Context: an optimization exercise on an open-source flow, tuned for small area, a short achievable clock period and few clock cycles. The choices shown serve that exercise and are no tape-out recipe.
RTL that was checked went through simulation tests only; none was proved equivalent to the original.
The series may have gaps, and a smaller design here may also do less where the tests do not look.
No functional check of the RTL was part of runs 5 and 6.

### flow/run.sh
#!/bin/bash
# synth_recipe.tcl (not shown) runs the flow's synth.tcl, then flattens the netlist and writes it again
# the make line also repeats each setting of config.mk as NAME=value (left out here)
make -C /OpenROAD-flow-scripts/flow DESIGN_CONFIG=/design/flow/config.mk WORK_HOME=/design/flow/orfs CLKGATE_MAP_FILE= SYNTH_SCRIPT=/design/flow/synth_recipe.tcl finish
### flow/config.mk
export PLATFORM = sky130hd
export DESIGN_NAME = CPU
export DESIGN_NICKNAME = CPU
export VERILOG_FILES = /design/flow/design.v
export SDC_FILE = /design/flow/constraint.sdc
export NUM_CORES = 8
export LEC_CHECK = 0
export CAP_MARGIN = 20
export CORE_MARGIN = 2
export CORE_UTILIZATION = 30
export PLACE_DENSITY = 0.4
export SLEW_MARGIN = 20
### flow/constraint.sdc
create_clock -name core_clock -period 90.0 [get_ports {clk}]
set_input_delay 18.0000 -clock core_clock [delete_from_list [all_inputs] [get_ports {clk}]]
set_output_delay 18.0000 -clock core_clock [all_outputs]
set_load 0.01 [all_outputs]
### flow/design.v
module CBP(
    input wire 							clk_i,
    input wire 							rst,
    input wire 							ED_train_valid_i,
    input wire	[7 - 1:0]	ED_train_global_history_i,
    input wire							ED_train_global_predict_i,
    input wire							ED_train_global_taken_i,
    input wire [7 - 1:0] 	MD_PC_i,
    input wire [7 - 1:0]	MD_train_global_history_i,
    input wire 							MD_train_valid_i,
    input wire							MD_train_predict_i,
    input wire							MD_train_taken_i,
    input wire							MD_train_global_taken_i,
    input wire							MD_train_global_predict_i,
	input wire							MD_train_local_predict_i,
	input wire							MD_train_local_taken_i,
    input wire	[7 - 1:0]	F_PC_i,
    input wire							mini_op_branch_i,
    output wire							F_train_predict_o,
    output wire [7 - 1:0] 	F_train_global_history_o,
    output wire 						F_train_local_predict_o,
    output wire							F_train_global_predict_o
);
	reg [1:0] state, next_state;
	global_CBP global_CBP(
		.rst					(rst						),
		.clk_i					(clk_i						),
		.MD_PC_i				(MD_PC_i					),
    	.MD_train_valid_i		(MD_train_valid_i			),
    	.MD_train_history_i		(MD_train_global_history_i	),
    	.MD_train_predict_i		(MD_train_global_predict_i	),
    	.MD_train_taken_i		(MD_train_global_taken_i	),
   		.ED_train_valid_i		(ED_train_valid_i			),
		.ED_train_history_i		(ED_train_global_history_i	),
    	.ED_train_predict_i		(ED_train_global_predict_i	),
    	.ED_train_taken_i		(ED_train_global_taken_i	),
    	.F_PC_i					(F_PC_i						),
    	.mini_op_branch_i		(mini_op_branch_i			),
		.F_train_predict_o		(F_train_global_predict_o	),
    	.F_train_history_o		(F_train_global_history_o	)
	);
	local_CBP local_CBP(
    	.clk_i					(clk_i						),
    	.rst					(rst						),
    	.MD_PC_i				(MD_PC_i					),
    	.MD_train_valid_i		(MD_train_valid_i			),
    	.MD_train_predict_i		(MD_train_local_predict_i	),
    	.MD_train_taken_i		(MD_train_local_taken_i		),
    	.F_PC_i					(F_PC_i						),
    	.F_train_predict_o		(F_train_local_predict_o	)
	);
	always @(*) begin
		case(state)
			2'b00:next_state = MD_train_local_taken_i ^ MD_train_global_taken_i ? MD_train_local_taken_i ? 2'b00 : 2'b01: 2'b00;
			2'b01:next_state = MD_train_local_taken_i ^ MD_train_global_taken_i ? MD_train_local_taken_i ? 2'b00 : 2'b10: 2'b01;
			2'b10:next_state = MD_train_local_taken_i ^ MD_train_global_taken_i ? MD_train_local_taken_i ? 2'b01 : 2'b11: 2'b10;
			2'b11:next_state = MD_train_local_taken_i ^ MD_train_global_taken_i ? MD_train_local_taken_i ? 2'b01 : 2'b11: 2'b11;
		endcase
	end
	always @(posedge clk_i)begin
		if(rst) state <= 2'b01;
		else if(MD_train_valid_i) state <= next_state;
	end
	assign F_train_predict_o = 1'b0;
endmodule
module global_CBP(
    input wire 							clk_i,
    input wire 							rst,
    input wire	[7 - 1:0]	ED_train_history_i,
    input wire 							ED_train_valid_i,
    input wire							ED_train_predict_i,
    input wire							ED_train_taken_i,
    input wire [7 - 1:0] 	MD_PC_i,
    input wire [7 - 1:0]	MD_train_history_i,
    input wire 							MD_train_valid_i,
    input wire							MD_train_predict_i,
    input wire							MD_train_taken_i,
    input wire	[7 - 1:0]	F_PC_i,
    input wire							mini_op_branch_i,
    output wire							F_train_predict_o,
    output reg [7 - 1:0] 	F_train_history_o
);
	reg [7 - 1:0] predict_history;
	reg [1:0] PHT [128 - 1:0];
    wire [7 - 1:0] F_sum = F_train_history_o^F_PC_i;
    wire [7 - 1:0] MD_sum = MD_PC_i^MD_train_history_i;
	always @(posedge clk_i) begin
        if(rst) begin
            predict_history <= 7'b0;
            for(int i = 0; i <= 127; i ++) begin
                PHT[i] = 2'b01;
            end
        end
        else begin
            	if(ED_train_valid_i & ~ED_train_taken_i)
              	 	 predict_history <= {ED_train_history_i[5:0], ~ED_train_predict_i};
           	 else if(mini_op_branch_i)
            		predict_history <= {predict_history[5:0], F_train_predict_o};
        	if(MD_train_valid_i) begin
            		if(MD_train_taken_i) begin
                		if(MD_train_predict_i) PHT[MD_sum]<=(PHT[MD_sum]==2'b11)?2'b11:PHT[MD_sum]+1;
                		else PHT[MD_sum]<=(PHT[MD_sum]==2'b00)?2'b00:PHT[MD_sum]-1;
            		end
            		else begin
            			if(MD_train_predict_i) PHT[MD_sum]<=(PHT[MD_sum]==2'b00)?2'b00:PHT[MD_sum]-1;
                		else PHT[MD_sum]<=(PHT[MD_sum]==2'b11)?2'b11:PHT[MD_sum]+1;
            		end
        	end
        	F_train_history_o <= predict_history;
        end
    end
    assign F_train_predict_o = PHT[F_sum][1];
endmodule
module local_CBP(
    input wire 							clk_i,
    input wire 							rst,
    input wire [7 - 1:0] 	MD_PC_i,
    input wire 							MD_train_valid_i,
    input wire							MD_train_predict_i,
    input wire							MD_train_taken_i,
    input wire	[7 - 1:0]	F_PC_i,
    output wire							F_train_predict_o
);
	reg [1:0] PHT [128 - 1:0];
	reg [7 - 1:0] BHT[128 - 1:0];
	wire [7 - 1:0] F_sum = BHT[F_PC_i] ^ F_PC_i;
	wire [7 - 1:0] MD_sum = BHT[MD_PC_i] ^ MD_PC_i;
	always @(posedge clk_i) begin
        	if(rst) begin
            		for(int i = 0; i <= 128 - 1; i ++) begin
               			PHT[i] = 2'b01;
            		end
            		for(int i = 0; i <= 128 - 1; i ++) begin
            			BHT[i] = 7'b0;
            		end
        	end
        	else begin
        		if(MD_train_valid_i) begin
            			if(MD_train_taken_i) begin
            				BHT[MD_PC_i] <= {BHT[MD_PC_i][5:0], MD_train_predict_i};
                			if(MD_train_predict_i) PHT[MD_sum]<=(PHT[MD_sum]==2'b11)?2'b11:PHT[MD_sum]+1;
                			else PHT[MD_sum]<=(PHT[MD_sum]==2'b00)?2'b00:PHT[MD_sum]-1;
            			end
            			else begin
            				BHT[MD_PC_i] <= {BHT[MD_PC_i][5:0], ~MD_train_predict_i};
            				if(MD_train_predict_i) PHT[MD_sum]<=(PHT[MD_sum]==2'b00)?2'b00:PHT[MD_sum]-1;
                			else PHT[MD_sum]<=(PHT[MD_sum]==2'b11)?2'b11:PHT[MD_sum]+1;
            			end
				end
        	end
        end
		wire [7 - 1:0] debug = BHT[MD_PC_i];
        assign F_train_predict_o = PHT[F_sum][1];
endmodule
module CSR(
	input wire								rst,
	input wire 								clk_i,
	input wire [8 - 1:0]			D_csr_op_i,
	input wire [12 - 1:0]	D_csr_read_addr_i,
	input wire [8 - 1:0]			MD_csr_op_i,
	input wire 								MD_need_CSR_i,
	input wire [12 - 1:0]	MD_csr_addr_i,
	input wire [32 - 1:0]				MD_csr_valE_i,
	output wire [32 - 1:0]       		D_csr_data_o
);
	reg [31:0] mstatus;
	reg [31:0] mtvec;
	reg [31:0] mcause;
	reg [31:0] mepc;
	wire D_ecall = D_csr_op_i[6];
	wire D_mret = D_csr_op_i[7];
	wire W_ecall = MD_csr_op_i[6];
	wire W_mret = MD_csr_op_i[7];
	wire W_mstatus = (MD_csr_addr_i == 12'h300);
	wire W_mtvec   = (MD_csr_addr_i == 12'h305);
	wire W_mepc    = (MD_csr_addr_i == 12'h341);
	wire W_mcause  = (MD_csr_addr_i == 12'h342);
	wire D_mstatus = (D_csr_read_addr_i == 12'h300);
	wire D_mtvec   = (D_csr_read_addr_i == 12'h305);
	wire D_mepc    = (D_csr_read_addr_i == 12'h341);
	wire D_mcause  = (D_csr_read_addr_i == 12'h342);
	always @(posedge clk_i) begin
		if(rst) begin
			mtvec   <= 32'd0;
			mstatus <= 32'h1800;
			mepc    <= 32'd0;
			mcause  <= 32'hb;
		end
		else if(W_ecall) begin
			mepc	<= MD_csr_valE_i;
		end
		else if(W_mret) begin
		end
		else if(MD_need_CSR_i)begin
			if(W_mstatus) mstatus <= MD_csr_valE_i;
			else if(W_mtvec) mtvec <= MD_csr_valE_i;
			else if(W_mepc) mepc <= MD_csr_valE_i;
			else if(W_mcause) mcause <= MD_csr_valE_i;
		end
	end
	assign D_csr_data_o = 	D_mstatus ? mstatus :
							D_mtvec ? mtvec : 
							D_mepc ? mepc : 
							D_mcause ? mcause : 0;
endmodule
module PC_instr(
	input wire								rst,
	input wire 								clk_i,
	input wire [32 - 1 : 0] 			F_PC_i,
	output wire								imem_req_o,
	output wire [32 - 1 : 0]			imem_addr_o,
	input wire								imem_ack_i,
	input wire [128 - 1 : 0]		imem_line_i,
	output wire								mini_op_branch_o,
	output wire 							mini_op_jal_o,
	output wire [32 - 1:0]				mini_jal_jmp_o,
	output wire [32 - 1:0]				mini_branch_jmp_o,
	output wire 							F_train_vaild_o,
	output wire								F_commit_o,
	output wire [32 - 1 : 0] 		instr_o,
	output wire 							instr_data_ok_o
);
	wire[12 - 1:0] mini_epcode;
	wire[32 - 1:0] mini_imme;
	icache icache(
		.rst(rst),
		.clk_i(clk_i),
		.instr_addr_i(F_PC_i),
		.imem_req_o(imem_req_o),
		.imem_addr_o(imem_addr_o),
		.imem_ack_i(imem_ack_i),
		.imem_line_i(imem_line_i),
		.instr_data_ok_o(instr_data_ok_o),
		.instr_data_o(instr_o)
	);
	id mini_decode(
		.FD_instr_i			(instr_o		),
		.D_epcode_o			(mini_epcode	),
		.D_branch_op_o		(				),
		.D_store_op_o		(				),
		.D_load_op_o		(				),
		.D_ALU_op_o			(				),
		.D_need_dstE_o		(				),
		.D_sel_reg_o		(				),
		.D_csr_read_addr_o	(				),
		.D_csr_op_o			(				),
		.D_csr_addr_o		(				),
		.D_need_CSR_o		(				),
		.D_csr_ecall_o		(				),
		.D_csr_mret_o		(				),
		.D_rs1_o			(				),
		.D_rs2_o			(				),
		.D_imme_o			(mini_imme		),
		.D_dstE_o			(				)
	);
	assign mini_op_branch_o = mini_epcode[0];
	assign mini_op_jal_o = mini_epcode[1];
	assign F_train_vaild_o = mini_op_branch_o;
	assign mini_jal_jmp_o = mini_imme + F_PC_i;
	assign mini_branch_jmp_o = mini_imme + F_PC_i;
	assign F_commit_o = 1;
endmodule
module PC_next(
	input wire							rst,
	input wire							clk_i,
	input wire[32 - 1 : 0] 		F_PC_i,	
	input wire[32 - 1:0] 		mini_jal_jmp_i,
	input wire[32 - 1:0] 		mini_branch_jmp_i,
	input wire							F_train_predict_i,
	input wire							mini_op_branch_i,
	input wire 							mini_op_jal_i,
	output wire[32 - 1 : 0] 		nPC_o,
	output wire 						F_success_hit_o
);
	assign nPC_o = 	mini_op_branch_i & F_train_predict_i ? mini_branch_jmp_i :
			mini_op_jal_i ? mini_jal_jmp_i : F_PC_i + 4;
	wire hit;
	wire [32 - 1:0] addr;
	target_buff target_buff(
		.rst				(rst													),
    	.clk_i				(clk_i													),
    	.jmp_vaild			((mini_op_branch_i & F_train_predict_i) |mini_op_jal_i	),
    	.index				(F_PC_i[4:2]											),
    	.tag				(F_PC_i													),
    	.nex_PC				(nPC_o													),
    	.hit				(hit													),
    	.addr				(addr													)
	);
	assign F_success_hit_o = hit & (addr == nPC_o);
endmodule
module PC_reg(
	input wire 						rst,
	input wire 						clk_i,
	input wire [32 - 1 : 0] 	nPC_i,
	input wire						fetch_allow_in_i,
	input wire 						PC_ready_i,
	output reg 						PC_vaild_o,
	output reg [32 - 1 : 0] 	F_PC_o
);
	always @(posedge clk_i) begin
		if(rst) begin
			F_PC_o <= 32'h80000000;
			PC_vaild_o <= 1'b1;
		end
		else if(fetch_allow_in_i & PC_ready_i) begin
			F_PC_o <= nPC_i;
		end
	end
endmodule
module PC_sel(
	input wire[32 - 1:0]			br_PC_i,
	input wire[1:0]						br_cancel_i,
	input wire							DD_op_jalr_i,
	input wire							DD_train_vaild_i,
	input wire							DD_train_taken_i,
	input wire 							MD_need_CSR_i,
	input wire[32 - 1:0]			MD_nPC_i,
	input wire[32 - 1:0] 		DD_jmp_i,
	input wire 							instr_data_ok_i,
	input wire[32 - 1:0] 		F_PC_i,
	output wire[32 - 1:0]		F_sel_PC_o
);
	assign F_sel_PC_o = (br_cancel_i == 2) ? br_PC_i :
						MD_need_CSR_i & instr_data_ok_i ? MD_nPC_i : 
						((DD_train_vaild_i & (~DD_train_taken_i)) | DD_op_jalr_i) & instr_data_ok_i  ? DD_jmp_i : F_PC_i;
endmodule
module branch_unit(
	input wire [32 - 1:0] 			D_fwdA_i,
	input wire [32 - 1:0] 			D_fwdB_i,
	input wire [32 - 1:0]			D_csr_data_i,
	input wire [8 - 1:0]	  	D_csr_op_i,
	input wire [12 - 1:0]    	FD_epcode_i,
	input wire [6 - 1:0] 	FD_branch_op_i,
	input wire 							FD_train_predict_i,
	input wire 							FD_train_local_predict_i,
	input wire 							FD_train_global_predict_i,
	input wire [32 - 1:0]         	FD_imme_i,
    input wire [32 - 1:0]        FD_PC_i,
	input wire [32 - 1:0]    	FD_nPC_i,
	output wire 						D_train_global_taken_o,
	output wire 						D_train_local_taken_o,
	output wire 						D_train_taken_o,
	output wire [32 - 1:0]	 	D_nPC_o,
	output wire [32 - 1:0]			D_jmp_o,
	output wire							D_op_jalr_o
);
	wire csr_ecall = D_csr_op_i[6];
	wire csr_mret = D_csr_op_i[7];
	wire op_branch = FD_epcode_i[0];
	wire op_jalr = FD_epcode_i[2];
	wire cout;
	wire [32 - 1:0] sub;
	wire [32 - 1:0] adder_OP1 = D_fwdA_i;
	wire [32 - 1:0] adder_OP2 = {32{1'b1}} ^ D_fwdB_i;
	assign {cout, sub} = adder_OP1 + adder_OP2 + {{31{1'b0}},1'b1};
	wire branch_eq = FD_branch_op_i[0];
	wire branch_ne = FD_branch_op_i[1];
	wire branch_lt = FD_branch_op_i[2];
	wire branch_ge = FD_branch_op_i[3];
	wire branch_ltu = FD_branch_op_i[4];
	wire branch_geu = FD_branch_op_i[5];
	wire lt = (D_fwdA_i[32 - 1] & ~D_fwdB_i[32 - 1]) | ((~(D_fwdB_i[32 - 1] ^ D_fwdA_i[32 - 1])) & sub[32 - 1]);
	wire ltu = ~cout;
	wire ne = (|sub);
	wire ge = ~lt;
	wire geu = ~ltu;
	wire eq = ~ne;
	assign D_train_taken_o =~(((branch_eq & eq) |
				(branch_ne & ne) | 
				(branch_lt & lt) | 
				(branch_ge & ge) | 
				(branch_ltu & ltu) |
				(branch_geu & geu)) ^ FD_train_predict_i);
	assign D_train_local_taken_o =~(((branch_eq & eq) |
				(branch_ne & ne) | 
				(branch_lt & lt) | 
				(branch_ge & ge) | 
				(branch_ltu & ltu) |
				(branch_geu & geu)) ^ FD_train_local_predict_i);
	assign D_train_global_taken_o =~(((branch_eq & eq) | 
				(branch_ne & ne) | 
				(branch_lt & lt) | 
				(branch_ge & ge) | 
				(branch_ltu & ltu) | 
				(branch_geu & geu)) ^ FD_train_global_predict_i);
	wire [32 - 1 : 0] PC_op1 = (op_jalr) ? D_fwdA_i : FD_PC_i;
	wire [32 - 1 : 0] PC_op2 = (op_jalr | (op_branch & ~FD_train_predict_i)) ? FD_imme_i : 4;
	assign D_jmp_o = csr_ecall | csr_mret ? D_csr_data_i : PC_op1 + PC_op2;
	assign D_op_jalr_o = op_jalr;
	assign D_nPC_o = (op_branch & ~D_train_taken_o) | op_jalr | csr_ecall | csr_mret ? D_jmp_o : FD_nPC_i;
endmodule
module decode(
	input wire					rst,
	input wire                	clk_i,
	input wire [4:0]			D_rs1_i,
	input wire [4:0]			D_rs2_i,
	input wire                	MD_need_dstE_i,
	input wire					memory_vaild_i,
	input wire [4:0]          	MD_dstE_i,
	input wire [32 - 1:0]  	data_i,
	output wire [32 - 1:0] 	D_rs1_data_o,
	output wire [32 - 1:0] 	D_rs2_data_o
);
	reg[32 - 1:0] reg_file[32 - 1:0];
	always @(posedge clk_i) begin
		if(rst) 
			reg_file[0] <= 0;
		else if(MD_need_dstE_i & (MD_dstE_i != 0) & memory_vaild_i) 
			reg_file[MD_dstE_i] <= data_i;
	end
	assign D_rs1_data_o = reg_file[D_rs1_i];
	assign D_rs2_data_o = reg_file[D_rs2_i];
endmodule
module decode_reg(
	input wire							rst,
	input wire							clk_i,
	input wire [12 - 1:0]     	D_epcode_i,
	input wire [4 - 1:0]  	D_store_op_i,
	input wire [7 - 1:0]   	D_load_op_i,
	input wire [6 - 1:0] 	D_branch_op_i,
	input wire [18 - 1:0]    	D_ALU_op_i,
	input wire							D_sel_reg_i,
	input wire [32 - 1:0]     	D_PC_i,
	input wire [32 - 1:0]		D_nPC_i,
	input wire                       	D_need_dstE_i,
	input wire [4:0]                 	D_dstE_i,
	input wire [32 - 1:0]			D_rs1_data_i,
	input wire [32 - 1:0]			D_rs2_data_i,
	input wire [32 - 1:0] 			D_imme_i,
	input wire 							D_commit_i,
	input wire [32 - 1:0]		D_instr_i,
	input wire							D_train_predict_i,
	input wire 							D_train_vaild_i,
	input wire [7 - 1:0] 	D_train_global_history_i,
	input wire 							D_train_global_predict_i,
	input wire							D_train_local_predict_i,
	input wire							D_success_hit_i,
	input wire							D_jal_i,
	input wire							D_train_taken_i,
	input wire							D_train_global_taken_i,
	input wire							D_train_local_taken_i,
	input wire							D_op_jalr_i,
	input wire [32 - 1:0]    	D_jmp_i,
	input wire 							decode_control_i,
	input wire							decode_ready_i,
	input wire							execute_allow_in_i,
	input wire 							D_need_CSR_i,
	input wire [12 - 1:0]D_csr_addr_i,
	input wire [8 - 1:0]	  	D_csr_op_i,
	input wire [32 - 1:0]			D_csr_data_i,
	input wire 							D_csr_ecall_i,
	input wire  						D_csr_mret_i,
	output reg 							DD_csr_ecall_o,
	output reg  						DD_csr_mret_o,
	output reg [32 - 1:0]			DD_csr_data_o,
	output reg 							DD_need_CSR_o,
	output reg [12 - 1:0]DD_csr_addr_o,
	output reg [8 - 1:0]	  	DD_csr_op_o,
	output reg							decode_vaild_o,
	output reg [32 - 1:0]    	DD_jmp_o,
	output reg							DD_op_jalr_o,
	output reg							DD_train_taken_o,
	output reg							DD_train_global_taken_o,
	output reg							DD_train_local_taken_o,
	output reg							DD_jal_o,
	output reg							DD_train_local_predict_o,
	output reg							DD_train_global_predict_o,
	output reg[7 - 1:0]	DD_train_global_history_o,
	output reg[32 - 1:0]		DD_instr_o,
	output reg [12 - 1:0]     	DD_epcode_o,
	output reg [4 - 1:0]  	DD_store_op_o,
	output reg [7 - 1:0]   	DD_load_op_o,
	output reg [6 - 1:0] 	DD_branch_op_o,
	output reg [18 - 1:0]    	DD_ALU_op_o,
	output reg							DD_sel_reg_o,
	output reg [32 - 1:0]		DD_nPC_o,
	output reg [32 - 1:0]     	DD_PC_o,
	output reg                       	DD_need_dstE_o,
	output reg [4:0]                 	DD_dstE_o,
	output reg [32 - 1:0]			DD_rs1_data_o,
	output reg [32 - 1:0]			DD_rs2_data_o,
	output reg							DD_train_predict_o,
	output reg 							DD_train_vaild_o,
	output reg [32 - 1:0] 			DD_imme_o,
	output reg 							DD_commit_o,
	output reg							DD_success_hit_o
);
	always @(posedge clk_i) begin
		if(rst | (~decode_control_i & execute_allow_in_i)) begin
			decode_vaild_o				<= 0;
			DD_epcode_o 				<= 0;
			DD_store_op_o				<= 0;
			DD_load_op_o				<= 0;
			DD_branch_op_o				<= 0;
			DD_ALU_op_o					<= 0;
			DD_sel_reg_o				<= 0;
			DD_need_dstE_o				<= 0;
			DD_dstE_o					<= 0;
			DD_rs1_data_o				<= 0;
			DD_rs2_data_o				<= 0;
			DD_imme_o					<= 0;
			DD_PC_o						<= 32'd0;
			DD_nPC_o					<= 32'd0;
			DD_commit_o					<= 1'b0;
			DD_instr_o					<= 32'h00000013;
			DD_train_vaild_o			<= 0;
			DD_train_predict_o			<= 0;
			DD_train_global_history_o	<= 0;
			DD_train_global_predict_o	<= 0;
			DD_train_local_predict_o	<= 0;
			DD_success_hit_o			<= 0;
			DD_jal_o					<= 0;
			DD_train_taken_o			<= 0;
			DD_train_global_taken_o 	<= 0;
			DD_train_local_taken_o 		<= 0;
			DD_jmp_o					<= 0;
			DD_op_jalr_o				<= 0;
			DD_csr_op_o					<= 0;
			DD_need_CSR_o				<= 0;
			DD_csr_addr_o				<= 0;
			DD_csr_data_o				<= 0;
			DD_csr_mret_o				<= 0;
			DD_csr_ecall_o				<= 0;
		end
		else if(decode_ready_i & execute_allow_in_i) begin
			decode_vaild_o				<= decode_control_i;
			DD_epcode_o 				<= D_epcode_i;
			DD_store_op_o				<= D_store_op_i;
			DD_load_op_o				<= D_load_op_i;
			DD_branch_op_o				<= D_branch_op_i;
			DD_ALU_op_o					<= D_ALU_op_i;
			DD_sel_reg_o				<= D_sel_reg_i;
			DD_PC_o						<= D_PC_i;
			DD_need_dstE_o				<= D_need_dstE_i;
			DD_dstE_o					<= D_dstE_i;
			DD_rs1_data_o				<= D_rs1_data_i;
			DD_rs2_data_o				<= D_rs2_data_i;
			DD_imme_o					<= D_imme_i;
			DD_nPC_o					<= D_nPC_i;
			DD_commit_o					<= D_commit_i;
			DD_instr_o					<= D_instr_i;
			DD_train_vaild_o			<= D_train_vaild_i;
			DD_train_predict_o			<= D_train_predict_i;
			DD_train_global_history_o	<= D_train_global_history_i;
			DD_train_global_predict_o	<= D_train_global_predict_i;
			DD_train_local_predict_o	<= D_train_local_predict_i;
			DD_success_hit_o			<= D_success_hit_i;
			DD_jal_o					<= D_jal_i;
			DD_train_taken_o			<= D_train_taken_i;
			DD_train_global_taken_o 	<= D_train_global_taken_i;
			DD_train_local_taken_o 		<= D_train_local_taken_i;
			DD_jmp_o					<= D_jmp_i;
			DD_op_jalr_o				<= D_op_jalr_i;
			DD_csr_op_o					<= D_csr_op_i;
			DD_need_CSR_o				<= D_need_CSR_i;
			DD_csr_addr_o				<= D_csr_addr_i;
			DD_csr_data_o				<= D_csr_data_i;
			DD_csr_mret_o				<= D_csr_mret_i;
			DD_csr_ecall_o				<= D_csr_ecall_i;
		end
		else if(~decode_ready_i & execute_allow_in_i) begin
			decode_vaild_o				<= 0;
			DD_epcode_o 				<= 0;
			DD_store_op_o				<= 0;
			DD_load_op_o				<= 0;
			DD_branch_op_o				<= 0;
			DD_ALU_op_o					<= 0;
			DD_sel_reg_o				<= 0;			
			DD_need_dstE_o				<= 0;
			DD_dstE_o					<= 0;
			DD_rs1_data_o				<= 0;
			DD_rs2_data_o				<= 0;
			DD_imme_o					<= 0;
			DD_PC_o						<= 32'd0;
			DD_nPC_o					<= 32'd0;
			DD_commit_o					<= 1'b0;
			DD_instr_o					<= 32'h00000013;
			DD_train_vaild_o			<= 0;
			DD_train_predict_o			<= 0;
			DD_train_global_history_o	<= 0;
			DD_train_global_predict_o	<= 0;
			DD_train_local_predict_o	<= 0;
			DD_success_hit_o			<= 0;
			DD_jal_o					<= 0;
			DD_train_taken_o			<= 0;
			DD_train_global_taken_o 	<= 0;
			DD_train_local_taken_o 		<= 0;
			DD_jmp_o					<= 0;
			DD_op_jalr_o				<= 0;
			DD_csr_op_o					<= 0;
			DD_need_CSR_o				<= 0;
			DD_csr_addr_o				<= 0;
			DD_csr_data_o				<= 0;
			DD_csr_mret_o				<= 0;
			DD_csr_ecall_o				<= 0;
		end
	end
endmodule
module div(
	input wire 					rst,
	input wire 					clk_i,
	input wire 					need,
	input wire [32 - 1:0] 	Dividend_i,
	input wire [32 - 1:0] 	Divisor_i,
	output wire [32 - 1:0] 	Q,
	output wire [32 - 1:0] 	D,
    output wire 				state_o,
    output wire [5:0] 			cnt_o
);
	reg 					state;
	reg [5:0] 				cnt;
	reg [32 * 2 - 1:0] 	Divisor;
	reg [32 * 2 - 1:0] 	Dividend;
	reg [32 - 1:0] 		Quotent;
	wire [32 * 2 - 1:0] 	sum;
	wire select;
	control control(
		.Divisor		(Divisor	),
		.Dividend		(Dividend	),
		.sum			(sum		),
		.select			(select		)
	);
	always @(posedge clk_i) begin
		if(rst)
			state <= 0;
		else if(need) begin
			if(state == 0) begin
				state 	<= 1;
				cnt		<=	33;	
				Divisor <= {Divisor_i, 32'b0};
				Dividend <= {32'b0, Dividend_i};
				Quotent	<= 32'b0;
			end
			else if(cnt == 0) begin
				state <= 0;
			end
			else begin
				cnt <= cnt - 1;
				Divisor <= Divisor >> 1; 
				Quotent <= {Quotent[30:0], select};
				if(select) begin
					Dividend <= sum;
				end
			end
		end
	end
	assign Q = Quotent;
	assign D = Dividend[32 - 1:0];
    assign state_o = state;
    assign cnt_o = cnt;
endmodule
module control(
	input wire [32 * 2 - 1:0]	Divisor,
	input wire [32 * 2 - 1:0] 	Dividend,
	output wire [32 * 2 - 1:0]	sum,
	output wire select
);
	wire [32 * 2 - 1:0] OP1 = Dividend;
	wire [32 * 2 - 1:0] OP2 = {64{1'b1}} ^ Divisor;
	assign sum = OP1 + OP2 + 64'b1;
	wire lt =  (Dividend[32 * 2 - 1] & ~Divisor[32 * 2 - 1]) | ((~(Divisor[32 * 2 - 1] ^ Dividend[32 * 2 - 1])) & sum[32 * 2 - 1]);
	assign select = ~lt;
endmodule
module execute(
	input wire 							rst,
	input wire							clk_i,
	input wire [32 - 1:0] 			DD_rs1_data_i,
	input wire [32 - 1:0] 			DD_rs2_data_i,
	input wire [12 - 1:0]    	DD_epcode_i,
	input wire [6 - 1:0]	DD_branch_op_i,
	input wire [32 - 1:0]         	DD_imme_i,
	input wire [18 - 1:0]   	DD_ALU_op_i,
	input wire [32 - 1:0]    	DD_PC_i,
	input wire [8 - 1:0]	  	DD_csr_op_i,
	input wire [32 - 1:0]			DD_csr_data_i,
	output wire [32 - 1:0]			E_csr_valE_o,
	output wire [32 - 1:0]			E_valE_o,
	output wire 						E_ready_o
);
	wire op_branch = DD_epcode_i[0];
	wire op_jal = DD_epcode_i[1];
	wire op_jalr = DD_epcode_i[2];
	wire op_store = DD_epcode_i[3];
	wire op_load = DD_epcode_i[4];
	wire op_alur = DD_epcode_i[5];
	wire op_alurw = DD_epcode_i[6];
	wire op_alui = DD_epcode_i[7];
	wire op_aluiw = DD_epcode_i[8];
	wire op_lui = DD_epcode_i[9];
	wire op_auipc = DD_epcode_i[10];
	wire op_system = DD_epcode_i[11];
	wire alu_add = DD_ALU_op_i[0];
	wire alu_sub = DD_ALU_op_i[1];
	wire alu_sll = DD_ALU_op_i[2];
	wire alu_slt = DD_ALU_op_i[3];
	wire alu_sltu = DD_ALU_op_i[4];
	wire alu_xor = DD_ALU_op_i[5];
	wire alu_srl = DD_ALU_op_i[6];
	wire alu_sra = DD_ALU_op_i[7];
	wire alu_or = DD_ALU_op_i[8];
	wire alu_and = DD_ALU_op_i[9];
	wire alu_mul = DD_ALU_op_i[10];
	wire alu_mulh = DD_ALU_op_i[11];
	wire alu_mulhu = DD_ALU_op_i[12];
	wire alu_mulhsu = DD_ALU_op_i[13];
	wire alu_div = DD_ALU_op_i[14];
	wire alu_divu = DD_ALU_op_i[15];
	wire alu_rem = DD_ALU_op_i[16];
	wire alu_remu = DD_ALU_op_i[17];
	wire branch_eq = DD_branch_op_i[0];
	wire branch_ne = DD_branch_op_i[1];
	wire branch_lt = DD_branch_op_i[2];
	wire branch_ge = DD_branch_op_i[3];
	wire branch_ltu = DD_branch_op_i[4];
	wire branch_geu = DD_branch_op_i[5];
	wire csr_rw = DD_csr_op_i[0];
	wire csr_rs = DD_csr_op_i[1];
	wire csr_rc = DD_csr_op_i[2];
	wire csr_wi = DD_csr_op_i[3];
	wire csr_si = DD_csr_op_i[4];
	wire csr_ci = DD_csr_op_i[5];
	wire csr_ecall = DD_csr_op_i[6];
	wire csr_mret = DD_csr_op_i[7];
	wire [32 - 1:0] OP1 =  	(op_jal | op_jalr | op_auipc | csr_ecall) ? DD_PC_i :
								(csr_wi | csr_si | csr_ci) ? DD_imme_i :
								(op_lui) ? 0 : DD_rs1_data_i;
	wire [32 - 1:0] OP2 = 	(csr_ecall) ? 0 :
								(op_jal | op_jalr) ? 4 :
								(op_system) ? DD_csr_data_i : 
								(op_store | op_load | op_lui | op_alui | op_aluiw | op_auipc) ? DD_imme_i : DD_rs2_data_i;
	wire use_sub = alu_sub | alu_slt | alu_sltu | op_branch;
	wire sel_add = alu_add | op_lui | op_auipc | op_store | op_load | op_jal | op_jalr;
	wire sel_sub = alu_sub;
	wire sel_sll = alu_sll;
	wire sel_slt = alu_slt;
	wire sel_sltu = alu_sltu;
	wire sel_xor = alu_xor;
	wire sel_srl = alu_srl;
	wire sel_sra = alu_sra;
	wire sel_or = alu_or;
	wire sel_and = alu_and;
	wire sel_mul = alu_mul;
	wire sel_mulh = alu_mulh | alu_mulhsu | alu_mulhu;
	wire sel_div = alu_div;
	wire sel_divu = alu_divu;
	wire sel_rem = alu_rem;
	wire sel_remu = alu_remu;
	wire sel_csr = op_system;
	wire sel_w = csr_rw | csr_wi;
	wire sel_s = csr_rs | csr_si;
	wire sel_c = csr_rc | csr_ci;
	wire sel_ecall = csr_ecall;
	wire [32 - 1:0] res_add_sub;
	wire [32 - 1:0] res_sll;
	wire [32 - 1:0] res_slt;
	wire [32 - 1:0] res_sltu;
	wire [32 - 1:0] res_xor;
	wire [32 - 1:0] res_srl;
	wire [32 - 1:0] res_sra;
	wire [32 - 1:0] res_or;
	wire [32 - 1:0] res_and;
	wire [32 - 1:0] res_OP1;
	wire [32 - 1:0] res_csr;
	wire cin = use_sub;
	wire cout;
	wire [32 - 1:0] adder_OP1 = OP1;
	wire [32 - 1:0] adder_OP2 = {32{use_sub}} ^ OP2;
	assign {cout, res_add_sub} = adder_OP1 + adder_OP2 + {{31{1'b0}},cin};
	wire lt = (OP1[32 - 1] & ~OP2[32 - 1]) | ((~(OP2[32 - 1] ^ OP1[32 - 1])) & res_add_sub[32 - 1]);
	wire ltu = ~cout;
	assign res_slt = {31'b0, lt};
	assign res_sltu = {31'b0, ltu};
	wire [4:0] shift_OP2 = (op_alurw | op_aluiw) ? {1'b0,OP2[3:0]} : OP2[4:0];
	assign res_sll =  OP1 << shift_OP2;
	assign res_srl = OP1 >> shift_OP2;
	assign res_sra = $signed(OP1) >>> shift_OP2;
	assign res_xor = OP1 ^ OP2;
	assign res_and = OP1 & OP2;
	assign res_or = OP1 | OP2;
	assign res_csr = OP2;
	wire [32:0] smul_OP1 = {OP1[32 - 1], OP1};
	wire [32:0] smul_OP2 = {OP2[32 - 1], OP2};
	wire [32:0] umul_OP1 = {1'b0, OP1};
	wire [32:0] umul_OP2 = {1'b0, OP2};
	wire [32:0] mul_OP1 = alu_mul | alu_mulh | alu_mulhsu ? smul_OP1 : umul_OP1;
	wire [32:0] mul_OP2 = alu_mul | alu_mulh ? smul_OP2 : umul_OP2;
	wire need_mul = sel_mul | sel_mulh;
	wire mul_state;
	wire mul_cnt;
	wire [32 * 2 + 1:0] res_mul;
	mul mul(
		.rst(rst),
		.clk_i(clk_i),
		.need(need_mul),
		.x(mul_OP1),
		.y(mul_OP2),
		.z(res_mul),
		.state_o(mul_state),
		.cnt_o(mul_cnt)
	);
	wire E_mul_ready =  (mul_state == 0 & ~need_mul) | (mul_state == 1 & ~(|mul_cnt));
	wire need_div = sel_div | sel_divu | sel_rem | sel_remu;
	wire div_state;
	wire [5:0] div_cnt;
	wire sign_rem = OP1[32 - 1];
	wire sign_div = OP1[32 - 1] ^ OP2[32 - 1];
	wire [32 - 1:0]div_OP1 =  OP1[32 - 1] ? (~OP1) + 1 : OP1;
	wire [32 - 1:0]div_OP2 =  OP2[32 - 1] ? (~OP2) + 1 : OP2;
	wire [32 - 1:0]divu_num;
	wire [32 - 1:0]remu_num;
	div div(
		.rst(rst),
		.clk_i(clk_i),
		.need(need_div),
		.Dividend_i(div_OP1),
		.Divisor_i(div_OP2),
		.Q(divu_num),
		.D(remu_num),
		.state_o(div_state),
		.cnt_o(div_cnt)
	);
	wire E_div_ready = (div_state == 0 & ~need_div) | (div_state == 1 & ~(|div_cnt));
	wire [32 - 1:0]div_num = sign_div ? (~divu_num) + 1 : divu_num;
	wire [32 - 1:0]rem_num = sign_rem ? (~remu_num) + 1 : remu_num;
	wire [32 - 1:0]res_div = |OP2 ? (OP1 == {1'b1,31'b0}) & (&OP2) ? OP1 : div_num : {32{1'b1}};
	wire [32 - 1:0]res_divu = |OP2 ? OP1 / OP2 : {32{1'b1}};
	wire [32 - 1:0]res_rem = |OP2 ? (OP1 == {1'b1,31'b0}) & (&OP2) ? 32'b0 : rem_num : OP1;
	wire [32 - 1:0]res_remu =  |OP2 ? OP1 % OP2 : OP1;
	wire [32 - 1:0] res = 
									({32{sel_slt}} & res_slt ) | 
									({32{sel_sltu}} & res_sltu ) | 
									({32{sel_add | sel_sub}} & res_add_sub ) | 
									({32{sel_sll}} & res_sll ) | 
									({32{sel_xor}} & res_xor ) | 
									({32{sel_srl}} & res_srl ) | 
									({32{sel_sra}} & res_sra ) | 
									({32{sel_mul}} & res_mul[32 - 1:0] ) | 
									({32{sel_mulh}} & res_mul[32 * 2 - 1:32] ) | 
									({32{sel_div}} & res_div ) | 
									({32{sel_divu}} & res_divu ) | 
									({32{sel_rem}} & res_rem ) |  
									({32{sel_csr}} & res_csr ) | 
									({32{sel_remu}} & res_remu ) | 
									({32{sel_or}} & res_or ) | 
									({32{sel_and}} & res_and );
	wire [32 - 1:0]resw = {res[31:0]};
	assign E_valE_o = (op_alurw | op_aluiw) ? resw : res;
	wire [32 - 1:0] w = OP1;
	wire [32 - 1:0] s = OP1 | OP2;
	wire [32 - 1:0] c = (~OP1 & OP2);
	assign E_csr_valE_o = 
									({32{csr_ecall}} & res_add_sub ) | 
									({32{sel_w}} & w ) | 
									({32{sel_s}} & s ) |
									({32{sel_c}} & c );
	assign E_ready_o = E_div_ready & E_mul_ready;
endmodule
module execute_reg(
	input wire							rst,
	input wire							clk_i,
	input wire [4 - 1:0]  	DD_store_op_i,
	input wire [7 - 1:0]   	DD_load_op_i,
	input wire							DD_sel_reg_i,
	input wire [32 - 1:0]			DD_rs2_data_i,
	input wire                       	DD_need_dstE_i,
	input wire [4:0]                 	DD_dstE_i,
	input wire [32 - 1:0]		DD_PC_i,
	input wire [32 - 1:0]		DD_nPC_i,
	input wire 							DD_commit_i,
	input wire [32 - 1:0]			E_valE_i,
	input wire [32 - 1:0]    	DD_jmp_i,
	input wire							DD_train_taken_i,
	input wire							DD_train_global_taken_i,
	input wire							DD_train_local_taken_i,
	input wire [32 - 1:0]		DD_instr_i,
	input wire							DD_train_predict_i,
	input wire 							DD_train_vaild_i,
	input wire [7 - 1:0] 	DD_train_global_history_i,
	input wire 							DD_train_global_predict_i,
	input wire							DD_train_local_predict_i,
	input wire							DD_op_jalr_i,
	input wire							DD_success_hit_i,
	input wire							DD_jal_i,
	input wire							decode_vaild_i,
	input wire							execute_ready_i,
	input wire							memory_allow_in_i,
	input wire 							DD_need_CSR_i,
	input wire [12 - 1:0]DD_csr_addr_i,
	input wire [8 - 1:0]	  	DD_csr_op_i,
	input wire [32 - 1:0]			E_csr_valE_i,
	output reg [32 - 1:0]			ED_csr_valE_o,
	output reg 							ED_need_CSR_o,
	output reg [12 - 1:0]ED_csr_addr_o,
	output reg [8 - 1:0]	  	ED_csr_op_o,
	output reg							execute_vaild_o,
	output reg							ED_jal_o,
	output reg							ED_train_global_taken_o,
	output reg							ED_train_local_taken_o,
	output reg [32 - 1:0]		ED_instr_o,
	output reg [4 - 1:0]  	ED_store_op_o,
	output reg [7 - 1:0]   	ED_load_op_o,
	output reg							ED_sel_reg_o,
	output reg [32 - 1:0]			ED_rs2_data_o,
	output reg [32 - 1:0]			ED_valE_o,
	output reg                       	ED_need_dstE_o,
	output reg [32 - 1:0]    	ED_jmp_o,
	output reg [32 - 1:0]		ED_PC_o,
	output reg [32 - 1:0]		ED_nPC_o,
	output reg							ED_commit_o,
	output reg							ED_train_predict_o,
	output reg 							ED_train_vaild_o,
	output reg							ED_train_taken_o,
	output reg							ED_train_local_predict_o,
	output reg							ED_train_global_predict_o,
	output reg[7 - 1:0]	ED_train_global_history_o,
	output reg							ED_op_jalr_o,
	output reg							ED_success_hit_o,
	output reg [4:0]                 	ED_dstE_o
);
	always @(posedge clk_i) begin
		if(rst | (~decode_vaild_i & memory_allow_in_i)) begin
			execute_vaild_o					<= 0;
			ED_store_op_o 					<= 0;
			ED_load_op_o 					<= 0;
			ED_sel_reg_o					<= 0;
			ED_rs2_data_o					<= 0;
			ED_valE_o						<= 0;
			ED_need_dstE_o 					<= 0;
			ED_dstE_o						<= 0;
			ED_jmp_o						<= 0;
			ED_PC_o							<= 32'd0;
			ED_nPC_o						<= 32'd0;
			ED_commit_o						<= 1'b0;
			ED_instr_o						<= 32'h00000013;
			ED_op_jalr_o					<= 0;
			ED_train_vaild_o				<= 0;
			ED_train_predict_o				<= 0;
			ED_train_global_history_o		<= 0;
			ED_train_global_predict_o		<= 0;
			ED_train_local_predict_o		<= 0;
			ED_train_taken_o				<= 0;
			ED_train_global_taken_o 		<= 0;
			ED_train_local_taken_o 			<= 0;
			ED_success_hit_o				<= 0;
			ED_jal_o						<= 0;
			ED_csr_op_o						<= 0;
			ED_need_CSR_o					<= 0;
			ED_csr_addr_o					<= 0;
			ED_csr_valE_o					<= 0;
		end
		else if(execute_ready_i & memory_allow_in_i)begin
			execute_vaild_o					<= decode_vaild_i;
			ED_store_op_o 					<= DD_store_op_i;
			ED_load_op_o 					<= DD_load_op_i;
			ED_sel_reg_o					<= DD_sel_reg_i;
			ED_rs2_data_o					<= DD_rs2_data_i;
			ED_valE_o						<= E_valE_i;
			ED_need_dstE_o					<= DD_need_dstE_i;
			ED_dstE_o						<= DD_dstE_i;
			ED_jmp_o						<= DD_jmp_i;
			ED_PC_o							<= DD_PC_i;
			ED_nPC_o						<= DD_nPC_i;
			ED_commit_o						<= DD_commit_i;
			ED_instr_o						<= DD_instr_i;
			ED_op_jalr_o					<= DD_op_jalr_i;
			ED_train_vaild_o				<= DD_train_vaild_i;
			ED_train_predict_o				<= DD_train_predict_i;
			ED_train_global_history_o		<= DD_train_global_history_i;
			ED_train_global_predict_o		<= DD_train_global_predict_i;
			ED_train_local_predict_o		<= DD_train_local_predict_i;
			ED_train_taken_o				<= DD_train_taken_i;
			ED_train_global_taken_o 		<= DD_train_global_taken_i;
			ED_train_local_taken_o 			<= DD_train_local_taken_i;
			ED_success_hit_o				<= DD_success_hit_i;
			ED_jal_o						<= DD_jal_i;
			ED_csr_op_o						<= DD_csr_op_i;
			ED_need_CSR_o					<= DD_need_CSR_i;
			ED_csr_addr_o					<= DD_csr_addr_i;
			ED_csr_valE_o					<= E_csr_valE_i;
		end
		else if(~execute_ready_i & memory_allow_in_i) begin
			execute_vaild_o					<= 0;
			ED_store_op_o 					<= 0;
			ED_load_op_o 					<= 0;
			ED_sel_reg_o					<= 0;
			ED_rs2_data_o					<= 0;
			ED_valE_o						<= 0;
			ED_need_dstE_o 					<= 0;
			ED_dstE_o						<= 0;
			ED_jmp_o						<= 0;
			ED_PC_o							<= 32'd0;
			ED_nPC_o						<= 32'd0;
			ED_commit_o						<= 1'b0;
			ED_instr_o						<= 32'h00000013;
			ED_op_jalr_o					<= 0;
			ED_train_vaild_o				<= 0;
			ED_train_predict_o				<= 0;
			ED_train_global_history_o		<= 0;
			ED_train_global_predict_o		<= 0;
			ED_train_local_predict_o		<= 0;
			ED_train_taken_o				<= 0;
			ED_train_global_taken_o 		<= 0;
			ED_train_local_taken_o 			<= 0;
			ED_success_hit_o				<= 0;
			ED_jal_o						<= 0;
			ED_csr_op_o						<= 0;
			ED_need_CSR_o					<= 0;
			ED_csr_addr_o					<= 0;
			ED_csr_valE_o					<= 0;
		end
	end
endmodule
module fetch_reg(
	input wire							rst,
	input wire							clk_i,
	input wire[32 - 1:0]		instr_i,
	input wire[32 - 1:0]			F_PC_i,
	input wire[32 - 1:0]			F_nPC_i,
	input wire							F_commit_i,
	input wire							F_train_predict_i,
	input wire 							F_train_vaild_i,
	input wire [7 - 1:0] 	F_train_global_history_i,
	input wire 							F_train_global_predict_i,
	input wire							F_train_local_predict_i,
	input wire							F_success_hit_i,
	input wire							F_jal_i,
	input wire							fetch_control_i,
	input wire							decode_allow_in_i,
	input wire							fetch_ready_i,
	output reg							fetch_vaild_o,
	output reg							FD_jal_o,
	output reg							FD_success_hit_o,
	output reg							FD_train_local_predict_o,
	output reg							FD_train_global_predict_o,
	output reg[7 - 1:0]	FD_train_global_history_o,
	output reg[32 - 1:0]		FD_instr_o,
	output reg[32 - 1:0]			FD_PC_o,
	output reg[32 - 1:0]			FD_nPC_o,
	output reg							FD_train_predict_o,
	output reg 							FD_train_vaild_o,
	output reg							FD_commit_o
);
	always @(posedge clk_i) begin
		if(rst | (~fetch_control_i & decode_allow_in_i)) begin
			FD_instr_o					<=32'h00000013;
			FD_PC_o						<=32'd0;
			FD_nPC_o					<=32'd0;
			FD_commit_o 				<=1'b0;
			FD_train_predict_o			<= 0;
			FD_train_vaild_o			<= 0;
			FD_train_global_history_o	<= 0;
			FD_train_global_predict_o	<= 0;
			FD_train_local_predict_o	<= 0;
			FD_success_hit_o			<= 0;
			FD_jal_o					<= 0;
			fetch_vaild_o				<= 0;
		end
		else if(decode_allow_in_i & fetch_ready_i)begin
			fetch_vaild_o				<= fetch_control_i;
			FD_instr_o					<= instr_i;
			FD_PC_o						<= F_PC_i;
			FD_nPC_o					<= F_nPC_i;
			FD_commit_o 				<= F_commit_i;
			FD_train_vaild_o			<= F_train_vaild_i;
			FD_train_predict_o			<= F_train_predict_i;
			FD_train_global_history_o	<= F_train_global_history_i;
			FD_train_global_predict_o	<= F_train_global_predict_i;
			FD_train_local_predict_o	<= F_train_local_predict_i;
			FD_success_hit_o			<= F_success_hit_i;
			FD_jal_o					<= F_jal_i;
		end
		else if(~fetch_ready_i & decode_allow_in_i) begin
			FD_instr_o					<= 32'h00000013;
			FD_PC_o						<= 32'd0;
			FD_nPC_o					<= 32'd0;
			FD_commit_o 				<= 1'b0;
			FD_train_predict_o			<= 0;
			FD_train_vaild_o			<= 0;
			FD_train_global_history_o	<= 0;
			FD_train_global_predict_o	<= 0;
			FD_train_local_predict_o	<= 0;
			FD_success_hit_o			<= 0;
			FD_jal_o					<= 0;
			fetch_vaild_o				<= 0;
		end
	end
endmodule
module fwd(
	input wire[4:0]				D_rs1_i,
	input wire[4:0] 			D_rs2_i,
	input wire[32 - 1:0]		D_rs1_data_i,
	input wire[32 - 1:0] 	D_rs2_data_i,
	input wire					DD_need_dstE_i,
	input wire[4:0] 			DD_dstE_i,
	input wire[32 - 1:0] 	E_valE_i,
	input wire 					ED_need_dstE_i,
	input wire[4:0] 			ED_dstE_i,
	input wire					ED_sel_reg_i,
	input wire[32 - 1:0] 	ED_valE_i,
	input wire[32 - 1:0] 	M_valM_i,
	input wire					MD_need_dstE_i,
	input wire[4:0]				MD_dstE_i,
	input wire[32 - 1:0]		W_data_i,
	output wire [32 - 1:0] 	D_fwdA_o,
	output wire [32 - 1:0] 	D_fwdB_o
);
	assign D_fwdA_o = 	(D_rs1_i == 5'b0) ? {32{1'b0}} :
						(D_rs1_i == DD_dstE_i & DD_need_dstE_i) ? E_valE_i :
						(D_rs1_i == ED_dstE_i & ED_sel_reg_i & ED_need_dstE_i) ? ED_valE_i :
						(D_rs1_i == ED_dstE_i & ED_need_dstE_i) ? M_valM_i :
						(D_rs1_i == MD_dstE_i & MD_need_dstE_i) ? W_data_i : D_rs1_data_i;
	assign D_fwdB_o = 	(D_rs2_i == 5'b0) ? {32{1'b0}} :
						(D_rs2_i == DD_dstE_i & DD_need_dstE_i) ? E_valE_i :
						(D_rs2_i == ED_dstE_i & ED_sel_reg_i & ED_need_dstE_i) ? ED_valE_i :
						(D_rs2_i == ED_dstE_i & ED_need_dstE_i) ? M_valM_i :
						(D_rs2_i == MD_dstE_i & MD_need_dstE_i) ? W_data_i : D_rs2_data_i;
endmodule
module icache(
		input wire					    rst,
		input wire					    clk_i,
		input wire [32-1:0] 	    instr_addr_i,
		output wire                     imem_req_o,
		output wire [32-1:0]     imem_addr_o,
		input wire                      imem_ack_i,
		input wire [128-1:0]    imem_line_i,
		output wire					    instr_data_ok_o,
		output reg [32-1:0]  	instr_data_o
	);
	reg cache_vaild[8 - 1:0];
	reg cache_dirty[8 - 1:0];
	reg [25 - 1:0] cache_tag[8 - 1:0];
	reg [128 - 1:0] cache_data[8 - 1:0];
	wire [4 - 1:0]  offset = instr_addr_i[3:0];
	wire [3 - 1:0]   index = instr_addr_i[4 + 3 - 1:4];
	wire [25 - 1:0]     tag = instr_addr_i[32 - 1:4 + 3];
	reg [2:0] state, nex_state;
	wire hit = (state == 1) & cache_vaild[index] & (cache_tag[index] == tag);
		always @(*)begin
		case(state)
			0:nex_state = 1;
			1:nex_state = hit ? 4 : 2;
			2:nex_state = imem_ack_i ? 3 : 2;
			3:nex_state = 4;
            4:nex_state = 0;
			default:nex_state = 0;
		endcase
	end
	integer i;
	always @(posedge clk_i) begin
		if(rst) begin
			state <= 0;
		end
		else begin
			state <= nex_state;
		end
	end
	wire [32 - 1:0] addr = instr_addr_i & {{28{1'b1}},{4{1'b0}}};
    reg [32 - 1:0] block_0;
    reg [32 - 1:0] block_1;
    reg [32 - 1:0] block_2;
    reg [32 - 1:0] block_3;
	always @(*) begin
		casez(offset)
			4'b00zz: instr_data_o = cache_data[index][31:0];
			4'b01zz: instr_data_o = cache_data[index][63:32];
			4'b10zz: instr_data_o = cache_data[index][95:64];
			4'b11zz: instr_data_o = cache_data[index][127:96];
		endcase
	end
	always @(posedge clk_i) begin
		if(rst) begin
			for(i = 0; i < 8; i = i + 1) begin
				cache_vaild[i] <= 0;
			end
		end
		else if(state == 3) begin
            cache_data[index] <= {block_3, block_2, block_1, block_0};
		    cache_tag[index] <= tag;
		    cache_vaild[index] <= 1;
		    cache_dirty[index] <= 1;
        end
		else if(state == 2 & imem_ack_i) begin
			block_0 <= imem_line_i[31:0];
			block_1 <= imem_line_i[63:32];
			block_2 <= imem_line_i[95:64];
			block_3 <= imem_line_i[127:96];
		end
	end
    assign instr_data_ok_o = state == 4;
	assign imem_req_o = state == 2;
	assign imem_addr_o = addr;
endmodule
module id(
	input wire [32 - 1:0]   	FD_instr_i,
	output wire							D_sel_reg_o,
	output wire [4:0]                	D_rs1_o,
	output wire [4:0]                	D_rs2_o,
	output wire                       	D_need_dstE_o,
	output wire [4:0]                 	D_dstE_o,
	output wire [12 - 1:0]     	D_epcode_o,
	output wire [6 - 1:0] 	D_branch_op_o,
	output wire [4 - 1:0]  	D_store_op_o,
	output wire [7 - 1:0]	  	D_load_op_o,
	output wire [32 - 1:0]         	D_imme_o,
	output wire [18 - 1:0]    	D_ALU_op_o,
	output wire 						D_need_CSR_o,
	output wire [12 - 1:0] D_csr_addr_o,
	output wire [12 - 1:0] D_csr_read_addr_o,
	output wire 						D_csr_ecall_o,
	output wire							D_csr_mret_o,
	output wire [8 - 1:0]	  	D_csr_op_o
);
	wire [6:0] opcode = FD_instr_i[6:0];
	wire [4:0] rd = FD_instr_i[11:7];
	wire [2:0] fun3 = FD_instr_i[14:12];
	wire [4:0] rs1 = FD_instr_i[19:15];
	wire [4:0] rs2 = FD_instr_i[24:20];
	wire [6:0] fun7 = FD_instr_i[31:25];
	assign D_rs1_o = rs1;
	assign D_rs2_o = rs2;
	assign D_dstE_o = rd;
	wire op_branch = (opcode == 7'b1100011);
	wire op_jal = (opcode == 7'b1101111);
	wire op_jalr = (opcode == 7'b1100111);
	wire op_store = (opcode == 7'b0100011);
	wire op_load = (opcode == 7'b0000011);
	wire op_alur = (opcode == 7'b0110011);
	wire op_alurw = (opcode == 7'b0111011);
	wire op_alui = (opcode == 7'b0010011);
	wire op_aluiw = (opcode == 7'b0011011);
	wire op_lui = (opcode == 7'b0110111);
	wire op_auipc = (opcode == 7'b0010111);
	wire op_system = (opcode == 7'b1110011);
	assign D_epcode_o = {
						op_system,
						op_auipc,  
						op_lui,	 
						op_aluiw,
						op_alui,
						op_alurw,
						op_alur,
						op_load,
						op_store,
						op_jalr,
						op_jal,
						op_branch
					};
	wire rv_addi = (op_alui) & (fun3 == 3'b000);
	wire rv_slti = (op_alui) & (fun3 == 3'b010);
	wire rv_sltiu = (op_alui) & (fun3 == 3'b011);
	wire rv_xori = (op_alui) & (fun3 == 3'b100);
	wire rv_ori = (op_alui) & (fun3 == 3'b110);
	wire rv_andi = (op_alui) & (fun3 == 3'b111) ;
	wire rv_slli = (op_alui) & (fun3 == 3'b001) & (fun7 == 7'b0000000);
	wire rv_srli = (op_alui) & (fun3 == 3'b101) & (fun7 == 7'b0000000);
	wire rv_srai = (op_alui) & (fun3 == 3'b101) & (fun7 == 7'b0100000);
	wire rv_addiw = (op_aluiw) & (fun3 == 3'b000) & (fun7 == 7'b0000000);
	wire rv_slliw = (op_aluiw) & (fun3 == 3'b001) & (fun7 == 7'b0000000);
	wire rv_srliw = (op_aluiw) & (fun3 == 3'b101) & (fun7 == 7'b0000000);
	wire rv_sraiw = (op_aluiw) & (fun3 == 3'b101) & (fun7 == 7'b0100000);
	wire rv_add = (op_alur) & (fun3 == 3'b000) & (fun7 == 7'b0000000);
	wire rv_sub = (op_alur) & (fun3 == 3'b000) & (fun7 == 7'b0100000);
	wire rv_slt = (op_alur) & (fun3 == 3'b010) & (fun7 == 7'b0000000);
	wire rv_sltu = (op_alur) & (fun3 == 3'b011) & (fun7 == 7'b0000000);
	wire rv_xor = (op_alur) & (fun3 == 3'b100) & (fun7 == 7'b0000000);
	wire rv_sll = (op_alur) & (fun3 == 3'b001) & (fun7 == 7'b0000000);
	wire rv_srl = (op_alur) & (fun3 == 3'b101) & (fun7 == 7'b0000000);
	wire rv_sra = (op_alur) & (fun3 == 3'b101) & (fun7 == 7'b0100000);
	wire rv_or = (op_alur) & (fun3 == 3'b110) & (fun7 == 7'b0000000);
	wire rv_and = (op_alur) & (fun3 == 3'b111) & (fun7 == 7'b0000000);
	wire rv_addw = (op_alurw) & (fun3 == 3'b000) & (fun7 == 7'b0000000);
	wire rv_subw = (op_alurw) & (fun3 == 3'b000) & (fun7 == 7'b0100000);
	wire rv_sllw = (op_alur) & (fun3 == 3'b001) & (fun7 == 7'b0000000);
	wire rv_srlw = (op_alur) & (fun3 == 3'b101) & (fun7 == 7'b0000000);
	wire rv_sraw = (op_alur) & (fun3 == 3'b101) & (fun7 == 7'b0100000);
	wire rv_mul = (op_alur) & (fun3 == 3'b000) & (fun7 == 7'b0000001);
	wire rv_mulh = (op_alur) & (fun3 == 3'b001) & (fun7 == 7'b0000001);
	wire rv_mulhsu = (op_alur) & (fun3 == 3'b010) & (fun7 == 7'b0000001);
	wire rv_mulhu = (op_alur) & (fun3 == 3'b011) & (fun7 == 7'b0000001);
	wire rv_div = (op_alur) & (fun3 == 3'b100) & (fun7 == 7'b0000001);
	wire rv_divu = (op_alur) & (fun3 == 3'b101) & (fun7 == 7'b0000001);
	wire rv_rem = (op_alur) & (fun3 == 3'b110) & (fun7 == 7'b0000001);
	wire rv_remu = (op_alur) & (fun3 == 3'b111) & (fun7 == 7'b0000001);
	wire ALU_add = rv_addi | rv_add | rv_addw | rv_addiw;
	wire ALU_sub = rv_sub | rv_subw;
	wire ALU_slt = rv_slt | rv_slti;
	wire ALU_sltu = rv_sltu | rv_sltiu;
	wire ALU_xor = rv_xor | rv_xori;
	wire ALU_or = rv_or | rv_ori;
	wire ALU_and = rv_and | rv_andi;
	wire ALU_sll = rv_sll | rv_slli | rv_slliw | rv_sllw;
	wire ALU_sra = rv_sra | rv_srai | rv_sraiw | rv_sraw;
	wire ALU_srl = rv_srl | rv_srli | rv_srliw | rv_srlw;
	wire ALU_mul = rv_mul;
	wire ALU_mulh = rv_mulh;
	wire ALU_mulhu = rv_mulhu;
	wire ALU_mulhsu = rv_mulhsu;
	wire ALU_div = rv_div;
	wire ALU_divu = rv_divu;
	wire ALU_rem = rv_rem;
	wire ALU_remu = rv_remu;
	assign D_ALU_op_o = {
						ALU_remu,
						ALU_rem,
						ALU_divu,
						ALU_div,
						ALU_mulhsu,
						ALU_mulhu,
						ALU_mulh,
						ALU_mul,
						ALU_and,
						ALU_or,
						ALU_sra,
						ALU_srl,
						ALU_xor,
						ALU_sltu,
						ALU_slt,
						ALU_sll,
						ALU_sub,
						ALU_add
				};
	wire ne = (op_branch) & (fun3 == 3'b001);
	wire eq = (op_branch) & (fun3 == 3'b000);
	wire lt = (op_branch) & (fun3 == 3'b100);
	wire ge = (op_branch) & (fun3 == 3'b101);
	wire ltu = (op_branch) & (fun3 == 3'b110);
	wire geu = (op_branch) & (fun3 == 3'b111);
	assign D_branch_op_o = {
						geu,
						ltu,
						ge,
						lt,
						ne,
						eq
	};
	wire [32 - 1 : 0] I_imme = {{21{FD_instr_i[31]}}, FD_instr_i[30:20]};
	wire [32 - 1 : 0] S_imme = {{21{FD_instr_i[31]}}, FD_instr_i[30:25], FD_instr_i[11:8], FD_instr_i[7]};
	wire [32 - 1 : 0] B_imme = {{20{FD_instr_i[31]}}, FD_instr_i[7], FD_instr_i[30:25], FD_instr_i[11:8], 1'b0};
	wire [32 - 1 : 0] U_imme = {FD_instr_i[31:12], 12'b0};
	wire [32 - 1 : 0] J_imme = {{12{FD_instr_i[31]}}, FD_instr_i[19:12], FD_instr_i[20], FD_instr_i[30:21], 1'b0};
	wire [32 - 1 : 0] csr_imme = {{27{1'b0}}, FD_instr_i[19:15]};
	wire I_type = op_load | op_aluiw | op_alui | op_jalr;
	wire S_type = op_store;
	wire J_type = op_jal;
	wire U_type = op_auipc | op_lui;
	wire B_type = op_branch;
	wire csr_type = op_system;
	assign D_imme_o = 	({32{I_type}} & I_imme) |
						({32{S_type}} & S_imme) |
						({32{B_type}} & B_imme) |
						({32{U_type}} & U_imme) |
						({32{csr_type}} & csr_imme) |
						({32{J_type}} & J_imme);
	wire sb = op_store & (fun3 == 3'b000);
	wire sh = op_store & (fun3 == 3'b001);
	wire sw = op_store & (fun3 == 3'b010);
	wire sd = op_store & (fun3 == 3'b011);
	assign D_store_op_o = 	{
								sd,
								sw,
								sh,
								sb
						};
	wire lb = op_load & (fun3 == 3'b000);
	wire lh = op_load & (fun3 == 3'b001);
	wire lw = op_load & (fun3 == 3'b010);
	wire ld = op_load & (fun3 == 3'b011);
	wire lbu = op_load & (fun3 == 3'b100);
	wire lhu = op_load & (fun3 == 3'b101);
	wire lwu = op_load & (fun3 == 3'b110);
	assign D_load_op_o = {
							lwu,
							lhu,
							lbu,
							ld,
							lw,
							lh,
							lb
						};
	assign D_sel_reg_o = ~op_load;
	wire rw = (op_system) & (fun3 == 3'b001);
	wire rs = (op_system) & (fun3 == 3'b010);
	wire rc = (op_system) & (fun3 == 3'b011);
	wire wi = (op_system) & (fun3 == 3'b101);
	wire si = (op_system) & (fun3 == 3'b110);
	wire ci = (op_system) & (fun3 == 3'b111);
	wire rv32_ecall = (FD_instr_i == 32'h00000073);
	wire rv32_mret  = (FD_instr_i == 32'h30200073);
	assign D_csr_op_o = {
							rv32_mret,
							rv32_ecall,
							ci,
							si,
							wi,
							rc,
							rs,
							rw
	};
	assign D_csr_read_addr_o = rv32_ecall ? 12'h305 : 
							rv32_mret ? 12'h341:
							FD_instr_i[31:20];
	assign D_csr_addr_o = 	rv32_ecall ? 12'h341 : 
							FD_instr_i[31:20];
	assign D_csr_ecall_o = rv32_ecall;
	assign D_csr_mret_o	 = rv32_mret;
	assign D_need_CSR_o = |D_csr_op_o;
	assign D_need_dstE_o = (op_jal) | (op_jalr) | (op_load) | (op_alur) | (op_alurw) | (op_alui) | (op_aluiw) | (op_lui) | (op_auipc) | (rw) | (rs) | (rc) | (wi) | (si) | (ci);
endmodule
module memory(
	input clk_i,
	input wire [4 - 1:0]  	ED_store_op_i,
	input wire [7 - 1:0]	 	ED_load_op_i,
	input wire [32 - 1:0]         	ED_valE_i,
	input wire [32 - 1:0]			ED_rs2_data_i,
	input wire 							execute_vaild_i,
	input wire [32 - 1:0]			dmem_rdata_i,
	output wire [32 - 1:0]			dmem_addr_o,
	output wire							dmem_we_o,
	output wire [1:0]					dmem_wsize_o,
	output wire [32 - 1:0]			dmem_wdata_o,
	output wire [32 - 1:0]        	M_valM_o
);
	wire load_lb = ED_load_op_i[0];
	wire load_lh = ED_load_op_i[1];
	wire load_lw = ED_load_op_i[2];
	wire load_ld = ED_load_op_i[3];
	wire load_lbu = ED_load_op_i[4];
	wire load_lhu = ED_load_op_i[5];
	wire load_lwu = ED_load_op_i[6];
	wire store_sb = ED_store_op_i[0];
	wire store_sh = ED_store_op_i[1];
	wire store_sw = ED_store_op_i[2];
	wire store_sd = ED_store_op_i[3];
	wire op_load = (load_lb | load_lh | load_lw | load_ld | load_lbu | load_lhu | load_lwu) & execute_vaild_i;
	wire op_store = (store_sb | store_sh | store_sw | store_sd) & execute_vaild_i;
	reg [32 - 1:0] data;
always @(*) begin
    if(op_load) begin
	data = dmem_rdata_i;
    end
    else begin
		data = 32'B0;
    end
end
	assign dmem_addr_o = ED_valE_i;
	assign dmem_we_o = store_sb | store_sh | store_sw;
	assign dmem_wsize_o = store_sb ? 2'd0 : store_sh ? 2'd1 : 2'd2;
	assign dmem_wdata_o = ED_rs2_data_i;
	assign M_valM_o = load_lb ? {{24{data[7]}},data[7:0]} :
					 load_lh ? {{16{data[15]}},data[15:0]} :
					 load_lw ? data :
					 load_lbu ? {{24{1'b0}},data[7:0]} :
					 {{16{1'b0}},data[15:0]};
endmodule
module memory_reg(
	input wire							rst,
	input wire							clk_i,
	input wire							ED_sel_reg_i,
	input wire [32 - 1:0]			ED_valE_i,
	input wire [32 - 1:0]			M_valM_i,
	input wire                      	ED_need_dstE_i,
	input wire [4:0]                	ED_dstE_i,
	input wire [32 - 1:0]		ED_PC_i,
	input wire [32 -1:0]			ED_nPC_i,
	input wire 							ED_commit_i,
	input wire [32 - 1:0]		ED_instr_i,
	input wire							ED_train_predict_i,
	input wire 							ED_train_vaild_i,
	input wire 							ED_train_taken_i,
	input wire [7 - 1:0] 	ED_train_global_history_i,
	input wire 							ED_train_global_predict_i,
	input wire							ED_train_local_predict_i,
	input wire							ED_train_global_taken_i,
	input wire							ED_train_local_taken_i,
	input wire							ED_success_hit_i,
	input wire							ED_jal_i,
	input wire							execute_vaild_i,
	input wire							memory_ready_i,
	input wire							write_back_allow_in_i,
	input wire 							ED_need_CSR_i,
	input wire [12 - 1:0]ED_csr_addr_i,
	input wire [8 - 1:0]	  	ED_csr_op_i,
	input wire [32 - 1:0]			ED_csr_valE_i,
	output reg [32 - 1:0]			MD_csr_valE_o,
	output reg 							MD_need_CSR_o,
	output reg [12 - 1:0]MD_csr_addr_o,
	output reg [8 - 1:0]	  	MD_csr_op_o,
	output reg							memory_vaild_o,
	output reg							MD_jal_o,
	output reg							MD_train_local_predict_o,
	output reg							MD_train_global_predict_o,
	output reg[7 - 1:0]	MD_train_global_history_o,
	output reg							MD_train_global_taken_o,
	output reg							MD_train_local_taken_o,
	output reg [32 - 1:0]		MD_instr_o,
	output reg							MD_sel_reg_o,
	output reg [32 - 1:0]			MD_valM_o,
	output reg [32 - 1:0]			MD_valE_o,
	output reg                     		MD_need_dstE_o,
	output reg [4:0]                	MD_dstE_o,
	output reg							MD_train_predict_o,
	output reg 							MD_train_vaild_o,
	output reg 							MD_train_taken_o,
	output reg							MD_success_hit_o,
	output reg [32 - 1:0]		MD_PC_o,
	output reg [32 -1:0]			MD_nPC_o,
	output reg 							MD_commit_o
);
	always @(posedge clk_i) begin
		if(rst | (~execute_vaild_i & write_back_allow_in_i))begin
			memory_vaild_o				<= 0;
			MD_sel_reg_o 				<= 0;
			MD_valM_o					<= 0;
			MD_valE_o					<= 0;
			MD_need_dstE_o				<= 0;
			MD_dstE_o					<= 0;
			MD_PC_o						<= 32'd0;
			MD_nPC_o					<= 32'd0;
			MD_commit_o					<= 1'b0;
			MD_instr_o					<= 32'h00000013;
			MD_train_taken_o			<= 0;
			MD_train_vaild_o			<= 0;
			MD_train_predict_o			<= 0;
			MD_train_global_history_o	<= 0;
			MD_train_global_predict_o	<= 0;
			MD_train_local_predict_o	<= 0;
			MD_train_global_taken_o 	<= 0;
			MD_train_local_taken_o 		<= 0;
			MD_success_hit_o			<= 0;
			MD_jal_o					<= 0;
			MD_csr_op_o					<= 0;
			MD_need_CSR_o				<= 0;
			MD_csr_addr_o				<= 0;
			MD_csr_valE_o				<= 0;
		end
		else if(memory_ready_i & write_back_allow_in_i)begin
			memory_vaild_o				<= execute_vaild_i;
			MD_sel_reg_o 				<= ED_sel_reg_i;
			MD_valM_o					<= M_valM_i;
			MD_valE_o					<= ED_valE_i;
			MD_need_dstE_o				<= ED_need_dstE_i;
			MD_dstE_o					<= ED_dstE_i;
			MD_PC_o						<= ED_PC_i;
			MD_nPC_o					<= ED_nPC_i;
			MD_commit_o					<= ED_commit_i;
			MD_instr_o					<= ED_instr_i;
			MD_train_taken_o			<= ED_train_taken_i;
			MD_train_vaild_o			<= ED_train_vaild_i;
			MD_train_predict_o			<= ED_train_predict_i;
			MD_train_global_history_o	<= ED_train_global_history_i;
			MD_train_global_predict_o	<= ED_train_global_predict_i;
			MD_train_local_predict_o	<= ED_train_local_predict_i;
			MD_train_global_taken_o 	<= ED_train_global_taken_i;
			MD_train_local_taken_o 		<= ED_train_local_taken_i;
			MD_success_hit_o			<= ED_success_hit_i;
			MD_jal_o					<= ED_jal_i;
			MD_csr_op_o					<= ED_csr_op_i;
			MD_need_CSR_o				<= ED_need_CSR_i;
			MD_csr_addr_o				<= ED_csr_addr_i;
			MD_csr_valE_o				<= ED_csr_valE_i;
		end
		else if(~memory_ready_i & write_back_allow_in_i) begin
			memory_vaild_o				<= 0;
			MD_sel_reg_o 				<= 0;
			MD_valM_o					<= 0;
			MD_valE_o					<= 0;
			MD_need_dstE_o				<= 0;
			MD_dstE_o					<= 0;
			MD_PC_o						<= 32'd0;
			MD_nPC_o					<= 32'd0;
			MD_commit_o					<= 1'b0;
			MD_instr_o					<= 32'h00000013;
			MD_train_taken_o			<= 0;
			MD_train_vaild_o			<= 0;
			MD_train_predict_o			<= 0;
			MD_train_global_history_o	<= 0;
			MD_train_global_predict_o	<= 0;
			MD_train_local_predict_o	<= 0;
			MD_train_global_taken_o 	<= 0;
			MD_train_local_taken_o 		<= 0;
			MD_success_hit_o			<= 0;
			MD_jal_o					<= 0;
			MD_csr_op_o					<= 0;
			MD_need_CSR_o				<= 0;
			MD_csr_addr_o				<= 0;
			MD_csr_valE_o				<= 0;
		end
	end
endmodule
module mul(
    input wire 						rst,
    input wire 						clk_i,
    input wire 						need,
    input wire[32:0] 			x,
    input wire[32:0] 			y,
    output wire[32 * 2 + 1:0] 	z,
    output reg 						state_o,
    output reg 						cnt_o
);
    wire [32 * 2 + 1:0] X = {{33{x[32]}},x};
    wire [32 * 2 + 1:0] add_x = X;
    wire [32 * 2 + 1:0] sub_x = ~X + {65'b0,1'b1};
    wire [32 * 2 + 1:0] tmp[16:0];
    reg  [32 * 2 + 1:0] tmp_1[16:0];
    wire [32 * 2 + 1:0] S_1[4:0];
    wire [32 * 2 + 1:0] C_1[4:0];
    wire [32 * 2 + 1:0] S_2[3:0];
    wire [32 * 2 + 1:0] C_2[3:0];
    wire [32 * 2 + 1:0] S_3[1:0];
    wire [32 * 2 + 1:0] C_3[1:0];
    wire [32 * 2 + 1:0] S_4[1:0];
    wire [32 * 2 + 1:0] C_4[1:0];
    wire [32 * 2 + 1:0] S_5;
    wire [32 * 2 + 1:0] C_5;
    wire [32 * 2 + 1:0] S_6;
    wire [32 * 2 + 1:0] C_6;
    genvar i;
    generate
        for(i = 0; i < 17; i = i + 1) begin:BLOCK1
            booth booth(
                .y_u(i == 16 ? y[i * 2] : y[i * 2 + 1]), 
                .y_i(y[i * 2]), 
                .y_d(i == 0 ? 1'b0 : y[i * 2 - 1]),
                .add_x(add_x << (i * 2)),
                .sub_x(sub_x << (i * 2)),
                .value(tmp[i]));
        end
    endgenerate
    full_add full_add_0(tmp_1[0], tmp_1[1], tmp_1[2], C_1[0], S_1[0]);
    full_add full_add_1(tmp_1[3], tmp_1[4], tmp_1[5], C_1[1], S_1[1]);
    full_add full_add_2(tmp_1[6], tmp_1[7], tmp_1[8], C_1[2], S_1[2]);
    full_add full_add_3(tmp_1[9], tmp_1[10], tmp_1[11], C_1[3], S_1[3]);
    full_add full_add_4(tmp_1[12], tmp_1[13], tmp_1[14], C_1[4], S_1[4]);
    full_add full_add_5(tmp_1[15], C_1[0], C_1[1], C_2[0], S_2[0]);
    full_add full_add_6(C_1[2], C_1[3],  C_1[4], C_2[1], S_2[1]);
    full_add full_add_7(S_1[0], S_1[1],  S_1[2], C_2[2], S_2[2]);
    full_add full_add_8(tmp_1[16], S_1[3], S_1[4], C_2[3], S_2[3]);
    full_add full_add_9(C_2[3], S_2[3],  C_2[0], C_3[0], S_3[0]);
    full_add full_add_10(C_2[1], C_2[2],  S_2[0], C_3[1], S_3[1]);
    full_add full_add_11(S_2[1], S_2[2],  C_3[0], C_4[0], S_4[0]);
    full_add full_add_12(C_3[1], S_3[0],  S_3[1], C_4[1], S_4[1]);
    full_add full_add_13(C_4[0], C_4[1],  S_4[0], C_5, S_5);
    full_add full_add_14(S_4[1], C_5,  S_5, C_6, S_6);
	assign z = C_6 + S_6;
    integer k;
    always @(posedge clk_i) begin
        if(rst) begin
            state_o <= 0;
        end
        else if(need) begin
            if(state_o == 0) begin
                state_o <= 1;
                cnt_o   <= 1;
            end
            else if(|cnt_o) begin
                cnt_o   <= cnt_o - 1;
                for(k = 0; k < 17; k = k + 1) tmp_1[k] <= tmp[k];
            end
            else state_o <= 0;
        end
    end
endmodule
module booth(
    input wire 				y_u,
    input wire 				y_i,
    input wire 				y_d,
    input [32 * 2 + 1:0] add_x,
    input [32 * 2 + 1:0] sub_x,
    output reg [32 * 2 + 1:0] value
);
    reg [2:0] op;
    always@(*)begin
        case({y_u,y_i,y_d})
            3'b000: op = 3'b000;
            3'b001: op = 3'b001;
            3'b010: op = 3'b001;
            3'b011: op = 3'b010;
            3'b100: op = 3'b011;
            3'b101: op = 3'b100;
            3'b110: op = 3'b100;
            3'b111: op = 3'b000;
        endcase
    end
    always @(*)begin
        case(op)
            3'b000:value = {(32*2+2){1'b0}};
            3'b001:value = add_x;
            3'b010:value = add_x << 1;
            3'b011:value = sub_x << 1;
            3'b100:value = sub_x;
            default: value = {(32*2+2){1'b0}};
        endcase
    end
endmodule
module full_add(
    input  wire [32 * 2 + 1:0] x,
    input  wire [32 * 2 + 1:0] y,
    input  wire [32 * 2 + 1:0] z,
    output wire [32 * 2 + 1:0] c,
    output wire [32 * 2 + 1:0] s
);
	reg [32 * 2 + 1:0] cout;
	reg [32 * 2 + 1:0] sum;
    always @(*)begin:full_add
		integer i;
		for(i = 0; i < 32 * 2 + 2; i = i + 1) begin
			sum[i] = x[i] ^ y[i] ^ z[i];
			cout[i] = (x[i] & y[i]) | (x[i] & z[i]) | (z[i] & y[i]);
		end
	end
	assign s = sum;
	assign c = cout << 1;
endmodule
module target_buff(
    input wire                      rst,
    input wire                      clk_i,
    input wire                      jmp_vaild,
    input wire [2:0]                index,
    input wire [32 - 1:0]   	tag,
    input wire [32 - 1:0]    nex_PC,
    output wire                     hit,
    output wire [32 - 1:0]  addr
);
    reg                    vaild   [8 - 1:0];
    reg [32 - 1:0] BTA     [8 - 1:0];
    reg [32 - 1:0]  BIA     [8 - 1:0];
    assign hit = jmp_vaild & vaild[index] & BIA[index] == tag;
    assign addr = hit ? BTA[index] : 32'b0;
    always @(posedge clk_i) begin
        if(rst) begin
            for(int i = 0; i < 8; i ++)
                vaild[i] = 1'b0;
            end
        else if(~hit & jmp_vaild) begin
            vaild[index] <= 1;
            BIA[index] <= tag;
            BTA[index] <= nex_PC;
        end
    end
endmodule
module write_back(
	input wire[32 - 1:0] 	MD_instr_i,
	input wire               		MD_sel_reg_i,
	input wire[32 - 1:0]  		MD_valE_i,
	input wire [32 - 1:0] 		MD_valM_i,
	output wire[32 - 1:0] 		W_data_o
);
	assign W_data_o = (MD_sel_reg_i) ? MD_valE_i : MD_valM_i;
endmodule
module CPU(
	input wire clk,
	input wire rst,
	output wire 						imem_req,
	output wire	[32 - 1:0]		imem_addr,
	input wire 							imem_ack,
	input wire	[128 - 1:0]		imem_line,
	output wire	[32 - 1:0]			dmem_addr,
	input wire	[32 - 1:0]			dmem_rdata,
	output wire 						dmem_we,
	output wire	[1:0]					dmem_wsize,
	output wire	[32 - 1:0]			dmem_wdata,
	output wire 						commit,
	output wire	[32 - 1:0]		commit_pc,
	output wire 						commit_wen,
	output wire	[4:0]					commit_rd,
	output wire	[32 - 1:0]			commit_wdata
);
	wire 								PC_vaild;
	wire								fetch_vaild;
	wire								decode_vaild;
	wire								execute_vaild;
	wire								memory_vaild;
	wire								PC_ready;
	wire 								fetch_ready;
	wire								decode_ready;
	wire								execute_ready;
	wire								memory_ready;
	wire								fetch_allow_in;
	wire								decode_allow_in;
	wire								execute_allow_in;
	wire								memory_allow_in;
	wire								write_back_allow_in;
	wire [12 - 1:0]     			F_epcode;
	wire [4 - 1:0]  			F_store_op;
	wire [7 - 1:0]   			F_load_op;
	wire [6 - 1:0] 			F_branch_op;
	wire [18 - 1:0]				F_ALU_op;
	wire								F_sel_reg;
	wire [32 - 1:0]     			F_PC;
	wire [32 - 1:0]    			nPC;
	wire [32 - 1:0]  			instr;
	wire [4:0]                 			F_rs1;
	wire [4:0]              			F_rs2;
	wire [32 - 1:0]      			F_imme;
	wire								F_commit;
	wire                       			F_need_dstE;
	wire [4:0]                 			F_dstE;
	wire [32 - 1:0]	   			F_sel_PC;
	wire								mini_op_branch;
	wire								mini_op_jal;
	wire [32 - 1:0]	   			mini_jal_jmp;
	wire [32 - 1:0]				mini_branch_jmp;
	wire 								F_train_predict;
	wire 								F_train_vaild;
	wire [7 - 1:0]			F_train_global_history;
	wire 								F_train_local_predict;
	wire								F_train_global_predict;
	wire								F_success_hit;
	wire								instr_data_ok;
	wire [32 - 1:0]			FD_instr;
	wire [32 - 1:0]     			FD_PC;
	wire [32 - 1:0]     			FD_nPC;
	wire 								FD_commit;
	wire 								FD_train_predict;
	wire 								FD_train_vaild;
	wire [7 - 1:0]			FD_train_global_history;
	wire 								FD_train_local_predict;
	wire								FD_train_global_predict;
	wire								FD_success_hit;
	wire								FD_jal;
	wire								D_sel_reg;
	wire [4:0]                 			D_rs1;
	wire [4:0]                 			D_rs2;
	wire                       			D_need_dstE;
	wire [4:0]                 			D_dstE;
	wire [12 - 1:0]     			D_epcode;
	wire [6 - 1:0] 			D_branch_op;
	wire [4 - 1:0]  			D_store_op;
	wire [7 - 1:0]			D_load_op;
	wire [32 - 1:0]         			D_imme;
	wire [18 - 1:0]    			D_ALU_op;
	wire 								D_need_CSR;
	wire [12 - 1:0] 		D_csr_addr;
	wire [8 - 1:0]	  			D_csr_op;
	wire [32 - 1:0] 					D_rs1_data;
	wire [32 - 1:0] 					D_rs2_data;
	wire [32 - 1:0] 					D_csr_data;
	wire								D_csr_ecall;
	wire								D_csr_mret;
	wire [32 - 1:0]					D_jmp;
	wire 								D_train_taken;
	wire								D_train_local_taken;
	wire								D_train_global_taken;
	wire [32 - 1:0]  			D_nPC;
	wire 								D_op_jalr;
	wire [12 - 1:0] 		D_csr_read_addr;
	wire [32 - 1:0] 					D_fwdA;
	wire [32 - 1:0] 					D_fwdB;
	wire								DD_csr_ecall;
	wire								DD_csr_mret;
	wire [12 - 1:0]     			DD_epcode;
	wire [4 - 1:0]  			DD_store_op;
	wire [7 - 1:0]   			DD_load_op;
	wire [6 - 1:0] 			DD_branch_op;
	wire [18 - 1:0]    			DD_ALU_op;
	wire								DD_sel_reg;
	wire [32 - 1:0]     			DD_PC;
	wire [32 - 1:0]     			DD_nPC;
	wire								DD_commit;
	wire                       			DD_need_dstE;
	wire [4:0]                 			DD_dstE;
	wire [32 - 1:0]					DD_rs1_data;
	wire [32 - 1:0]					DD_rs2_data;
	wire [32 - 1:0] 					DD_imme;
	wire [32 - 1:0]			DD_instr;
	wire 								DD_train_predict;
	wire 								DD_train_vaild;
	wire [7 - 1:0]			DD_train_global_history;
	wire 								DD_train_local_predict;
	wire								DD_train_global_predict;
	wire								DD_success_hit;
	wire								DD_jal;
	wire								DD_op_jalr;
	wire [32 - 1:0] 				DD_jmp;
	wire								DD_train_local_taken;
	wire								DD_train_global_taken;
	wire								DD_train_taken;
	wire 								DD_need_CSR;
	wire [12 - 1:0] 		DD_csr_addr;
	wire [8 - 1:0]	  			DD_csr_op;
	wire [32 - 1:0] 					DD_csr_data;
	wire [32 - 1:0]					E_valE;
	wire [32 - 1:0]					E_csr_valE;
	wire 								E_ready;
	wire [4 - 1:0]  			ED_store_op;
	wire [7 - 1:0]   			ED_load_op;
	wire								ED_sel_reg;
	wire [32 - 1:0]					ED_rs2_data;
	wire [32 - 1:0]					ED_valE;
	wire                       			ED_need_dstE;
	wire [4:0]                 			ED_dstE;
	wire [32 - 1:0]    			ED_jmp;
	wire [32 - 1:0]     			ED_PC;
	wire [32 - 1:0]     			ED_nPC;
	wire								ED_commit;
	wire [32 - 1:0]			ED_instr;
	wire								ED_train_taken;
	wire 								ED_train_predict;
	wire 								ED_train_vaild;
	wire								ED_op_jalr;
	wire [7 - 1:0]			ED_train_global_history;
	wire								ED_train_local_taken;
	wire								ED_train_global_taken;
	wire 								ED_train_local_predict;
	wire								ED_train_global_predict;
	wire								ED_success_hit;
	wire								ED_jal;
	wire 								ED_need_CSR;
	wire [12 - 1:0] 		ED_csr_addr;
	wire [8 - 1:0]	  			ED_csr_op;
	wire [32 - 1:0]					ED_csr_valE;
	wire [32 - 1:0]        			M_valM;
	wire				   				MD_sel_reg;
	wire [32 - 1:0]					MD_valM;
	wire [32 - 1:0]					MD_valE;
	wire                       			MD_need_dstE;
	wire [4:0]                 			MD_dstE;
	wire [32 - 1:0]     			MD_PC;
	wire [32 - 1:0]     			MD_nPC;
	wire								MD_commit;
	wire [32 - 1:0]			MD_instr;
	wire								MD_train_taken;
	wire 								MD_train_predict;
	wire 								MD_train_vaild;
	wire [7 - 1:0]			MD_train_global_history;
	wire								MD_train_local_taken;
	wire								MD_train_global_taken;
	wire 								MD_train_local_predict;
	wire								MD_train_global_predict;
	wire								MD_success_hit;
	wire								MD_jal;
	wire 								MD_need_CSR;
	wire [12 - 1:0] 		MD_csr_addr;
	wire [8 - 1:0]	  			MD_csr_op;
	wire [32 - 1:0]					MD_csr_valE;
	wire [32 - 1:0]       			W_data;
	assign PC_ready = 1'b1;
	PC_reg PC(
		.rst							(rst							),
		.clk_i							(clk							),
		.nPC_i							(nPC							),
		.fetch_allow_in_i				(fetch_allow_in					),
		.PC_ready_i						(PC_ready						),
		.PC_vaild_o						(PC_vaild						),
		.F_PC_o							(F_PC							)
	);
	PC_sel PC_sel(
		.instr_data_ok_i				(instr_data_ok					),
		.br_cancel_i					(br_cancel						),
		.br_PC_i						(br_PC							),
		.MD_need_CSR_i					(MD_need_CSR					),
		.MD_nPC_i						(MD_nPC							),
		.DD_op_jalr_i					(DD_op_jalr						),
		.DD_train_vaild_i				(DD_train_vaild					),
		.DD_train_taken_i				(DD_train_taken					),
		.DD_jmp_i						(DD_jmp							),
		.F_PC_i							(F_PC							),
		.F_sel_PC_o						(F_sel_PC						)
	);
	PC_instr PC_instr(
		.rst							(rst							),
		.clk_i							(clk							),
		.F_PC_i							(F_sel_PC						),
		.imem_req_o						(imem_req						),
		.imem_addr_o					(imem_addr						),
		.imem_ack_i						(imem_ack						),
		.imem_line_i					(imem_line						),
		.instr_o						(instr							),
		.mini_jal_jmp_o					(mini_jal_jmp					),
		.mini_branch_jmp_o				(mini_branch_jmp				),
		.F_commit_o						(F_commit						),
		.F_train_vaild_o				(F_train_vaild					),
		.mini_op_branch_o				(mini_op_branch					),
		.mini_op_jal_o					(mini_op_jal					),
		.instr_data_ok_o				(instr_data_ok					)
	);
	CBP CBP(
		.rst							(rst							),
		.clk_i							(clk							),
		.MD_PC_i						(MD_PC[7 - 1:0]	),
    	.MD_train_global_history_i		(MD_train_global_history		),
    	.MD_train_valid_i				(MD_train_vaild					),
    	.MD_train_predict_i				(MD_train_predict				),
    	.MD_train_taken_i				(MD_train_taken					),
		.MD_train_global_taken_i		(MD_train_global_taken			),
		.MD_train_global_predict_i		(MD_train_global_predict		),
		.MD_train_local_predict_i		(MD_train_local_predict			),
		.MD_train_local_taken_i			(MD_train_local_taken			),
   		.ED_train_valid_i				(ED_train_vaild					),
		.ED_train_global_history_i		(ED_train_global_history		),
    	.ED_train_global_predict_i		(ED_train_global_predict		),
    	.ED_train_global_taken_i		(ED_train_global_taken			),
    	.F_PC_i							(F_sel_PC[7 - 1:0]	),
    	.mini_op_branch_i				(mini_op_branch					),
		.F_train_predict_o				(F_train_predict				),
    	.F_train_global_history_o		(F_train_global_history			),
    	.F_train_local_predict_o		(F_train_local_predict			),
    	.F_train_global_predict_o		(F_train_global_predict			)
	);
	PC_next PC_next(
		.rst							(rst							),
		.clk_i							(clk							),
		.F_PC_i							(F_sel_PC						),
		.mini_op_branch_i				(mini_op_branch					),
		.mini_op_jal_i					(mini_op_jal					),
		.mini_jal_jmp_i					(mini_jal_jmp					),
		.mini_branch_jmp_i				(mini_branch_jmp				),
		.F_train_predict_i				(F_train_predict				),
		.nPC_o							(nPC							),
		.F_success_hit_o				(F_success_hit					)
	);
	wire D_branch = D_epcode[0];
	wire D_jalr = D_epcode[2];
	wire D_ecall = D_csr_op[6];
	wire D_mret = D_csr_op[7];
	wire cancel_PC = ((D_branch & (~D_train_taken)) | D_jalr | D_need_CSR | DD_need_CSR | ED_need_CSR) ? decode_allow_in ? 1'b0 : PC_vaild : PC_vaild;
	reg [1:0] br_cancel;
	reg [32 - 1:0] br_PC;
	always@(posedge clk) begin
		if(rst) begin
			br_cancel <= 1;
		end
		else if(fetch_allow_in) begin
			if(br_cancel == 0) begin
				br_cancel <= 2;
			end
			else if(br_cancel == 2) begin
				br_cancel <= 1;
			end
		end
		else if(~fetch_ready & ~cancel_PC)begin
			br_cancel <= 0;
			if(ED_need_CSR) begin
				br_PC <= ED_nPC;
			end
			else if(DD_need_CSR) begin
				br_PC <= DD_nPC;
			end
			else if(D_need_CSR) begin
				br_PC <= D_nPC;
			end
			else if((D_branch & (~D_train_taken)) | D_jalr) begin
				br_PC <= D_jmp;
			end
		end
	end
	wire fetch_control = cancel_PC & (br_cancel != 0);
	assign fetch_allow_in = fetch_ready & decode_allow_in;
	assign fetch_ready = instr_data_ok;
	fetch_reg fetch_reg(
		.rst							(rst							),
		.clk_i							(clk							),
		.instr_i						(instr							),
		.F_PC_i							(F_sel_PC						),
		.F_nPC_i						(nPC							),
		.F_commit_i						(F_commit						),
		.F_train_predict_i				(F_train_predict				),
		.F_train_vaild_i				(F_train_vaild					),
		.F_train_global_history_i		(F_train_global_history			),
    	.F_train_local_predict_i		(F_train_local_predict			),
    	.F_train_global_predict_i		(F_train_global_predict			),
		.F_success_hit_i				(F_success_hit					),
		.F_jal_i						(mini_op_jal					),
		.fetch_control_i				(fetch_control					),
		.fetch_ready_i					(fetch_ready					),
		.decode_allow_in_i				(decode_allow_in				),
		.fetch_vaild_o					(fetch_vaild					),
		.FD_jal_o						(FD_jal							),
		.FD_success_hit_o				(FD_success_hit					),
    	.FD_train_local_predict_o		(FD_train_local_predict			),
    	.FD_train_global_predict_o		(FD_train_global_predict		),
		.FD_train_global_history_o		(FD_train_global_history		),
		.FD_train_predict_o				(FD_train_predict				),
		.FD_train_vaild_o				(FD_train_vaild					),
		.FD_PC_o						(FD_PC							),
		.FD_nPC_o						(FD_nPC							),
		.FD_commit_o					(FD_commit						),
		.FD_instr_o						(FD_instr						)
	);
	id id(
		.FD_instr_i						(FD_instr						),
		.D_epcode_o						(D_epcode						),
		.D_branch_op_o					(D_branch_op					),
		.D_store_op_o					(D_store_op						),
		.D_load_op_o					(D_load_op						),
		.D_ALU_op_o						(D_ALU_op						),
		.D_need_dstE_o					(D_need_dstE					),
		.D_sel_reg_o					(D_sel_reg						),
		.D_csr_addr_o					(D_csr_addr						),
		.D_csr_op_o						(D_csr_op						),
		.D_need_CSR_o					(D_need_CSR						),
		.D_csr_read_addr_o				(D_csr_read_addr				),
		.D_csr_ecall_o					(D_csr_ecall					),
		.D_csr_mret_o					(D_csr_mret						),
		.D_rs1_o						(D_rs1							),
		.D_rs2_o						(D_rs2							),
		.D_imme_o						(D_imme							),
		.D_dstE_o						(D_dstE							)
	);
	decode decode(
		.rst							(rst							),
		.clk_i							(clk							),
		.D_rs1_i						(D_rs1							),
		.D_rs2_i						(D_rs2							),
		.MD_need_dstE_i					(MD_need_dstE					),
		.MD_dstE_i						(MD_dstE						),
		.data_i							(W_data							),
		.memory_vaild_i					(memory_vaild					),
		.D_rs1_data_o					(D_rs1_data						),
		.D_rs2_data_o					(D_rs2_data						)
	);
	CSR CSR(
		.rst							(rst							),
		.clk_i							(clk							),
		.D_csr_op_i						(D_csr_op						),
		.MD_csr_op_i					(MD_csr_op						),
		.MD_need_CSR_i					(MD_need_CSR					),
		.MD_csr_addr_i					(MD_csr_addr					),
		.MD_csr_valE_i					(MD_csr_valE					),
		.D_csr_read_addr_i				(D_csr_read_addr				),
		.D_csr_data_o					(D_csr_data						)
	);
	fwd fwd(
		.D_rs1_i						(D_rs1							),
		.D_rs2_i						(D_rs2							),
		.D_rs1_data_i					(D_rs1_data						),
		.D_rs2_data_i					(D_rs2_data						),
		.DD_need_dstE_i					(DD_need_dstE					),
		.DD_dstE_i						(DD_dstE						),
		.E_valE_i						(E_valE							),
		.ED_need_dstE_i					(ED_need_dstE					),
		.ED_dstE_i						(ED_dstE						),
		.ED_sel_reg_i					(ED_sel_reg						),
		.ED_valE_i						(ED_valE						),
		.M_valM_i						(M_valM							),
		.MD_need_dstE_i					(MD_need_dstE					),
		.MD_dstE_i						(MD_dstE						),
		.W_data_i						(W_data							),
		.D_fwdA_o						(D_fwdA),
		.D_fwdB_o						(D_fwdB)
	);
	branch_unit branch_unit(
		.D_csr_data_i					(D_csr_data						),
		.D_fwdA_i						(D_fwdA							),
		.D_fwdB_i						(D_fwdB							),
		.D_csr_op_i						(D_csr_op						),
		.FD_epcode_i					(D_epcode						),
		.FD_branch_op_i					(D_branch_op					),
		.FD_imme_i						(D_imme							),
		.FD_PC_i						(FD_PC							),
		.FD_nPC_i						(FD_nPC							),
		.FD_train_predict_i				(FD_train_predict				),
    	.FD_train_local_predict_i		(FD_train_local_predict			),
    	.FD_train_global_predict_i		(FD_train_global_predict		),
		.D_jmp_o						(D_jmp							),
		.D_nPC_o						(D_nPC							),
		.D_train_local_taken_o			(D_train_local_taken			),
		.D_train_global_taken_o			(D_train_global_taken			),
		.D_train_taken_o				(D_train_taken					),
		.D_op_jalr_o					(D_op_jalr						)
	);
	wire DD_op_load = DD_epcode[4];
	wire decode_control = fetch_vaild;
	assign decode_ready = ~((DD_op_load) & (D_rs1 == DD_dstE | D_rs2 == DD_dstE) & DD_need_dstE & decode_vaild) | (~fetch_vaild);
	assign decode_allow_in = (execute_allow_in & decode_ready);
	decode_reg decode_reg(
		.rst							(rst							),
		.clk_i							(clk							),
		.D_epcode_i						(D_epcode						),
		.D_store_op_i					(D_store_op						),
		.D_load_op_i					(D_load_op						),
		.D_branch_op_i					(D_branch_op					),
		.D_ALU_op_i						(D_ALU_op						),
		.D_csr_ecall_i					(D_csr_ecall					),
		.D_csr_mret_i					(D_csr_mret						),
		.D_sel_reg_i					(D_sel_reg						),
		.D_PC_i							(FD_PC							),
		.D_nPC_i						(D_nPC							),
		.D_commit_i						(FD_commit						),
		.D_need_dstE_i					(D_need_dstE					),
		.D_dstE_i						(D_dstE							),
		.D_rs1_data_i					(D_fwdA							),
		.D_rs2_data_i					(D_fwdB							),
		.D_imme_i						(D_imme							),
		.D_instr_i						(FD_instr						),
		.D_train_predict_i				(FD_train_predict				),
		.D_train_vaild_i				(FD_train_vaild					),
		.D_train_global_history_i		(FD_train_global_history		),
    	.D_train_local_predict_i		(FD_train_local_predict			),
    	.D_train_global_predict_i		(FD_train_global_predict		),
		.D_success_hit_i				(FD_success_hit					),
		.D_jal_i						(FD_jal							),
		.D_train_taken_i				(D_train_taken					),
		.D_train_local_taken_i			(D_train_local_taken			),
    	.D_train_global_taken_i			(D_train_global_taken			),
		.D_jmp_i						(D_jmp							),
		.D_op_jalr_i					(D_op_jalr						),
		.decode_control_i				(decode_control					),
		.decode_ready_i					(decode_ready					),
		.execute_allow_in_i				(execute_allow_in				),
		.D_csr_addr_i					(D_csr_addr						),
		.D_csr_op_i						(D_csr_op						),
		.D_need_CSR_i					(D_need_CSR						),
		.D_csr_data_i					(D_csr_data						),
		.DD_csr_ecall_o					(DD_csr_ecall					),
		.DD_csr_mret_o					(DD_csr_mret					),
		.DD_csr_data_o					(DD_csr_data					),
		.DD_csr_addr_o					(DD_csr_addr					),
		.DD_csr_op_o					(DD_csr_op						),
		.DD_need_CSR_o					(DD_need_CSR					),
		.decode_vaild_o					(decode_vaild					),
		.DD_jmp_o						(DD_jmp							),		
		.DD_op_jalr_o					(DD_op_jalr						),
		.DD_train_taken_o				(DD_train_taken					),
		.DD_train_local_taken_o			(DD_train_local_taken			),
    	.DD_train_global_taken_o		(DD_train_global_taken			),
		.DD_jal_o						(DD_jal							),
		.DD_success_hit_o				(DD_success_hit					),
    	.DD_train_local_predict_o		(DD_train_local_predict			),
    	.DD_train_global_predict_o		(DD_train_global_predict		),
		.DD_train_global_history_o		(DD_train_global_history		),
		.DD_instr_o						(DD_instr						),
		.DD_train_predict_o				(DD_train_predict				),
		.DD_train_vaild_o				(DD_train_vaild					),
		.DD_epcode_o					(DD_epcode						),
		.DD_store_op_o					(DD_store_op					),		
		.DD_load_op_o					(DD_load_op						),
		.DD_branch_op_o					(DD_branch_op					),
		.DD_ALU_op_o					(DD_ALU_op						),
		.DD_sel_reg_o					(DD_sel_reg						),
		.DD_PC_o						(DD_PC							),
		.DD_nPC_o						(DD_nPC							),
		.DD_commit_o					(DD_commit						),
		.DD_need_dstE_o					(DD_need_dstE					),
		.DD_dstE_o						(DD_dstE						),
		.DD_rs1_data_o					(DD_rs1_data					),
		.DD_rs2_data_o					(DD_rs2_data					),
		.DD_imme_o						(DD_imme						)
	);
	execute execute(
		.rst							(rst							),
		.clk_i							(clk							),
		.DD_csr_data_i					(DD_csr_data					),
		.DD_rs1_data_i					(DD_rs1_data					),
		.DD_csr_op_i					(DD_csr_op						),
		.DD_rs2_data_i					(DD_rs2_data					),
		.DD_epcode_i					(DD_epcode						),
		.DD_branch_op_i					(DD_branch_op					),
		.DD_imme_i						(DD_imme						),
		.DD_ALU_op_i					(DD_ALU_op						),
		.DD_PC_i						(DD_PC							),
		.E_valE_o						(E_valE							),
		.E_ready_o						(E_ready						),
		.E_csr_valE_o					(E_csr_valE						)
	);
	assign execute_ready = E_ready;
	assign execute_allow_in = execute_ready & memory_allow_in;
	execute_reg execute_reg(
		.rst							(rst							),
		.clk_i							(clk							),
		.DD_dstE_i						(DD_dstE						),		
		.DD_need_dstE_i					(DD_need_dstE					),
		.DD_store_op_i					(DD_store_op					),
		.DD_load_op_i					(DD_load_op						),
		.DD_sel_reg_i					(DD_sel_reg						),
		.DD_rs2_data_i					(DD_rs2_data					),
		.DD_PC_i						(DD_PC							),
		.DD_commit_i					(DD_commit						),
		.DD_instr_i						(DD_instr						),
		.DD_nPC_i						(DD_nPC							),
		.E_valE_i						(E_valE							),
		.DD_jmp_i						(DD_jmp							),	
		.DD_train_taken_i				(DD_train_taken					),
		.DD_train_predict_i				(DD_train_predict				),
		.DD_train_vaild_i				(DD_train_vaild					),
		.DD_op_jalr_i					(DD_op_jalr						),
		.DD_train_global_history_i		(DD_train_global_history		),
    	.DD_train_local_predict_i		(DD_train_local_predict			),
    	.DD_train_global_predict_i		(DD_train_global_predict		),
    	.DD_train_local_taken_i			(DD_train_local_taken			),
    	.DD_train_global_taken_i		(DD_train_global_taken			),
		.DD_success_hit_i				(DD_success_hit					),
		.DD_jal_i						(DD_jal							),
		.decode_vaild_i					(decode_vaild					),
		.execute_ready_i				(execute_ready					),
		.memory_allow_in_i				(memory_allow_in				),
		.DD_csr_addr_i					(DD_csr_addr					),
		.DD_csr_op_i					(DD_csr_op						),
		.DD_need_CSR_i					(DD_need_CSR					),
		.E_csr_valE_i					(E_csr_valE						),
		.ED_csr_valE_o					(ED_csr_valE					),
		.ED_csr_addr_o					(ED_csr_addr					),
		.ED_csr_op_o					(ED_csr_op						),			
		.ED_need_CSR_o					(ED_need_CSR					),
		.execute_vaild_o				(execute_vaild					),
		.ED_jal_o						(ED_jal							),
		.ED_success_hit_o				(ED_success_hit					),
		.ED_train_local_taken_o			(ED_train_local_taken			),
		.ED_train_global_taken_o		(ED_train_global_taken			),
    	.ED_train_local_predict_o		(ED_train_local_predict			),
    	.ED_train_global_predict_o		(ED_train_global_predict		),
		.ED_train_global_history_o		(ED_train_global_history		),
		.ED_op_jalr_o					(ED_op_jalr						),
		.ED_instr_o						(ED_instr						),
		.ED_PC_o						(ED_PC							),
		.ED_train_predict_o				(ED_train_predict				),
		.ED_train_vaild_o				(ED_train_vaild					),
		.ED_nPC_o						(ED_nPC							),
		.ED_commit_o					(ED_commit						),
		.ED_store_op_o					(ED_store_op					),
		.ED_need_dstE_o					(ED_need_dstE					),
		.ED_dstE_o						(ED_dstE						),
		.ED_load_op_o					(ED_load_op						),
		.ED_sel_reg_o					(ED_sel_reg						),
		.ED_jmp_o						(ED_jmp							),
		.ED_train_taken_o				(ED_train_taken					),
		.ED_rs2_data_o					(ED_rs2_data					),
		.ED_valE_o						(ED_valE						)
	);
	assign memory_ready = 1'b1;
	assign memory_allow_in = 1'b1;
	memory memory(
		.clk_i							(clk							),
		.ED_store_op_i					(ED_store_op					),
		.ED_load_op_i					(ED_load_op						),
		.ED_valE_i						(ED_valE						),
		.ED_rs2_data_i					(ED_rs2_data					),
		.execute_vaild_i				(execute_vaild					),
		.dmem_rdata_i					(dmem_rdata						),
		.dmem_addr_o					(dmem_addr						),
		.dmem_we_o						(dmem_we						),
		.dmem_wsize_o					(dmem_wsize						),
		.dmem_wdata_o					(dmem_wdata						),
		.M_valM_o						(M_valM							)
	);
	memory_reg memory_reg(
		.rst							(rst							),
		.clk_i							(clk							),
		.ED_sel_reg_i					(ED_sel_reg						),
		.ED_valE_i						(ED_valE						),
		.M_valM_i						(M_valM							),
		.ED_need_dstE_i					(ED_need_dstE					),
		.ED_dstE_i						(ED_dstE						),
		.ED_PC_i						(ED_PC							),
		.ED_nPC_i						(ED_nPC							),
		.ED_commit_i					(ED_commit						),
		.ED_instr_i						(ED_instr						),
		.ED_train_taken_i				(ED_train_taken					),
		.ED_train_predict_i				(ED_train_predict				),
		.ED_train_vaild_i				(ED_train_vaild					),
		.ED_train_global_history_i		(ED_train_global_history		),
    	.ED_train_local_predict_i		(ED_train_local_predict			),
    	.ED_train_global_predict_i		(ED_train_global_predict		),
    	.ED_train_local_taken_i			(ED_train_local_taken			),
    	.ED_train_global_taken_i		(ED_train_global_taken			),
		.ED_success_hit_i				(ED_success_hit					),
		.ED_jal_i						(ED_jal							),
		.execute_vaild_i				(execute_vaild					),
		.memory_ready_i					(memory_ready					),
		.write_back_allow_in_i			(write_back_allow_in			),
		.ED_csr_addr_i					(ED_csr_addr					),
		.ED_csr_op_i					(ED_csr_op						),
		.ED_need_CSR_i					(ED_need_CSR					),
		.ED_csr_valE_i					(ED_csr_valE					),
		.MD_csr_valE_o					(MD_csr_valE					),
		.MD_csr_addr_o					(MD_csr_addr					),
		.MD_csr_op_o					(MD_csr_op						),
		.MD_need_CSR_o					(MD_need_CSR					),
		.memory_vaild_o					(memory_vaild					),
		.MD_jal_o						(MD_jal							),
		.MD_success_hit_o				(MD_success_hit					),
		.MD_train_local_taken_o			(MD_train_local_taken			),
		.MD_train_global_taken_o		(MD_train_global_taken			),
    	.MD_train_local_predict_o		(MD_train_local_predict			),
    	.MD_train_global_predict_o		(MD_train_global_predict		),
		.MD_train_global_history_o		(MD_train_global_history		),
		.MD_instr_o						(MD_instr						),
		.MD_train_taken_o				(MD_train_taken					),
		.MD_train_predict_o				(MD_train_predict				),
		.MD_train_vaild_o				(MD_train_vaild					),
		.MD_PC_o						(MD_PC							),
		.MD_nPC_o						(MD_nPC							),
		.MD_commit_o					(MD_commit						),
		.MD_need_dstE_o					(MD_need_dstE					),
		.MD_dstE_o						(MD_dstE						),
		.MD_sel_reg_o					(MD_sel_reg						),
		.MD_valM_o						(MD_valM						),
		.MD_valE_o						(MD_valE						)
	);
	write_back write_back(
		.MD_instr_i						(MD_instr						),
		.MD_sel_reg_i					(MD_sel_reg						),
		.MD_valM_i						(MD_valM						),
		.MD_valE_i						(MD_valE						),
		.W_data_o						(W_data							)
	);
	assign write_back_allow_in = 1'b1;
	assign commit_pc 	= MD_PC;
	assign commit 		= MD_commit & memory_vaild;
	assign commit_wen	= commit & MD_need_dstE & (MD_dstE != 5'd0);
	assign commit_rd	= MD_dstE;
	assign commit_wdata	= W_data;
endmodule
==> summary.txt, run 1 <==
Timing
  • # setup viols final: 0
  • Hold Slack: around 420 ps
  • RSZ-0062 raised after global routing: false
  • Setup TNS: 0 ps
  • Fmax: between 10 and 15 MHz
  • Final-report hold violation count: 0
  • Slew Viols, Final: 0
  • Clock Skew: 129 ps
  • Min setup slack post-route: 4500 ps
  • Slew margin rel.: a little under a tenth
  • Measured slew at the worst slew-check pin: about 1300 ps

Floorplan
  • Die Span X: roughly 930 um
  • # rows: 341
  • Placeable Area: between 0.8 and 0.9 mm^2
  • Chip height: about 930 um

Finish
  • P&R area growth vs syn: 17.8%
  • Final non-filler cell total: 37,500
  • Reg area: roughly 0.12 mm^2
  • Finished Core Util: 35.5%
  • Fraction of layout cells with a size suffix above 1: about 16%
  • Filler instances: a little under 90,000
  • Finished Cell Area: 0.306 mm^2
  • Most frequent cells in the layout: edfxtp_1, nand2_1, nor2_1, buf_4, o21ai_0

Status
  • Outcome: no timing/DRC/antenna violations

Setup path
  • Max FO, Critical Path: 23
  • Most used cell along the critical path: buf_4
  • Crit end category: register
  • Largest stage delay, worst path: ~670 ps
  • Worst path required time: 90,780 ps
  • Critical path launch point type: register
  • Kind of critical path: register to register
  • CP Data Arrival Time: ~86,000 ps

Synth
  • Mean Syn Cell Area: between 10 and 15 um^2
  • EDFF count, synth: ~3,400
  • Synth Cell Area: about 0.26 mm^2
  • FFs w/ async S/R, synth: 0%
  • Post-synth top flop: edfxtp_1
  • Cell count after synthesis: 24,600

Clock network
  • Post-cts repair resize count: 0
  • Clock Path Buffers: 4
  • CTS tree: done
  • Worst-path clk slew: approximately 60 ps
  • Clock sinks: between 4,000 and 5,000
  • Root Driver: clkbuf_16
  • Clk latency of the worst-skew pair: between 1000 and 1500 ps
  • Depth of the CTS H-tree: 6
  • Setup Buffers After CTS: 0

Global route
  • GR peak layer: met2
  • GRT Overall Usage: a little over 30%
  • First-pass GRT wire length: 1880 mm
  • Pin count of the biggest net entering global routing: approximately 150
  • Grt ovf: 0
  • Initial antenna violation count: ~180
  • Vias in the first global route: 213,000

Drt
  • Post-DR wirelength/cell: between 30 and 40 um
  • Post-DRT Antenna Nets: 0
  • Initial DRT Pass Iterations: 11
  • Max layer used: met5
  • Initial drt markers: 29,500
  • Wl on met1: between 500 and 600 mm
  • DRC: 0
  • Met3 routed WL: between 100 and 150 mm

Placed design
  • Port bufs: ~330
  • Setup Slack @ Placement: 1060 ps
  • Dpl cells: ~36,000
  • DP Wirelength: 981 mm
  • RePlAce Congestion: 1.07

Min path
  • HP Class: register to register

Run
  • Max-Cap Viols: 0
Testbench counts for the RTL of run 1, summed over its fixed seeds: cycles 234,629.
==> run 1: cell usage after synthesis, types with 399 or more instances <==
| library cell | n | area, um^2 |
|---|---|---|
| edfxtp_1 | 3391 | 102000 |
| nand2_1 | 2706 | 10200 |
| nor2_1 | 1875 | 7040 |
| o21ai_0 | 1710 | 8560 |
| a21oi_1 | 1518 | 7600 |
| clkbuf_1 | 1518 | 5700 |
| inv_1 | 1317 | 4940 |
| ha_1 | 1012 | 12700 |
| dfxtp_1 | 957 | 19200 |
| fa_1 | 678 | 13600 |
| mux4_2 | 640 | 14400 |
| xnor2_1 | 549 | 4810 |
| nand3_1 | 496 | 2480 |
| and2_1 | 399 | 2500 |
==> run 1: worst paths after layout <==
kind / depth (start not counted) / to / from / slack [ps]
worst max-delay path: 382 / br_PC[30] / decode_reg.DD_epcode_o[9] / 4500
worst min-delay path: 1 / memory_reg.MD_PC_o[3] / execute_reg.ED_PC_o[3] / 420
worst max register to register: 382 / br_PC[30] / decode_reg.DD_epcode_o[9] / 4500
worst min register to register: 1 / memory_reg.MD_PC_o[3] / execute_reg.ED_PC_o[3] / 420
==> run 1: cell families after synthesis <==
family	synth area share [%]
AOI/OAI and AO/OA	16.2
xor gates and xnor gates	2.71
adders and majority gates	10.1
buffers and inverters	4.60
DFF	46.6
muxes	7.24
other	0.00144
and+or+nand+nor	12.6
==> run 1: area by class of cell <==
| cell class | count | share of cell area (%) |
|---|---|---|
| multi-input cells | 17100 | 42.4 |
| flip-flops and latches | 4348 | 39.6 |
| repair buffers | 2132 | 5.76 |
| clock buffers | 699 | 4.79 |
| well taps | 11500 | 4.70 |
| inverters | 1336 | 1.65 |
| clock inverters | 275 | 1.04 |
| diodes | 106 | 0.0867 |
==> run 1: worst max-delay path: cells and delay by family (launching register included) <==
family,cells,cell delay [ps]
multiplexers,8,2580
adder cells (fa/ha/maj),34,11010
flip-flops,1,420
AO/OA/AOI/OAI,194,41840
XOR/XNOR,1,300
AND/OR/NAND/NOR,95,20380
buffers and inverters,50,8440
Figure 1. Signal wires on met1 (run 1).
Supply wires on this layer in gray.
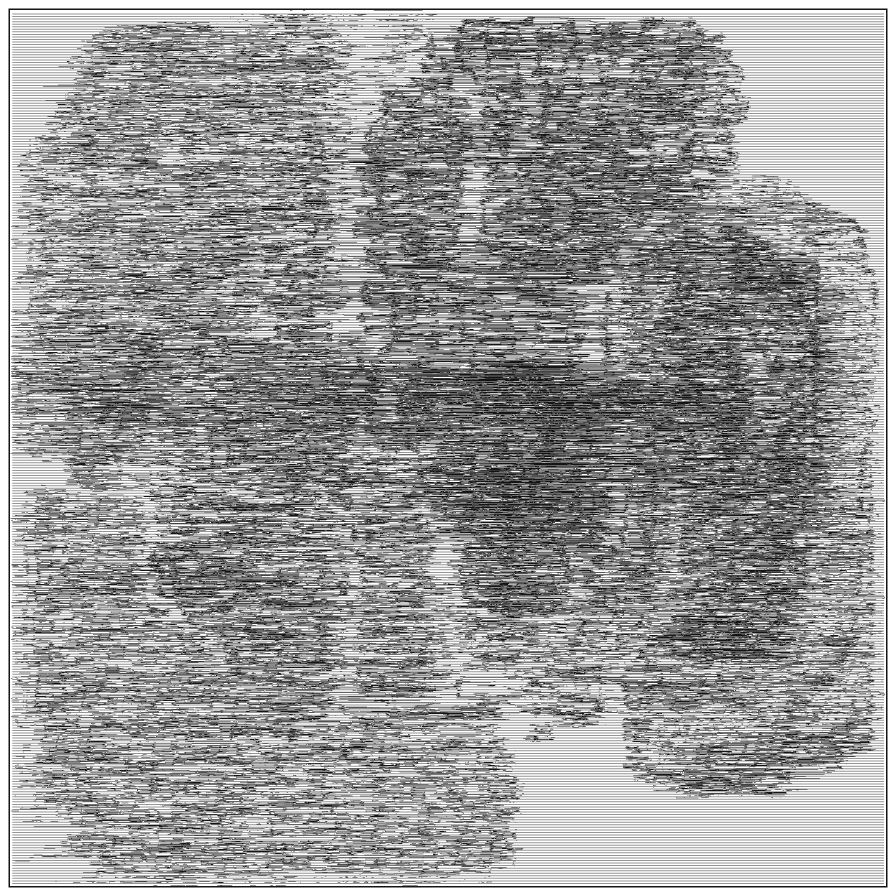
The layer holds 40% of the routed length. The wires run mostly horizontal. The layer carries 562 mm of wire. The longest straight run is 222 um. 26,295 nets have wire on it.
final WL: 1390 mm
GRT met1 Usage: 39.3%
via count: 220,000

Figure 2. Signal wires on met2 (run 1).
Cells faint in the background.
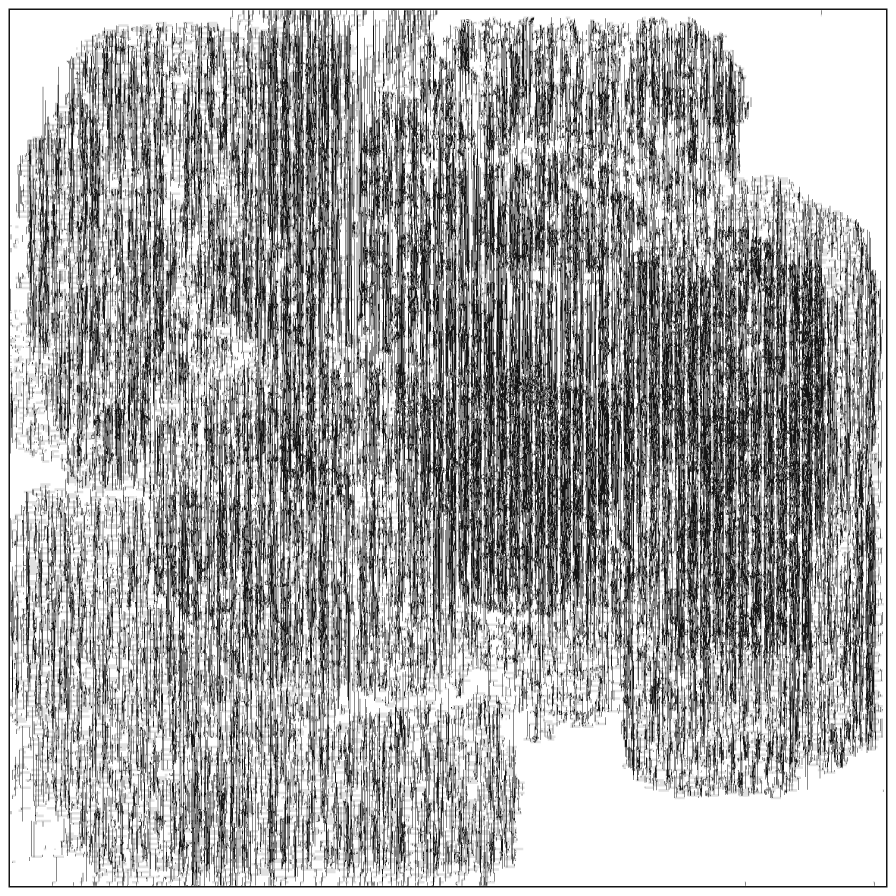
The layer holds 44% of the routed length. The layer carries 612 mm of wire. 22,223 nets have wire on it.
M2 GR Usage: 47.2%

Figure 3. M3 wires (run 1).
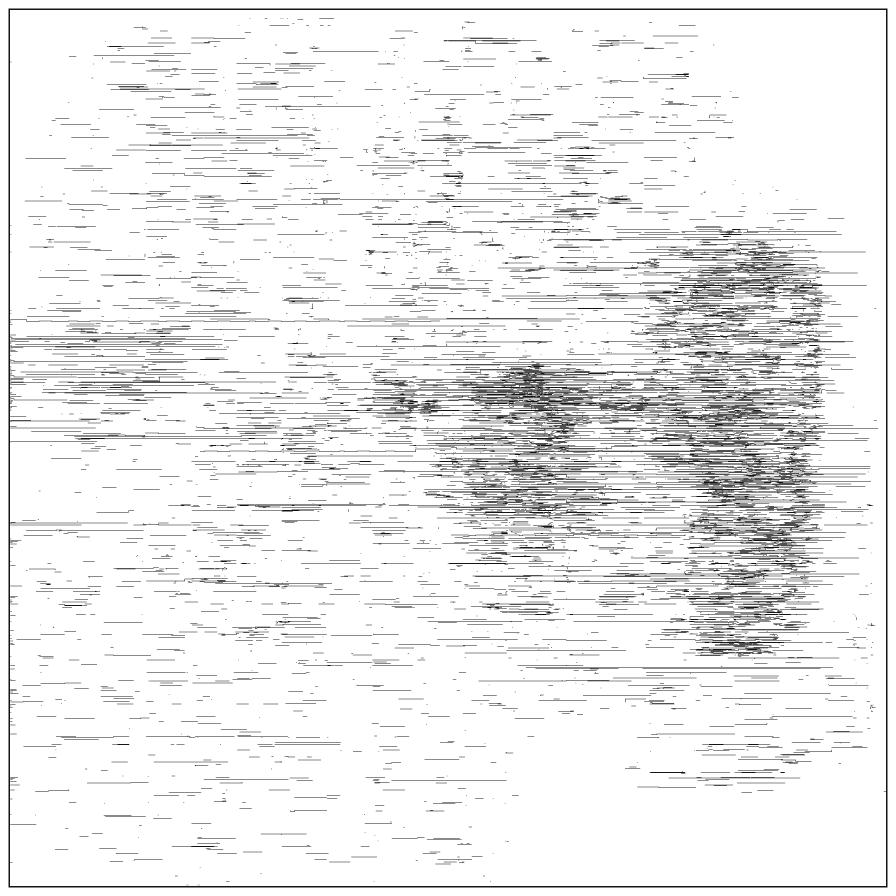
2,706 nets have wire on it. The wires run mostly horizontal. The layer holds 8.4% of the routed length. The layer carries 118 mm of wire. The longest straight run is 374 um.
grt met3 use: 7.61%

Figure 4. Routing congestion map (run 1).
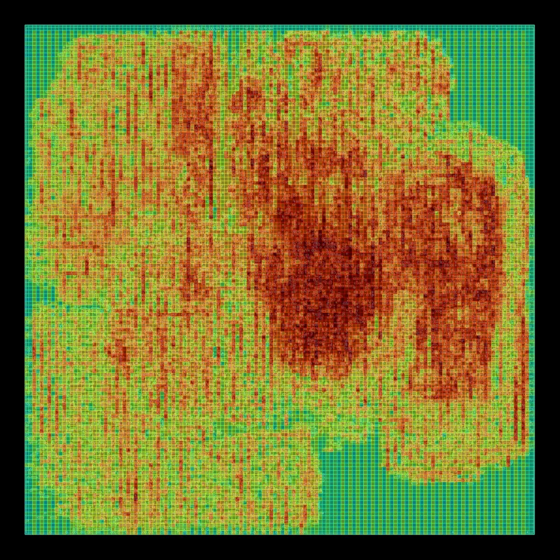

==> run 2: a larger rewrite; changed files in full <==
==> flow/design.v <==
module CPU (
	input  wire         clk,
	input  wire         rst,
	output wire         imem_req,
	output wire [31:0]  imem_addr,
	input  wire         imem_ack,
	input  wire [127:0] imem_line,
	output wire [31:0]  dmem_addr,
	input  wire [31:0]  dmem_rdata,
	output wire         dmem_we,
	output wire [1:0]   dmem_wsize,
	output wire [31:0]  dmem_wdata,
	output wire         commit,
	output wire [31:0]  commit_pc,
	output wire         commit_wen,
	output wire [4:0]   commit_rd,
	output wire [31:0]  commit_wdata
);
	localparam LN = 2;               
	localparam NL = 1 << LN;
	localparam TW = 28 - LN;         
	reg  [31:0]  pc_q;
	reg  [127:0] fdata_q;            
	reg  [27:0]  fline_q;            
	reg          fv_q;               
	reg          pend_q;             
	reg  [27:0]  paddr_q;            
	reg  [31:0]  cword [0:4*NL-1];
	reg  [TW-1:0] ctag [0:NL-1];
	reg  [NL-1:0] cval;
	assign imem_req  = pend_q;
	assign imem_addr = {paddr_q, 4'b0};
	always @(posedge clk) begin
		fdata_q <= imem_line;
		fline_q <= paddr_q;
		fv_q    <= ~rst & pend_q & imem_ack;
	end
	wire [27:0]   pcl  = pc_q[31:4];
	wire [LN-1:0] pidx = pcl[LN-1:0];
	wire c_hit = cval[pidx] & (ctag[pidx] == pcl[27:LN]);
	wire b_hit = fv_q & (fline_q == pcl);
	wire ihit  = c_hit | b_hit;
	wire [31:0] bword = fdata_q[pc_q[3:2]*32 +: 32];
	wire [31:0] instr = b_hit ? bword : cword[{pidx, pc_q[3:2]}];
	wire [LN-1:0] fidx = fline_q[LN-1:0];
	wire fwr = fv_q & ~(c_hit & (fidx == pidx) & (fline_q != pcl));
	always @(posedge clk) begin
		if (rst) cval <= {NL{1'b0}};
		else if (fwr) cval[fidx] <= 1'b1;
		if (fwr) begin
			ctag[fidx] <= fline_q[27:LN];
			cword[{fidx, 2'd0}] <= fdata_q[31:0];
			cword[{fidx, 2'd1}] <= fdata_q[63:32];
			cword[{fidx, 2'd2}] <= fdata_q[95:64];
			cword[{fidx, 2'd3}] <= fdata_q[127:96];
		end
	end
	wire [31:0] npc;                 
	wire [27:0] nl  = npc[31:4];
	wire [27:0] nl1 = nl + 28'd1;
	wire [LN-1:0] ni0 = nl[LN-1:0];
	wire [LN-1:0] ni1 = nl1[LN-1:0];
	wire np0 = (cval[ni0] & (ctag[ni0] == nl[27:LN]))
	         | (fv_q & (fline_q == nl))  | (pend_q & (paddr_q == nl));
	wire np1 = (cval[ni1] & (ctag[ni1] == nl1[27:LN]))
	         | (fv_q & (fline_q == nl1)) | (pend_q & (paddr_q == nl1));
	wire want = ~np0 | ~np1;
	always @(posedge clk) begin
		if (rst) pend_q <= 1'b0;
		else if (~pend_q | imem_ack) begin
			pend_q <= want;
			if (want) paddr_q <= np0 ? nl1 : nl;
		end
	end
	wire [6:0] opc = instr[6:0];
	wire [4:0] rd  = instr[11:7];
	wire [2:0] f3  = instr[14:12];
	wire [4:0] rs1 = instr[19:15];
	wire [4:0] rs2 = instr[24:20];
	wire [6:0] f7  = instr[31:25];
	wire o_lui   = opc == 7'b0110111;
	wire o_auipc = opc == 7'b0010111;
	wire o_jal   = opc == 7'b1101111;
	wire o_jalr  = opc == 7'b1100111;
	wire o_br    = opc == 7'b1100011;
	wire o_ld    = opc == 7'b0000011;
	wire o_st    = opc == 7'b0100011;
	wire o_alui  = opc == 7'b0010011;
	wire o_alur  = opc == 7'b0110011;
	wire o_sys   = opc == 7'b1110011;
	wire o_md    = o_alur & (f7 == 7'b0000001);
	wire o_div   = o_md & f3[2];
	wire o_csr   = o_sys & (f3[1:0] != 2'b00);
	wire o_ecall = instr == 32'h00000073;
	wire o_mret  = instr == 32'h30200073;
	wire wen_i = (o_jal | o_jalr | o_ld | o_alur | o_alui | o_lui | o_auipc | o_csr) & (rd != 5'd0);
	wire [31:0] imm_i = {{20{instr[31]}}, instr[31:20]};
	wire [31:0] imm_s = {{20{instr[31]}}, instr[31:25], instr[11:7]};
	wire [31:0] imm_b = {{19{instr[31]}}, instr[31], instr[7], instr[30:25], instr[11:8], 1'b0};
	wire [31:0] imm_u = {instr[31:12], 12'b0};
	wire [31:0] imm_j = {{11{instr[31]}}, instr[31], instr[19:12], instr[20], instr[30:21], 1'b0};
	reg  [31:0] rf [1:31];
	wire [31:0] a = (rs1 == 5'd0) ? 32'd0 : rf[rs1];
	wire [31:0] b = (rs2 == 5'd0) ? 32'd0 : rf[rs2];
	reg [31:0] mstatus, mtvec, mepc, mcause;
	wire [11:0] csr_a = instr[31:20];
	wire cs_mstatus = csr_a == 12'h300;
	wire cs_mtvec   = csr_a == 12'h305;
	wire cs_mepc    = csr_a == 12'h341;
	wire cs_mcause  = csr_a == 12'h342;
	wire [31:0] csr_old = cs_mstatus ? mstatus : cs_mtvec ? mtvec :
	                      cs_mepc ? mepc : cs_mcause ? mcause : 32'd0;
	wire [31:0] csr_src = f3[2] ? {27'd0, rs1} : a;
	wire [31:0] csr_new = (f3[1:0] == 2'b01) ? csr_src :
	                      (f3[1:0] == 2'b10) ? (csr_old | csr_src) : (csr_old & ~csr_src);
	wire use_b  = o_alur | o_br;
	wire [31:0] y = use_b ? b : (o_st ? imm_s : imm_i);
	wire do_sub = o_br | ((o_alur | o_alui) & ((f3 == 3'd2) | (f3 == 3'd3))) |
	              (o_alur & (f3 == 3'd0) & f7[5]);
	wire [32:0] sum33 = {1'b0, a} + {1'b0, y ^ {32{do_sub}}} + {32'd0, do_sub};
	wire [31:0] sum = sum33[31:0];
	wire ltu = ~sum33[32];
	wire lt  = (a[31] & ~y[31]) | (~(a[31] ^ y[31]) & sum[31]);
	wire eq  = a == b;
	wire [4:0]  shamt = o_alur ? b[4:0] : instr[24:20];
	wire        sh_l  = (f3 == 3'd1);
	reg  [31:0] sh_in, sh_res;
	integer bi;
	always @(*) begin
		for (bi = 0; bi < 32; bi = bi + 1) sh_in[bi] = sh_l ? a[31-bi] : a[bi];
	end
	wire [32:0] sh_ext = {~sh_l & f7[5] & a[31], sh_in};
	wire [32:0] sh_out = $signed(sh_ext) >>> shamt;
	always @(*) begin
		for (bi = 0; bi < 32; bi = bi + 1) sh_res[bi] = sh_l ? sh_out[31-bi] : sh_out[bi];
	end
	wire alu_ok = o_alui ? ((f3 == 3'd1) ? (f7 == 7'd0) :
	                        (f3 == 3'd5) ? ((f7 == 7'd0) | (f7 == 7'h20)) : 1'b1) :
	              ((f7 == 7'd0) | ((f7 == 7'h20) & ((f3 == 3'd0) | (f3 == 3'd5))));
	reg [31:0] alu_res;
	always @(*) begin
		case (f3)
			3'd0: alu_res = sum;
			3'd1: alu_res = sh_res;
			3'd2: alu_res = {31'd0, lt};
			3'd3: alu_res = {31'd0, ltu};
			3'd4: alu_res = a ^ y;
			3'd5: alu_res = sh_res;
			3'd6: alu_res = a | y;
			default: alu_res = a & y;
		endcase
		if (~alu_ok) alu_res = 32'd0;
	end
	wire [32:0] ma = {(f3 != 3'd3) & a[31], a};
	wire [32:0] mb = {~f3[1] & b[31], b};
	wire [65:0] prod = $signed(ma) * $signed(mb);
	wire [31:0] mul_res = (f3[1:0] == 2'd0) ? prod[31:0] : prod[63:32];
	function [5:0] clz32;
		input [31:0] v;
		integer k;
		begin
			clz32 = 6'd32;
			for (k = 0; k < 32; k = k + 1) if (v[k]) clz32 = 31 - k;
		end
	endfunction
	reg  [1:0]  dv_st;               
	reg  [31:0] dv_r, dv_d, dv_q;
	reg  [4:0]  dv_n;
	wire dv_sg  = ~f3[0];
	wire dv_rem = f3[1];
	wire [31:0] dv_A = (dv_sg & a[31]) ? -a : a;
	wire [31:0] dv_B = (dv_sg & b[31]) ? -b : b;
	wire dv_bz  = b == 32'd0;
	wire dv_ovf = dv_sg & (a == 32'h80000000) & (b == 32'hffffffff);
	wire dv_bmn = dv_sg & (b == 32'h80000000);
	wire dv_triv = dv_bz | dv_ovf | dv_bmn | (dv_A < dv_B);
	wire [31:0] dv_tres = dv_bz ? (dv_rem ? a : 32'hffffffff) :
	                      dv_ovf ? (dv_rem ? 32'd0 : a) : (dv_rem ? a : 32'd0);
	wire [5:0]  dv_za = clz32(dv_A);
	wire [5:0]  dv_zb = clz32(dv_B);
	wire [4:0]  dv_k  = dv_zb[4:0] - dv_za[4:0];
	wire [32:0] dv_diff = {1'b0, dv_r} - {1'b0, dv_d};
	wire dv_ge = ~dv_diff[32];
	wire [31:0] dv_x = dv_rem ? dv_r : dv_q;
	wire dv_neg = dv_sg & (dv_rem ? a[31] : (a[31] ^ b[31]));
	wire [31:0] dv_res = dv_neg ? -dv_x : dv_x;
	reg        ld_q;                 
	reg [4:0]  ld_rd;
	reg        ld_wen;
	reg [2:0]  ld_f3;
	reg [31:0] dm_addr_q, dm_wdata_q;
	reg        dm_we_q;
	reg [1:0]  dm_wsize_q;
	wire go      = ihit & ~ld_q;     
	wire dv_done = (dv_st == 2'd2) | ((dv_st == 2'd0) & dv_triv);
	wire fin     = go & (o_ld ? 1'b0 : o_div ? dv_done : 1'b1);
	wire done    = fin | ld_q;       
	wire taken = o_br & ((f3 == 3'd0) ? eq : (f3 == 3'd1) ? ~eq :
	                     (f3 == 3'd4) ? lt : (f3 == 3'd5) ? ~lt :
	                     (f3 == 3'd6) ? ltu : (f3 == 3'd7) ? ~ltu : 1'b0);
	wire [31:0] pc4   = pc_q + 32'd4;
	wire [31:0] pcimm = pc_q + (o_jal ? imm_j : o_br ? imm_b : imm_u);
	wire [31:0] nxt   = (o_jal | taken) ? pcimm : o_jalr ? sum :
	                    o_ecall ? mtvec : o_mret ? mepc : pc4;
	assign npc = ld_q ? pc4 : fin ? nxt : pc_q;
	wire [31:0] res = o_lui ? imm_u : o_auipc ? pcimm : (o_jal | o_jalr) ? pc4 :
	                  o_sys ? csr_old : o_div ? ((dv_st == 2'd2) ? dv_res : dv_tres) :
	                  o_md ? mul_res : alu_res;
	wire [31:0] ldv = (ld_f3 == 3'd0) ? {{24{dmem_rdata[7]}}, dmem_rdata[7:0]} :
	                  (ld_f3 == 3'd1) ? {{16{dmem_rdata[15]}}, dmem_rdata[15:0]} :
	                  (ld_f3 == 3'd2) ? dmem_rdata :
	                  (ld_f3 == 3'd4) ? {24'd0, dmem_rdata[7:0]} :
	                  (ld_f3 == 3'd7) ? 32'd0 : {16'd0, dmem_rdata[15:0]};
	wire        w_en = ld_q ? ld_wen : (fin & wen_i);
	wire [4:0]  w_rd = ld_q ? ld_rd : rd;
	wire [31:0] w_d  = ld_q ? ldv : res;
	always @(posedge clk) begin
		if (w_en) rf[w_rd] <= w_d;
	end
	always @(posedge clk) begin
		if (rst) begin
			pc_q    <= 32'h80000000;
			ld_q    <= 1'b0;
			dm_we_q <= 1'b0;
			dv_st   <= 2'd0;
			mstatus <= 32'h1800;
			mtvec   <= 32'd0;
			mepc    <= 32'd0;
			mcause  <= 32'hb;
		end else begin
			pc_q    <= npc;
			ld_q    <= go & o_ld;
			dm_we_q <= go & o_st & ~f3[2] & (f3[1:0] != 2'b11);
			if (go & o_ecall) mepc <= pc_q;
			else if (go & o_csr) begin
				if (cs_mstatus) mstatus <= csr_new;
				if (cs_mtvec)   mtvec   <= csr_new;
				if (cs_mepc)    mepc    <= csr_new;
				if (cs_mcause)  mcause  <= csr_new;
			end
			if (go & o_div) begin
				if (dv_st == 2'd0) begin
					if (~dv_triv) dv_st <= 2'd1;
				end else if (dv_st == 2'd1) begin
					if (dv_n == 5'd0) dv_st <= 2'd2;
				end else dv_st <= 2'd0;
			end
		end
		if (go & o_ld) begin
			ld_rd  <= rd;
			ld_wen <= rd != 5'd0;
			ld_f3  <= f3;
		end
		if (~ld_q) begin
			dm_addr_q  <= sum;
			dm_wdata_q <= b;
			dm_wsize_q <= (f3[1:0] == 2'd0) ? 2'd0 : (f3[1:0] == 2'd1) ? 2'd1 : 2'd2;
		end
		if (dv_st == 2'd0) begin
			dv_r <= dv_A;
			dv_d <= dv_B << dv_k;
			dv_n <= dv_k;
			dv_q <= 32'd0;
		end else if (go & (dv_st == 2'd1)) begin
			if (dv_ge) dv_r <= dv_diff[31:0];
			dv_q <= {dv_q[30:0], dv_ge};
			dv_d <= {1'b0, dv_d[31:1]};
			dv_n <= dv_n - 5'd1;
		end
	end
	assign dmem_addr  = dm_addr_q;
	assign dmem_we    = dm_we_q;
	assign dmem_wsize = dm_wsize_q;
	assign dmem_wdata = dm_wdata_q;
	reg        c_v, c_wen;
	reg [31:0] c_pc, c_wd;
	reg [4:0]  c_rd;
	always @(posedge clk) begin
		if (rst) begin
			c_v   <= 1'b0;
			c_wen <= 1'b0;
		end else begin
			c_v   <= done;
			c_wen <= w_en;
		end
		c_pc <= pc_q;
		c_rd <= w_rd;
		c_wd <= w_d;
	end
	assign commit       = c_v;
	assign commit_pc    = c_pc;
	assign commit_wen   = c_wen;
	assign commit_rd    = c_rd;
	assign commit_wdata = c_wd;
endmodule
Figure 5. Routing congestion map (run 2).
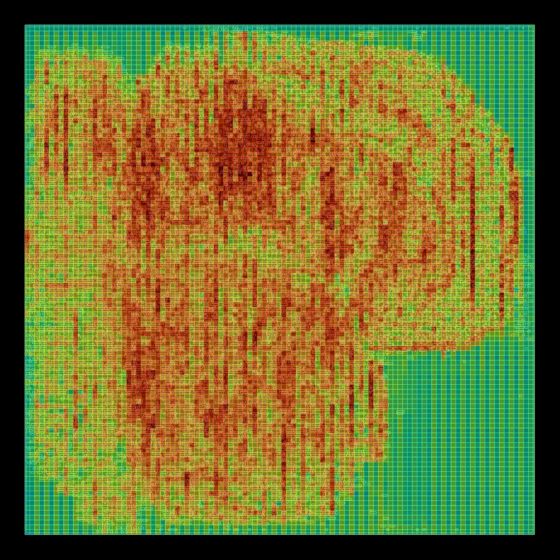
GRT met1 Usage: 38.7%
GR peak layer: met2
M2 GR Usage: 44.3%
grt met3 use: 4.90%
GRT Overall Usage: 28.3%

Figure 6. M3 wires (run 2).
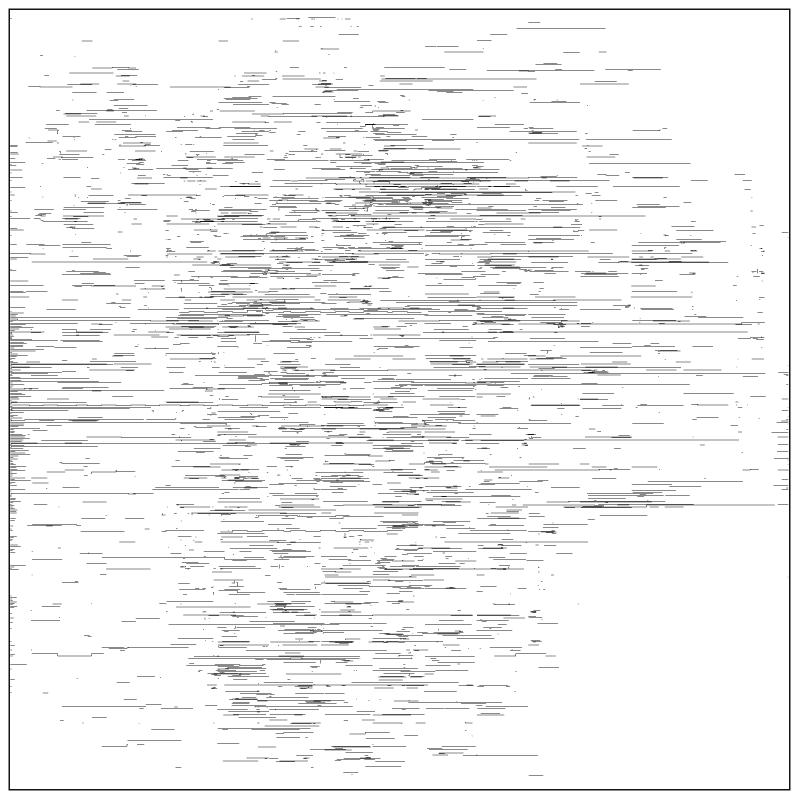
1,576 nets have wire on it. The longest straight run is 278 um. The layer holds 7.7% of the routed length.
final WL: 769 mm
via count: 126,000

Figure 7. Signal wires on met1 (run 2).
Supply wires on this layer in gray.
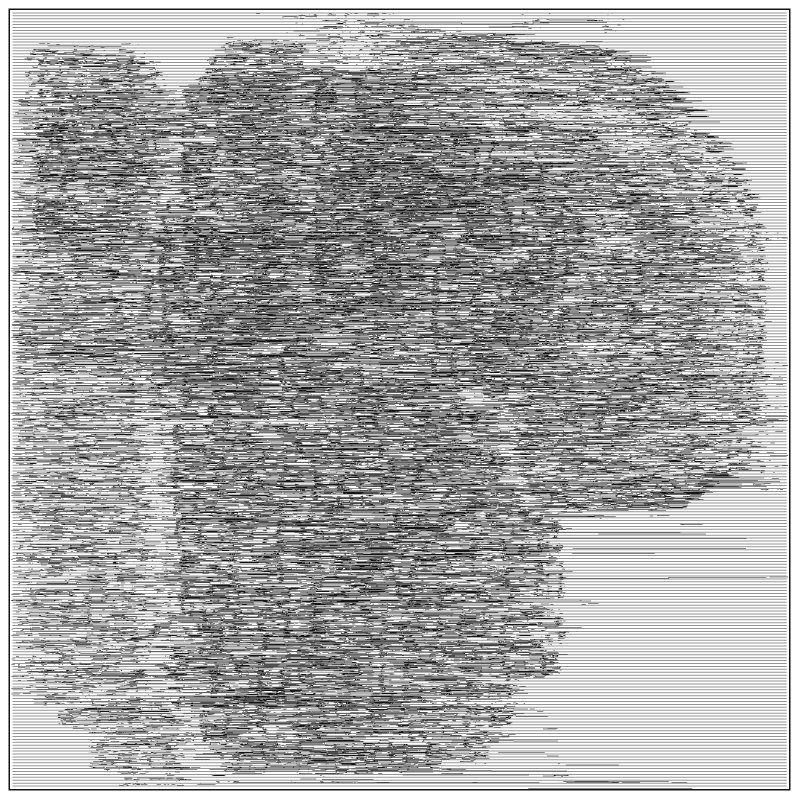
The layer carries 328 mm of wire. 15,674 nets have wire on it. The longest straight run is 190 um. The layer holds 43% of the routed length.

==> summary.txt, run 2 <==
Synth
  • Post-synth top area cell: edfxtp_1
  • FFs w/ async S/R, synth: 0% (unchanged)
  • Yosys top cell area share: 34.2% (-5.0 points)
  • Area contributors post-synth: edfxtp_1, fa_1, nand2_1
  • YS warnings: 1
  • Sequential cell area fraction in the yosys report: just under 40%
  • Yosys reg bits: approximately 2,200
  • Most frequent cell after synthesis: nand2_1
  • Post-synth top flop: edfxtp_1
  • Yosys cell types: ~130
  • EDFF count, synth: 1,780 (-48%)
  • Cell count after synthesis: 15,000 (-39%)
  • Synth Cell Area: 0.156 mm^2 (-40%)
  • Mean Syn Cell Area: 10.4 um^2 (-1.4%)
  • Synth cell count leaders: nand2_1, edfxtp_1, inv_1

Drt
  • Post-DRT Antenna Nets: 0 (unchanged)
  • Initial drt markers: 14,000 (-52%)
  • Post-DR wirelength/cell: 34.3 um (-7.6%)
  • DRC: 0 (unchanged)
  • Initial DRT Pass Iterations: 7 (-4)
  • Vias per inst: 5.61

Timing
  • # setup viols final: 0 (unchanged)
  • Measured slew at the worst slew-check pin: 1220 ps (-133 ps)
  • Clock Skew: 111 ps (-17.8 ps)
  • Fin crit period: ~20,000 ps
  • Slew Viols, Final: 0 (unchanged)
  • Fmax: 49.1 MHz (+320%)
  • Final-report hold violation count: 0 (unchanged)
  • Slew margin rel.: 18.7% (+9.2 points)
  • Min setup slack post-route: 69,620 ps (+65,120 ps)
  • Final period util: about 23%
  • Setup TNS: 0 ps (unchanged)
  • RSZ-0062 raised after global routing: false

Setup path
  • Max FO, Critical Path: 32 (+39%)
  • Critical path launch point type: input pin
  • CP startpoint: dmem_rdata[15]
  • Kind of critical path: input pin to register
  • Worst path required time: 90,580 ps (-200 ps)
  • CP Data Arrival Time: 20,960 ps (-65,330 ps)
  • R2r startpoint: pc_q[2]
  • Crit end category: register

Global route
  • Grt ovf: 0 (unchanged)
  • Vias in the first global route: 125,000 (-41%)
  • First-pass GRT wire length: 1050 mm (-44%)
  • Initial antenna violation count: 73 (-60%)
  • Pin count of the biggest net entering global routing: 115 (-22%)

Floorplan
  • Io pins: around 330
  • # rows: 265 (-22%)
  • Die ar.: approximately 0.53 mm^2
  • Chip height: 726 um (-22%)
  • Placeable Area: 0.520 mm^2 (-40%)
  • Initial Utilization: 30.1%
  • Die Span X: 726 um (-22%)

Finish
  • Fraction of layout cells with a size suffix above 1: 10.9% (-4.9 points)
  • Finished Core Util: 34.4% (-1.0 points)
  • Nets@finish: about 17,000
  • Commonest non-fill, non-tap cell in the layout: nand2_1
  • P&R area growth vs syn: 14.4%
  • Largest register FFs: between 900 and 1,000
  • Most frequent cells in the layout: nand2_1, edfxtp_1, inv_1, fa_1, nor2_1
  • Biggest regs: rf: 992 flops, cword: 512 flops, fdata_q: 128 flops
  • Finished Cell Area: 0.179 mm^2 (-41%)
  • Reg with most FFs: rf

Status
  • Outcome: no timing/DRC/antenna violations

Placed design
  • Setup Slack @ Placement: 68,640 ps (+67,580 ps)
  • Area after DPL: between 0.15 and 0.2 mm^2
  • Port bufs: 329 (unchanged)
  • RePlAce Congestion: 0.949 (-11%)
  • DP Wirelength: 528 mm (-46%)

Min path
  • Critical hold path startpoint: paddr_q[26]
  • HP Class: register to register

Clock network
  • Hold buffer count at cts: 0
  • Clock sinks: 2,209 (-49%)
  • Depth of the CTS H-tree: 5 (-1)
  • Clk latency of the worst-skew pair: 1000 ps (-150 ps)
  • Root Driver: clkbuf_16
  • Worst-path clk slew: 50 ps (about the same)
  • CTS Buf Count: 280
  • CTS tree: done
  • Post-cts repair resize count: 0 (unchanged)
  • Clock Path Buffers: 4 (unchanged)
  • Setup Buffers After CTS: 0 (unchanged)

Run
  • Max-Cap Viols: 0 (unchanged)
Testbench counts for the RTL of run 2, summed over its fixed seeds: cycles 77,938.
## run 2: cell families after synthesis
logic type / share of synthesized area [%]
AO/OA/AOI/OAI: 12.4
flip-flops: 39.6
AND/OR/NAND/NOR: 12.7
XOR/XNOR: 3.21
buffers and inverters: 6.63
adder cells (fa/ha/maj): 18.0
other: 0.00240
multiplexers: 7.44
## run 2: area by class of cell
type | instances | area (um^2)
Clock inverter | 125 | 1460
Timing Repair Buffer | 896 | 7860
Fill cell | 52600 | 341000
Clock buffer | 385 | 7760
Inverter | 1433 | 5400
Antenna cell | 19 | 47.5
Tap cell | 6942 | 8690
Sequential cell | 2209 | 62100
Multi-Input combinational cell | 10400 | 85700
## run 2: worst paths after layout
kind	cells after the start	slack (ps)	endpoint
worst max-delay path	9	69620	rf[10][20]
worst min-delay path	0	420	fline_q[26]
worst max register to register	52	70450	rf[28][15]
worst min register to register	0	420	fline_q[26]
## run 2: metrics by stage
stage / instances / hold slack (ps)
after global routing: 22400 / 433
final: 22400 / 423
after global placement: 21800 / 420
after CTS: 22400 / 419
after floorplan: 15000 / 326
after detailed placement: 21900 / 419
## run 2: per-layer routing
layer	vias up	wire length, um	part of all wire (%)	global-route usage (%)
li1	53100	-	-	-
met1	65500	328000	43	38.7
met2	5761	343000	45	44.3
met3	1235	59300	7.7	4.90
met4	16	38800	5.0	12.1
met5	-	103	0.013	0
## run 2: critical path, stage by stage
cell	delay [ps]
clkdlybuf4s50_1	710
mux2i_1	160
nor3_2	120
buf_4	250
nand2b_1	350
a21oi_1	80
a31oi_1	180
o21ai_0	200
a21oi_4	830
Figure 8. Signal wires on met2 (run 2).
Cells faint in the background.
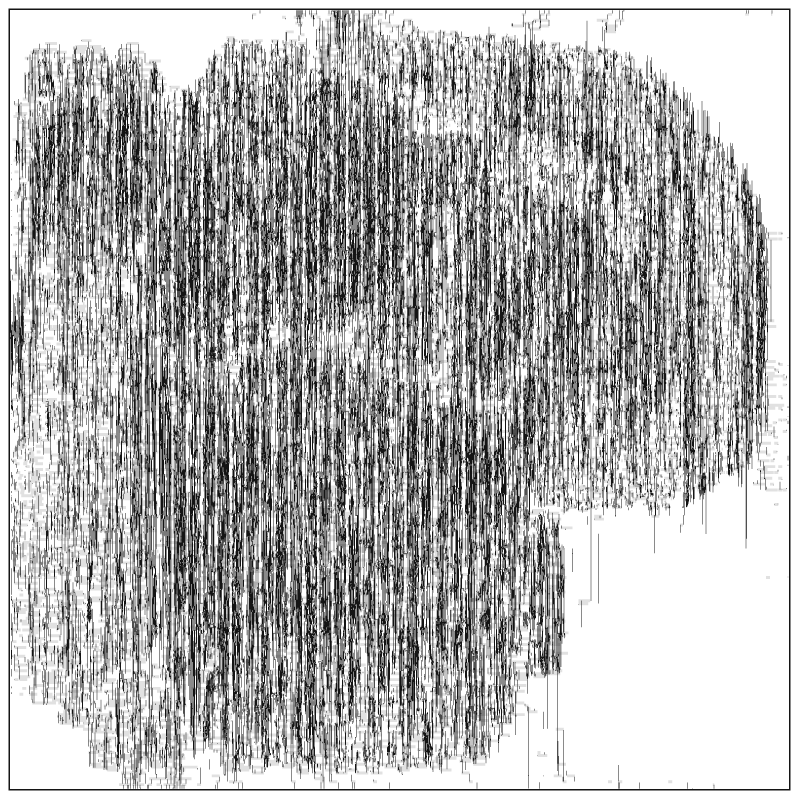

--- run 3 (changed files replaced; the others as in run 2) ---
==> flow/design.v <==
module CPU (
	input  wire         clk,
	input  wire         rst,
	output wire         imem_req,
	output wire [31:0]  imem_addr,
	input  wire         imem_ack,
	input  wire [127:0] imem_line,
	output wire [31:0]  dmem_addr,
	input  wire [31:0]  dmem_rdata,
	output wire         dmem_we,
	output wire [1:0]   dmem_wsize,
	output wire [31:0]  dmem_wdata,
	output wire         commit,
	output wire [31:0]  commit_pc,
	output wire         commit_wen,
	output wire [4:0]   commit_rd,
	output wire [31:0]  commit_wdata
);
	localparam LN = 3;               
	localparam NL = 1 << LN;
	localparam TW = 28 - LN;         
	function [32:0] radd;            
		input [31:0] x, y;
		input        ci;
		integer k;
		reg c;
		begin
			c = ci;
			for (k = 0; k < 32; k = k + 1) begin
				radd[k] = x[k] ^ y[k] ^ c;
				c = (x[k] & y[k]) | (x[k] & c) | (y[k] & c);
			end
			radd[32] = c;
		end
	endfunction
	function [31:0] rinc;            
		input [31:0] x;
		integer k;
		reg c;
		begin
			c = 1'b1;
			for (k = 0; k < 32; k = k + 1) begin
				rinc[k] = x[k] ^ c;
				c = x[k] & c;
			end
		end
	endfunction
	reg  [31:0]  pc_q;
	reg  [127:0] fdata_q;            
	reg  [27:0]  fline_q;            
	reg          fv_q;               
	reg          pend_q;             
	reg  [27:0]  paddr_q;            
	reg  [31:0]  cword [0:4*NL-1];
	reg  [TW-1:0] ctag [0:NL-1];
	reg  [NL-1:0] cval;
	assign imem_req  = pend_q;
	assign imem_addr = {paddr_q, 4'b0};
	always @(posedge clk) begin
		fdata_q <= imem_line;
		fline_q <= paddr_q;
		fv_q    <= ~rst & pend_q & imem_ack;
	end
	wire [27:0]   pcl  = pc_q[31:4];
	wire [LN-1:0] pidx = pcl[LN-1:0];
	wire c_hit = cval[pidx] & (ctag[pidx] == pcl[27:LN]);
	wire b_hit = fv_q & (fline_q == pcl);
	wire ihit  = c_hit | b_hit;
	wire [31:0] bword = fdata_q[pc_q[3:2]*32 +: 32];
	wire [31:0] instr = b_hit ? bword : cword[{pidx, pc_q[3:2]}];
	wire [LN-1:0] fidx = fline_q[LN-1:0];
	wire fwr = fv_q & ~(c_hit & (fidx == pidx) & (fline_q != pcl));
	always @(posedge clk) begin
		if (rst) cval <= {NL{1'b0}};
		else if (fwr) cval[fidx] <= 1'b1;
		if (fwr) begin
			ctag[fidx] <= fline_q[27:LN];
			cword[{fidx, 2'd0}] <= fdata_q[31:0];
			cword[{fidx, 2'd1}] <= fdata_q[63:32];
			cword[{fidx, 2'd2}] <= fdata_q[95:64];
			cword[{fidx, 2'd3}] <= fdata_q[127:96];
		end
	end
	wire [31:0] npc;                 
	wire [27:0] nl  = npc_pf[31:4];
	wire [27:0] nl1 = nl + 28'd1;
	wire [27:0] nl2 = nl + 28'd2;
	wire [LN-1:0] ni0 = nl[LN-1:0];
	wire [LN-1:0] ni1 = nl1[LN-1:0];
	wire [LN-1:0] ni2 = nl2[LN-1:0];
	wire np0 = (cval[ni0] & (ctag[ni0] == nl[27:LN]))
	         | (fv_q & (fline_q == nl))  | (pend_q & (paddr_q == nl));
	wire np1 = (cval[ni1] & (ctag[ni1] == nl1[27:LN]))
	         | (fv_q & (fline_q == nl1)) | (pend_q & (paddr_q == nl1));
	wire np2 = (cval[ni2] & (ctag[ni2] == nl2[27:LN]))
	         | (fv_q & (fline_q == nl2)) | (pend_q & (paddr_q == nl2));
	wire want = ~np0 | ~np1 | ~np2;
	always @(posedge clk) begin
		if (rst) pend_q <= 1'b0;
		else if (~pend_q | imem_ack) begin
			pend_q <= want;
			if (want) paddr_q <= ~np0 ? nl : ~np1 ? nl1 : nl2;
		end
	end
	wire [6:0] opc = instr[6:0];
	wire [4:0] rd  = instr[11:7];
	wire [2:0] f3  = instr[14:12];
	wire [4:0] rs1 = instr[19:15];
	wire [4:0] rs2 = instr[24:20];
	wire [6:0] f7  = instr[31:25];
	wire o_lui   = opc == 7'b0110111;
	wire o_auipc = opc == 7'b0010111;
	wire o_jal   = opc == 7'b1101111;
	wire o_jalr  = opc == 7'b1100111;
	wire o_br    = opc == 7'b1100011;
	wire o_ld    = opc == 7'b0000011;
	wire o_st    = opc == 7'b0100011;
	wire o_alui  = opc == 7'b0010011;
	wire o_alur  = opc == 7'b0110011;
	wire o_sys   = opc == 7'b1110011;
	wire o_md    = o_alur & (f7 == 7'b0000001);
	wire o_div   = o_md & f3[2];
	wire o_csr   = o_sys & (f3[1:0] != 2'b00);
	wire o_ecall = instr == 32'h00000073;
	wire o_mret  = instr == 32'h30200073;
	wire wen_i = (o_jal | o_jalr | o_ld | o_alur | o_alui | o_lui | o_auipc | o_csr) & (rd != 5'd0);
	wire [31:0] imm_i = {{20{instr[31]}}, instr[31:20]};
	wire [31:0] imm_s = {{20{instr[31]}}, instr[31:25], instr[11:7]};
	wire [31:0] imm_b = {{19{instr[31]}}, instr[31], instr[7], instr[30:25], instr[11:8], 1'b0};
	wire [31:0] imm_u = {instr[31:12], 12'b0};
	wire [31:0] imm_j = {{11{instr[31]}}, instr[31], instr[19:12], instr[20], instr[30:21], 1'b0};
	reg         w_v, w_wen, w_ld;
	reg  [4:0]  w_rd;
	reg  [2:0]  w_f3;
	reg  [31:0] w_pc, w_val;
	reg         c_v, c_wen;
	reg  [31:0] c_pc, c_wd;
	reg  [4:0]  c_rd;
	reg  [31:0] rf [1:31];
	wire fw1 = w_wen & (w_rd == rs1);
	wire fw2 = w_wen & (w_rd == rs2);
	wire fc1 = c_wen & (c_rd == rs1);
	wire fc2 = c_wen & (c_rd == rs2);
	wire [31:0] a = (rs1 == 5'd0) ? 32'd0 : fw1 ? w_val : fc1 ? c_wd : rf[rs1];
	wire [31:0] b = (rs2 == 5'd0) ? 32'd0 : fw2 ? w_val : fc2 ? c_wd : rf[rs2];
	wire use1 = ~(o_lui | o_auipc | o_jal);
	wire use2 = o_alur | o_st | o_br;
	wire lu_stall = w_ld & ((fw1 & use1) | (fw2 & use2));
	reg [31:0] mstatus, mtvec, mepc, mcause;
	wire [11:0] csr_a = instr[31:20];
	wire cs_mstatus = csr_a == 12'h300;
	wire cs_mtvec   = csr_a == 12'h305;
	wire cs_mepc    = csr_a == 12'h341;
	wire cs_mcause  = csr_a == 12'h342;
	wire [31:0] csr_old = cs_mstatus ? mstatus : cs_mtvec ? mtvec :
	                      cs_mepc ? mepc : cs_mcause ? mcause : 32'd0;
	wire [31:0] csr_src = f3[2] ? {27'd0, rs1} : a;
	wire [31:0] csr_new = (f3[1:0] == 2'b01) ? csr_src :
	                      (f3[1:0] == 2'b10) ? (csr_old | csr_src) : (csr_old & ~csr_src);
	wire use_b  = o_alur | o_br;
	wire [31:0] y = use_b ? b : (o_st ? imm_s : imm_i);
	wire do_sub = o_br | ((o_alur | o_alui) & ((f3 == 3'd2) | (f3 == 3'd3))) |
	              (o_alur & (f3 == 3'd0) & f7[5]) | o_div;
	wire [31:0] x = o_div ? 32'd0 : a;       
	wire [32:0] sum33 = {1'b0, x} + {1'b0, y ^ {32{do_sub}}} + {32'd0, do_sub};
	wire [31:0] sum = sum33[31:0];
	wire ltu = ~sum33[32];
	wire lt  = (x[31] & ~y[31]) | (~(x[31] ^ y[31]) & sum[31]);
	wire eq  = a == b;
	wire [4:0]  shamt = o_alur ? b[4:0] : instr[24:20];
	wire        sh_l  = (f3 == 3'd1);
	reg  [31:0] sh_in, sh_res;
	integer bi;
	always @(*) begin
		for (bi = 0; bi < 32; bi = bi + 1) sh_in[bi] = sh_l ? a[31-bi] : a[bi];
	end
	wire [32:0] sh_ext = {~sh_l & f7[5] & a[31], sh_in};
	wire [32:0] sh_out = $signed(sh_ext) >>> shamt;
	always @(*) begin
		for (bi = 0; bi < 32; bi = bi + 1) sh_res[bi] = sh_l ? sh_out[31-bi] : sh_out[bi];
	end
	wire alu_ok = o_alui ? ((f3 == 3'd1) ? (f7 == 7'd0) :
	                        (f3 == 3'd5) ? ((f7 == 7'd0) | (f7 == 7'h20)) : 1'b1) :
	              ((f7 == 7'd0) | ((f7 == 7'h20) & ((f3 == 3'd0) | (f3 == 3'd5))));
	reg [31:0] alu_res;
	always @(*) begin
		case (f3)
			3'd0: alu_res = sum;
			3'd1: alu_res = sh_res;
			3'd2: alu_res = {31'd0, lt};
			3'd3: alu_res = {31'd0, ltu};
			3'd4: alu_res = a ^ y;
			3'd5: alu_res = sh_res;
			3'd6: alu_res = a | y;
			default: alu_res = a & y;
		endcase
		if (~alu_ok) alu_res = 32'd0;
	end
	reg         mul_st;
	wire [49:0] mul_p;               
	wire [32:0] ma  = {(f3 != 3'd3) & a[31], a};
	wire [32:0] mb  = {~f3[1] & b[31], b};
	wire [17:0] dig = mul_st ? {mb[32], mb[32:16]} : {2'b00, mb[15:0]};
	wire [50:0] macc = mul_st ? {17'd0, ~mul_p[49], mul_p[48:16]} : 51'd0;
	wire [50:0] mk   = mul_st ? (51'd0 - (51'd1 << 33)) : 51'd0;
	reg  [50:0] mrow [0:8];
	reg  [50:0] mneg, mkc;
	reg  [2:0]  mg;
	reg  [34:0] mv;
	integer mi;
	always @(*) begin
		mneg = 51'd0;
		mkc  = 51'd0;
		for (mi = 0; mi < 9; mi = mi + 1) begin
			mg = {dig[2*mi+1], dig[2*mi], (mi == 0) ? 1'b0 : dig[2*mi-1]};
			case (mg)
				3'b001, 3'b010: mv = {{2{ma[32]}}, ma};
				3'b011:         mv = {ma[32], ma, 1'b0};
				3'b100:         mv = ~{ma[32], ma, 1'b0};
				3'b101, 3'b110: mv = ~{{2{ma[32]}}, ma};
				default:        mv = 35'd0;
			endcase
			mrow[mi] = {15'd0, ~mv[34], mv} << (2*mi);
			mneg[2*mi] = mg[2] & ~(mg[1] & mg[0]);
			mkc = mkc - (51'd1 << (35 + 2*mi));
		end
	end
	wire [50:0] mp = mrow[0] + mrow[1] + mrow[2] + mrow[3] + mrow[4] + mrow[5] + mrow[6] +
	                 mrow[7] + mrow[8] + mneg + mkc + macc + mk;
	wire [31:0] mul_res = (f3[1:0] == 2'd0) ? {mp[15:0], mul_p[15:0]} : mp[47:16];
	function [5:0] clz32;
		input [31:0] v;
		integer k;
		begin
			clz32 = 6'd32;
			for (k = 0; k < 32; k = k + 1) if (v[k]) clz32 = 31 - k;
		end
	endfunction
	reg  [1:0]  dv_st;               
	reg  [31:0] dv_r, dv_d, dv_q;
	reg  [4:0]  dv_n;
	wire dv_sg  = ~f3[0];
	wire dv_rem = f3[1];
	wire [31:0] dv_A = (dv_sg & a[31]) ? rinc(~a) : a;
	wire [31:0] dv_B = (dv_sg & b[31]) ? sum : b;
	wire dv_bz  = b == 32'd0;
	wire dv_ovf = dv_sg & (a == 32'h80000000) & (b == 32'hffffffff);
	wire dv_bmn = dv_sg & (b == 32'h80000000);
	wire [5:0]  dv_za = clz32(dv_A);
	wire [5:0]  dv_zb = clz32(dv_B);
	wire dv_triv = dv_bz | dv_ovf | dv_bmn | (dv_za > dv_zb);
	wire [31:0] dv_tres = dv_bz ? (dv_rem ? a : 32'hffffffff) :
	                      dv_ovf ? (dv_rem ? 32'd0 : a) : (dv_rem ? a : 32'd0);
	wire [4:0]  dv_k  = dv_zb[4:0] - dv_za[4:0];
	wire [32:0] dv_diff = radd(dv_r, ~dv_d, 1'b1);
	wire dv_ge = dv_diff[32];
	wire [31:0] dv_x = dv_rem ? dv_r : dv_q;
	wire dv_neg = dv_sg & (dv_rem ? a[31] : (a[31] ^ b[31]));
	wire [31:0] dv_res = dv_neg ? rinc(~dv_x) : dv_x;
	assign mul_p = {dv_q[17:0], dv_r};
	reg [31:0] dm_addr_q, dm_wdata_q;
	reg        dm_we_q;
	reg [1:0]  dm_wsize_q;
	wire go      = ihit & ~lu_stall;  
	wire dv_done = (dv_st == 2'd2) | ((dv_st == 2'd0) & dv_triv);
	wire fin     = go & (o_div ? dv_done : o_md ? mul_st : 1'b1);
	wire taken = o_br & ((f3 == 3'd0) ? eq : (f3 == 3'd1) ? ~eq :
	                     (f3 == 3'd4) ? lt : (f3 == 3'd5) ? ~lt :
	                     (f3 == 3'd6) ? ltu : (f3 == 3'd7) ? ~ltu : 1'b0);
	wire [31:0] pc4   = {rinc({2'b00, pc_q[31:2]}), pc_q[1:0]};
	wire [31:0] pcimm = pc_q + (o_jal ? imm_j : o_br ? imm_b : imm_u);
	wire [31:0] nxt   = (o_jal | taken) ? pcimm : o_jalr ? sum :
	                    o_ecall ? mtvec : o_mret ? mepc : pc4;
	assign npc = fin ? nxt : pc_q;
	wire [31:0] npc_pf = (ihit & ~o_md) ? nxt : pc_q;
	wire [31:0] res = o_lui ? imm_u : o_auipc ? pcimm : (o_jal | o_jalr) ? pc4 :
	                  o_sys ? csr_old : o_div ? ((dv_st == 2'd2) ? dv_res : dv_tres) :
	                  o_md ? mul_res : alu_res;
	wire [31:0] ldv = (w_f3 == 3'd0) ? {{24{dmem_rdata[7]}}, dmem_rdata[7:0]} :
	                  (w_f3 == 3'd1) ? {{16{dmem_rdata[15]}}, dmem_rdata[15:0]} :
	                  (w_f3 == 3'd2) ? dmem_rdata :
	                  (w_f3 == 3'd4) ? {24'd0, dmem_rdata[7:0]} :
	                  (w_f3 == 3'd7) ? 32'd0 : {16'd0, dmem_rdata[15:0]};
	wire [31:0] w_d = w_ld ? ldv : w_val;
	always @(posedge clk) begin
		if (c_wen) rf[c_rd] <= c_wd;
	end
	always @(posedge clk) begin
		if (rst) begin
			w_v   <= 1'b0;
			w_wen <= 1'b0;
			w_ld  <= 1'b0;
		end else begin
			w_v   <= fin;
			w_wen <= fin & wen_i;
			w_ld  <= fin & o_ld;
		end
		w_rd  <= rd;
		w_f3  <= f3;
		w_pc  <= pc_q;
		w_val <= res;
	end
	always @(posedge clk) begin
		if (rst) begin
			pc_q    <= 32'h80000000;
			dm_we_q <= 1'b0;
			dv_st   <= 2'd0;
			mul_st  <= 1'b0;
			mstatus <= 32'h1800;
			mtvec   <= 32'd0;
			mepc    <= 32'd0;
			mcause  <= 32'hb;
		end else begin
			pc_q    <= npc;
			dm_we_q <= fin & o_st & ~f3[2] & (f3[1:0] != 2'b11);
			if (go & o_ecall) mepc <= pc_q;
			else if (go & o_csr) begin
				if (cs_mstatus) mstatus <= csr_new;
				if (cs_mtvec)   mtvec   <= csr_new;
				if (cs_mepc)    mepc    <= csr_new;
				if (cs_mcause)  mcause  <= csr_new;
			end
			if (go & o_md & ~f3[2]) mul_st <= ~mul_st;
			if (go & o_div) begin
				if (dv_st == 2'd0) begin
					if (~dv_triv) dv_st <= 2'd1;
				end else if (dv_st == 2'd1) begin
					if (dv_n == 5'd0) dv_st <= 2'd2;
				end else dv_st <= 2'd0;
			end
		end
		dm_addr_q  <= sum;
		dm_wdata_q <= b;
		dm_wsize_q <= (f3[1:0] == 2'd0) ? 2'd0 : (f3[1:0] == 2'd1) ? 2'd1 : 2'd2;
		if (dv_st == 2'd0) begin
			if (o_div) begin
				dv_r <= dv_A;
				dv_q <= 32'd0;
			end else begin
				dv_r <= mp[31:0];
				dv_q[17:0] <= mp[49:32];
			end
			dv_d <= dv_B << dv_k;
			dv_n <= dv_k;
		end else if (go & (dv_st == 2'd1)) begin
			if (dv_ge) dv_r <= dv_diff[31:0];
			dv_q <= {dv_q[30:0], dv_ge};
			dv_d <= {1'b0, dv_d[31:1]};
			dv_n <= dv_n - 5'd1;
		end
	end
	assign dmem_addr  = dm_addr_q;
	assign dmem_we    = dm_we_q;
	assign dmem_wsize = dm_wsize_q;
	assign dmem_wdata = dm_wdata_q;
	always @(posedge clk) begin
		if (rst) begin
			c_v   <= 1'b0;
			c_wen <= 1'b0;
		end else begin
			c_v   <= w_v;
			c_wen <= w_wen;
		end
		c_pc <= w_pc;
		c_rd <= w_rd;
		c_wd <= w_d;
	end
	assign commit       = c_v;
	assign commit_pc    = c_pc;
	assign commit_wen   = c_wen;
	assign commit_rd    = c_rd;
	assign commit_wdata = c_wd;
endmodule
Figure 9. Signal wires on met2 (run 3).
Cells faint in the background.
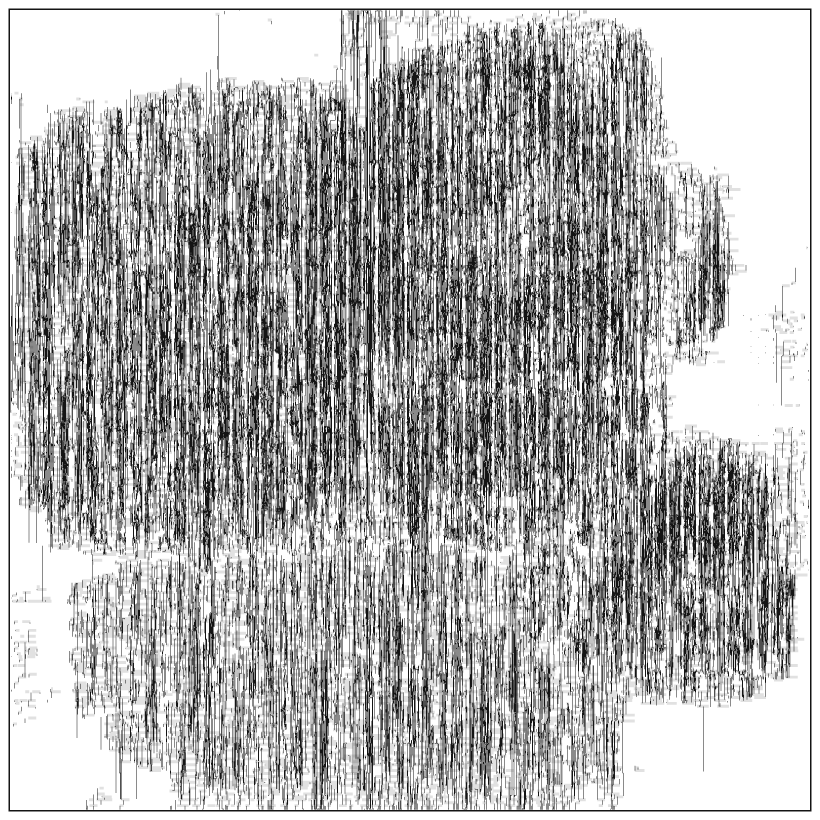
12,557 nets have wire on it. The layer holds 44% of the routed length. The layer carries 365 mm of wire.
via count: 133,000
M2 GR Usage: 44.2%
final WL: 823 mm

Figure 10. M3 wires (run 3).
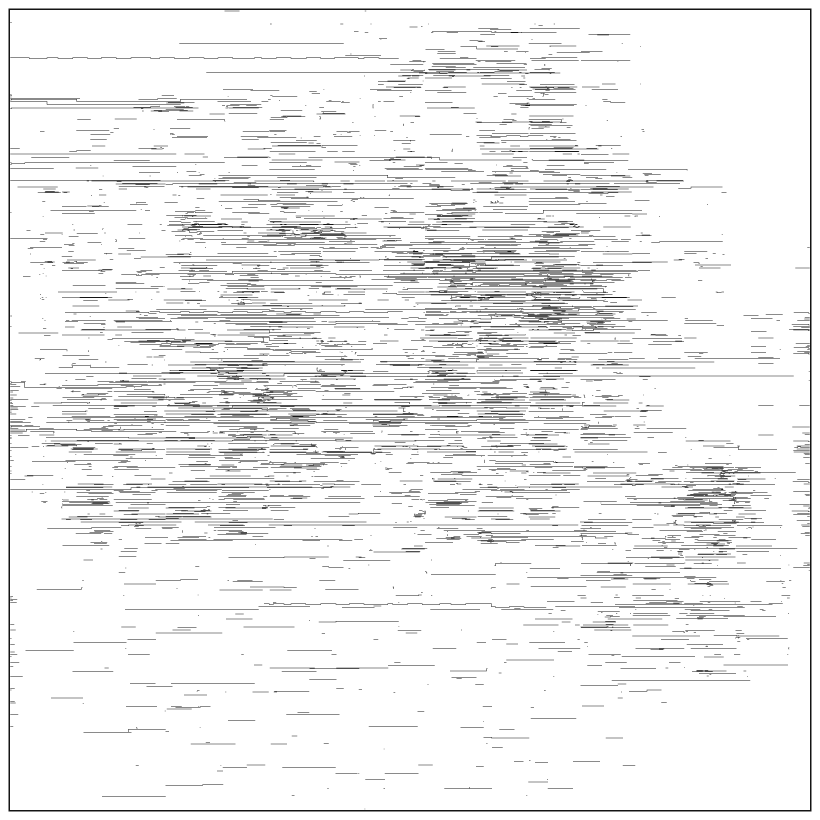
The layer holds 9.1% of the routed length. 1,724 nets have wire on it. The wires run mostly horizontal. The longest straight run is 427 um.
grt met3 use: 6.57%

Figure 11. Signal wires on met1 (run 3).
Supply wires on this layer in gray.
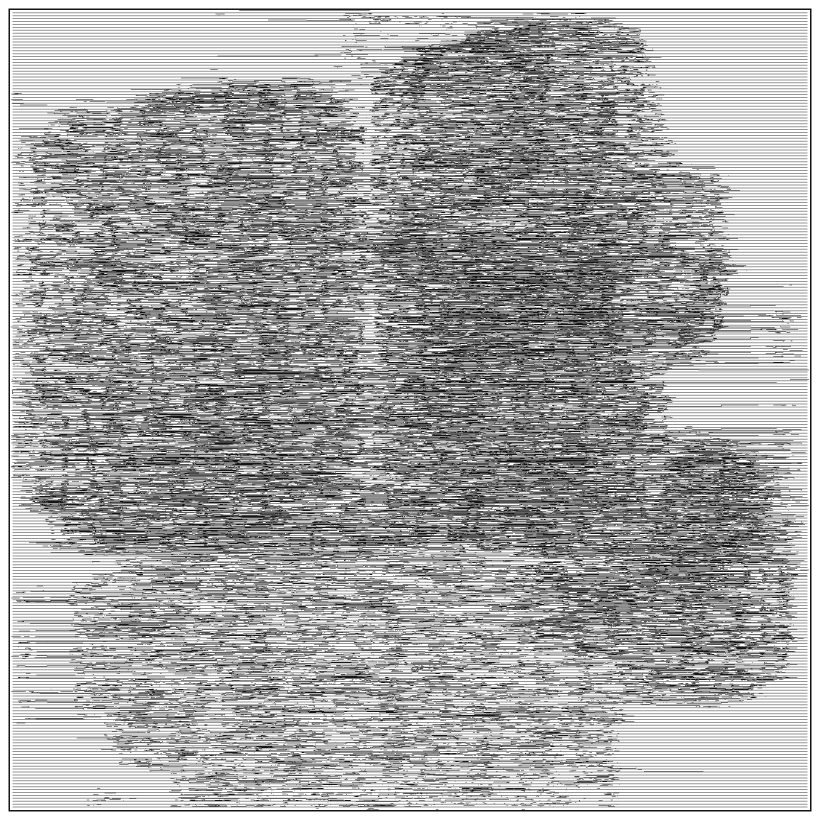
The wires run mostly horizontal. The layer carries 345 mm of wire. The layer holds 42% of the routed length. 14,973 nets have wire on it.
GRT met1 Usage: 38.8%

==> summary.txt, run 3 <==
Synth
  • Area contributors post-synth: edfxtp_1, dfxtp_1, mux2i_1
  • Compound-gate portion of the synthesized area: 13.3% (+0.93 points)
  • Most frequent cell after synthesis: edfxtp_1
  • Mean Syn Cell Area: 11.0 um^2 (+6.2%)
  • Synth Cell Area: 0.165 mm^2 (+5.3%)
  • Post-Synth XOR/XNOR Area: 4.38% (+1.2 points)
  • Largest family of logic cells by synthesized area: compound AO/OA/AOI/OAI gates
  • Sequential cell area fraction in the yosys report: 49.4% (+9.7 points)
  • Cell count after synthesis: 14,900 (-0.82%)
  • Post-synth top flop: edfxtp_1
  • Yosys reg bits: 2,892 (+31%)
  • Post-synth top area cell: edfxtp_1
  • EDFF count, synth: 2,345 (+32%)
  • Synth cell count leaders: edfxtp_1, nand2_1, nor2_1
  • Yosys top cell area share: 42.7% (+8.6 points)
  • Yosys cell types: 128 (-2.3%)

Placed design
  • Port bufs: 329 (unchanged)
  • Dpl cells: 22,000 (+0.67%)
  • RePlAce Congestion: 0.967 (+1.8%)
  • Setup Slack @ Placement: 69,360 ps (+718 ps)

Setup path
  • CP Data Arrival Time: 2700 ps (-18,260 ps)
  • Crit-path slowest cell: clkdlybuf4s50_1
  • CP cell instances: clkdlybuf4s50_1
  • CP Buf/Inv Count: 1 (-1)
  • Worst path required time: 72,000 ps (-18,580 ps)
  • Kind of critical path: register to output pin
  • Max FO, Critical Path: 33 (+3.1%)
  • Crit end category: output pin

Timing
  • Fin crit period: 20,700 ps (+316 ps)
  • Min setup slack post-route: 69,300 ps (-316 ps)
  • RSZ-0062 raised after global routing: false
  • Final period util: 23.0% (+0.35 points)
  • Setup TNS: 0 ps (unchanged)
  • Fmax: 48.3 MHz (-1.5%)
  • Clock Skew: 86.7 ps (-24.6 ps)
  • # setup viols final: 0 (unchanged)
  • Slew Viols, Final: 0 (unchanged)

Finish
  • Multi-input gate area: 0.0778 mm^2 (-9.3%)
  • P&R area growth vs syn: 15.6%
  • Filler instances: 54,500 (+3.7%)
  • Reg with most FFs: cword
  • Largest register FFs: 1,024 (+3.2%)
  • Biggest regs: cword: 1024 flops, rf: 992 flops, ctag: 200 flops
  • Nets@finish: 15,900 (-5.9%)
  • Most frequent cells in the layout: edfxtp_1, nand2_1, nor2_1, mux2i_1, a21oi_1
  • Finished Cell Area: 0.190 mm^2 (+6.4%)
  • Reg area: 0.0814 mm^2 (+31%)

Floorplan
  • # rows: 272 (+2.6%)
  • Initial Utilization: 30.1% (about the same)
  • Die Span X: 745 um (+2.6%)
  • Placeable Area: 0.548 mm^2 (+5.3%)

Clock network
  • Worst-path clk slew: 60 ps (about the same)
  • Clk latency of the worst-skew pair: 1040 ps (+40 ps)
  • Hold buffer count at cts: 0 (unchanged)
  • CTS Buf Count: 350 (+25%)
  • Clock sinks: 2,892 (+31%)
  • Clock Path Buffers: 4 (unchanged)
  • Post-cts repair resize count: 0 (unchanged)
  • Depth of the CTS H-tree: 5 (unchanged)
  • CTS tree: done
  • Root Driver: clkbuf_16

Drt
  • Post-DRT Antenna Nets: 0 (unchanged)
  • Initial drt markers: 17,200 (+22%)
  • Post-DR wirelength/cell: 36.2 um (+5.5%)
  • Vias per inst: 5.84 (+4.0%)
  • Initial DRT Pass Iterations: 6 (-1)

Run
  • Max-Cap Viols: 0 (unchanged)

Min path
  • HP Class: register to register

Global route
  • GRT Overall Usage: 28.7% (+0.31 points)
  • Grt ovf: 0 (unchanged)
  • First-pass GRT wire length: 1110 mm (+5.5%)

Status
  • Outcome: no timing/DRC/antenna violations
Testbench counts for the RTL of run 3, summed over its fixed seeds: cycles 59,946.
[run 3: cell type report]
class                   instances  area share (%)
inverters                     528            1.05
well taps                    7261            4.77
diodes                         60          0.0788
multi-input cells           10400            40.8
clock inverters               176            1.06
repair buffers                963            4.34
flip-flops and latches       2892            42.7
clock buffers                 472            5.12
[run 3: routing by layer]
| layer | vias up | global-route usage [%] | wire, um |
|---|---|---|---|
| met1 | 68100 | 38.8 | 345000 |
| met3 | 1548 | 6.57 | 75100 |
| met2 | 7003 | 44.2 | 365000 |
| met4 | 26 | 11.7 | 37700 |
| li1 | 55800 | - | - |
| met5 | - | 0 | 200 |
[run 3: worst paths after layout]
kind	startpoint	end	slack [ps]	cells past startpoint
worst max register to register	fline_q[11]	paddr_q[1]	70130	54
worst max-delay path	c_wd[8]	commit_wdata[8]	69300	1
worst min register to register	w_pc[24]	c_pc[24]	330	0
worst min-delay path	w_pc[24]	c_pc[24]	330	0
[run 3: logic make-up (layout without fill, tap and decap cells)]
family	count (synthesis)	in the layout
AO/OA/AOI/OAI	3291	3291
AND/OR/NAND/NOR	4258	4258
XOR/XNOR	801	801
multiplexers	1329	1329
buffers and inverters	1675	2139
other	1	64
adder cells (fa/ha/maj)	675	675
flip-flops	2892	2892
[run 3: per-stage QoR]
stage	hold slack, ps	util [%]
2_1_floorplan	310	-
3_3_place_gp	311	32.6
3_5_place_dp	312	32.6
4_1_cts	326	34.7
5_1_grt	330	34.7
6_report	325	34.8
Figure 12. Routing congestion map (run 3).
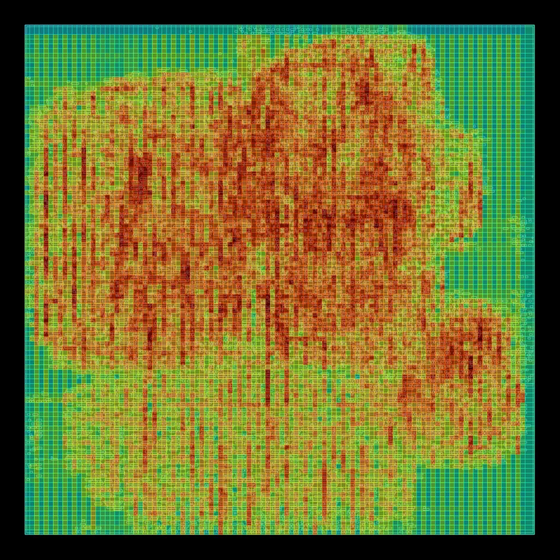

## Run 4: what changed since run 3
--- a/flow/design.v
+++ b/flow/design.v
@@ -19,5 +19,6 @@
 	localparam LN = 3;               
 	localparam NL = 1 << LN;
-	localparam TW = 28 - LN;         
+	localparam RB = 12;              
+	localparam TW = RB - LN;         
 	function [32:0] radd;            
 		input [31:0] x, y;
@@ -34,4 +35,33 @@
 		end
 	endfunction
+	function [11:0] radd11;          
+		input [10:0] x, y;
+		input        ci;
+		integer k;
+		reg c;
+		begin
+			c = ci;
+			for (k = 0; k < 11; k = k + 1) begin
+				radd11[k] = x[k] ^ y[k] ^ c;
+				c = (x[k] & y[k]) | (x[k] & c) | (y[k] & c);
+			end
+			radd11[11] = c;
+		end
+	endfunction
+	function [33:0] csub;            
+		input [32:0] x, y;
+		reg [11:0] l, m0, m1, h0, h1;
+		reg [11:0] m, h;
+		begin
+			l  = radd11(x[10:0],  ~y[10:0],  1'b1);
+			m0 = radd11(x[21:11], ~y[21:11], 1'b0);
+			m1 = radd11(x[21:11], ~y[21:11], 1'b1);
+			h0 = radd11(x[32:22], ~y[32:22], 1'b0);
+			h1 = radd11(x[32:22], ~y[32:22], 1'b1);
+			m  = l[11] ? m1 : m0;
+			h  = m[11] ? h1 : h0;
+			csub = {h, m[10:0], l[10:0]};
+		end
+	endfunction
 	function [31:0] rinc;            
 		input [31:0] x;
@@ -47,7 +77,4 @@
 	endfunction
 	reg  [31:0]  pc_q;
-	reg  [127:0] fdata_q;            
-	reg  [27:0]  fline_q;            
-	reg          fv_q;               
 	reg          pend_q;             
 	reg  [27:0]  paddr_q;            
@@ -55,29 +82,28 @@
 	reg  [TW-1:0] ctag [0:NL-1];
 	reg  [NL-1:0] cval;
+	reg  [27-RB:0] region_q;         
 	assign imem_req  = pend_q;
 	assign imem_addr = {paddr_q, 4'b0};
-	always @(posedge clk) begin
-		fdata_q <= imem_line;
-		fline_q <= paddr_q;
-		fv_q    <= ~rst & pend_q & imem_ack;
-	end
 	wire [27:0]   pcl  = pc_q[31:4];
 	wire [LN-1:0] pidx = pcl[LN-1:0];
-	wire c_hit = cval[pidx] & (ctag[pidx] == pcl[27:LN]);
-	wire b_hit = fv_q & (fline_q == pcl);
-	wire ihit  = c_hit | b_hit;
-	wire [31:0] bword = fdata_q[pc_q[3:2]*32 +: 32];
-	wire [31:0] instr = b_hit ? bword : cword[{pidx, pc_q[3:2]}];
-	wire [LN-1:0] fidx = fline_q[LN-1:0];
-	wire fwr = fv_q & ~(c_hit & (fidx == pidx) & (fline_q != pcl));
+	wire c_hit = cval[pidx] & (ctag[pidx] == pcl[RB-1:LN]) & (region_q == pcl[27:RB]);
+	wire ihit  = c_hit;
+	wire [31:0] instr = cword[{pidx, pc_q[3:2]}];
+	wire [LN-1:0] fidx = paddr_q[LN-1:0];
+	wire fnew = paddr_q[27:RB] != region_q;
+	wire fwr = pend_q & imem_ack & ~(c_hit & (fnew | ((fidx == pidx) & (paddr_q != pcl))));
 	always @(posedge clk) begin
 		if (rst) cval <= {NL{1'b0}};
-		else if (fwr) cval[fidx] <= 1'b1;
+		else if (fwr) begin
+			if (fnew) cval <= {NL{1'b0}} | ({{(NL-1){1'b0}}, 1'b1} << fidx);
+			else cval[fidx] <= 1'b1;
+		end
+		if (fwr & fnew) region_q <= paddr_q[27:RB];
 		if (fwr) begin
-			ctag[fidx] <= fline_q[27:LN];
-			cword[{fidx, 2'd0}] <= fdata_q[31:0];
-			cword[{fidx, 2'd1}] <= fdata_q[63:32];
-			cword[{fidx, 2'd2}] <= fdata_q[95:64];
-			cword[{fidx, 2'd3}] <= fdata_q[127:96];
+			ctag[fidx] <= paddr_q[RB-1:LN];
+			cword[{fidx, 2'd0}] <= imem_line[31:0];
+			cword[{fidx, 2'd1}] <= imem_line[63:32];
+			cword[{fidx, 2'd2}] <= imem_line[95:64];
+			cword[{fidx, 2'd3}] <= imem_line[127:96];
 		end
 	end
@@ -89,10 +115,10 @@
 	wire [LN-1:0] ni1 = nl1[LN-1:0];
 	wire [LN-1:0] ni2 = nl2[LN-1:0];
-	wire np0 = (cval[ni0] & (ctag[ni0] == nl[27:LN]))
-	         | (fv_q & (fline_q == nl))  | (pend_q & (paddr_q == nl));
-	wire np1 = (cval[ni1] & (ctag[ni1] == nl1[27:LN]))
-	         | (fv_q & (fline_q == nl1)) | (pend_q & (paddr_q == nl1));
-	wire np2 = (cval[ni2] & (ctag[ni2] == nl2[27:LN]))
-	         | (fv_q & (fline_q == nl2)) | (pend_q & (paddr_q == nl2));
+	wire np0 = (cval[ni0] & (ctag[ni0] == nl[RB-1:LN]) & (region_q == nl[27:RB]))
+	           | (pend_q & (paddr_q == nl));
+	wire np1 = (cval[ni1] & (ctag[ni1] == nl1[RB-1:LN]) & (region_q == nl1[27:RB]))
+	          | (pend_q & (paddr_q == nl1));
+	wire np2 = (cval[ni2] & (ctag[ni2] == nl2[RB-1:LN]) & (region_q == nl2[27:RB]))
+	          | (pend_q & (paddr_q == nl2));
 	wire want = ~np0 | ~np1 | ~np2;
 	always @(posedge clk) begin
@@ -142,6 +168,16 @@
 	wire fc1 = c_wen & (c_rd == rs1);
 	wire fc2 = c_wen & (c_rd == rs2);
-	wire [31:0] a = (rs1 == 5'd0) ? 32'd0 : fw1 ? w_val : fc1 ? c_wd : rf[rs1];
-	wire [31:0] b = (rs2 == 5'd0) ? 32'd0 : fw2 ? w_val : fc2 ? c_wd : rf[rs2];
+	reg  [31:0] rf1, rf2;
+	integer ri;
+	always @(*) begin
+		rf1 = 32'd0;
+		rf2 = 32'd0;
+		for (ri = 1; ri < 32; ri = ri + 1) begin
+			rf1 = rf1 | (rf[ri] & {32{rs1 == ri}});
+			rf2 = rf2 | (rf[ri] & {32{rs2 == ri}});
+		end
+	end
+	wire [31:0] a = (rs1 == 5'd0) ? 32'd0 : fw1 ? w_val : fc1 ? c_wd : rf1;
+	wire [31:0] b = (rs2 == 5'd0) ? 32'd0 : fw2 ? w_val : fc2 ? c_wd : rf2;
 	wire use1 = ~(o_lui | o_auipc | o_jal);
 	wire use2 = o_alur | o_st | o_br;
@@ -238,5 +274,6 @@
 	endfunction
 	reg  [1:0]  dv_st;               
-	reg  [31:0] dv_r, dv_d, dv_q;
+	reg  [31:0] dv_r, dv_q;
+	reg  [32:0] dv_d;
 	reg  [4:0]  dv_n;
 	wire dv_sg  = ~f3[0];
@@ -253,6 +290,11 @@
 	                      dv_ovf ? (dv_rem ? 32'd0 : a) : (dv_rem ? a : 32'd0);
 	wire [4:0]  dv_k  = dv_zb[4:0] - dv_za[4:0];
-	wire [32:0] dv_diff = radd(dv_r, ~dv_d, 1'b1);
-	wire dv_ge = dv_diff[32];
+	wire [4:0]  dv_sh = {dv_k[4:1], 1'b1};
+	wire [33:0] dv_s1 = csub({1'b0, dv_r}, dv_d);
+	wire        dv_g1 = dv_s1[33];
+	wire [31:0] dv_r1 = dv_g1 ? dv_s1[31:0] : dv_r;
+	wire [33:0] dv_s2 = csub({1'b0, dv_r1}, {1'b0, dv_d[32:1]});
+	wire        dv_g2 = dv_s2[33];
+	wire [31:0] dv_r2 = dv_g2 ? dv_s2[31:0] : dv_r1;
 	wire [31:0] dv_x = dv_rem ? dv_r : dv_q;
 	wire dv_neg = dv_sg & (dv_rem ? a[31] : (a[31] ^ b[31]));
@@ -341,10 +383,10 @@
 				dv_q[17:0] <= mp[49:32];
 			end
-			dv_d <= dv_B << dv_k;
-			dv_n <= dv_k;
+			dv_d <= {1'b0, dv_B} << dv_sh;
+			dv_n <= {1'b0, dv_k[4:1]};
 		end else if (go & (dv_st == 2'd1)) begin
-			if (dv_ge) dv_r <= dv_diff[31:0];
-			dv_q <= {dv_q[30:0], dv_ge};
-			dv_d <= {1'b0, dv_d[31:1]};
+			dv_r <= dv_r2;
+			dv_q <= {dv_q[29:0], dv_g1, dv_g2};
+			dv_d <= {2'b00, dv_d[32:2]};
 			dv_n <= dv_n - 5'd1;
 		end
Figure 13. Routing congestion map (run 4).
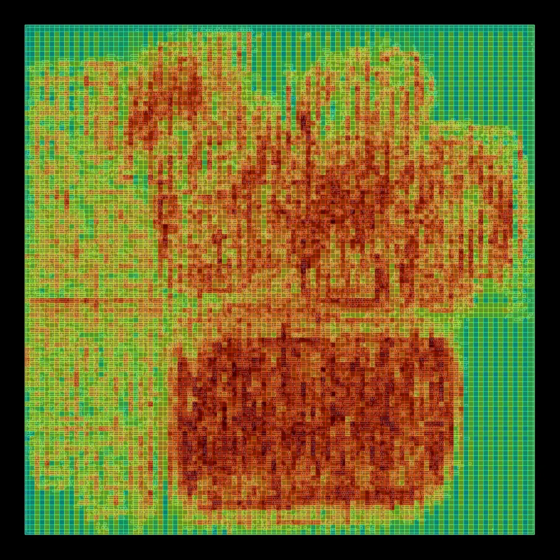
Finished Core Util: 35.1%
post-DR wirelength/cell: 41.6 um

Figure 14. M4 wires (run 4).
Bar = 200 um. Supply wires on this layer in gray. Cells faint in the background.
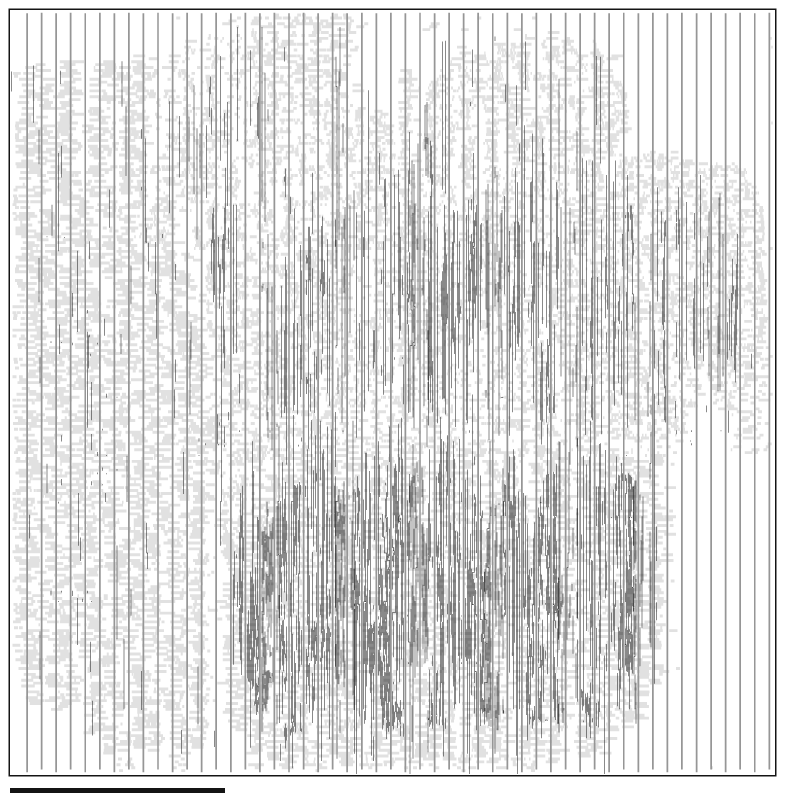
688 nets have wire on it. The layer holds 7.3% of the routed length. The wires run mostly vertical. The layer carries 62.8 mm of wire.
via count: 130,000
final WL: 860 mm

==> summary.txt, run 4 <==
Global route
  • First-pass GRT wire length: 1140 mm (+2.6%)
  • GRT Overall Usage: 32.6% (+4.0 points)
  • Initial antenna violation count: about 160
  • Pin count of the biggest net entering global routing: 129
  • Vias in the first global route: 124,000
  • Grt ovf: 0 (unchanged)

Setup path
  • Worst path required time: 90,610 ps (+18,610 ps)
  • CP Data Arrival Time: 22,090 ps (+19,390 ps)
  • Most used cell along the critical path: buf_4
  • Register-to-register setup slack: 70,000 ps (-130 ps)
  • Worst reg-to-reg path cell count: 57 (+5.6%)
  • Largest stage delay, worst path: between 800 and 900 ps
  • CP startpoint: imem_ack
  • Kind of critical path: input pin to register
  • Crit end category: register
  • CP cell instances: clkdlybuf4s50_1 > o211a_1 > nand2_1 > nor3_2 > buf_4 > buf_4 > buf_4
  • Critical path launch point type: input pin
  • CP Buf/Inv Count: 4 (+3)
  • Crit-path slowest cell: nor3_2
  • Max FO, Critical Path: 55 (+67%)
  • Reg-to-reg endpoint: w_val[31]
  • Cell family with most CP delay: buffers and inverters

Clock network
  • CTS Buf Count: 318 (-9.1%)
  • Clock Path Buffers: 4 (unchanged)
  • Hold buffer count at cts: 0 (unchanged)
  • Clk latency of the worst-skew pair: 1040 ps (about the same)
  • Root Driver: clkbuf_16
  • Setup Buffers After CTS: 0
  • Depth of the CTS H-tree: 5 (unchanged)
  • Clock sinks: 2,624 (-9.3%)
  • CTS tree: done
  • Post-cts repair resize count: 0 (unchanged)
  • Worst-path clk slew: 60 ps (about the same)

Timing
  • Slew margin rel.: a little under a tenth
  • Fmax: 46.6 MHz (-3.6%)
  • Fin crit period: 21,480 ps (+781 ps)
  • Final-report hold violation count: 0
  • RSZ-0062 raised after global routing: false
  • Clock Skew: 103 ps (+16.6 ps)
  • Slew Viols, Final: 0 (unchanged)
  • Measured slew at the worst slew-check pin: approximately 1400 ps
  • # setup viols final: 0 (unchanged)
  • Final period util: 23.9% (+0.87 points)
  • Setup TNS: 0 ps (unchanged)

Synth
  • Synth Cell Area: 0.151 mm^2 (-8.4%)
  • Yosys top cell area share: 44.4% (+1.7 points)
  • FFs w/ async S/R, synth: 0%
  • Yosys cell types: 129 (+0.78%)
  • YS warnings: 2
  • Post-synth top area cell: edfxtp_1
  • Cell count after synthesis: 13,300 (-11%)
  • Sequential cell area fraction in the yosys report: 49.6% (+0.24 points)
  • EDFF count, synth: 2,233 (-4.8%)
  • Mean Syn Cell Area: 11.3 um^2 (+2.5%)
  • Most frequent cell after synthesis: edfxtp_1
  • Yosys reg bits: 2,624 (-9.3%)
  • Synth cell count leaders: edfxtp_1, nor2_1, nand2_1
  • Post-synth top flop: edfxtp_1
  • Area contributors post-synth: edfxtp_1, dfxtp_1, fa_1

Floorplan
  • Die ar.: 0.509 mm^2
  • Io pins: 334
  • Placeable Area: 0.501 mm^2 (-8.5%)
  • Chip height: 713 um
  • # rows: 260 (-4.4%)
  • Initial Utilization: 30.1% (about the same)
  • Die Span X: 713 um (-4.3%)

Finish
  • Most frequent cells in the layout: edfxtp_1, nand2_1, nor2_1, a21oi_1, buf_4
  • Biggest regs: cword: 1024 flops, rf: 992 flops, ctag: 72 flops
  • Fraction of layout cells with a size suffix above 1: 13.8%
  • Multi-input gate area: 0.0709 mm^2 (-8.8%)
  • Largest register FFs: 1,024 (unchanged)
  • Reg area: 0.0749 mm^2 (-8.0%)
  • Reg with most FFs: cword
  • Nets@finish: 14,500 (-8.8%)
  • Filler instances: 49,500 (-9.1%)
  • P&R area growth vs syn: 16.6%
  • Commonest non-fill, non-tap cell in the layout: edfxtp_1

Drt
  • Vias per inst: 6.28 (+7.6%)
  • Post-DRT Antenna Nets: 0 (unchanged)
  • Initial drt markers: 22,200 (+29%)
  • Initial DRT Pass Iterations: 10 (+4)
  • DRC: 0

Min path
  • Hold EP: c_pc[19]
  • HP Class: register to register
  • WHS Path Cells: 0 (unchanged)
  • Critical hold path startpoint: w_pc[19]

Status
  • Outcome: no timing/DRC/antenna violations

Placed design
  • RePlAce Congestion: 1.02 (+5.2%)
  • Port bufs: 329 (unchanged)
  • DP Wirelength: between 500 and 600 mm

Run
  • Max-Cap Viols: 0 (unchanged)
Testbench counts for the RTL of run 4, summed over its fixed seeds: cycles 57,927.
Figure 15. Signal wires on met1 (run 4).
Supply wires on this layer in gray.
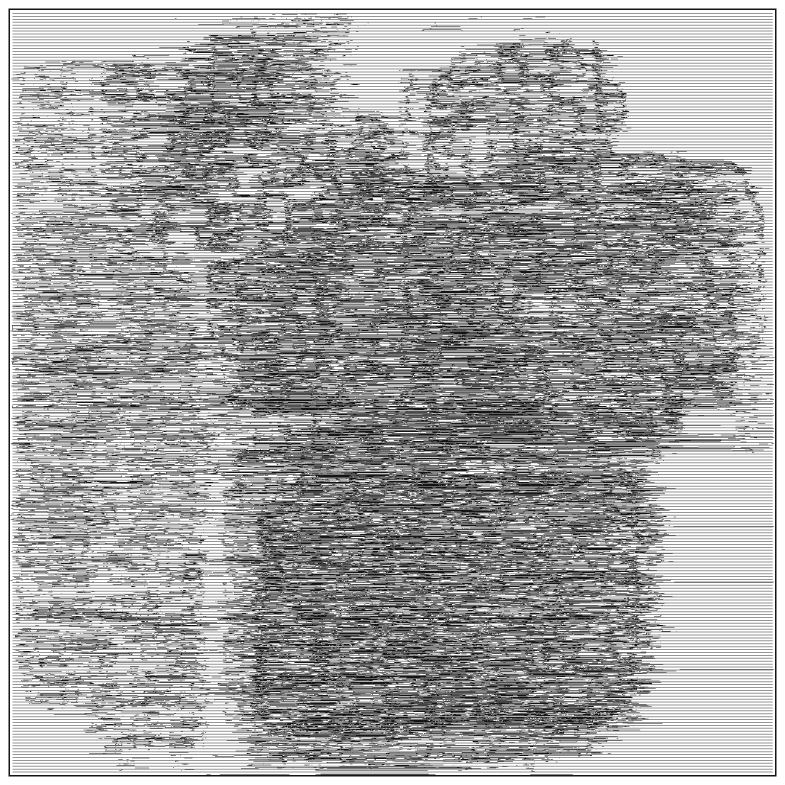
The layer holds 39% of the routed length. 13,741 nets have wire on it. The wires run mostly horizontal. The longest straight run is 147 um.
GRT met1 Usage: 41.9%

[run 4: per-layer routing]
| layer | global-route usage, % | up-vias | routed length, um |
|---|---|---|---|
| met5 | 0 | - | 770 |
| met4 | 19.5 | 116 | 62800 |
| met3 | 12.2 | 2700 | 108000 |
| met2 | 46.6 | 10100 | 351000 |
| met1 | 41.9 | 65800 | 337000 |
| li1 | - | 51200 | - |
[run 4: layout make-up]
cell class / instances / share of cell area (%)
flip-flops and latches: 2624 / 42.6
multi-input cells: 9078 / 40.3
clock buffers: 411 / 4.94
repair buffers: 1013 / 4.90
well taps: 6681 / 4.75
inverters: 626 / 1.34
clock inverters: 170 / 1.06
diodes: 87 / 0.124
[run 4: worst max path at each step]
| stage | cells after the start | to | slack, ps |
|---|---|---|---|
| after global placement | 7 | cword[12][0] | 67600 |
| after floorplan | 4 | ctag[1][0] | 61440 |
| after detailed placement | 7 | cword[13][1] | 67410 |
| after global routing | 7 | cword[15][6] | 68240 |
| final | 7 | cword[15][6] | 68520 |
| after CTS | 7 | cword[15][1] | 68480 |
[run 4: cells by family after synthesis]
family	after synthesis	share of synthesized area (%)
buffers and inverters	1638	4.46
multiplexers	935	8.48
adder cells (fa/ha/maj)	713	7.42
flip-flops	2624	49.6
AO/OA/AOI/OAI	3281	14.8
XOR/XNOR	726	4.23
other	1	0.00248
AND/OR/NAND/NOR	3419	11.0
[run 4: stage by stage]
step / hold slack, ps / cell area, um^2 / std cells / worst slack, ps
after floorplan: 310 / 151000 / 13300 / 61440
after global placement: 310 / 165000 / 20000 / 67600
after detailed placement: 315 / 165000 / 20000 / 67410
after CTS: 321 / 176000 / 20600 / 68480
after global routing: 330 / 176000 / 20600 / 68240
final: 323 / 176000 / 20700 / 68520
[run 4: worst register-to-register path: cells and delay by family (launching register included)]
family / cells / cell delay (ps)
AND/OR/NAND/NOR: 8 / 3820
XOR/XNOR: 1 / 700
AO/OA/AOI/OAI: 29 / 6750
buffers and inverters: 9 / 4300
flip-flops: 1 / 750
multiplexers: 3 / 790
adder cells (fa/ha/maj): 7 / 2750
Figure 16. M3 wires (run 4).
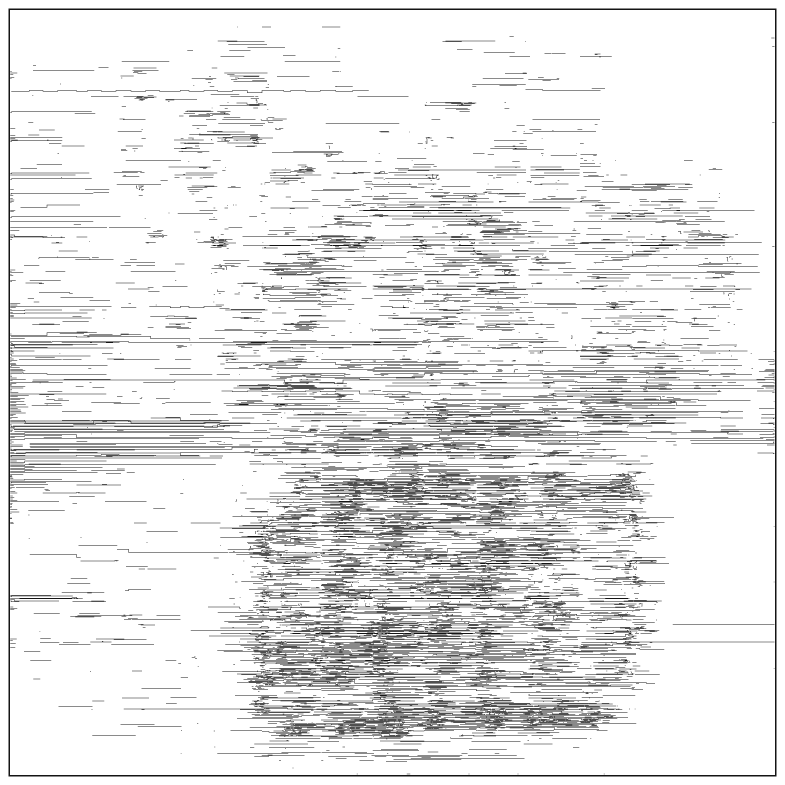

## Run 5: what changed since run 4
--- a/flow/design.v
+++ b/flow/design.v
@@ -156,5 +156,5 @@
 	wire [31:0] imm_u = {instr[31:12], 12'b0};
 	wire [31:0] imm_j = {{11{instr[31]}}, instr[31], instr[19:12], instr[20], instr[30:21], 1'b0};
-	reg         w_v, w_wen, w_ld;
+	reg         w_v, w_wen, w_ld, w_mul;
 	reg  [4:0]  w_rd;
 	reg  [2:0]  w_f3;
@@ -182,5 +182,5 @@
 	wire use1 = ~(o_lui | o_auipc | o_jal);
 	wire use2 = o_alur | o_st | o_br;
-	wire lu_stall = w_ld & ((fw1 & use1) | (fw2 & use2));
+	wire lu_stall = ((w_ld | w_mul) & ((fw1 & use1) | (fw2 & use2))) | (w_mul & o_mul);
 	reg [31:0] mstatus, mtvec, mepc, mcause;
 	wire [11:0] csr_a = instr[31:20];
@@ -233,11 +233,14 @@
 		if (~alu_ok) alu_res = 32'd0;
 	end
-	reg         mul_st;
-	wire [49:0] mul_p;               
+	wire o_mul = o_md & ~f3[2];
+	reg  [32:0] mq_a;                
+	reg  [17:0] mq_d;
+	reg  [49:0] mq_p;
 	wire [32:0] ma  = {(f3 != 3'd3) & a[31], a};
 	wire [32:0] mb  = {~f3[1] & b[31], b};
-	wire [17:0] dig = mul_st ? {mb[32], mb[32:16]} : {2'b00, mb[15:0]};
-	wire [50:0] macc = mul_st ? {17'd0, ~mul_p[49], mul_p[48:16]} : 51'd0;
-	wire [50:0] mk   = mul_st ? (51'd0 - (51'd1 << 33)) : 51'd0;
+	wire [32:0] mx  = w_mul ? mq_a : ma;
+	wire [17:0] dig = w_mul ? mq_d : {2'b00, mb[15:0]};
+	wire [50:0] macc = w_mul ? {17'd0, ~mq_p[49], mq_p[48:16]} : 51'd0;
+	wire [50:0] mk   = w_mul ? (51'd0 - (51'd1 << 33)) : 51'd0;
 	reg  [50:0] mrow [0:8];
 	reg  [50:0] mneg, mkc;
@@ -251,8 +254,8 @@
 			mg = {dig[2*mi+1], dig[2*mi], (mi == 0) ? 1'b0 : dig[2*mi-1]};
 			case (mg)
-				3'b001, 3'b010: mv = {{2{ma[32]}}, ma};
-				3'b011:         mv = {ma[32], ma, 1'b0};
-				3'b100:         mv = ~{ma[32], ma, 1'b0};
-				3'b101, 3'b110: mv = ~{{2{ma[32]}}, ma};
+				3'b001, 3'b010: mv = {{2{mx[32]}}, mx};
+				3'b011:         mv = {mx[32], mx, 1'b0};
+				3'b100:         mv = ~{mx[32], mx, 1'b0};
+				3'b101, 3'b110: mv = ~{{2{mx[32]}}, mx};
 				default:        mv = 35'd0;
 			endcase
@@ -264,5 +267,10 @@
 	wire [50:0] mp = mrow[0] + mrow[1] + mrow[2] + mrow[3] + mrow[4] + mrow[5] + mrow[6] +
 	                 mrow[7] + mrow[8] + mneg + mkc + macc + mk;
-	wire [31:0] mul_res = (f3[1:0] == 2'd0) ? {mp[15:0], mul_p[15:0]} : mp[47:16];
+	wire [31:0] mul_res = (w_f3[1:0] == 2'd0) ? {mp[15:0], mq_p[15:0]} : mp[47:16];
+	always @(posedge clk) begin
+		mq_a <= ma;
+		mq_d <= {mb[32], mb[32:16]};
+		mq_p <= mp[49:0];
+	end
 	function [5:0] clz32;
 		input [31:0] v;
@@ -300,5 +308,4 @@
 	wire dv_neg = dv_sg & (dv_rem ? a[31] : (a[31] ^ b[31]));
 	wire [31:0] dv_res = dv_neg ? rinc(~dv_x) : dv_x;
-	assign mul_p = {dv_q[17:0], dv_r};
 	reg [31:0] dm_addr_q, dm_wdata_q;
 	reg        dm_we_q;
@@ -306,5 +313,5 @@
 	wire go      = ihit & ~lu_stall;  
 	wire dv_done = (dv_st == 2'd2) | ((dv_st == 2'd0) & dv_triv);
-	wire fin     = go & (o_div ? dv_done : o_md ? mul_st : 1'b1);
+	wire fin     = go & (o_div ? dv_done : 1'b1);
 	wire taken = o_br & ((f3 == 3'd0) ? eq : (f3 == 3'd1) ? ~eq :
 	                     (f3 == 3'd4) ? lt : (f3 == 3'd5) ? ~lt :
@@ -318,5 +325,5 @@
 	wire [31:0] res = o_lui ? imm_u : o_auipc ? pcimm : (o_jal | o_jalr) ? pc4 :
 	                  o_sys ? csr_old : o_div ? ((dv_st == 2'd2) ? dv_res : dv_tres) :
-	                  o_md ? mul_res : alu_res;
+	                  alu_res;
 	wire [31:0] ldv = (w_f3 == 3'd0) ? {{24{dmem_rdata[7]}}, dmem_rdata[7:0]} :
 	                  (w_f3 == 3'd1) ? {{16{dmem_rdata[15]}}, dmem_rdata[15:0]} :
@@ -324,5 +331,5 @@
 	                  (w_f3 == 3'd4) ? {24'd0, dmem_rdata[7:0]} :
 	                  (w_f3 == 3'd7) ? 32'd0 : {16'd0, dmem_rdata[15:0]};
-	wire [31:0] w_d = w_ld ? ldv : w_val;
+	wire [31:0] w_d = w_ld ? ldv : w_mul ? mul_res : w_val;
 	always @(posedge clk) begin
 		if (c_wen) rf[c_rd] <= c_wd;
@@ -333,8 +340,10 @@
 			w_wen <= 1'b0;
 			w_ld  <= 1'b0;
+			w_mul <= 1'b0;
 		end else begin
 			w_v   <= fin;
 			w_wen <= fin & wen_i;
 			w_ld  <= fin & o_ld;
+			w_mul <= fin & o_mul;
 		end
 		w_rd  <= rd;
@@ -348,5 +357,4 @@
 			dm_we_q <= 1'b0;
 			dv_st   <= 2'd0;
-			mul_st  <= 1'b0;
 			mstatus <= 32'h1800;
 			mtvec   <= 32'd0;
@@ -363,5 +371,4 @@
 				if (cs_mcause)  mcause  <= csr_new;
 			end
-			if (go & o_md & ~f3[2]) mul_st <= ~mul_st;
 			if (go & o_div) begin
 				if (dv_st == 2'd0) begin
@@ -376,11 +383,6 @@
 		dm_wsize_q <= (f3[1:0] == 2'd0) ? 2'd0 : (f3[1:0] == 2'd1) ? 2'd1 : 2'd2;
 		if (dv_st == 2'd0) begin
-			if (o_div) begin
-				dv_r <= dv_A;
-				dv_q <= 32'd0;
-			end else begin
-				dv_r <= mp[31:0];
-				dv_q[17:0] <= mp[49:32];
-			end
+			dv_r <= dv_A;
+			dv_q <= 32'd0;
 			dv_d <= {1'b0, dv_B} << dv_sh;
 			dv_n <= {1'b0, dv_k[4:1]};
--- a/flow/config.mk
+++ b/flow/config.mk
@@ -8,5 +8,6 @@
 export CAP_MARGIN = 20
 export CORE_MARGIN = 2
-export CORE_UTILIZATION = 30
-export PLACE_DENSITY = 0.4
+export CORE_UTILIZATION = 50
+export CTS_BUF_LIST = sky130_fd_sc_hd__clkbuf_4 sky130_fd_sc_hd__clkbuf_8
+export PLACE_DENSITY = 0.6
 export SLEW_MARGIN = 20
Figure 17. M3 wires (run 5).
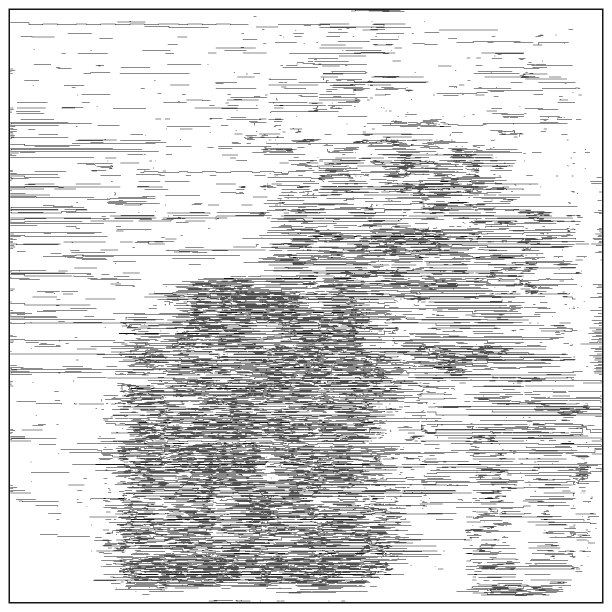
The wires run mostly horizontal. The longest straight run is 249 um. The layer holds 16% of the routed length. 2,327 nets have wire on it.
final WL: 703 mm
grt met3 use: 20.8%
via count: 132,000

Figure 18. Signal wires on met1 (run 5).
Supply wires on this layer in gray.
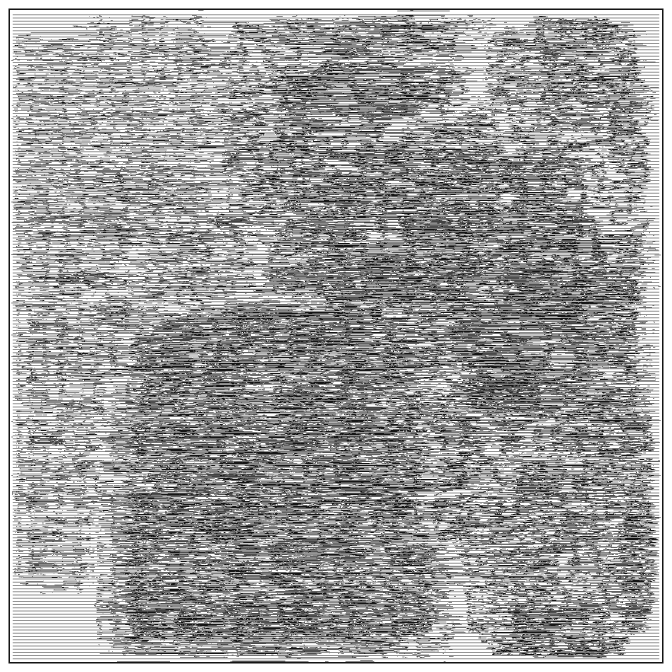
The layer holds 35% of the routed length. The layer carries 246 mm of wire.
GRT met1 Usage: 53.9%

Figure 19. Routing congestion map (run 5).
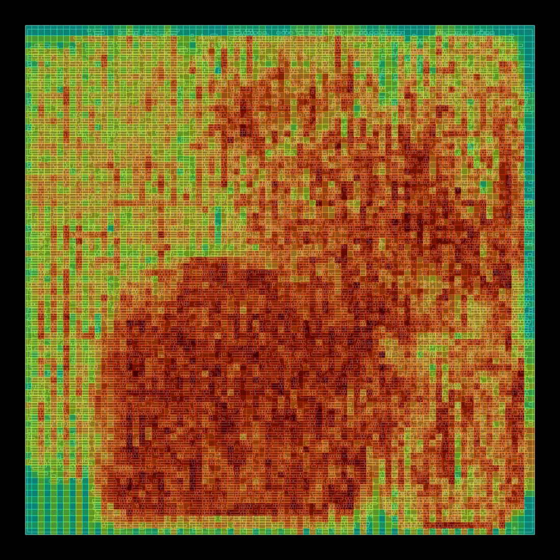
Finished Core Util: 56.4%
GRT Overall Usage: 44.0%
post-DR wirelength/cell: 38.3 um
M2 GR Usage: 61.3%

==> summary.txt, run 5 <==
Status
  • Outcome: complete, but fails checks
  • Layout check failures: antenna violations

Setup path
  • Largest stage delay, worst path: 840 ps (+30 ps)
  • Crit-path slowest cell: buf_4
  • Worst path required time: 90,690 ps (+80 ps)
  • Critical path launch point type: input pin
  • CP Data Arrival Time: 21,980 ps (-110 ps)
  • Max FO, Critical Path: 64 (+16%)
  • Kind of critical path: input pin to register
  • CP startpoint: imem_ack
  • Crit end category: register
  • CP cell instances: clkdlybuf4s50_1 > nand2_1 > a21oi_1 > nand2_1 > nor2_4 > buf_4 > buf_4

Floorplan
  • Chip height: 556 um (-22%)
  • Placeable Area: 0.303 mm^2 (-40%)
  • Die ar.: 0.309 mm^2 (-39%)
  • Initial Utilization: 50.3% (+20 points)
  • # rows: 202 (-22%)
  • Io pins: 334 (unchanged)
  • Die Span X: 556 um (-22%)

Global route
  • Pin count of the biggest net entering global routing: 138 (+7.0%)
  • First-pass GRT wire length: 959 mm (-16%)
  • Initial antenna violation count: 126 (-22%)
  • Vias in the first global route: 123,000 (-0.91%)
  • Grt ovf: 0 (unchanged)

Finish
  • Largest register FFs: 1,024 (unchanged)
  • Filler instances: 25,400 (-49%)
  • Nets@finish: 14,800 (+1.7%)
  • Most frequent cells in the layout: edfxtp_1, nor2_1, nand2_1, a21oi_1, a22oi_1
  • Reg with most FFs: cword
  • Commonest non-fill, non-tap cell in the layout: edfxtp_1
  • Fraction of layout cells with a size suffix above 1: 13.6% (-0.11 points)
  • Biggest regs: cword: 1024 flops, rf: 992 flops, ctag: 72 flops
  • Finished Cell Area: 0.171 mm^2 (-2.9%)
  • P&R area growth vs syn: 12.1%

Timing
  • Clock Skew: 99.3 ps (-3.93 ps)
  • # setup viols final: 0 (unchanged)
  • RSZ-0062 raised after global routing: false
  • Slew margin rel.: 12.9% (+3.6 points)
  • Fin crit period: 21,280 ps (-196 ps)
  • Min setup slack post-route: 68,720 ps (+196 ps)
  • Final period util: 23.6% (-0.22 points)
  • Fmax: 47.0 MHz (+0.92%)
  • Slew Viols, Final: 0 (unchanged)
  • Setup TNS: 0 ps (unchanged)
  • Measured slew at the worst slew-check pin: 1300 ps (-49.2 ps)
  • Final-report hold violation count: 0 (unchanged)

Synth
  • Synth Cell Area: 0.152 mm^2 (+1.0%)
  • EDFF count, synth: 2,201 (-1.4%)
  • Synth cell count leaders: edfxtp_1, nor2_1, nand2_1
  • YS warnings: 2 (unchanged)
  • Sequential cell area fraction in the yosys report: 50.0% (+0.39 points)
  • Most frequent cell after synthesis: edfxtp_1
  • Yosys cell types: 136 (+5.4%)
  • Post-synth top flop: edfxtp_1
  • Yosys reg bits: 2,708 (+3.2%)
  • Post-synth top area cell: edfxtp_1
  • FFs w/ async S/R, synth: 0% (unchanged)
  • Area contributors post-synth: edfxtp_1, dfxtp_1, fa_1
  • Yosys top cell area share: 43.3% (-1.1 points)
  • Mean Syn Cell Area: 11.2 um^2 (-0.82%)
  • Cell count after synthesis: 13,600 (+1.9%)

Clock network
  • Post-cts repair resize count: 0 (unchanged)
  • Clock sinks: 2,708 (+3.2%)
  • Worst-path clk slew: 60 ps (about the same)
  • Depth of the CTS H-tree: 5 (unchanged)
  • Root Driver: clkbuf_8
  • Hold buffer count at cts: 0 (unchanged)
  • CTS Buf Count: 443 (+39%)
  • Clock Path Buffers: 4 (unchanged)
  • Clk latency of the worst-skew pair: 1170 ps (+130 ps)
  • CTS tree: done
  • Setup Buffers After CTS: 0 (unchanged)

Min path
  • HP Class: register to register
  • Critical hold path startpoint: w_pc[18]

Placed design
  • Port bufs: 329 (unchanged)
  • Area after DPL: 0.162 mm^2 (-2.1%)
  • DP Wirelength: 455 mm (-22%)
  • RePlAce Congestion: 1.05 (+3.3%)
  • Setup Slack @ Placement: 67,670 ps (+255 ps)

Drt
  • DRC: 0 (unchanged)
  • Initial DRT Pass Iterations: 17 (+7)
  • Initial drt markers: 24,700 (+11%)
  • Vias per inst: 7.17 (+14%)
  • Post-DRT Antenna Nets: 1 (+1)

Run
  • Max-Cap Viols: 0 (unchanged)
## run 5: path summary, 6_finish.rpt
| kind | slack, ps | to | cells past startpoint |
|---|---|---|---|
| max | 68720 | cword[25][20] | 7 |
| min reg2reg | 320 | c_pc[18] | 0 |
| min | 320 | c_pc[18] | 0 |
| max reg2reg | 70560 | paddr_q[13] | 51 |
## run 5: cells by family (layout without fill, tap and decap cells)
kind of cell	after synthesis	after routing	synth area share, %
simple gates	3724	3724	11.9
compound gates	3316	3316	14.9
flops	2708	2708	50.0
buf+inv	1566	2258	4.45
mux	865	865	7.40
fa+ha+maj	713	713	7.35
xor+xnor	693	693	3.99
other cells	1	102	0.00246
## run 5: final cells by class
class	count	area, um^2	share of cell area (%)
Sequential cell	2708	76300	44.6
Multi-Input combinational cell	9315	70700	41.4
Clock buffer	629	7710	4.51
Inverter	542	2030	1.19
Timing Repair Buffer	902	7690	4.50
Clock inverter	185	1250	0.732
Antenna cell	98	245	0.144
Tap cell	3978	4980	2.91
## run 5: per-layer routing
layer | global-route usage, % | up-vias | part of all wire [%]
li1 | - | 52100 | -
met1 | 53.9 | 63900 | 35
met4 | 29.4 | 94 | 8.6
met3 | 20.8 | 3479 | 16
met2 | 61.3 | 12000 | 40
met5 | 1.52 | - | 0.18
## run 5: metrics by stage
stage               instances  hold WS, ps
finish                  18400          322
global route            18300          317
CTS                     18300          302
detailed placement      17400          312
global placement        17400          311
floorplan               13600          310
## run 5: worst max-delay path, delay by kind of cell
| kind | cells | cell delay [ps] |
|---|---|---|
| AO/OA/AOI/OAI | 1 | 630 |
| AND/OR/NAND/NOR | 3 | 1120 |
| buffers and inverters | 3 | 2060 |
Figure 20. M4 wires (run 5).
Bar = 200 um. Supply wires on this layer in gray. Cells faint in the background.
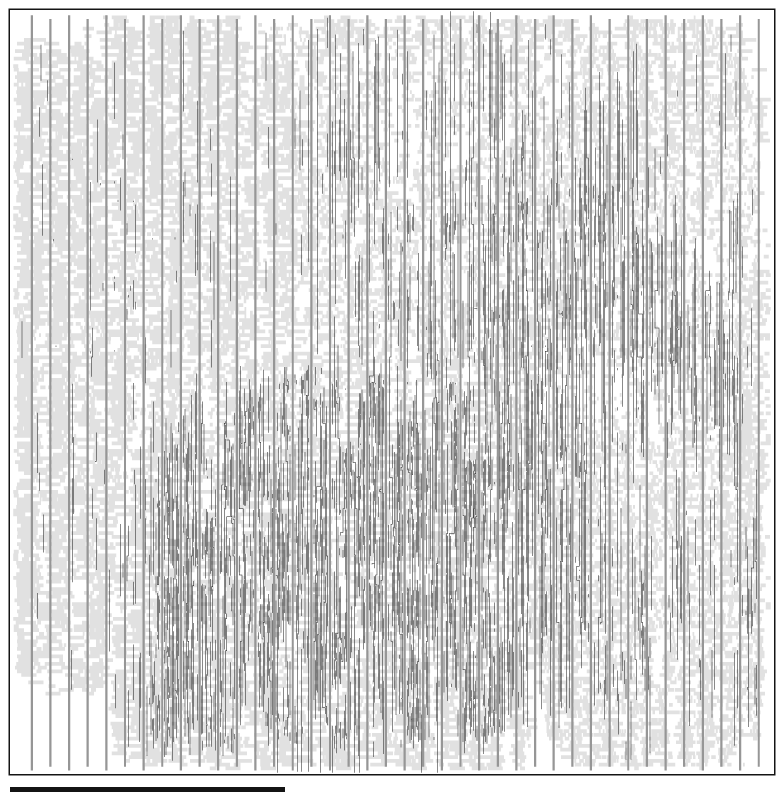

## Run 6: what changed since run 5
--- a/flow/design.v
+++ b/flow/design.v
@@ -76,8 +76,24 @@
 		end
 	endfunction
+	function [3:0] opclass;
+		input [6:0] op;
+		case (op)
+			7'b0110111: opclass = 4'd1;      
+			7'b0010111: opclass = 4'd2;      
+			7'b1101111: opclass = 4'd3;      
+			7'b1100111: opclass = 4'd4;      
+			7'b1100011: opclass = 4'd5;      
+			7'b0000011: opclass = 4'd6;      
+			7'b0100011: opclass = 4'd7;      
+			7'b0010011: opclass = 4'd8;      
+			7'b0110011: opclass = 4'd9;      
+			7'b1110011: opclass = 4'd10;     
+			default:    opclass = 4'd0;      
+		endcase
+	endfunction
 	reg  [31:0]  pc_q;
 	reg          pend_q;             
 	reg  [27:0]  paddr_q;            
-	reg  [31:0]  cword [0:4*NL-1];
+	reg  [28:0]  cword [0:4*NL-1];    
 	reg  [TW-1:0] ctag [0:NL-1];
 	reg  [NL-1:0] cval;
@@ -89,21 +105,23 @@
 	wire c_hit = cval[pidx] & (ctag[pidx] == pcl[RB-1:LN]) & (region_q == pcl[27:RB]);
 	wire ihit  = c_hit;
-	wire [31:0] instr = cword[{pidx, pc_q[3:2]}];
+	wire [28:0] cw    = cword[{pidx, pc_q[3:2]}];
+	wire [31:0] instr = {cw[28:4], 7'd0};   
+	wire [3:0]  cls   = cw[3:0];
 	wire [LN-1:0] fidx = paddr_q[LN-1:0];
 	wire fnew = paddr_q[27:RB] != region_q;
-	wire fwr = pend_q & imem_ack & ~(c_hit & (fnew | ((fidx == pidx) & (paddr_q != pcl))));
+	wire fld  = pend_q & ~(c_hit & (fnew | ((fidx == pidx) & (paddr_q != pcl))));
 	always @(posedge clk) begin
 		if (rst) cval <= {NL{1'b0}};
-		else if (fwr) begin
-			if (fnew) cval <= {NL{1'b0}} | ({{(NL-1){1'b0}}, 1'b1} << fidx);
-			else cval[fidx] <= 1'b1;
+		else if (fld) begin
+			if (imem_ack & fnew) cval <= {{(NL-1){1'b0}}, 1'b1} << fidx;
+			else cval[fidx] <= imem_ack;
 		end
-		if (fwr & fnew) region_q <= paddr_q[27:RB];
-		if (fwr) begin
+		if (fld & imem_ack & fnew) region_q <= paddr_q[27:RB];
+		if (fld) begin
 			ctag[fidx] <= paddr_q[RB-1:LN];
-			cword[{fidx, 2'd0}] <= imem_line[31:0];
-			cword[{fidx, 2'd1}] <= imem_line[63:32];
-			cword[{fidx, 2'd2}] <= imem_line[95:64];
-			cword[{fidx, 2'd3}] <= imem_line[127:96];
+			cword[{fidx, 2'd0}] <= {imem_line[31:7],   opclass(imem_line[6:0])};
+			cword[{fidx, 2'd1}] <= {imem_line[63:39],  opclass(imem_line[38:32])};
+			cword[{fidx, 2'd2}] <= {imem_line[95:71],  opclass(imem_line[70:64])};
+			cword[{fidx, 2'd3}] <= {imem_line[127:103], opclass(imem_line[102:96])};
 		end
 	end
@@ -129,5 +147,4 @@
 		end
 	end
-	wire [6:0] opc = instr[6:0];
 	wire [4:0] rd  = instr[11:7];
 	wire [2:0] f3  = instr[14:12];
@@ -135,19 +152,19 @@
 	wire [4:0] rs2 = instr[24:20];
 	wire [6:0] f7  = instr[31:25];
-	wire o_lui   = opc == 7'b0110111;
-	wire o_auipc = opc == 7'b0010111;
-	wire o_jal   = opc == 7'b1101111;
-	wire o_jalr  = opc == 7'b1100111;
-	wire o_br    = opc == 7'b1100011;
-	wire o_ld    = opc == 7'b0000011;
-	wire o_st    = opc == 7'b0100011;
-	wire o_alui  = opc == 7'b0010011;
-	wire o_alur  = opc == 7'b0110011;
-	wire o_sys   = opc == 7'b1110011;
+	wire o_lui   = cls == 4'd1;
+	wire o_auipc = cls == 4'd2;
+	wire o_jal   = cls == 4'd3;
+	wire o_jalr  = cls == 4'd4;
+	wire o_br    = cls == 4'd5;
+	wire o_ld    = cls == 4'd6;
+	wire o_st    = cls == 4'd7;
+	wire o_alui  = cls == 4'd8;
+	wire o_alur  = cls == 4'd9;
+	wire o_sys   = cls == 4'd10;
 	wire o_md    = o_alur & (f7 == 7'b0000001);
 	wire o_div   = o_md & f3[2];
 	wire o_csr   = o_sys & (f3[1:0] != 2'b00);
-	wire o_ecall = instr == 32'h00000073;
-	wire o_mret  = instr == 32'h30200073;
+	wire o_ecall = o_sys & (instr[31:7] == 25'h0000000);
+	wire o_mret  = o_sys & (instr[31:7] == 25'h0604000);
 	wire wen_i = (o_jal | o_jalr | o_ld | o_alur | o_alui | o_lui | o_auipc | o_csr) & (rd != 5'd0);
 	wire [31:0] imm_i = {{20{instr[31]}}, instr[31:20]};
@@ -163,9 +180,12 @@
 	reg  [31:0] c_pc, c_wd;
 	reg  [4:0]  c_rd;
+	wire        r_wen = c_wen;
+	wire [31:0] r_wd  = c_wd;
+	wire [4:0]  r_rd  = c_rd;
 	reg  [31:0] rf [1:31];
 	wire fw1 = w_wen & (w_rd == rs1);
 	wire fw2 = w_wen & (w_rd == rs2);
-	wire fc1 = c_wen & (c_rd == rs1);
-	wire fc2 = c_wen & (c_rd == rs2);
+	wire fc1 = r_wen & (r_rd == rs1);
+	wire fc2 = r_wen & (r_rd == rs2);
 	reg  [31:0] rf1, rf2;
 	integer ri;
@@ -178,6 +198,6 @@
 		end
 	end
-	wire [31:0] a = (rs1 == 5'd0) ? 32'd0 : fw1 ? w_val : fc1 ? c_wd : rf1;
-	wire [31:0] b = (rs2 == 5'd0) ? 32'd0 : fw2 ? w_val : fc2 ? c_wd : rf2;
+	wire [31:0] a = (rs1 == 5'd0) ? 32'd0 : fw1 ? w_val : fc1 ? r_wd : rf1;
+	wire [31:0] b = (rs2 == 5'd0) ? 32'd0 : fw2 ? w_val : fc2 ? r_wd : rf2;
 	wire use1 = ~(o_lui | o_auipc | o_jal);
 	wire use2 = o_alur | o_st | o_br;
@@ -199,5 +219,6 @@
 	              (o_alur & (f3 == 3'd0) & f7[5]) | o_div;
 	wire [31:0] x = o_div ? 32'd0 : a;       
-	wire [32:0] sum33 = {1'b0, x} + {1'b0, y ^ {32{do_sub}}} + {32'd0, do_sub};
+	wire [33:0] sum34 = {1'b0, x, 1'b1} + {1'b0, y ^ {32{do_sub}}, do_sub};
+	wire [32:0] sum33 = sum34[33:1];
 	wire [31:0] sum = sum33[31:0];
 	wire ltu = ~sum33[32];
@@ -234,7 +255,7 @@
 	end
 	wire o_mul = o_md & ~f3[2];
-	reg  [32:0] mq_a;                
-	reg  [17:0] mq_d;
-	reg  [49:0] mq_p;
+	wire [32:0] mq_a;                
+	reg  [17:0] mq_d;                
+	wire [49:0] mq_p;
 	wire [32:0] ma  = {(f3 != 3'd3) & a[31], a};
 	wire [32:0] mb  = {~f3[1] & b[31], b};
@@ -269,7 +290,5 @@
 	wire [31:0] mul_res = (w_f3[1:0] == 2'd0) ? {mp[15:0], mq_p[15:0]} : mp[47:16];
 	always @(posedge clk) begin
-		mq_a <= ma;
 		mq_d <= {mb[32], mb[32:16]};
-		mq_p <= mp[49:0];
 	end
 	function [5:0] clz32;
@@ -302,4 +321,6 @@
 	wire        dv_g1 = dv_s1[33];
 	wire [31:0] dv_r1 = dv_g1 ? dv_s1[31:0] : dv_r;
+	assign mq_a = dv_d;
+	assign mq_p = {dv_q[17:0], dv_r};
 	wire [33:0] dv_s2 = csub({1'b0, dv_r1}, {1'b0, dv_d[32:1]});
 	wire        dv_g2 = dv_s2[33];
@@ -326,12 +347,18 @@
 	                  o_sys ? csr_old : o_div ? ((dv_st == 2'd2) ? dv_res : dv_tres) :
 	                  alu_res;
-	wire [31:0] ldv = (w_f3 == 3'd0) ? {{24{dmem_rdata[7]}}, dmem_rdata[7:0]} :
-	                  (w_f3 == 3'd1) ? {{16{dmem_rdata[15]}}, dmem_rdata[15:0]} :
-	                  (w_f3 == 3'd2) ? dmem_rdata :
-	                  (w_f3 == 3'd4) ? {24'd0, dmem_rdata[7:0]} :
-	                  (w_f3 == 3'd7) ? 32'd0 : {16'd0, dmem_rdata[15:0]};
-	wire [31:0] w_d = w_ld ? ldv : w_mul ? mul_res : w_val;
+	wire [31:0] w_o  = w_mul ? mul_res : w_val;
+	wire s_lo  = w_ld & (w_f3 != 3'd7);
+	wire s_mid = w_ld & ((w_f3 == 3'd1) | (w_f3 == 3'd2) | (w_f3 == 3'd3) | (w_f3 == 3'd5) | (w_f3 == 3'd6));
+	wire s_hi  = w_ld & (w_f3 == 3'd2);
+	wire s_b   = w_ld & (w_f3 == 3'd0);
+	wire s_h   = w_ld & (w_f3 == 3'd1);
+	wire [31:0] rd_ = dmem_rdata;
+	wire [31:0] w_d;
+	assign w_d[7:0]   = (rd_[7:0] & {8{s_lo}}) | (w_o[7:0] & {8{~w_ld}});
+	assign w_d[15:8]  = (rd_[15:8] & {8{s_mid}}) | ({8{rd_[7] & s_b}}) | (w_o[15:8] & {8{~w_ld}});
+	assign w_d[31:16] = (rd_[31:16] & {16{s_hi}}) | ({16{rd_[7] & s_b}}) | ({16{rd_[15] & s_h}}) |
+	                    (w_o[31:16] & {16{~w_ld}});
 	always @(posedge clk) begin
-		if (c_wen) rf[c_rd] <= c_wd;
+		if (r_wen) rf[r_rd] <= r_wd;
 	end
 	always @(posedge clk) begin
@@ -383,7 +410,13 @@
 		dm_wsize_q <= (f3[1:0] == 2'd0) ? 2'd0 : (f3[1:0] == 2'd1) ? 2'd1 : 2'd2;
 		if (dv_st == 2'd0) begin
-			dv_r <= dv_A;
-			dv_q <= 32'd0;
-			dv_d <= {1'b0, dv_B} << dv_sh;
+			if (o_div) begin
+				dv_r <= dv_A;
+				dv_q <= 32'd0;
+				dv_d <= {1'b0, dv_B} << dv_sh;
+			end else begin
+				dv_r <= mp[31:0];
+				dv_q[17:0] <= mp[49:32];
+				dv_d <= ma;
+			end
 			dv_n <= {1'b0, dv_k[4:1]};
 		end else if (go & (dv_st == 2'd1)) begin
==> flow/flow/run.sh (new file) <==
#!/bin/bash
# The standard layout, with the timing repair aimed at paths well
# inside the clock period (the clock and constraints stay as given).
export SETUP_SLACK_MARGIN=71
bash standard.sh > standard.log 2>&1
==> flow/standard.sh (new file) <==
#!/bin/bash
# synth_recipe.tcl (not shown) runs the flow's synth.tcl, then flattens the netlist and writes it again
# the make line also repeats each setting of config.mk as NAME=value (left out here)
make -C /OpenROAD-flow-scripts/flow DESIGN_CONFIG=/design/flow/config.mk WORK_HOME=/design/flow/orfs CLKGATE_MAP_FILE= SYNTH_SCRIPT=/design/flow/synth_recipe.tcl "${@:-finish}"
--- a/flow/config.mk
+++ b/flow/config.mk
@@ -8,6 +8,5 @@
 export CAP_MARGIN = 20
 export CORE_MARGIN = 2
-export CORE_UTILIZATION = 50
-export CTS_BUF_LIST = sky130_fd_sc_hd__clkbuf_4 sky130_fd_sc_hd__clkbuf_8
-export PLACE_DENSITY = 0.6
+export CORE_UTILIZATION = 30
+export PLACE_DENSITY = 0.4
 export SLEW_MARGIN = 20
removed: flow/run.sh
Figure 21. M4 wires (run 6).
Bar = 200 um. Supply wires on this layer in gray. Cells faint in the background.
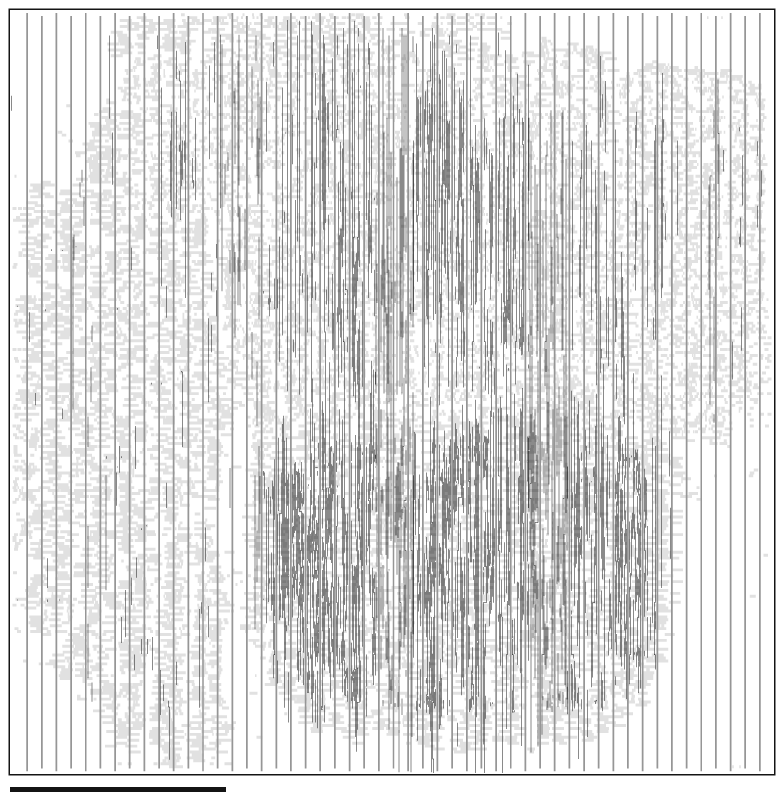
683 nets have wire on it. The wires run mostly vertical. The layer holds 8.1% of the routed length. The layer carries 68.4 mm of wire. The longest straight run is 353 um.
final WL: 850 mm
via count: 131,000

Figure 22. Routing congestion map (run 6).
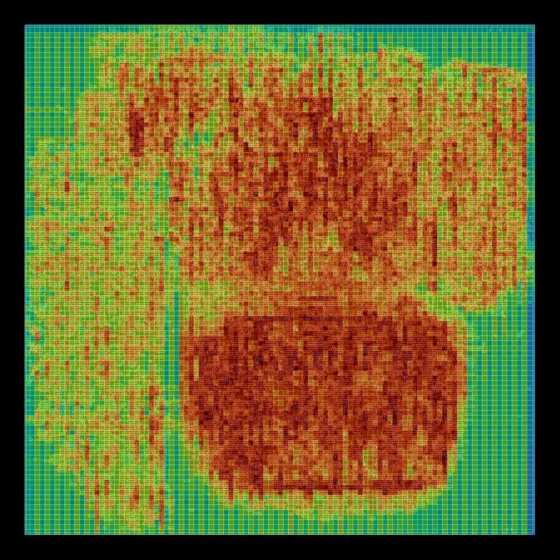
GRT Overall Usage: 32.7%
post-DR wirelength/cell: 41.0 um
GRT met1 Usage: 41.5%
M2 GR Usage: 48.3%
Finished Core Util: 35.5%

Figure 23. Signal wires on met1 (run 6).
Supply wires on this layer in gray.
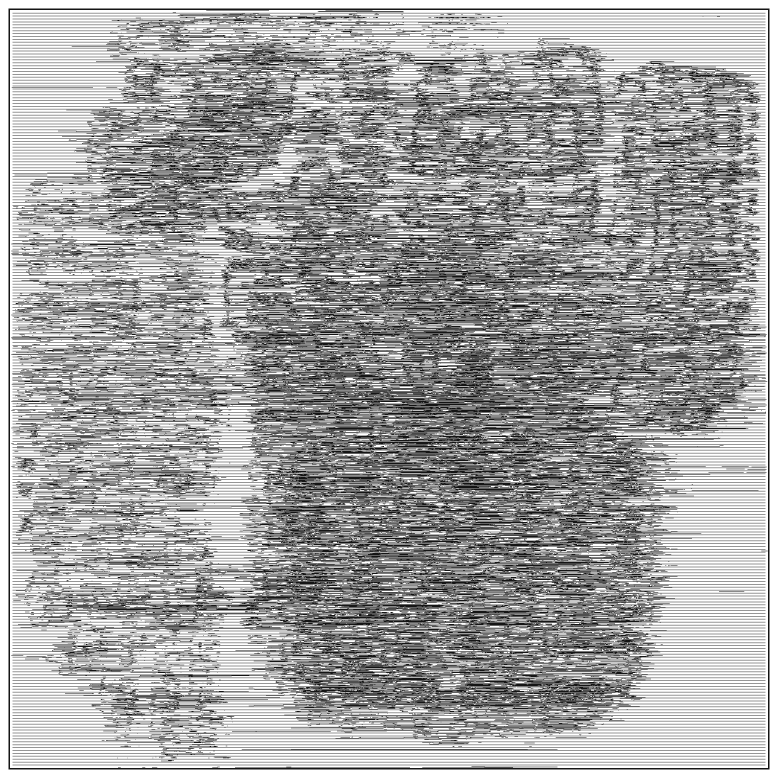
The longest straight run is 294 um. The layer holds 39% of the routed length. The layer carries 328 mm of wire. The wires run mostly horizontal. 13,983 nets have wire on it.

==> summary.txt, run 6 <==
Clock network
  • Worst-path clk slew: 60 ps (about the same)
  • Clk latency of the worst-skew pair: 1030 ps (-140 ps)
  • Hold buffer count at cts: 0 (unchanged)
  • Root Driver: clkbuf_16
  • Clock sinks: 2,529 (-6.6%)
  • CTS tree: done
  • Clock Path Buffers: 4 (unchanged)
  • Depth of the CTS H-tree: 5 (unchanged)
  • CTS Buf Count: 312 (-30%)

Synth
  • Sequential cell area fraction in the yosys report: 48.5% (-1.5 points)
  • Yosys reg bits: 2,529 (-6.6%)
  • Post-synth top flop: edfxtp_1
  • Yosys top cell area share: 43.2% (-0.12 points)
  • Synth cell count leaders: edfxtp_1, nand2_1, nor2_1
  • Yosys cell types: 124 (-8.8%)
  • Synth Cell Area: 0.148 mm^2 (-2.6%)
  • EDFF count, synth: 2,137 (-2.9%)
  • Cell count after synthesis: 13,500 (-0.90%)
  • Post-synth top area cell: edfxtp_1
  • Most frequent cell after synthesis: edfxtp_1
  • YS warnings: 2 (unchanged)
  • Area contributors post-synth: edfxtp_1, dfxtp_1, mux2i_1
  • FFs w/ async S/R, synth: 0% (unchanged)
  • Mean Syn Cell Area: 11.0 um^2 (-1.8%)

Finish
  • Reg with most FFs: rf
  • Nets@finish: 14,800 (+0.027%)
  • Biggest regs: rf: 992 flops, cword: 928 flops, ctag: 72 flops
  • Most frequent cells in the layout: edfxtp_1, nand2_1, nor2_1, a21oi_1, buf_4
  • Commonest non-fill, non-tap cell in the layout: edfxtp_1
  • Filler instances: 48,800 (+92%)
  • Largest register FFs: 992 (-3.1%)
  • Fraction of layout cells with a size suffix above 1: 15.4% (+1.8 points)
  • P&R area growth vs syn: 17.9%

Setup path
  • Kind of critical path: register to output pin
  • Crit path depth: 1 (-6)
  • Register-to-register setup slack: 71,450 ps (+890 ps)
  • CP cell instances: buf_6
  • Cell family with most CP delay: flip-flops
  • Worst path required time: 72,000 ps (-18,690 ps)
  • CP Data Arrival Time: 1720 ps (-20,260 ps)
  • Critical path launch point type: register
  • Max FO, Critical Path: 2 (-97%)
  • Crit-path slowest cell: edfxtp_1
  • Reg-to-reg endpoint: paddr_q[1]
  • CP Buf/Inv Count: 1 (-2)
  • Largest stage delay, worst path: 530 ps (-310 ps)
  • Worst reg-to-reg path cell count: 48 (-5.9%)
  • Crit end category: output pin

Floorplan
  • Placeable Area: 0.493 mm^2 (+63%)
  • Io pins: 334 (unchanged)
  • Die Span X: 707 um (+27%)
  • Initial Utilization: 30.1% (-20 points)
  • Die ar.: 0.500 mm^2 (+62%)
  • Chip height: 707 um (+27%)
  • # rows: 258 (+28%)

Min path
  • Critical hold path startpoint: w_pc[16]
  • HP Class: register to register
  • Hold EP: c_pc[16]
  • WHS Path Cells: 0 (unchanged)

Placed design
  • DP Wirelength: 573 mm (+26%)
  • RePlAce Congestion: 0.984 (-6.3%)
  • Port bufs: 329 (unchanged)

Drt
  • DRC: 0 (unchanged)
  • Vias per inst: 6.31 (-12%)
  • Initial drt markers: 21,100 (-14%)
  • Initial DRT Pass Iterations: 13 (-4)
  • Post-DRT Antenna Nets: 0 (-1)

Run
  • Max-Cap Viols: 0 (unchanged)

Timing
  • Final-report hold violation count: 0 (unchanged)
  • Fin crit period: 19,720 ps (-1560 ps)
  • Fmax: 50.7 MHz (+7.9%)
  • Measured slew at the worst slew-check pin: 1330 ps (+25.1 ps)
  • Slew Viols, Final: 0 (unchanged)
  • RSZ-0062 raised after global routing: true
  • Slew margin rel.: 10.4% (-2.5 points)
  • Clock Skew: 82.2 ps (-17.2 ps)
  • Setup TNS: 0 ps (unchanged)
  • Final period util: 21.9% (-1.7 points)
  • # setup viols final: 0 (unchanged)

Global route
  • Vias in the first global route: 125,000 (+1.7%)
  • Pin count of the biggest net entering global routing: 120 (-13%)
  • Initial antenna violation count: 114 (-9.5%)
  • Grt ovf: 0 (unchanged)
  • First-pass GRT wire length: 1130 mm (+18%)

Status
  • Outcome: no timing/DRC/antenna violations
## run 6: cell families after synthesis
kind of cell               share of synthesized area (%)
xor gates and xnor gates                            4.28
DFF                                                 48.5
other                                            0.00253
muxes                                               7.55
adders and majority gates                           7.53
and+or+nand+nor                                     11.1
buffers and inverters                               4.37
AOI/OAI and AO/OA                                   16.6
## run 6: metrics by stage
step                      cells  hold WS (ps)  setup slack, ps  cell area (um^2)  util [%]
after floorplan           13500           310            70900            149000         -
after global placement    20000           315            69680            162000      32.8
after detailed placement  20000           315            69640            162000      32.8
after CTS                 20700           326            70220            174000      35.4
after global routing      20700           325            70270            175000      35.4
final                     20700           314            70280            175000      35.5
## run 6: routing by layer
layer,vias to the layer above,GRT usage (%),share of wire [%]
li1,52000,-,-
met1,66400,41.5,39
met2,9894,48.3,42
met3,2585,9.75,11
met4,78,21.2,8.0
met5,-,0.567,0.11
## run 6: timing repair
action	in CTS	in global routing
setup buffers	116	4
cloned	28	0
endpoints found under the hold margin	0	0
endpoints found under the setup margin	240	305
gates resized for setup	1136	44
pin swaps	3	1
## run 6: how the worst max path moves through the flow
| stage | start | end | slack [ps] |
|---|---|---|---|
| floorplan | rst | paddr_q[0] | 70900 |
| global placement | rst | w_v | 69680 |
| detailed placement | rst | dm_we_q | 69640 |
| CTS | paddr_q[11] | imem_addr[15] | 70220 |
| global route | paddr_q[11] | imem_addr[15] | 70270 |
| finish | paddr_q[11] | imem_addr[15] | 70280 |
## run 6: area by class of cell
class | instances | area (um^2) | share of cell area, %
Multi-Input combinational cell | 9414 | 71700 | 41.0
Clock inverter | 170 | 1630 | 0.930
Timing Repair Buffer | 1131 | 10700 | 6.09
Antenna cell | 91 | 228 | 0.130
Tap cell | 6500 | 8130 | 4.65
Clock buffer | 384 | 8380 | 4.79
Inverter | 529 | 1990 | 1.14
Sequential cell | 2529 | 72300 | 41.3
Figure 24. Signal wires on met2 (run 6).
Cells faint in the background.
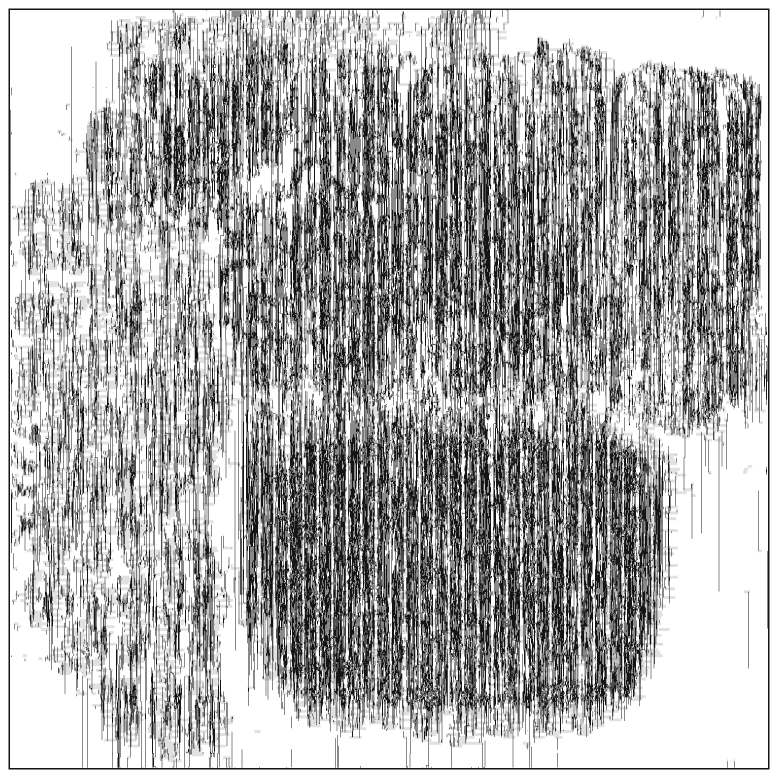

## Run 7: what changed since run 6
--- a/flow/design.v
+++ b/flow/design.v
@@ -99,6 +99,8 @@
 	reg  [NL-1:0] cval;
 	reg  [27-RB:0] region_q;         
-	assign imem_req  = pend_q;
-	assign imem_addr = {paddr_q, 4'b0};
+	reg          po_req;
+	reg  [27:0]  po_addr;
+	assign imem_req  = po_req;
+	assign imem_addr = {po_addr, 4'b0};
 	wire [27:0]   pcl  = pc_q[31:4];
 	wire [LN-1:0] pidx = pcl[LN-1:0];
@@ -146,4 +148,6 @@
 			if (want) paddr_q <= ~np0 ? nl : ~np1 ? nl1 : nl2;
 		end
+		po_req <= ~rst & (want | (pend_q & ~imem_ack));
+		if (~pend_q | imem_ack) po_addr <= ~np0 ? nl : ~np1 ? nl1 : nl2;
 	end
 	wire [4:0] rd  = instr[11:7];
@@ -180,7 +184,7 @@
 	reg  [31:0] c_pc, c_wd;
 	reg  [4:0]  c_rd;
-	wire        r_wen = c_wen;
-	wire [31:0] r_wd  = c_wd;
-	wire [4:0]  r_rd  = c_rd;
+	reg         r_wen;
+	reg  [31:0] r_wd;
+	reg  [4:0]  r_rd;
 	reg  [31:0] rf [1:31];
 	wire fw1 = w_wen & (w_rd == rs1);
@@ -219,6 +223,5 @@
 	              (o_alur & (f3 == 3'd0) & f7[5]) | o_div;
 	wire [31:0] x = o_div ? 32'd0 : a;       
-	wire [33:0] sum34 = {1'b0, x, 1'b1} + {1'b0, y ^ {32{do_sub}}, do_sub};
-	wire [32:0] sum33 = sum34[33:1];
+	wire [32:0] sum33 = {1'b0, x} + {1'b0, y ^ {32{do_sub}}} + {32'd0, do_sub};
 	wire [31:0] sum = sum33[31:0];
 	wire ltu = ~sum33[32];
@@ -435,7 +438,13 @@
 			c_v   <= 1'b0;
 			c_wen <= 1'b0;
+			r_wen <= 1'b0;
 		end else begin
 			c_v   <= w_v;
 			c_wen <= w_wen;
+			r_wen <= w_wen & (w_rd != 5'd0);
+		end
+		if (w_wen) begin
+			r_rd <= w_rd;
+			r_wd <= w_d;
 		end
 		c_pc <= w_pc;
Figure 25. Signal wires on met2 (run 7).
Cells faint in the background.
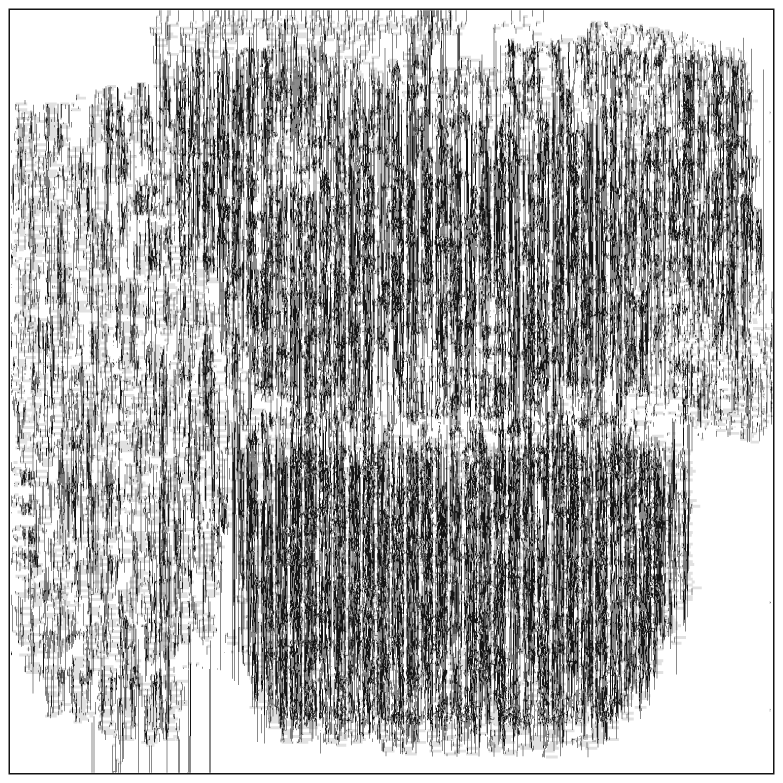
The layer holds 42% of the routed length. 12,267 nets have wire on it. The longest straight run is 253 um. The layer carries 358 mm of wire. The wires run mostly vertical.
final WL: 861 mm
M2 GR Usage: 47.8%
via count: 131,000

Figure 26. M3 wires (run 7).
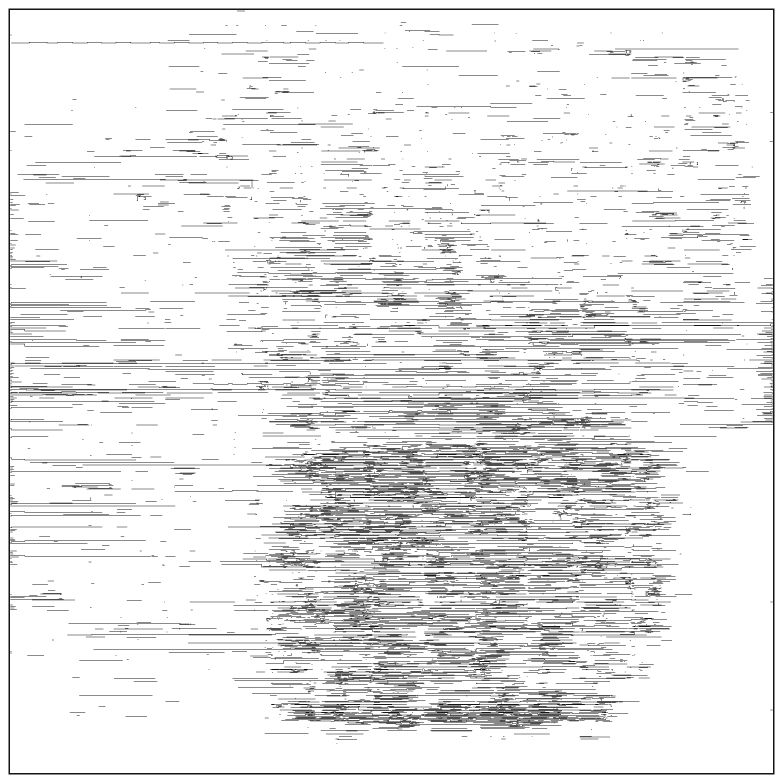
The layer holds 12% of the routed length. The wires run mostly horizontal. The longest straight run is 312 um. The layer carries 100 mm of wire. 2,246 nets have wire on it.
grt met3 use: 10.3%

Figure 27. M4 wires (run 7).
Bar = 200 um. Supply wires on this layer in gray. Cells faint in the background.
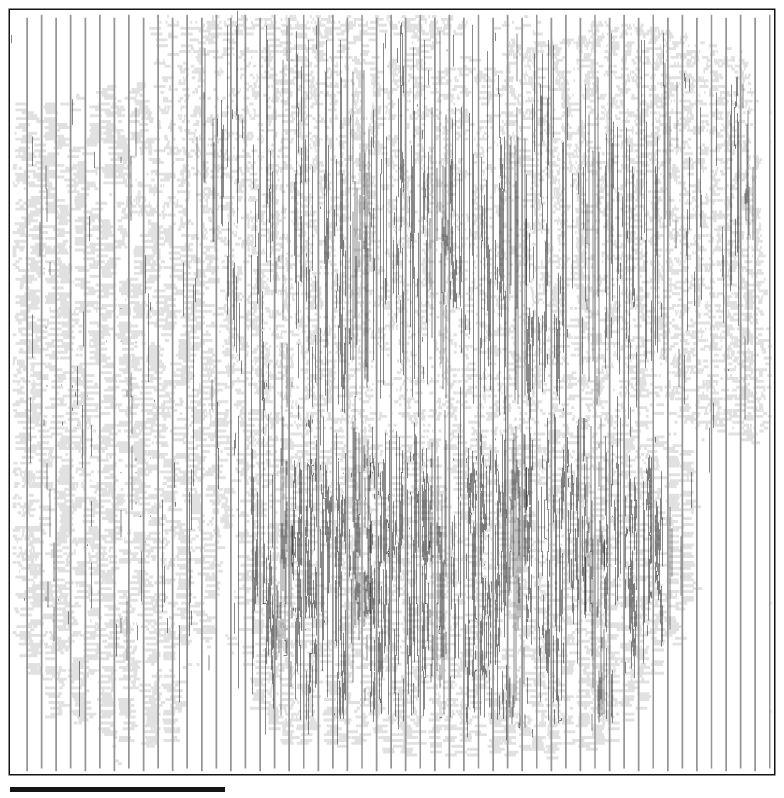
The layer carries 63.8 mm of wire. The longest straight run is 318 um.

==> summary.txt, run 7 <==
Setup path
  • Reg-to-reg endpoint: paddr_q[4]
  • Crit-path slowest cell: edfxtp_1
  • Cell family with most CP delay: flip-flops
  • Crit end category: output pin
  • CP cell instances: buf_2
  • Worst reg-to-reg path cell count: 53 (+10%)
  • CP Buf/Inv Count: 1 (unchanged)
  • Worst path required time: 72,000 ps (about the same)
  • Register-to-register setup slack: 71,280 ps (-170 ps)
  • CP Data Arrival Time: 1510 ps (-210 ps)
  • Max FO, Critical Path: 1 (-1)
  • Largest stage delay, worst path: 390 ps (-140 ps)
  • Kind of critical path: register to output pin
  • Critical path launch point type: register

Synth
  • Largest family of logic cells by synthesized area: compound AO/OA/AOI/OAI gates
  • Area contributors post-synth: edfxtp_1, dfxtp_1, fa_1
  • Sequential cell area fraction in the yosys report: 49.2% (+0.72 points)
  • Post-synthesis mux area share: 7.07% (-0.49 points)
  • Cell count after synthesis: 13,500 (+0.045%)
  • Yosys reg bits: 2,596 (+2.6%)
  • Post-Synth XOR/XNOR Area: 4.25% (-0.029 points)
  • YS warnings: 2 (unchanged)
  • Synth Cell Area: 0.150 mm^2 (+1.3%)
  • Post-synth top area cell: edfxtp_1
  • Synth cell count leaders: edfxtp_1, nand2_1, nor2_1
  • Mean Syn Cell Area: 11.2 um^2 (+1.2%)
  • Post-synth top flop: edfxtp_1
  • Post-synthesis simple-gate area fraction: 11.2% (+0.057 points)
  • Yosys top cell area share: 44.0% (+0.76 points)
  • Yosys cell types: 123 (-0.81%)
  • FFs w/ async S/R, synth: 0% (unchanged)
  • EDFF count, synth: 2,202 (+3.0%)
  • Compound-gate portion of the synthesized area: 16.5% (-0.084 points)
  • Synth Area in Adders: 7.44% (-0.089 points)
  • Most frequent cell after synthesis: edfxtp_1

Timing
  • Measured slew at the worst slew-check pin: 1320 ps (-7.94 ps)
  • Fmax: 51.2 MHz (+1.1%)
  • Clock Skew: 91.6 ps (+9.47 ps)
  • RSZ-0062 raised after global routing: true
  • Final period util: 21.7% (-0.23 points)
  • Slew Viols, Final: 0 (unchanged)
  • Setup TNS: 0 ps (unchanged)
  • Min setup slack post-route: 70,490 ps (+208 ps)
  • Slew margin rel.: 11.2% (+0.79 points)
  • Final-report hold violation count: 0 (unchanged)
  • # setup viols final: 0 (unchanged)
  • Fin crit period: 19,510 ps (-208 ps)

Global route
  • Pin count of the biggest net entering global routing: 132 (+10%)
  • Initial antenna violation count: 164 (+44%)
  • First-pass GRT wire length: 1140 mm (+0.71%)
  • GRT Overall Usage: 32.7% (-0.038 points)
  • Grt ovf: 0 (unchanged)
  • Vias in the first global route: 124,000 (-0.61%)

Clock network
  • Root Driver: clkbuf_16
  • Clock Path Buffers: 4 (unchanged)
  • CTS tree: done
  • Depth of the CTS H-tree: 5 (unchanged)
  • Worst-path clk slew: 60 ps (about the same)
  • Clock sinks: 2,596 (+2.6%)
  • CTS Buf Count: 317 (+1.6%)
  • Clk latency of the worst-skew pair: 1020 ps (about the same)

Placed design
  • Area after DPL: 0.165 mm^2 (+1.7%)
  • DP Wirelength: 593 mm (+3.4%)
  • Dpl cells: 20,200 (+1.2%)
  • Port bufs: 329 (unchanged)
  • RePlAce Congestion: 0.993 (+0.97%)
  • Setup Slack @ Placement: 69,130 ps (-507 ps)

Finish
  • Reg with most FFs: rf
  • Fraction of layout cells with a size suffix above 1: 15.6% (+0.18 points)
  • Finished Cell Area: 0.176 mm^2 (+0.36%)
  • P&R area growth vs syn: 16.8%
  • Most frequent cells in the layout: edfxtp_1, nand2_1, nor2_1, a21oi_1, buf_4
  • Biggest regs: rf: 992 flops, cword: 928 flops, ctag: 72 flops
  • Commonest non-fill, non-tap cell in the layout: edfxtp_1
  • Final non-filler cell total: 20,900 (+0.62%)
  • Finished Core Util: 35.2% (-0.24 points)
  • Largest register FFs: 992 (unchanged)
  • Nets@finish: 14,800 (-0.18%)

Min path
  • Hold EP: c_pc[24]
  • WHS Path Cells: 0 (unchanged)
  • Critical hold path startpoint: w_pc[24]
  • HP Class: register to register

Run
  • Max-Cap Viols: 0 (unchanged)

Floorplan
  • Die Span X: 712 um (+0.63%)
  • Io pins: 334 (unchanged)
  • Chip height: 712 um (+0.63%)
  • # rows: 259 (+0.39%)
  • Placeable Area: 0.498 mm^2 (+1.0%)
  • Initial Utilization: 30.2% (+0.066 points)
  • Die ar.: 0.507 mm^2 (+1.3%)

Drt
  • DRC: 0 (unchanged)
  • Post-DR wirelength/cell: 41.3 um (+0.71%)
  • Vias per inst: 6.25 (-0.96%)
  • Post-DRT Antenna Nets: 0 (unchanged)
  • Initial DRT Pass Iterations: 10 (-3)
  • Initial drt markers: 21,600 (+2.3%)

Status
  • Outcome: no timing/DRC/antenna violations
Testbench counts for the RTL of run 7, summed over its fixed seeds: cycles 56,298.
## run 7: changes by cell type after synthesis, sizes merged, moves of 31 or more
cell    delta
buf       -42
mux2i    -141
nand3     -36
a221oi    -31
nor2      +52
o221ai    +42
a21oi     +57
o22ai     +78
o211ai    -39
edfxtp    +65
a22oi    -151
## run 7: worst max path at each step
stage                     start       endpoint  depth (start not counted)
global route        po_addr[22]  imem_addr[26]                          1
finish              po_addr[20]  imem_addr[24]                          1
global placement       imem_ack     paddr_q[7]                          4
floorplan              imem_ack     paddr_q[0]                          5
CTS                 po_addr[16]  imem_addr[20]                          1
detailed placement     imem_ack     paddr_q[7]                          4
## run 7: cells by family (layout without fill, tap and decap cells)
kind of cell             after synthesis  after routing
buffers and inverters               1502           2171
flip-flops                          2596           2596
multiplexers                         810            810
other                                  1             81
adder cells (fa/ha/maj)              712            712
AO/OA/AOI/OAI                       3601           3601
AND/OR/NAND/NOR                     3521           3523
XOR/XNOR                             727            727
## run 7: cell type report
class	count	area (um^2)
antenna	77	193
clock buffer	402	8600
clock inverter	171	1900
fill	49600	323000
inverter	539	2030
multi-input combinational	9377	71600
sequential	2596	74200
tap	6655	8330
timing repair buffer	1059	8810
## run 7: what timing repair did
action | 4_1_cts | 5_1_grt
hold endpoints to repair | 0 | 0
pin swaps | 2 | 2
gates cloned | 2 | 0
buffers inserted | 11 | 6
hold buffers | 0 | 0
gates resized for setup | 796 | 100
setup endpoints to repair | 211 | 303
## run 7: per-stage QoR
step	hold slack [ps]
after CTS	329
after global routing	330
after detailed placement	314
final	327
after floorplan	310
after global placement	319
## run 7: routing by layer
layer	up-vias	wire [um]	GRT usage (%)
met5	-	679	0
met2	9678	358000	47.8
li1	52000	-	-
met3	2399	100000	10.3
met1	66300	339000	42.2
met4	98	63800	19.6
Figure 28. Routing congestion map (run 7).
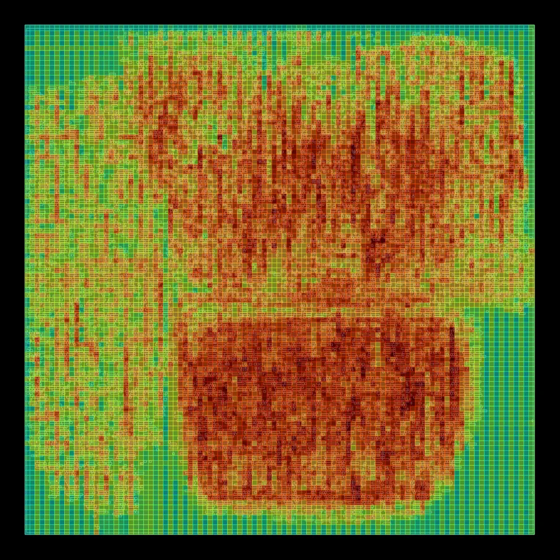

## Run 8: what changed since run 7
--- a/flow/design.v
+++ b/flow/design.v
@@ -116,8 +116,8 @@
 		if (rst) cval <= {NL{1'b0}};
 		else if (fld) begin
-			if (imem_ack & fnew) cval <= {{(NL-1){1'b0}}, 1'b1} << fidx;
+			if (fnew) cval <= {{(NL-1){1'b0}}, imem_ack} << fidx;
 			else cval[fidx] <= imem_ack;
 		end
-		if (fld & imem_ack & fnew) region_q <= paddr_q[27:RB];
+		if (fld & fnew) region_q <= paddr_q[27:RB];
 		if (fld) begin
 			ctag[fidx] <= paddr_q[RB-1:LN];
@@ -223,5 +223,6 @@
 	              (o_alur & (f3 == 3'd0) & f7[5]) | o_div;
 	wire [31:0] x = o_div ? 32'd0 : a;       
-	wire [32:0] sum33 = {1'b0, x} + {1'b0, y ^ {32{do_sub}}} + {32'd0, do_sub};
+	wire [33:0] sum34 = {1'b0, x, 1'b1} + {1'b0, y ^ {32{do_sub}}, do_sub};
+	wire [32:0] sum33 = sum34[33:1];
 	wire [31:0] sum = sum33[31:0];
 	wire ltu = ~sum33[32];
==> flow/flow/run.sh (replaced) <==
#!/bin/bash
# The standard layout with three changes to how it is made (the clock
# and constraints stay as given):
#  - timing repair aims at paths well inside the clock period,
#  - larger clock-tree leaf clusters and no dummy clock loads,
#  - plain buffers on the ports.
export SETUP_SLACK_MARGIN=71
export CTS_ARGS="-sink_clustering_enable -repair_clock_nets -dont_use_dummy_load -sink_clustering_size 24 -sink_clustering_max_diameter 90"
export BUFFER_PORTS_ARGS="-buffer_cell sky130_fd_sc_hd__buf_2"
bash standard.sh > standard.log 2>&1
Figure 29. Routing congestion map (run 8).
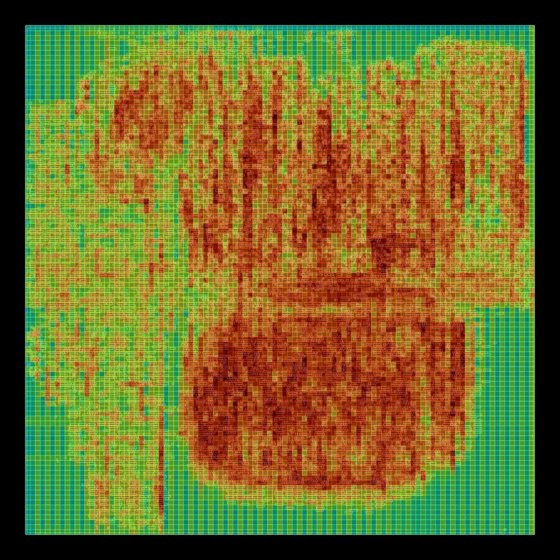
GRT met1 Usage: 40.7%
post-DR wirelength/cell: 40.0 um
GRT Overall Usage: 31.1%

Figure 30. M4 wires (run 8).
Bar = 200 um. Supply wires on this layer in gray. Cells faint in the background.
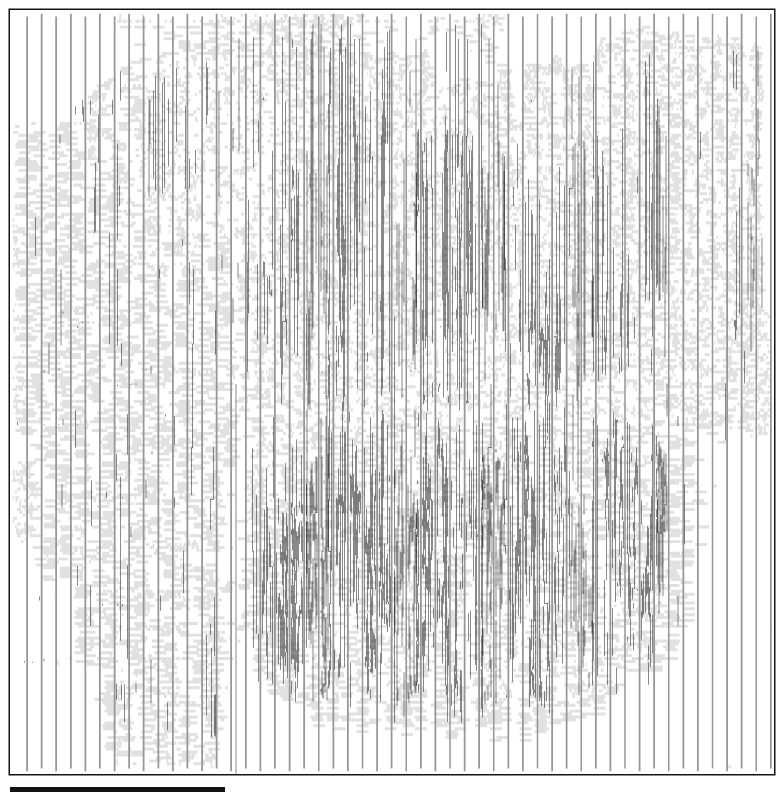
The layer carries 58.1 mm of wire. The wires run mostly vertical. The layer holds 7.1% of the routed length. 602 nets have wire on it.
via count: 128,000
final WL: 817 mm

Figure 31. Signal wires on met2 (run 8).
Cells faint in the background.
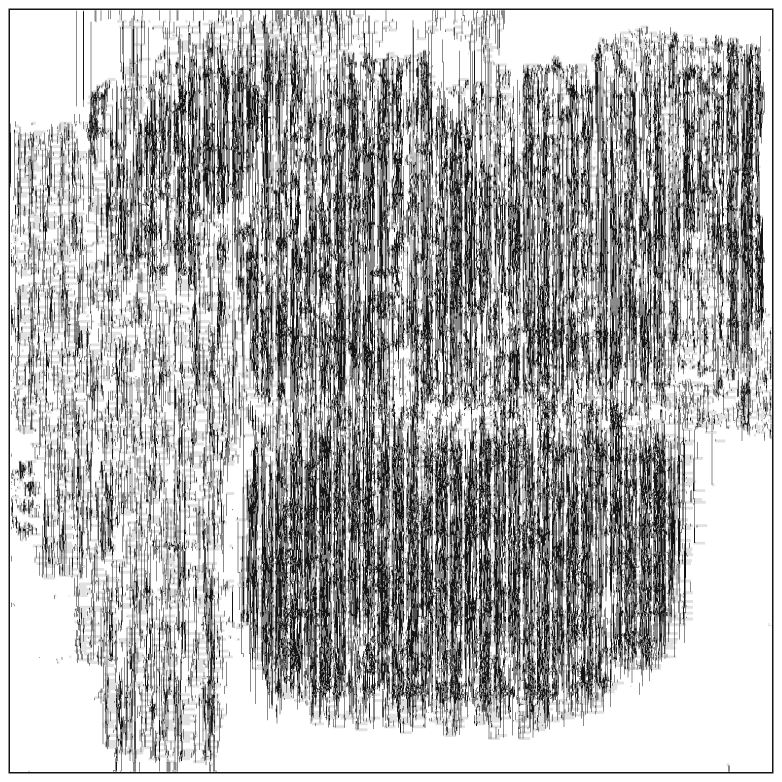
The wires run mostly vertical. The layer holds 42% of the routed length. The longest straight run is 184 um. The layer carries 341 mm of wire. 12,143 nets have wire on it.
M2 GR Usage: 45.6%

==> summary.txt, run 8 <==
Synth
  • Post-synth top area cell: edfxtp_1
  • Synth cell count leaders: edfxtp_1, nand2_1, a21oi_1
  • Yosys top cell area share: 44.1% (+0.13 points)
  • Area contributors post-synth: edfxtp_1, dfxtp_1, fa_1
  • Yosys cell types: 118 (-4.1%)
  • Most frequent cell after synthesis: edfxtp_1
  • Post-synth top flop: edfxtp_1
  • Cell count after synthesis: 13,500 (+0.33%)
  • Mean Syn Cell Area: 11.1 um^2 (-0.61%)
  • Yosys reg bits: 2,596 (unchanged)
  • FFs w/ async S/R, synth: 0% (unchanged)

Clock network
  • Clock Path Buffers: 4 (unchanged)
  • Clk latency of the worst-skew pair: 980 ps (-40 ps)
  • CTS Buf Count: 166 (-48%)
  • Setup Buffers After CTS: 5 (-6)
  • CTS tree: done
  • Depth of the CTS H-tree: 4 (-1)

Drt
  • Vias per inst: 6.26 (+0.13%)
  • Initial drt markers: 20,100 (-7.1%)
  • DRC: 0 (unchanged)
  • Initial DRT Pass Iterations: 12 (+2)

Timing
  • Final period util: 21.7% (+0.062 points)
  • Fin crit period: 19,570 ps (+55.7 ps)
  • Clock Skew: 175 ps (+83.7 ps)
  • Measured slew at the worst slew-check pin: 1360 ps (+34.9 ps)
  • # setup viols final: 0 (unchanged)
  • Slew margin rel.: 9.55% (-1.6 points)
  • Final-report hold violation count: 0 (unchanged)
  • Slew Viols, Final: 0 (unchanged)

Finish
  • Multi-input gate area: 0.0713 mm^2 (-0.43%)
  • Biggest regs: rf: 992 flops, cword: 928 flops, ctag: 72 flops
  • Commonest non-fill, non-tap cell in the layout: edfxtp_1
  • Final non-filler cell total: 20,400 (-2.2%)
  • Fraction of layout cells with a size suffix above 1: 14.6% (-1.0 points)
  • Finished Core Util: 33.8% (-1.5 points)
  • Most frequent cells in the layout: edfxtp_1, nand2_1, a21oi_1, nor2_1, a22oi_1

Floorplan
  • Io pins: 334 (unchanged)
  • # rows: 259 (unchanged)
  • Initial Utilization: 30.1% (-0.046 points)
  • Die Span X: 711 um (-0.14%)
  • Die ar.: 0.505 mm^2 (-0.28%)

Setup path
  • CP cell instances: buf_6
  • CP Data Arrival Time: 1570 ps (+60 ps)
  • Kind of critical path: register to output pin
  • Worst reg-to-reg path cell count: 61 (+15%)
  • CP Buf/Inv Count: 1 (unchanged)
  • Critical path launch point type: register
  • Crit end category: output pin

Placed design
  • Dpl cells: 20,200 (-0.13%)
  • Port bufs: 329 (unchanged)
  • RePlAce Congestion: 1.00 (+0.90%)

Global route
  • Initial antenna violation count: 129 (-21%)
  • Grt ovf: 0 (unchanged)
  • First-pass GRT wire length: 1090 mm (-3.9%)

Min path
  • WHS Path Cells: 0 (unchanged)

Status
  • Outcome: no timing/DRC/antenna violations
Testbench counts for the RTL of run 8, summed over its fixed seeds: cycles 56,298.
[run 8: cell types whose count changed in the layout (fill, tap and decap cells not counted), sizes merged, moves of 47 or more]
| cell | change |
|---|---|
| clkdlybuf4s50 | -160 |
| nor2 | -62 |
| o21ai | +61 |
| a221oi | -47 |
| buf | +117 |
| and3 | +72 |
| clkbuf | -238 |
| nand2 | -73 |
| a21oi | +64 |
| clkinv | -115 |
| a22oi | +214 |
[run 8: kinds of logic after synthesis]
family	share of synthesized area (%)
flip-flops	49.4
buffers and inverters	4.21
XOR/XNOR	4.26
AND/OR/NAND/NOR	11.1
AO/OA/AOI/OAI	16.6
multiplexers	7.00
other	0.00250
adder cells (fa/ha/maj)	7.44
[run 8: how the worst max path moves through the flow]
stage | cells after the start | slack, ps | start | endpoint
final | 1 | 70430 | po_addr[6] | imem_addr[10]
after global routing | 1 | 70380 | po_addr[0] | imem_addr[4]
after CTS | 1 | 70350 | po_addr[6] | imem_addr[10]
after detailed placement | 5 | 69650 | rst | dm_we_q
after global placement | 6 | 69660 | rst | mepc[2]
after floorplan | 4 | 70690 | imem_ack | paddr_q[0]
[run 8: layer usage]
layer	share of wire (%)	wire length [um]	GRT usage [%]	vias to the layer above
met1	40	325000	40.7	65100
met4	7.1	58100	17.9	76
met5	0.069	566	0.0754	-
li1	-	-	-	51300
met3	11	92900	9.36	2149
met2	42	341000	45.6	9089
[run 8: cell type report]
cell class	instances	area share, %
Sequential cell	2596	44.2
Inverter	530	1.19
Clock buffer	166	2.47
Multi-Input combinational cell	9393	42.5
Timing Repair Buffer	1013	4.66
Tap cell	6655	4.96
Antenna cell	59	0.0879
[run 8: stage by stage]
step,worst slack [ps],hold slack (ps),instance area [um^2]
3_5_place_dp,69650,312,162000
5_1_grt,70380,334,168000
4_1_cts,70350,332,167000
3_3_place_gp,69660,315,162000
6_report,70430,330,168000
2_1_floorplan,70690,310,150000
[run 8: worst reg2reg max path: cells and delay by family (launching register included)]
| kind | cells | cell delay, ps |
|---|---|---|
| adder cells (fa/ha/maj) | 6 | 2660 |
| multiplexers | 1 | 620 |
| buffers and inverters | 14 | 4540 |
| AO/OA/AOI/OAI | 30 | 7090 |
| XOR/XNOR | 1 | 200 |
| AND/OR/NAND/NOR | 9 | 2280 |
| flip-flops | 1 | 670 |

==> notes/layouts.md <==
Pictures saved along the way, in no particular order.

M4 wires.
Bar = 200 um. Supply wires on this layer in gray. Cells faint in the background.
(a)
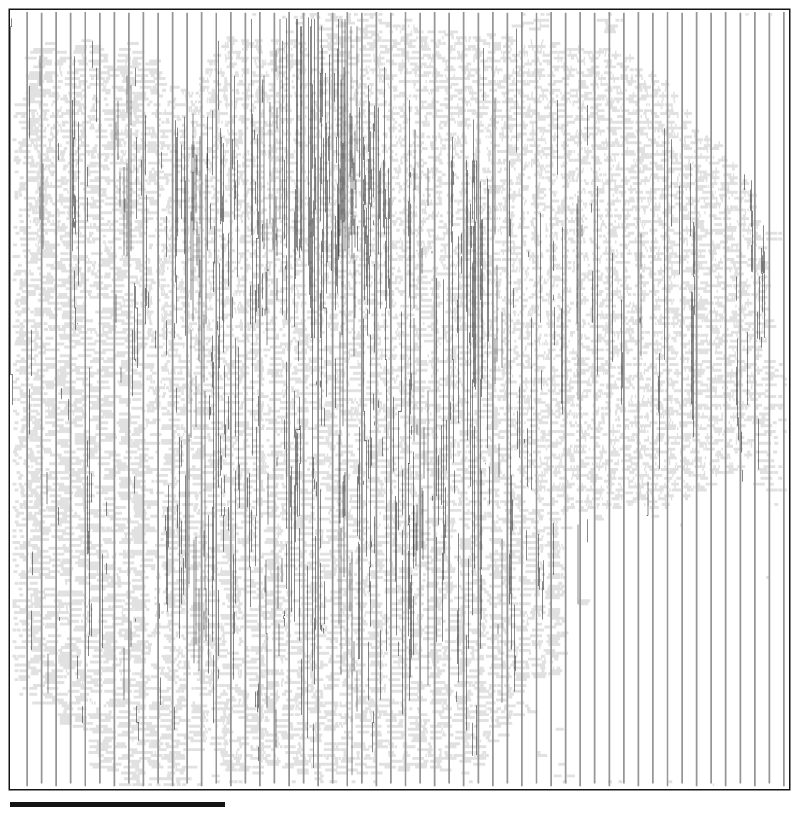
(b)
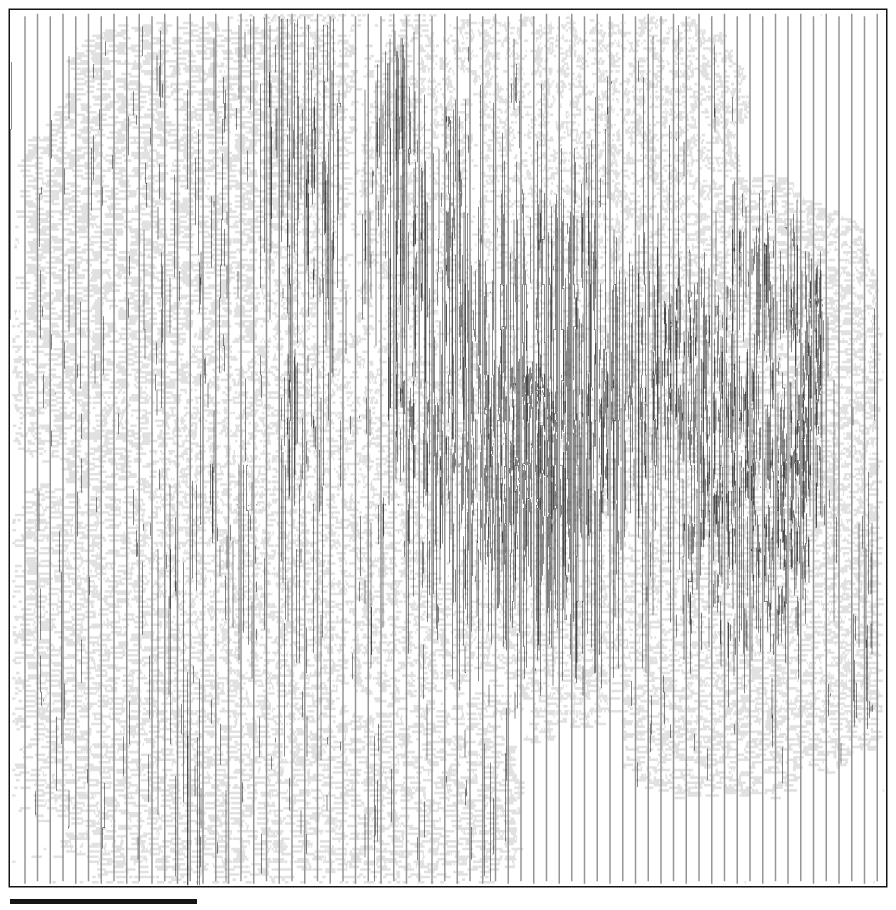
(b) -> run 1
(a) -> run 2
Of these, largest die: (b)

## re-timing with driven ports
The results above use ideal ports. As a check the final layouts listed here were re-extracted and re-timed, cells and wires unchanged.
Step 1 (the two cells are an assumption about what drives the block):
set clk [get_ports {clk}]
set_driving_cell -lib_cell sky130_fd_sc_hd__clkbuf_16 $clk
set_driving_cell -lib_cell sky130_fd_sc_hd__buf_2 [delete_from_list [all_inputs] $clk]
Step 2 also shifts input and output timing later by t, the mid clock arrival at the registers, as if the neighbouring blocks saw the same clock.
a / b / c = ideal / step 1 / step 2; a / b = the first two.
run	t, ns	setup WS [ns]	clock arrival spread, ns
run 1	1.236	4.497 / 4.497 / 4.497	0.135 / 0.136
run 2	1.071	69.616 / 69.545 / 68.652	0.113 / 0.113
run 3	1.135	69.300 / 69.161 / 69.041	0.087 / 0.087
run 4	1.124	68.519 / 68.616 / 67.492	0.103 / 0.104
run 5	1.224	68.715 / 68.790 / 67.565	0.103 / 0.103
run 6	1.117	70.278 / 70.142 / 69.980	0.089 / 0.089
run 7	1.092	70.486 / 70.362 / 69.964	0.098 / 0.099
run 8	1.004	70.430 / 70.314 / 70.099	0.175 / 0.176
For run 5, which loses most, drivers alone change the setup slack by +0.075 ns; drivers and shift together by -1.150 ns.
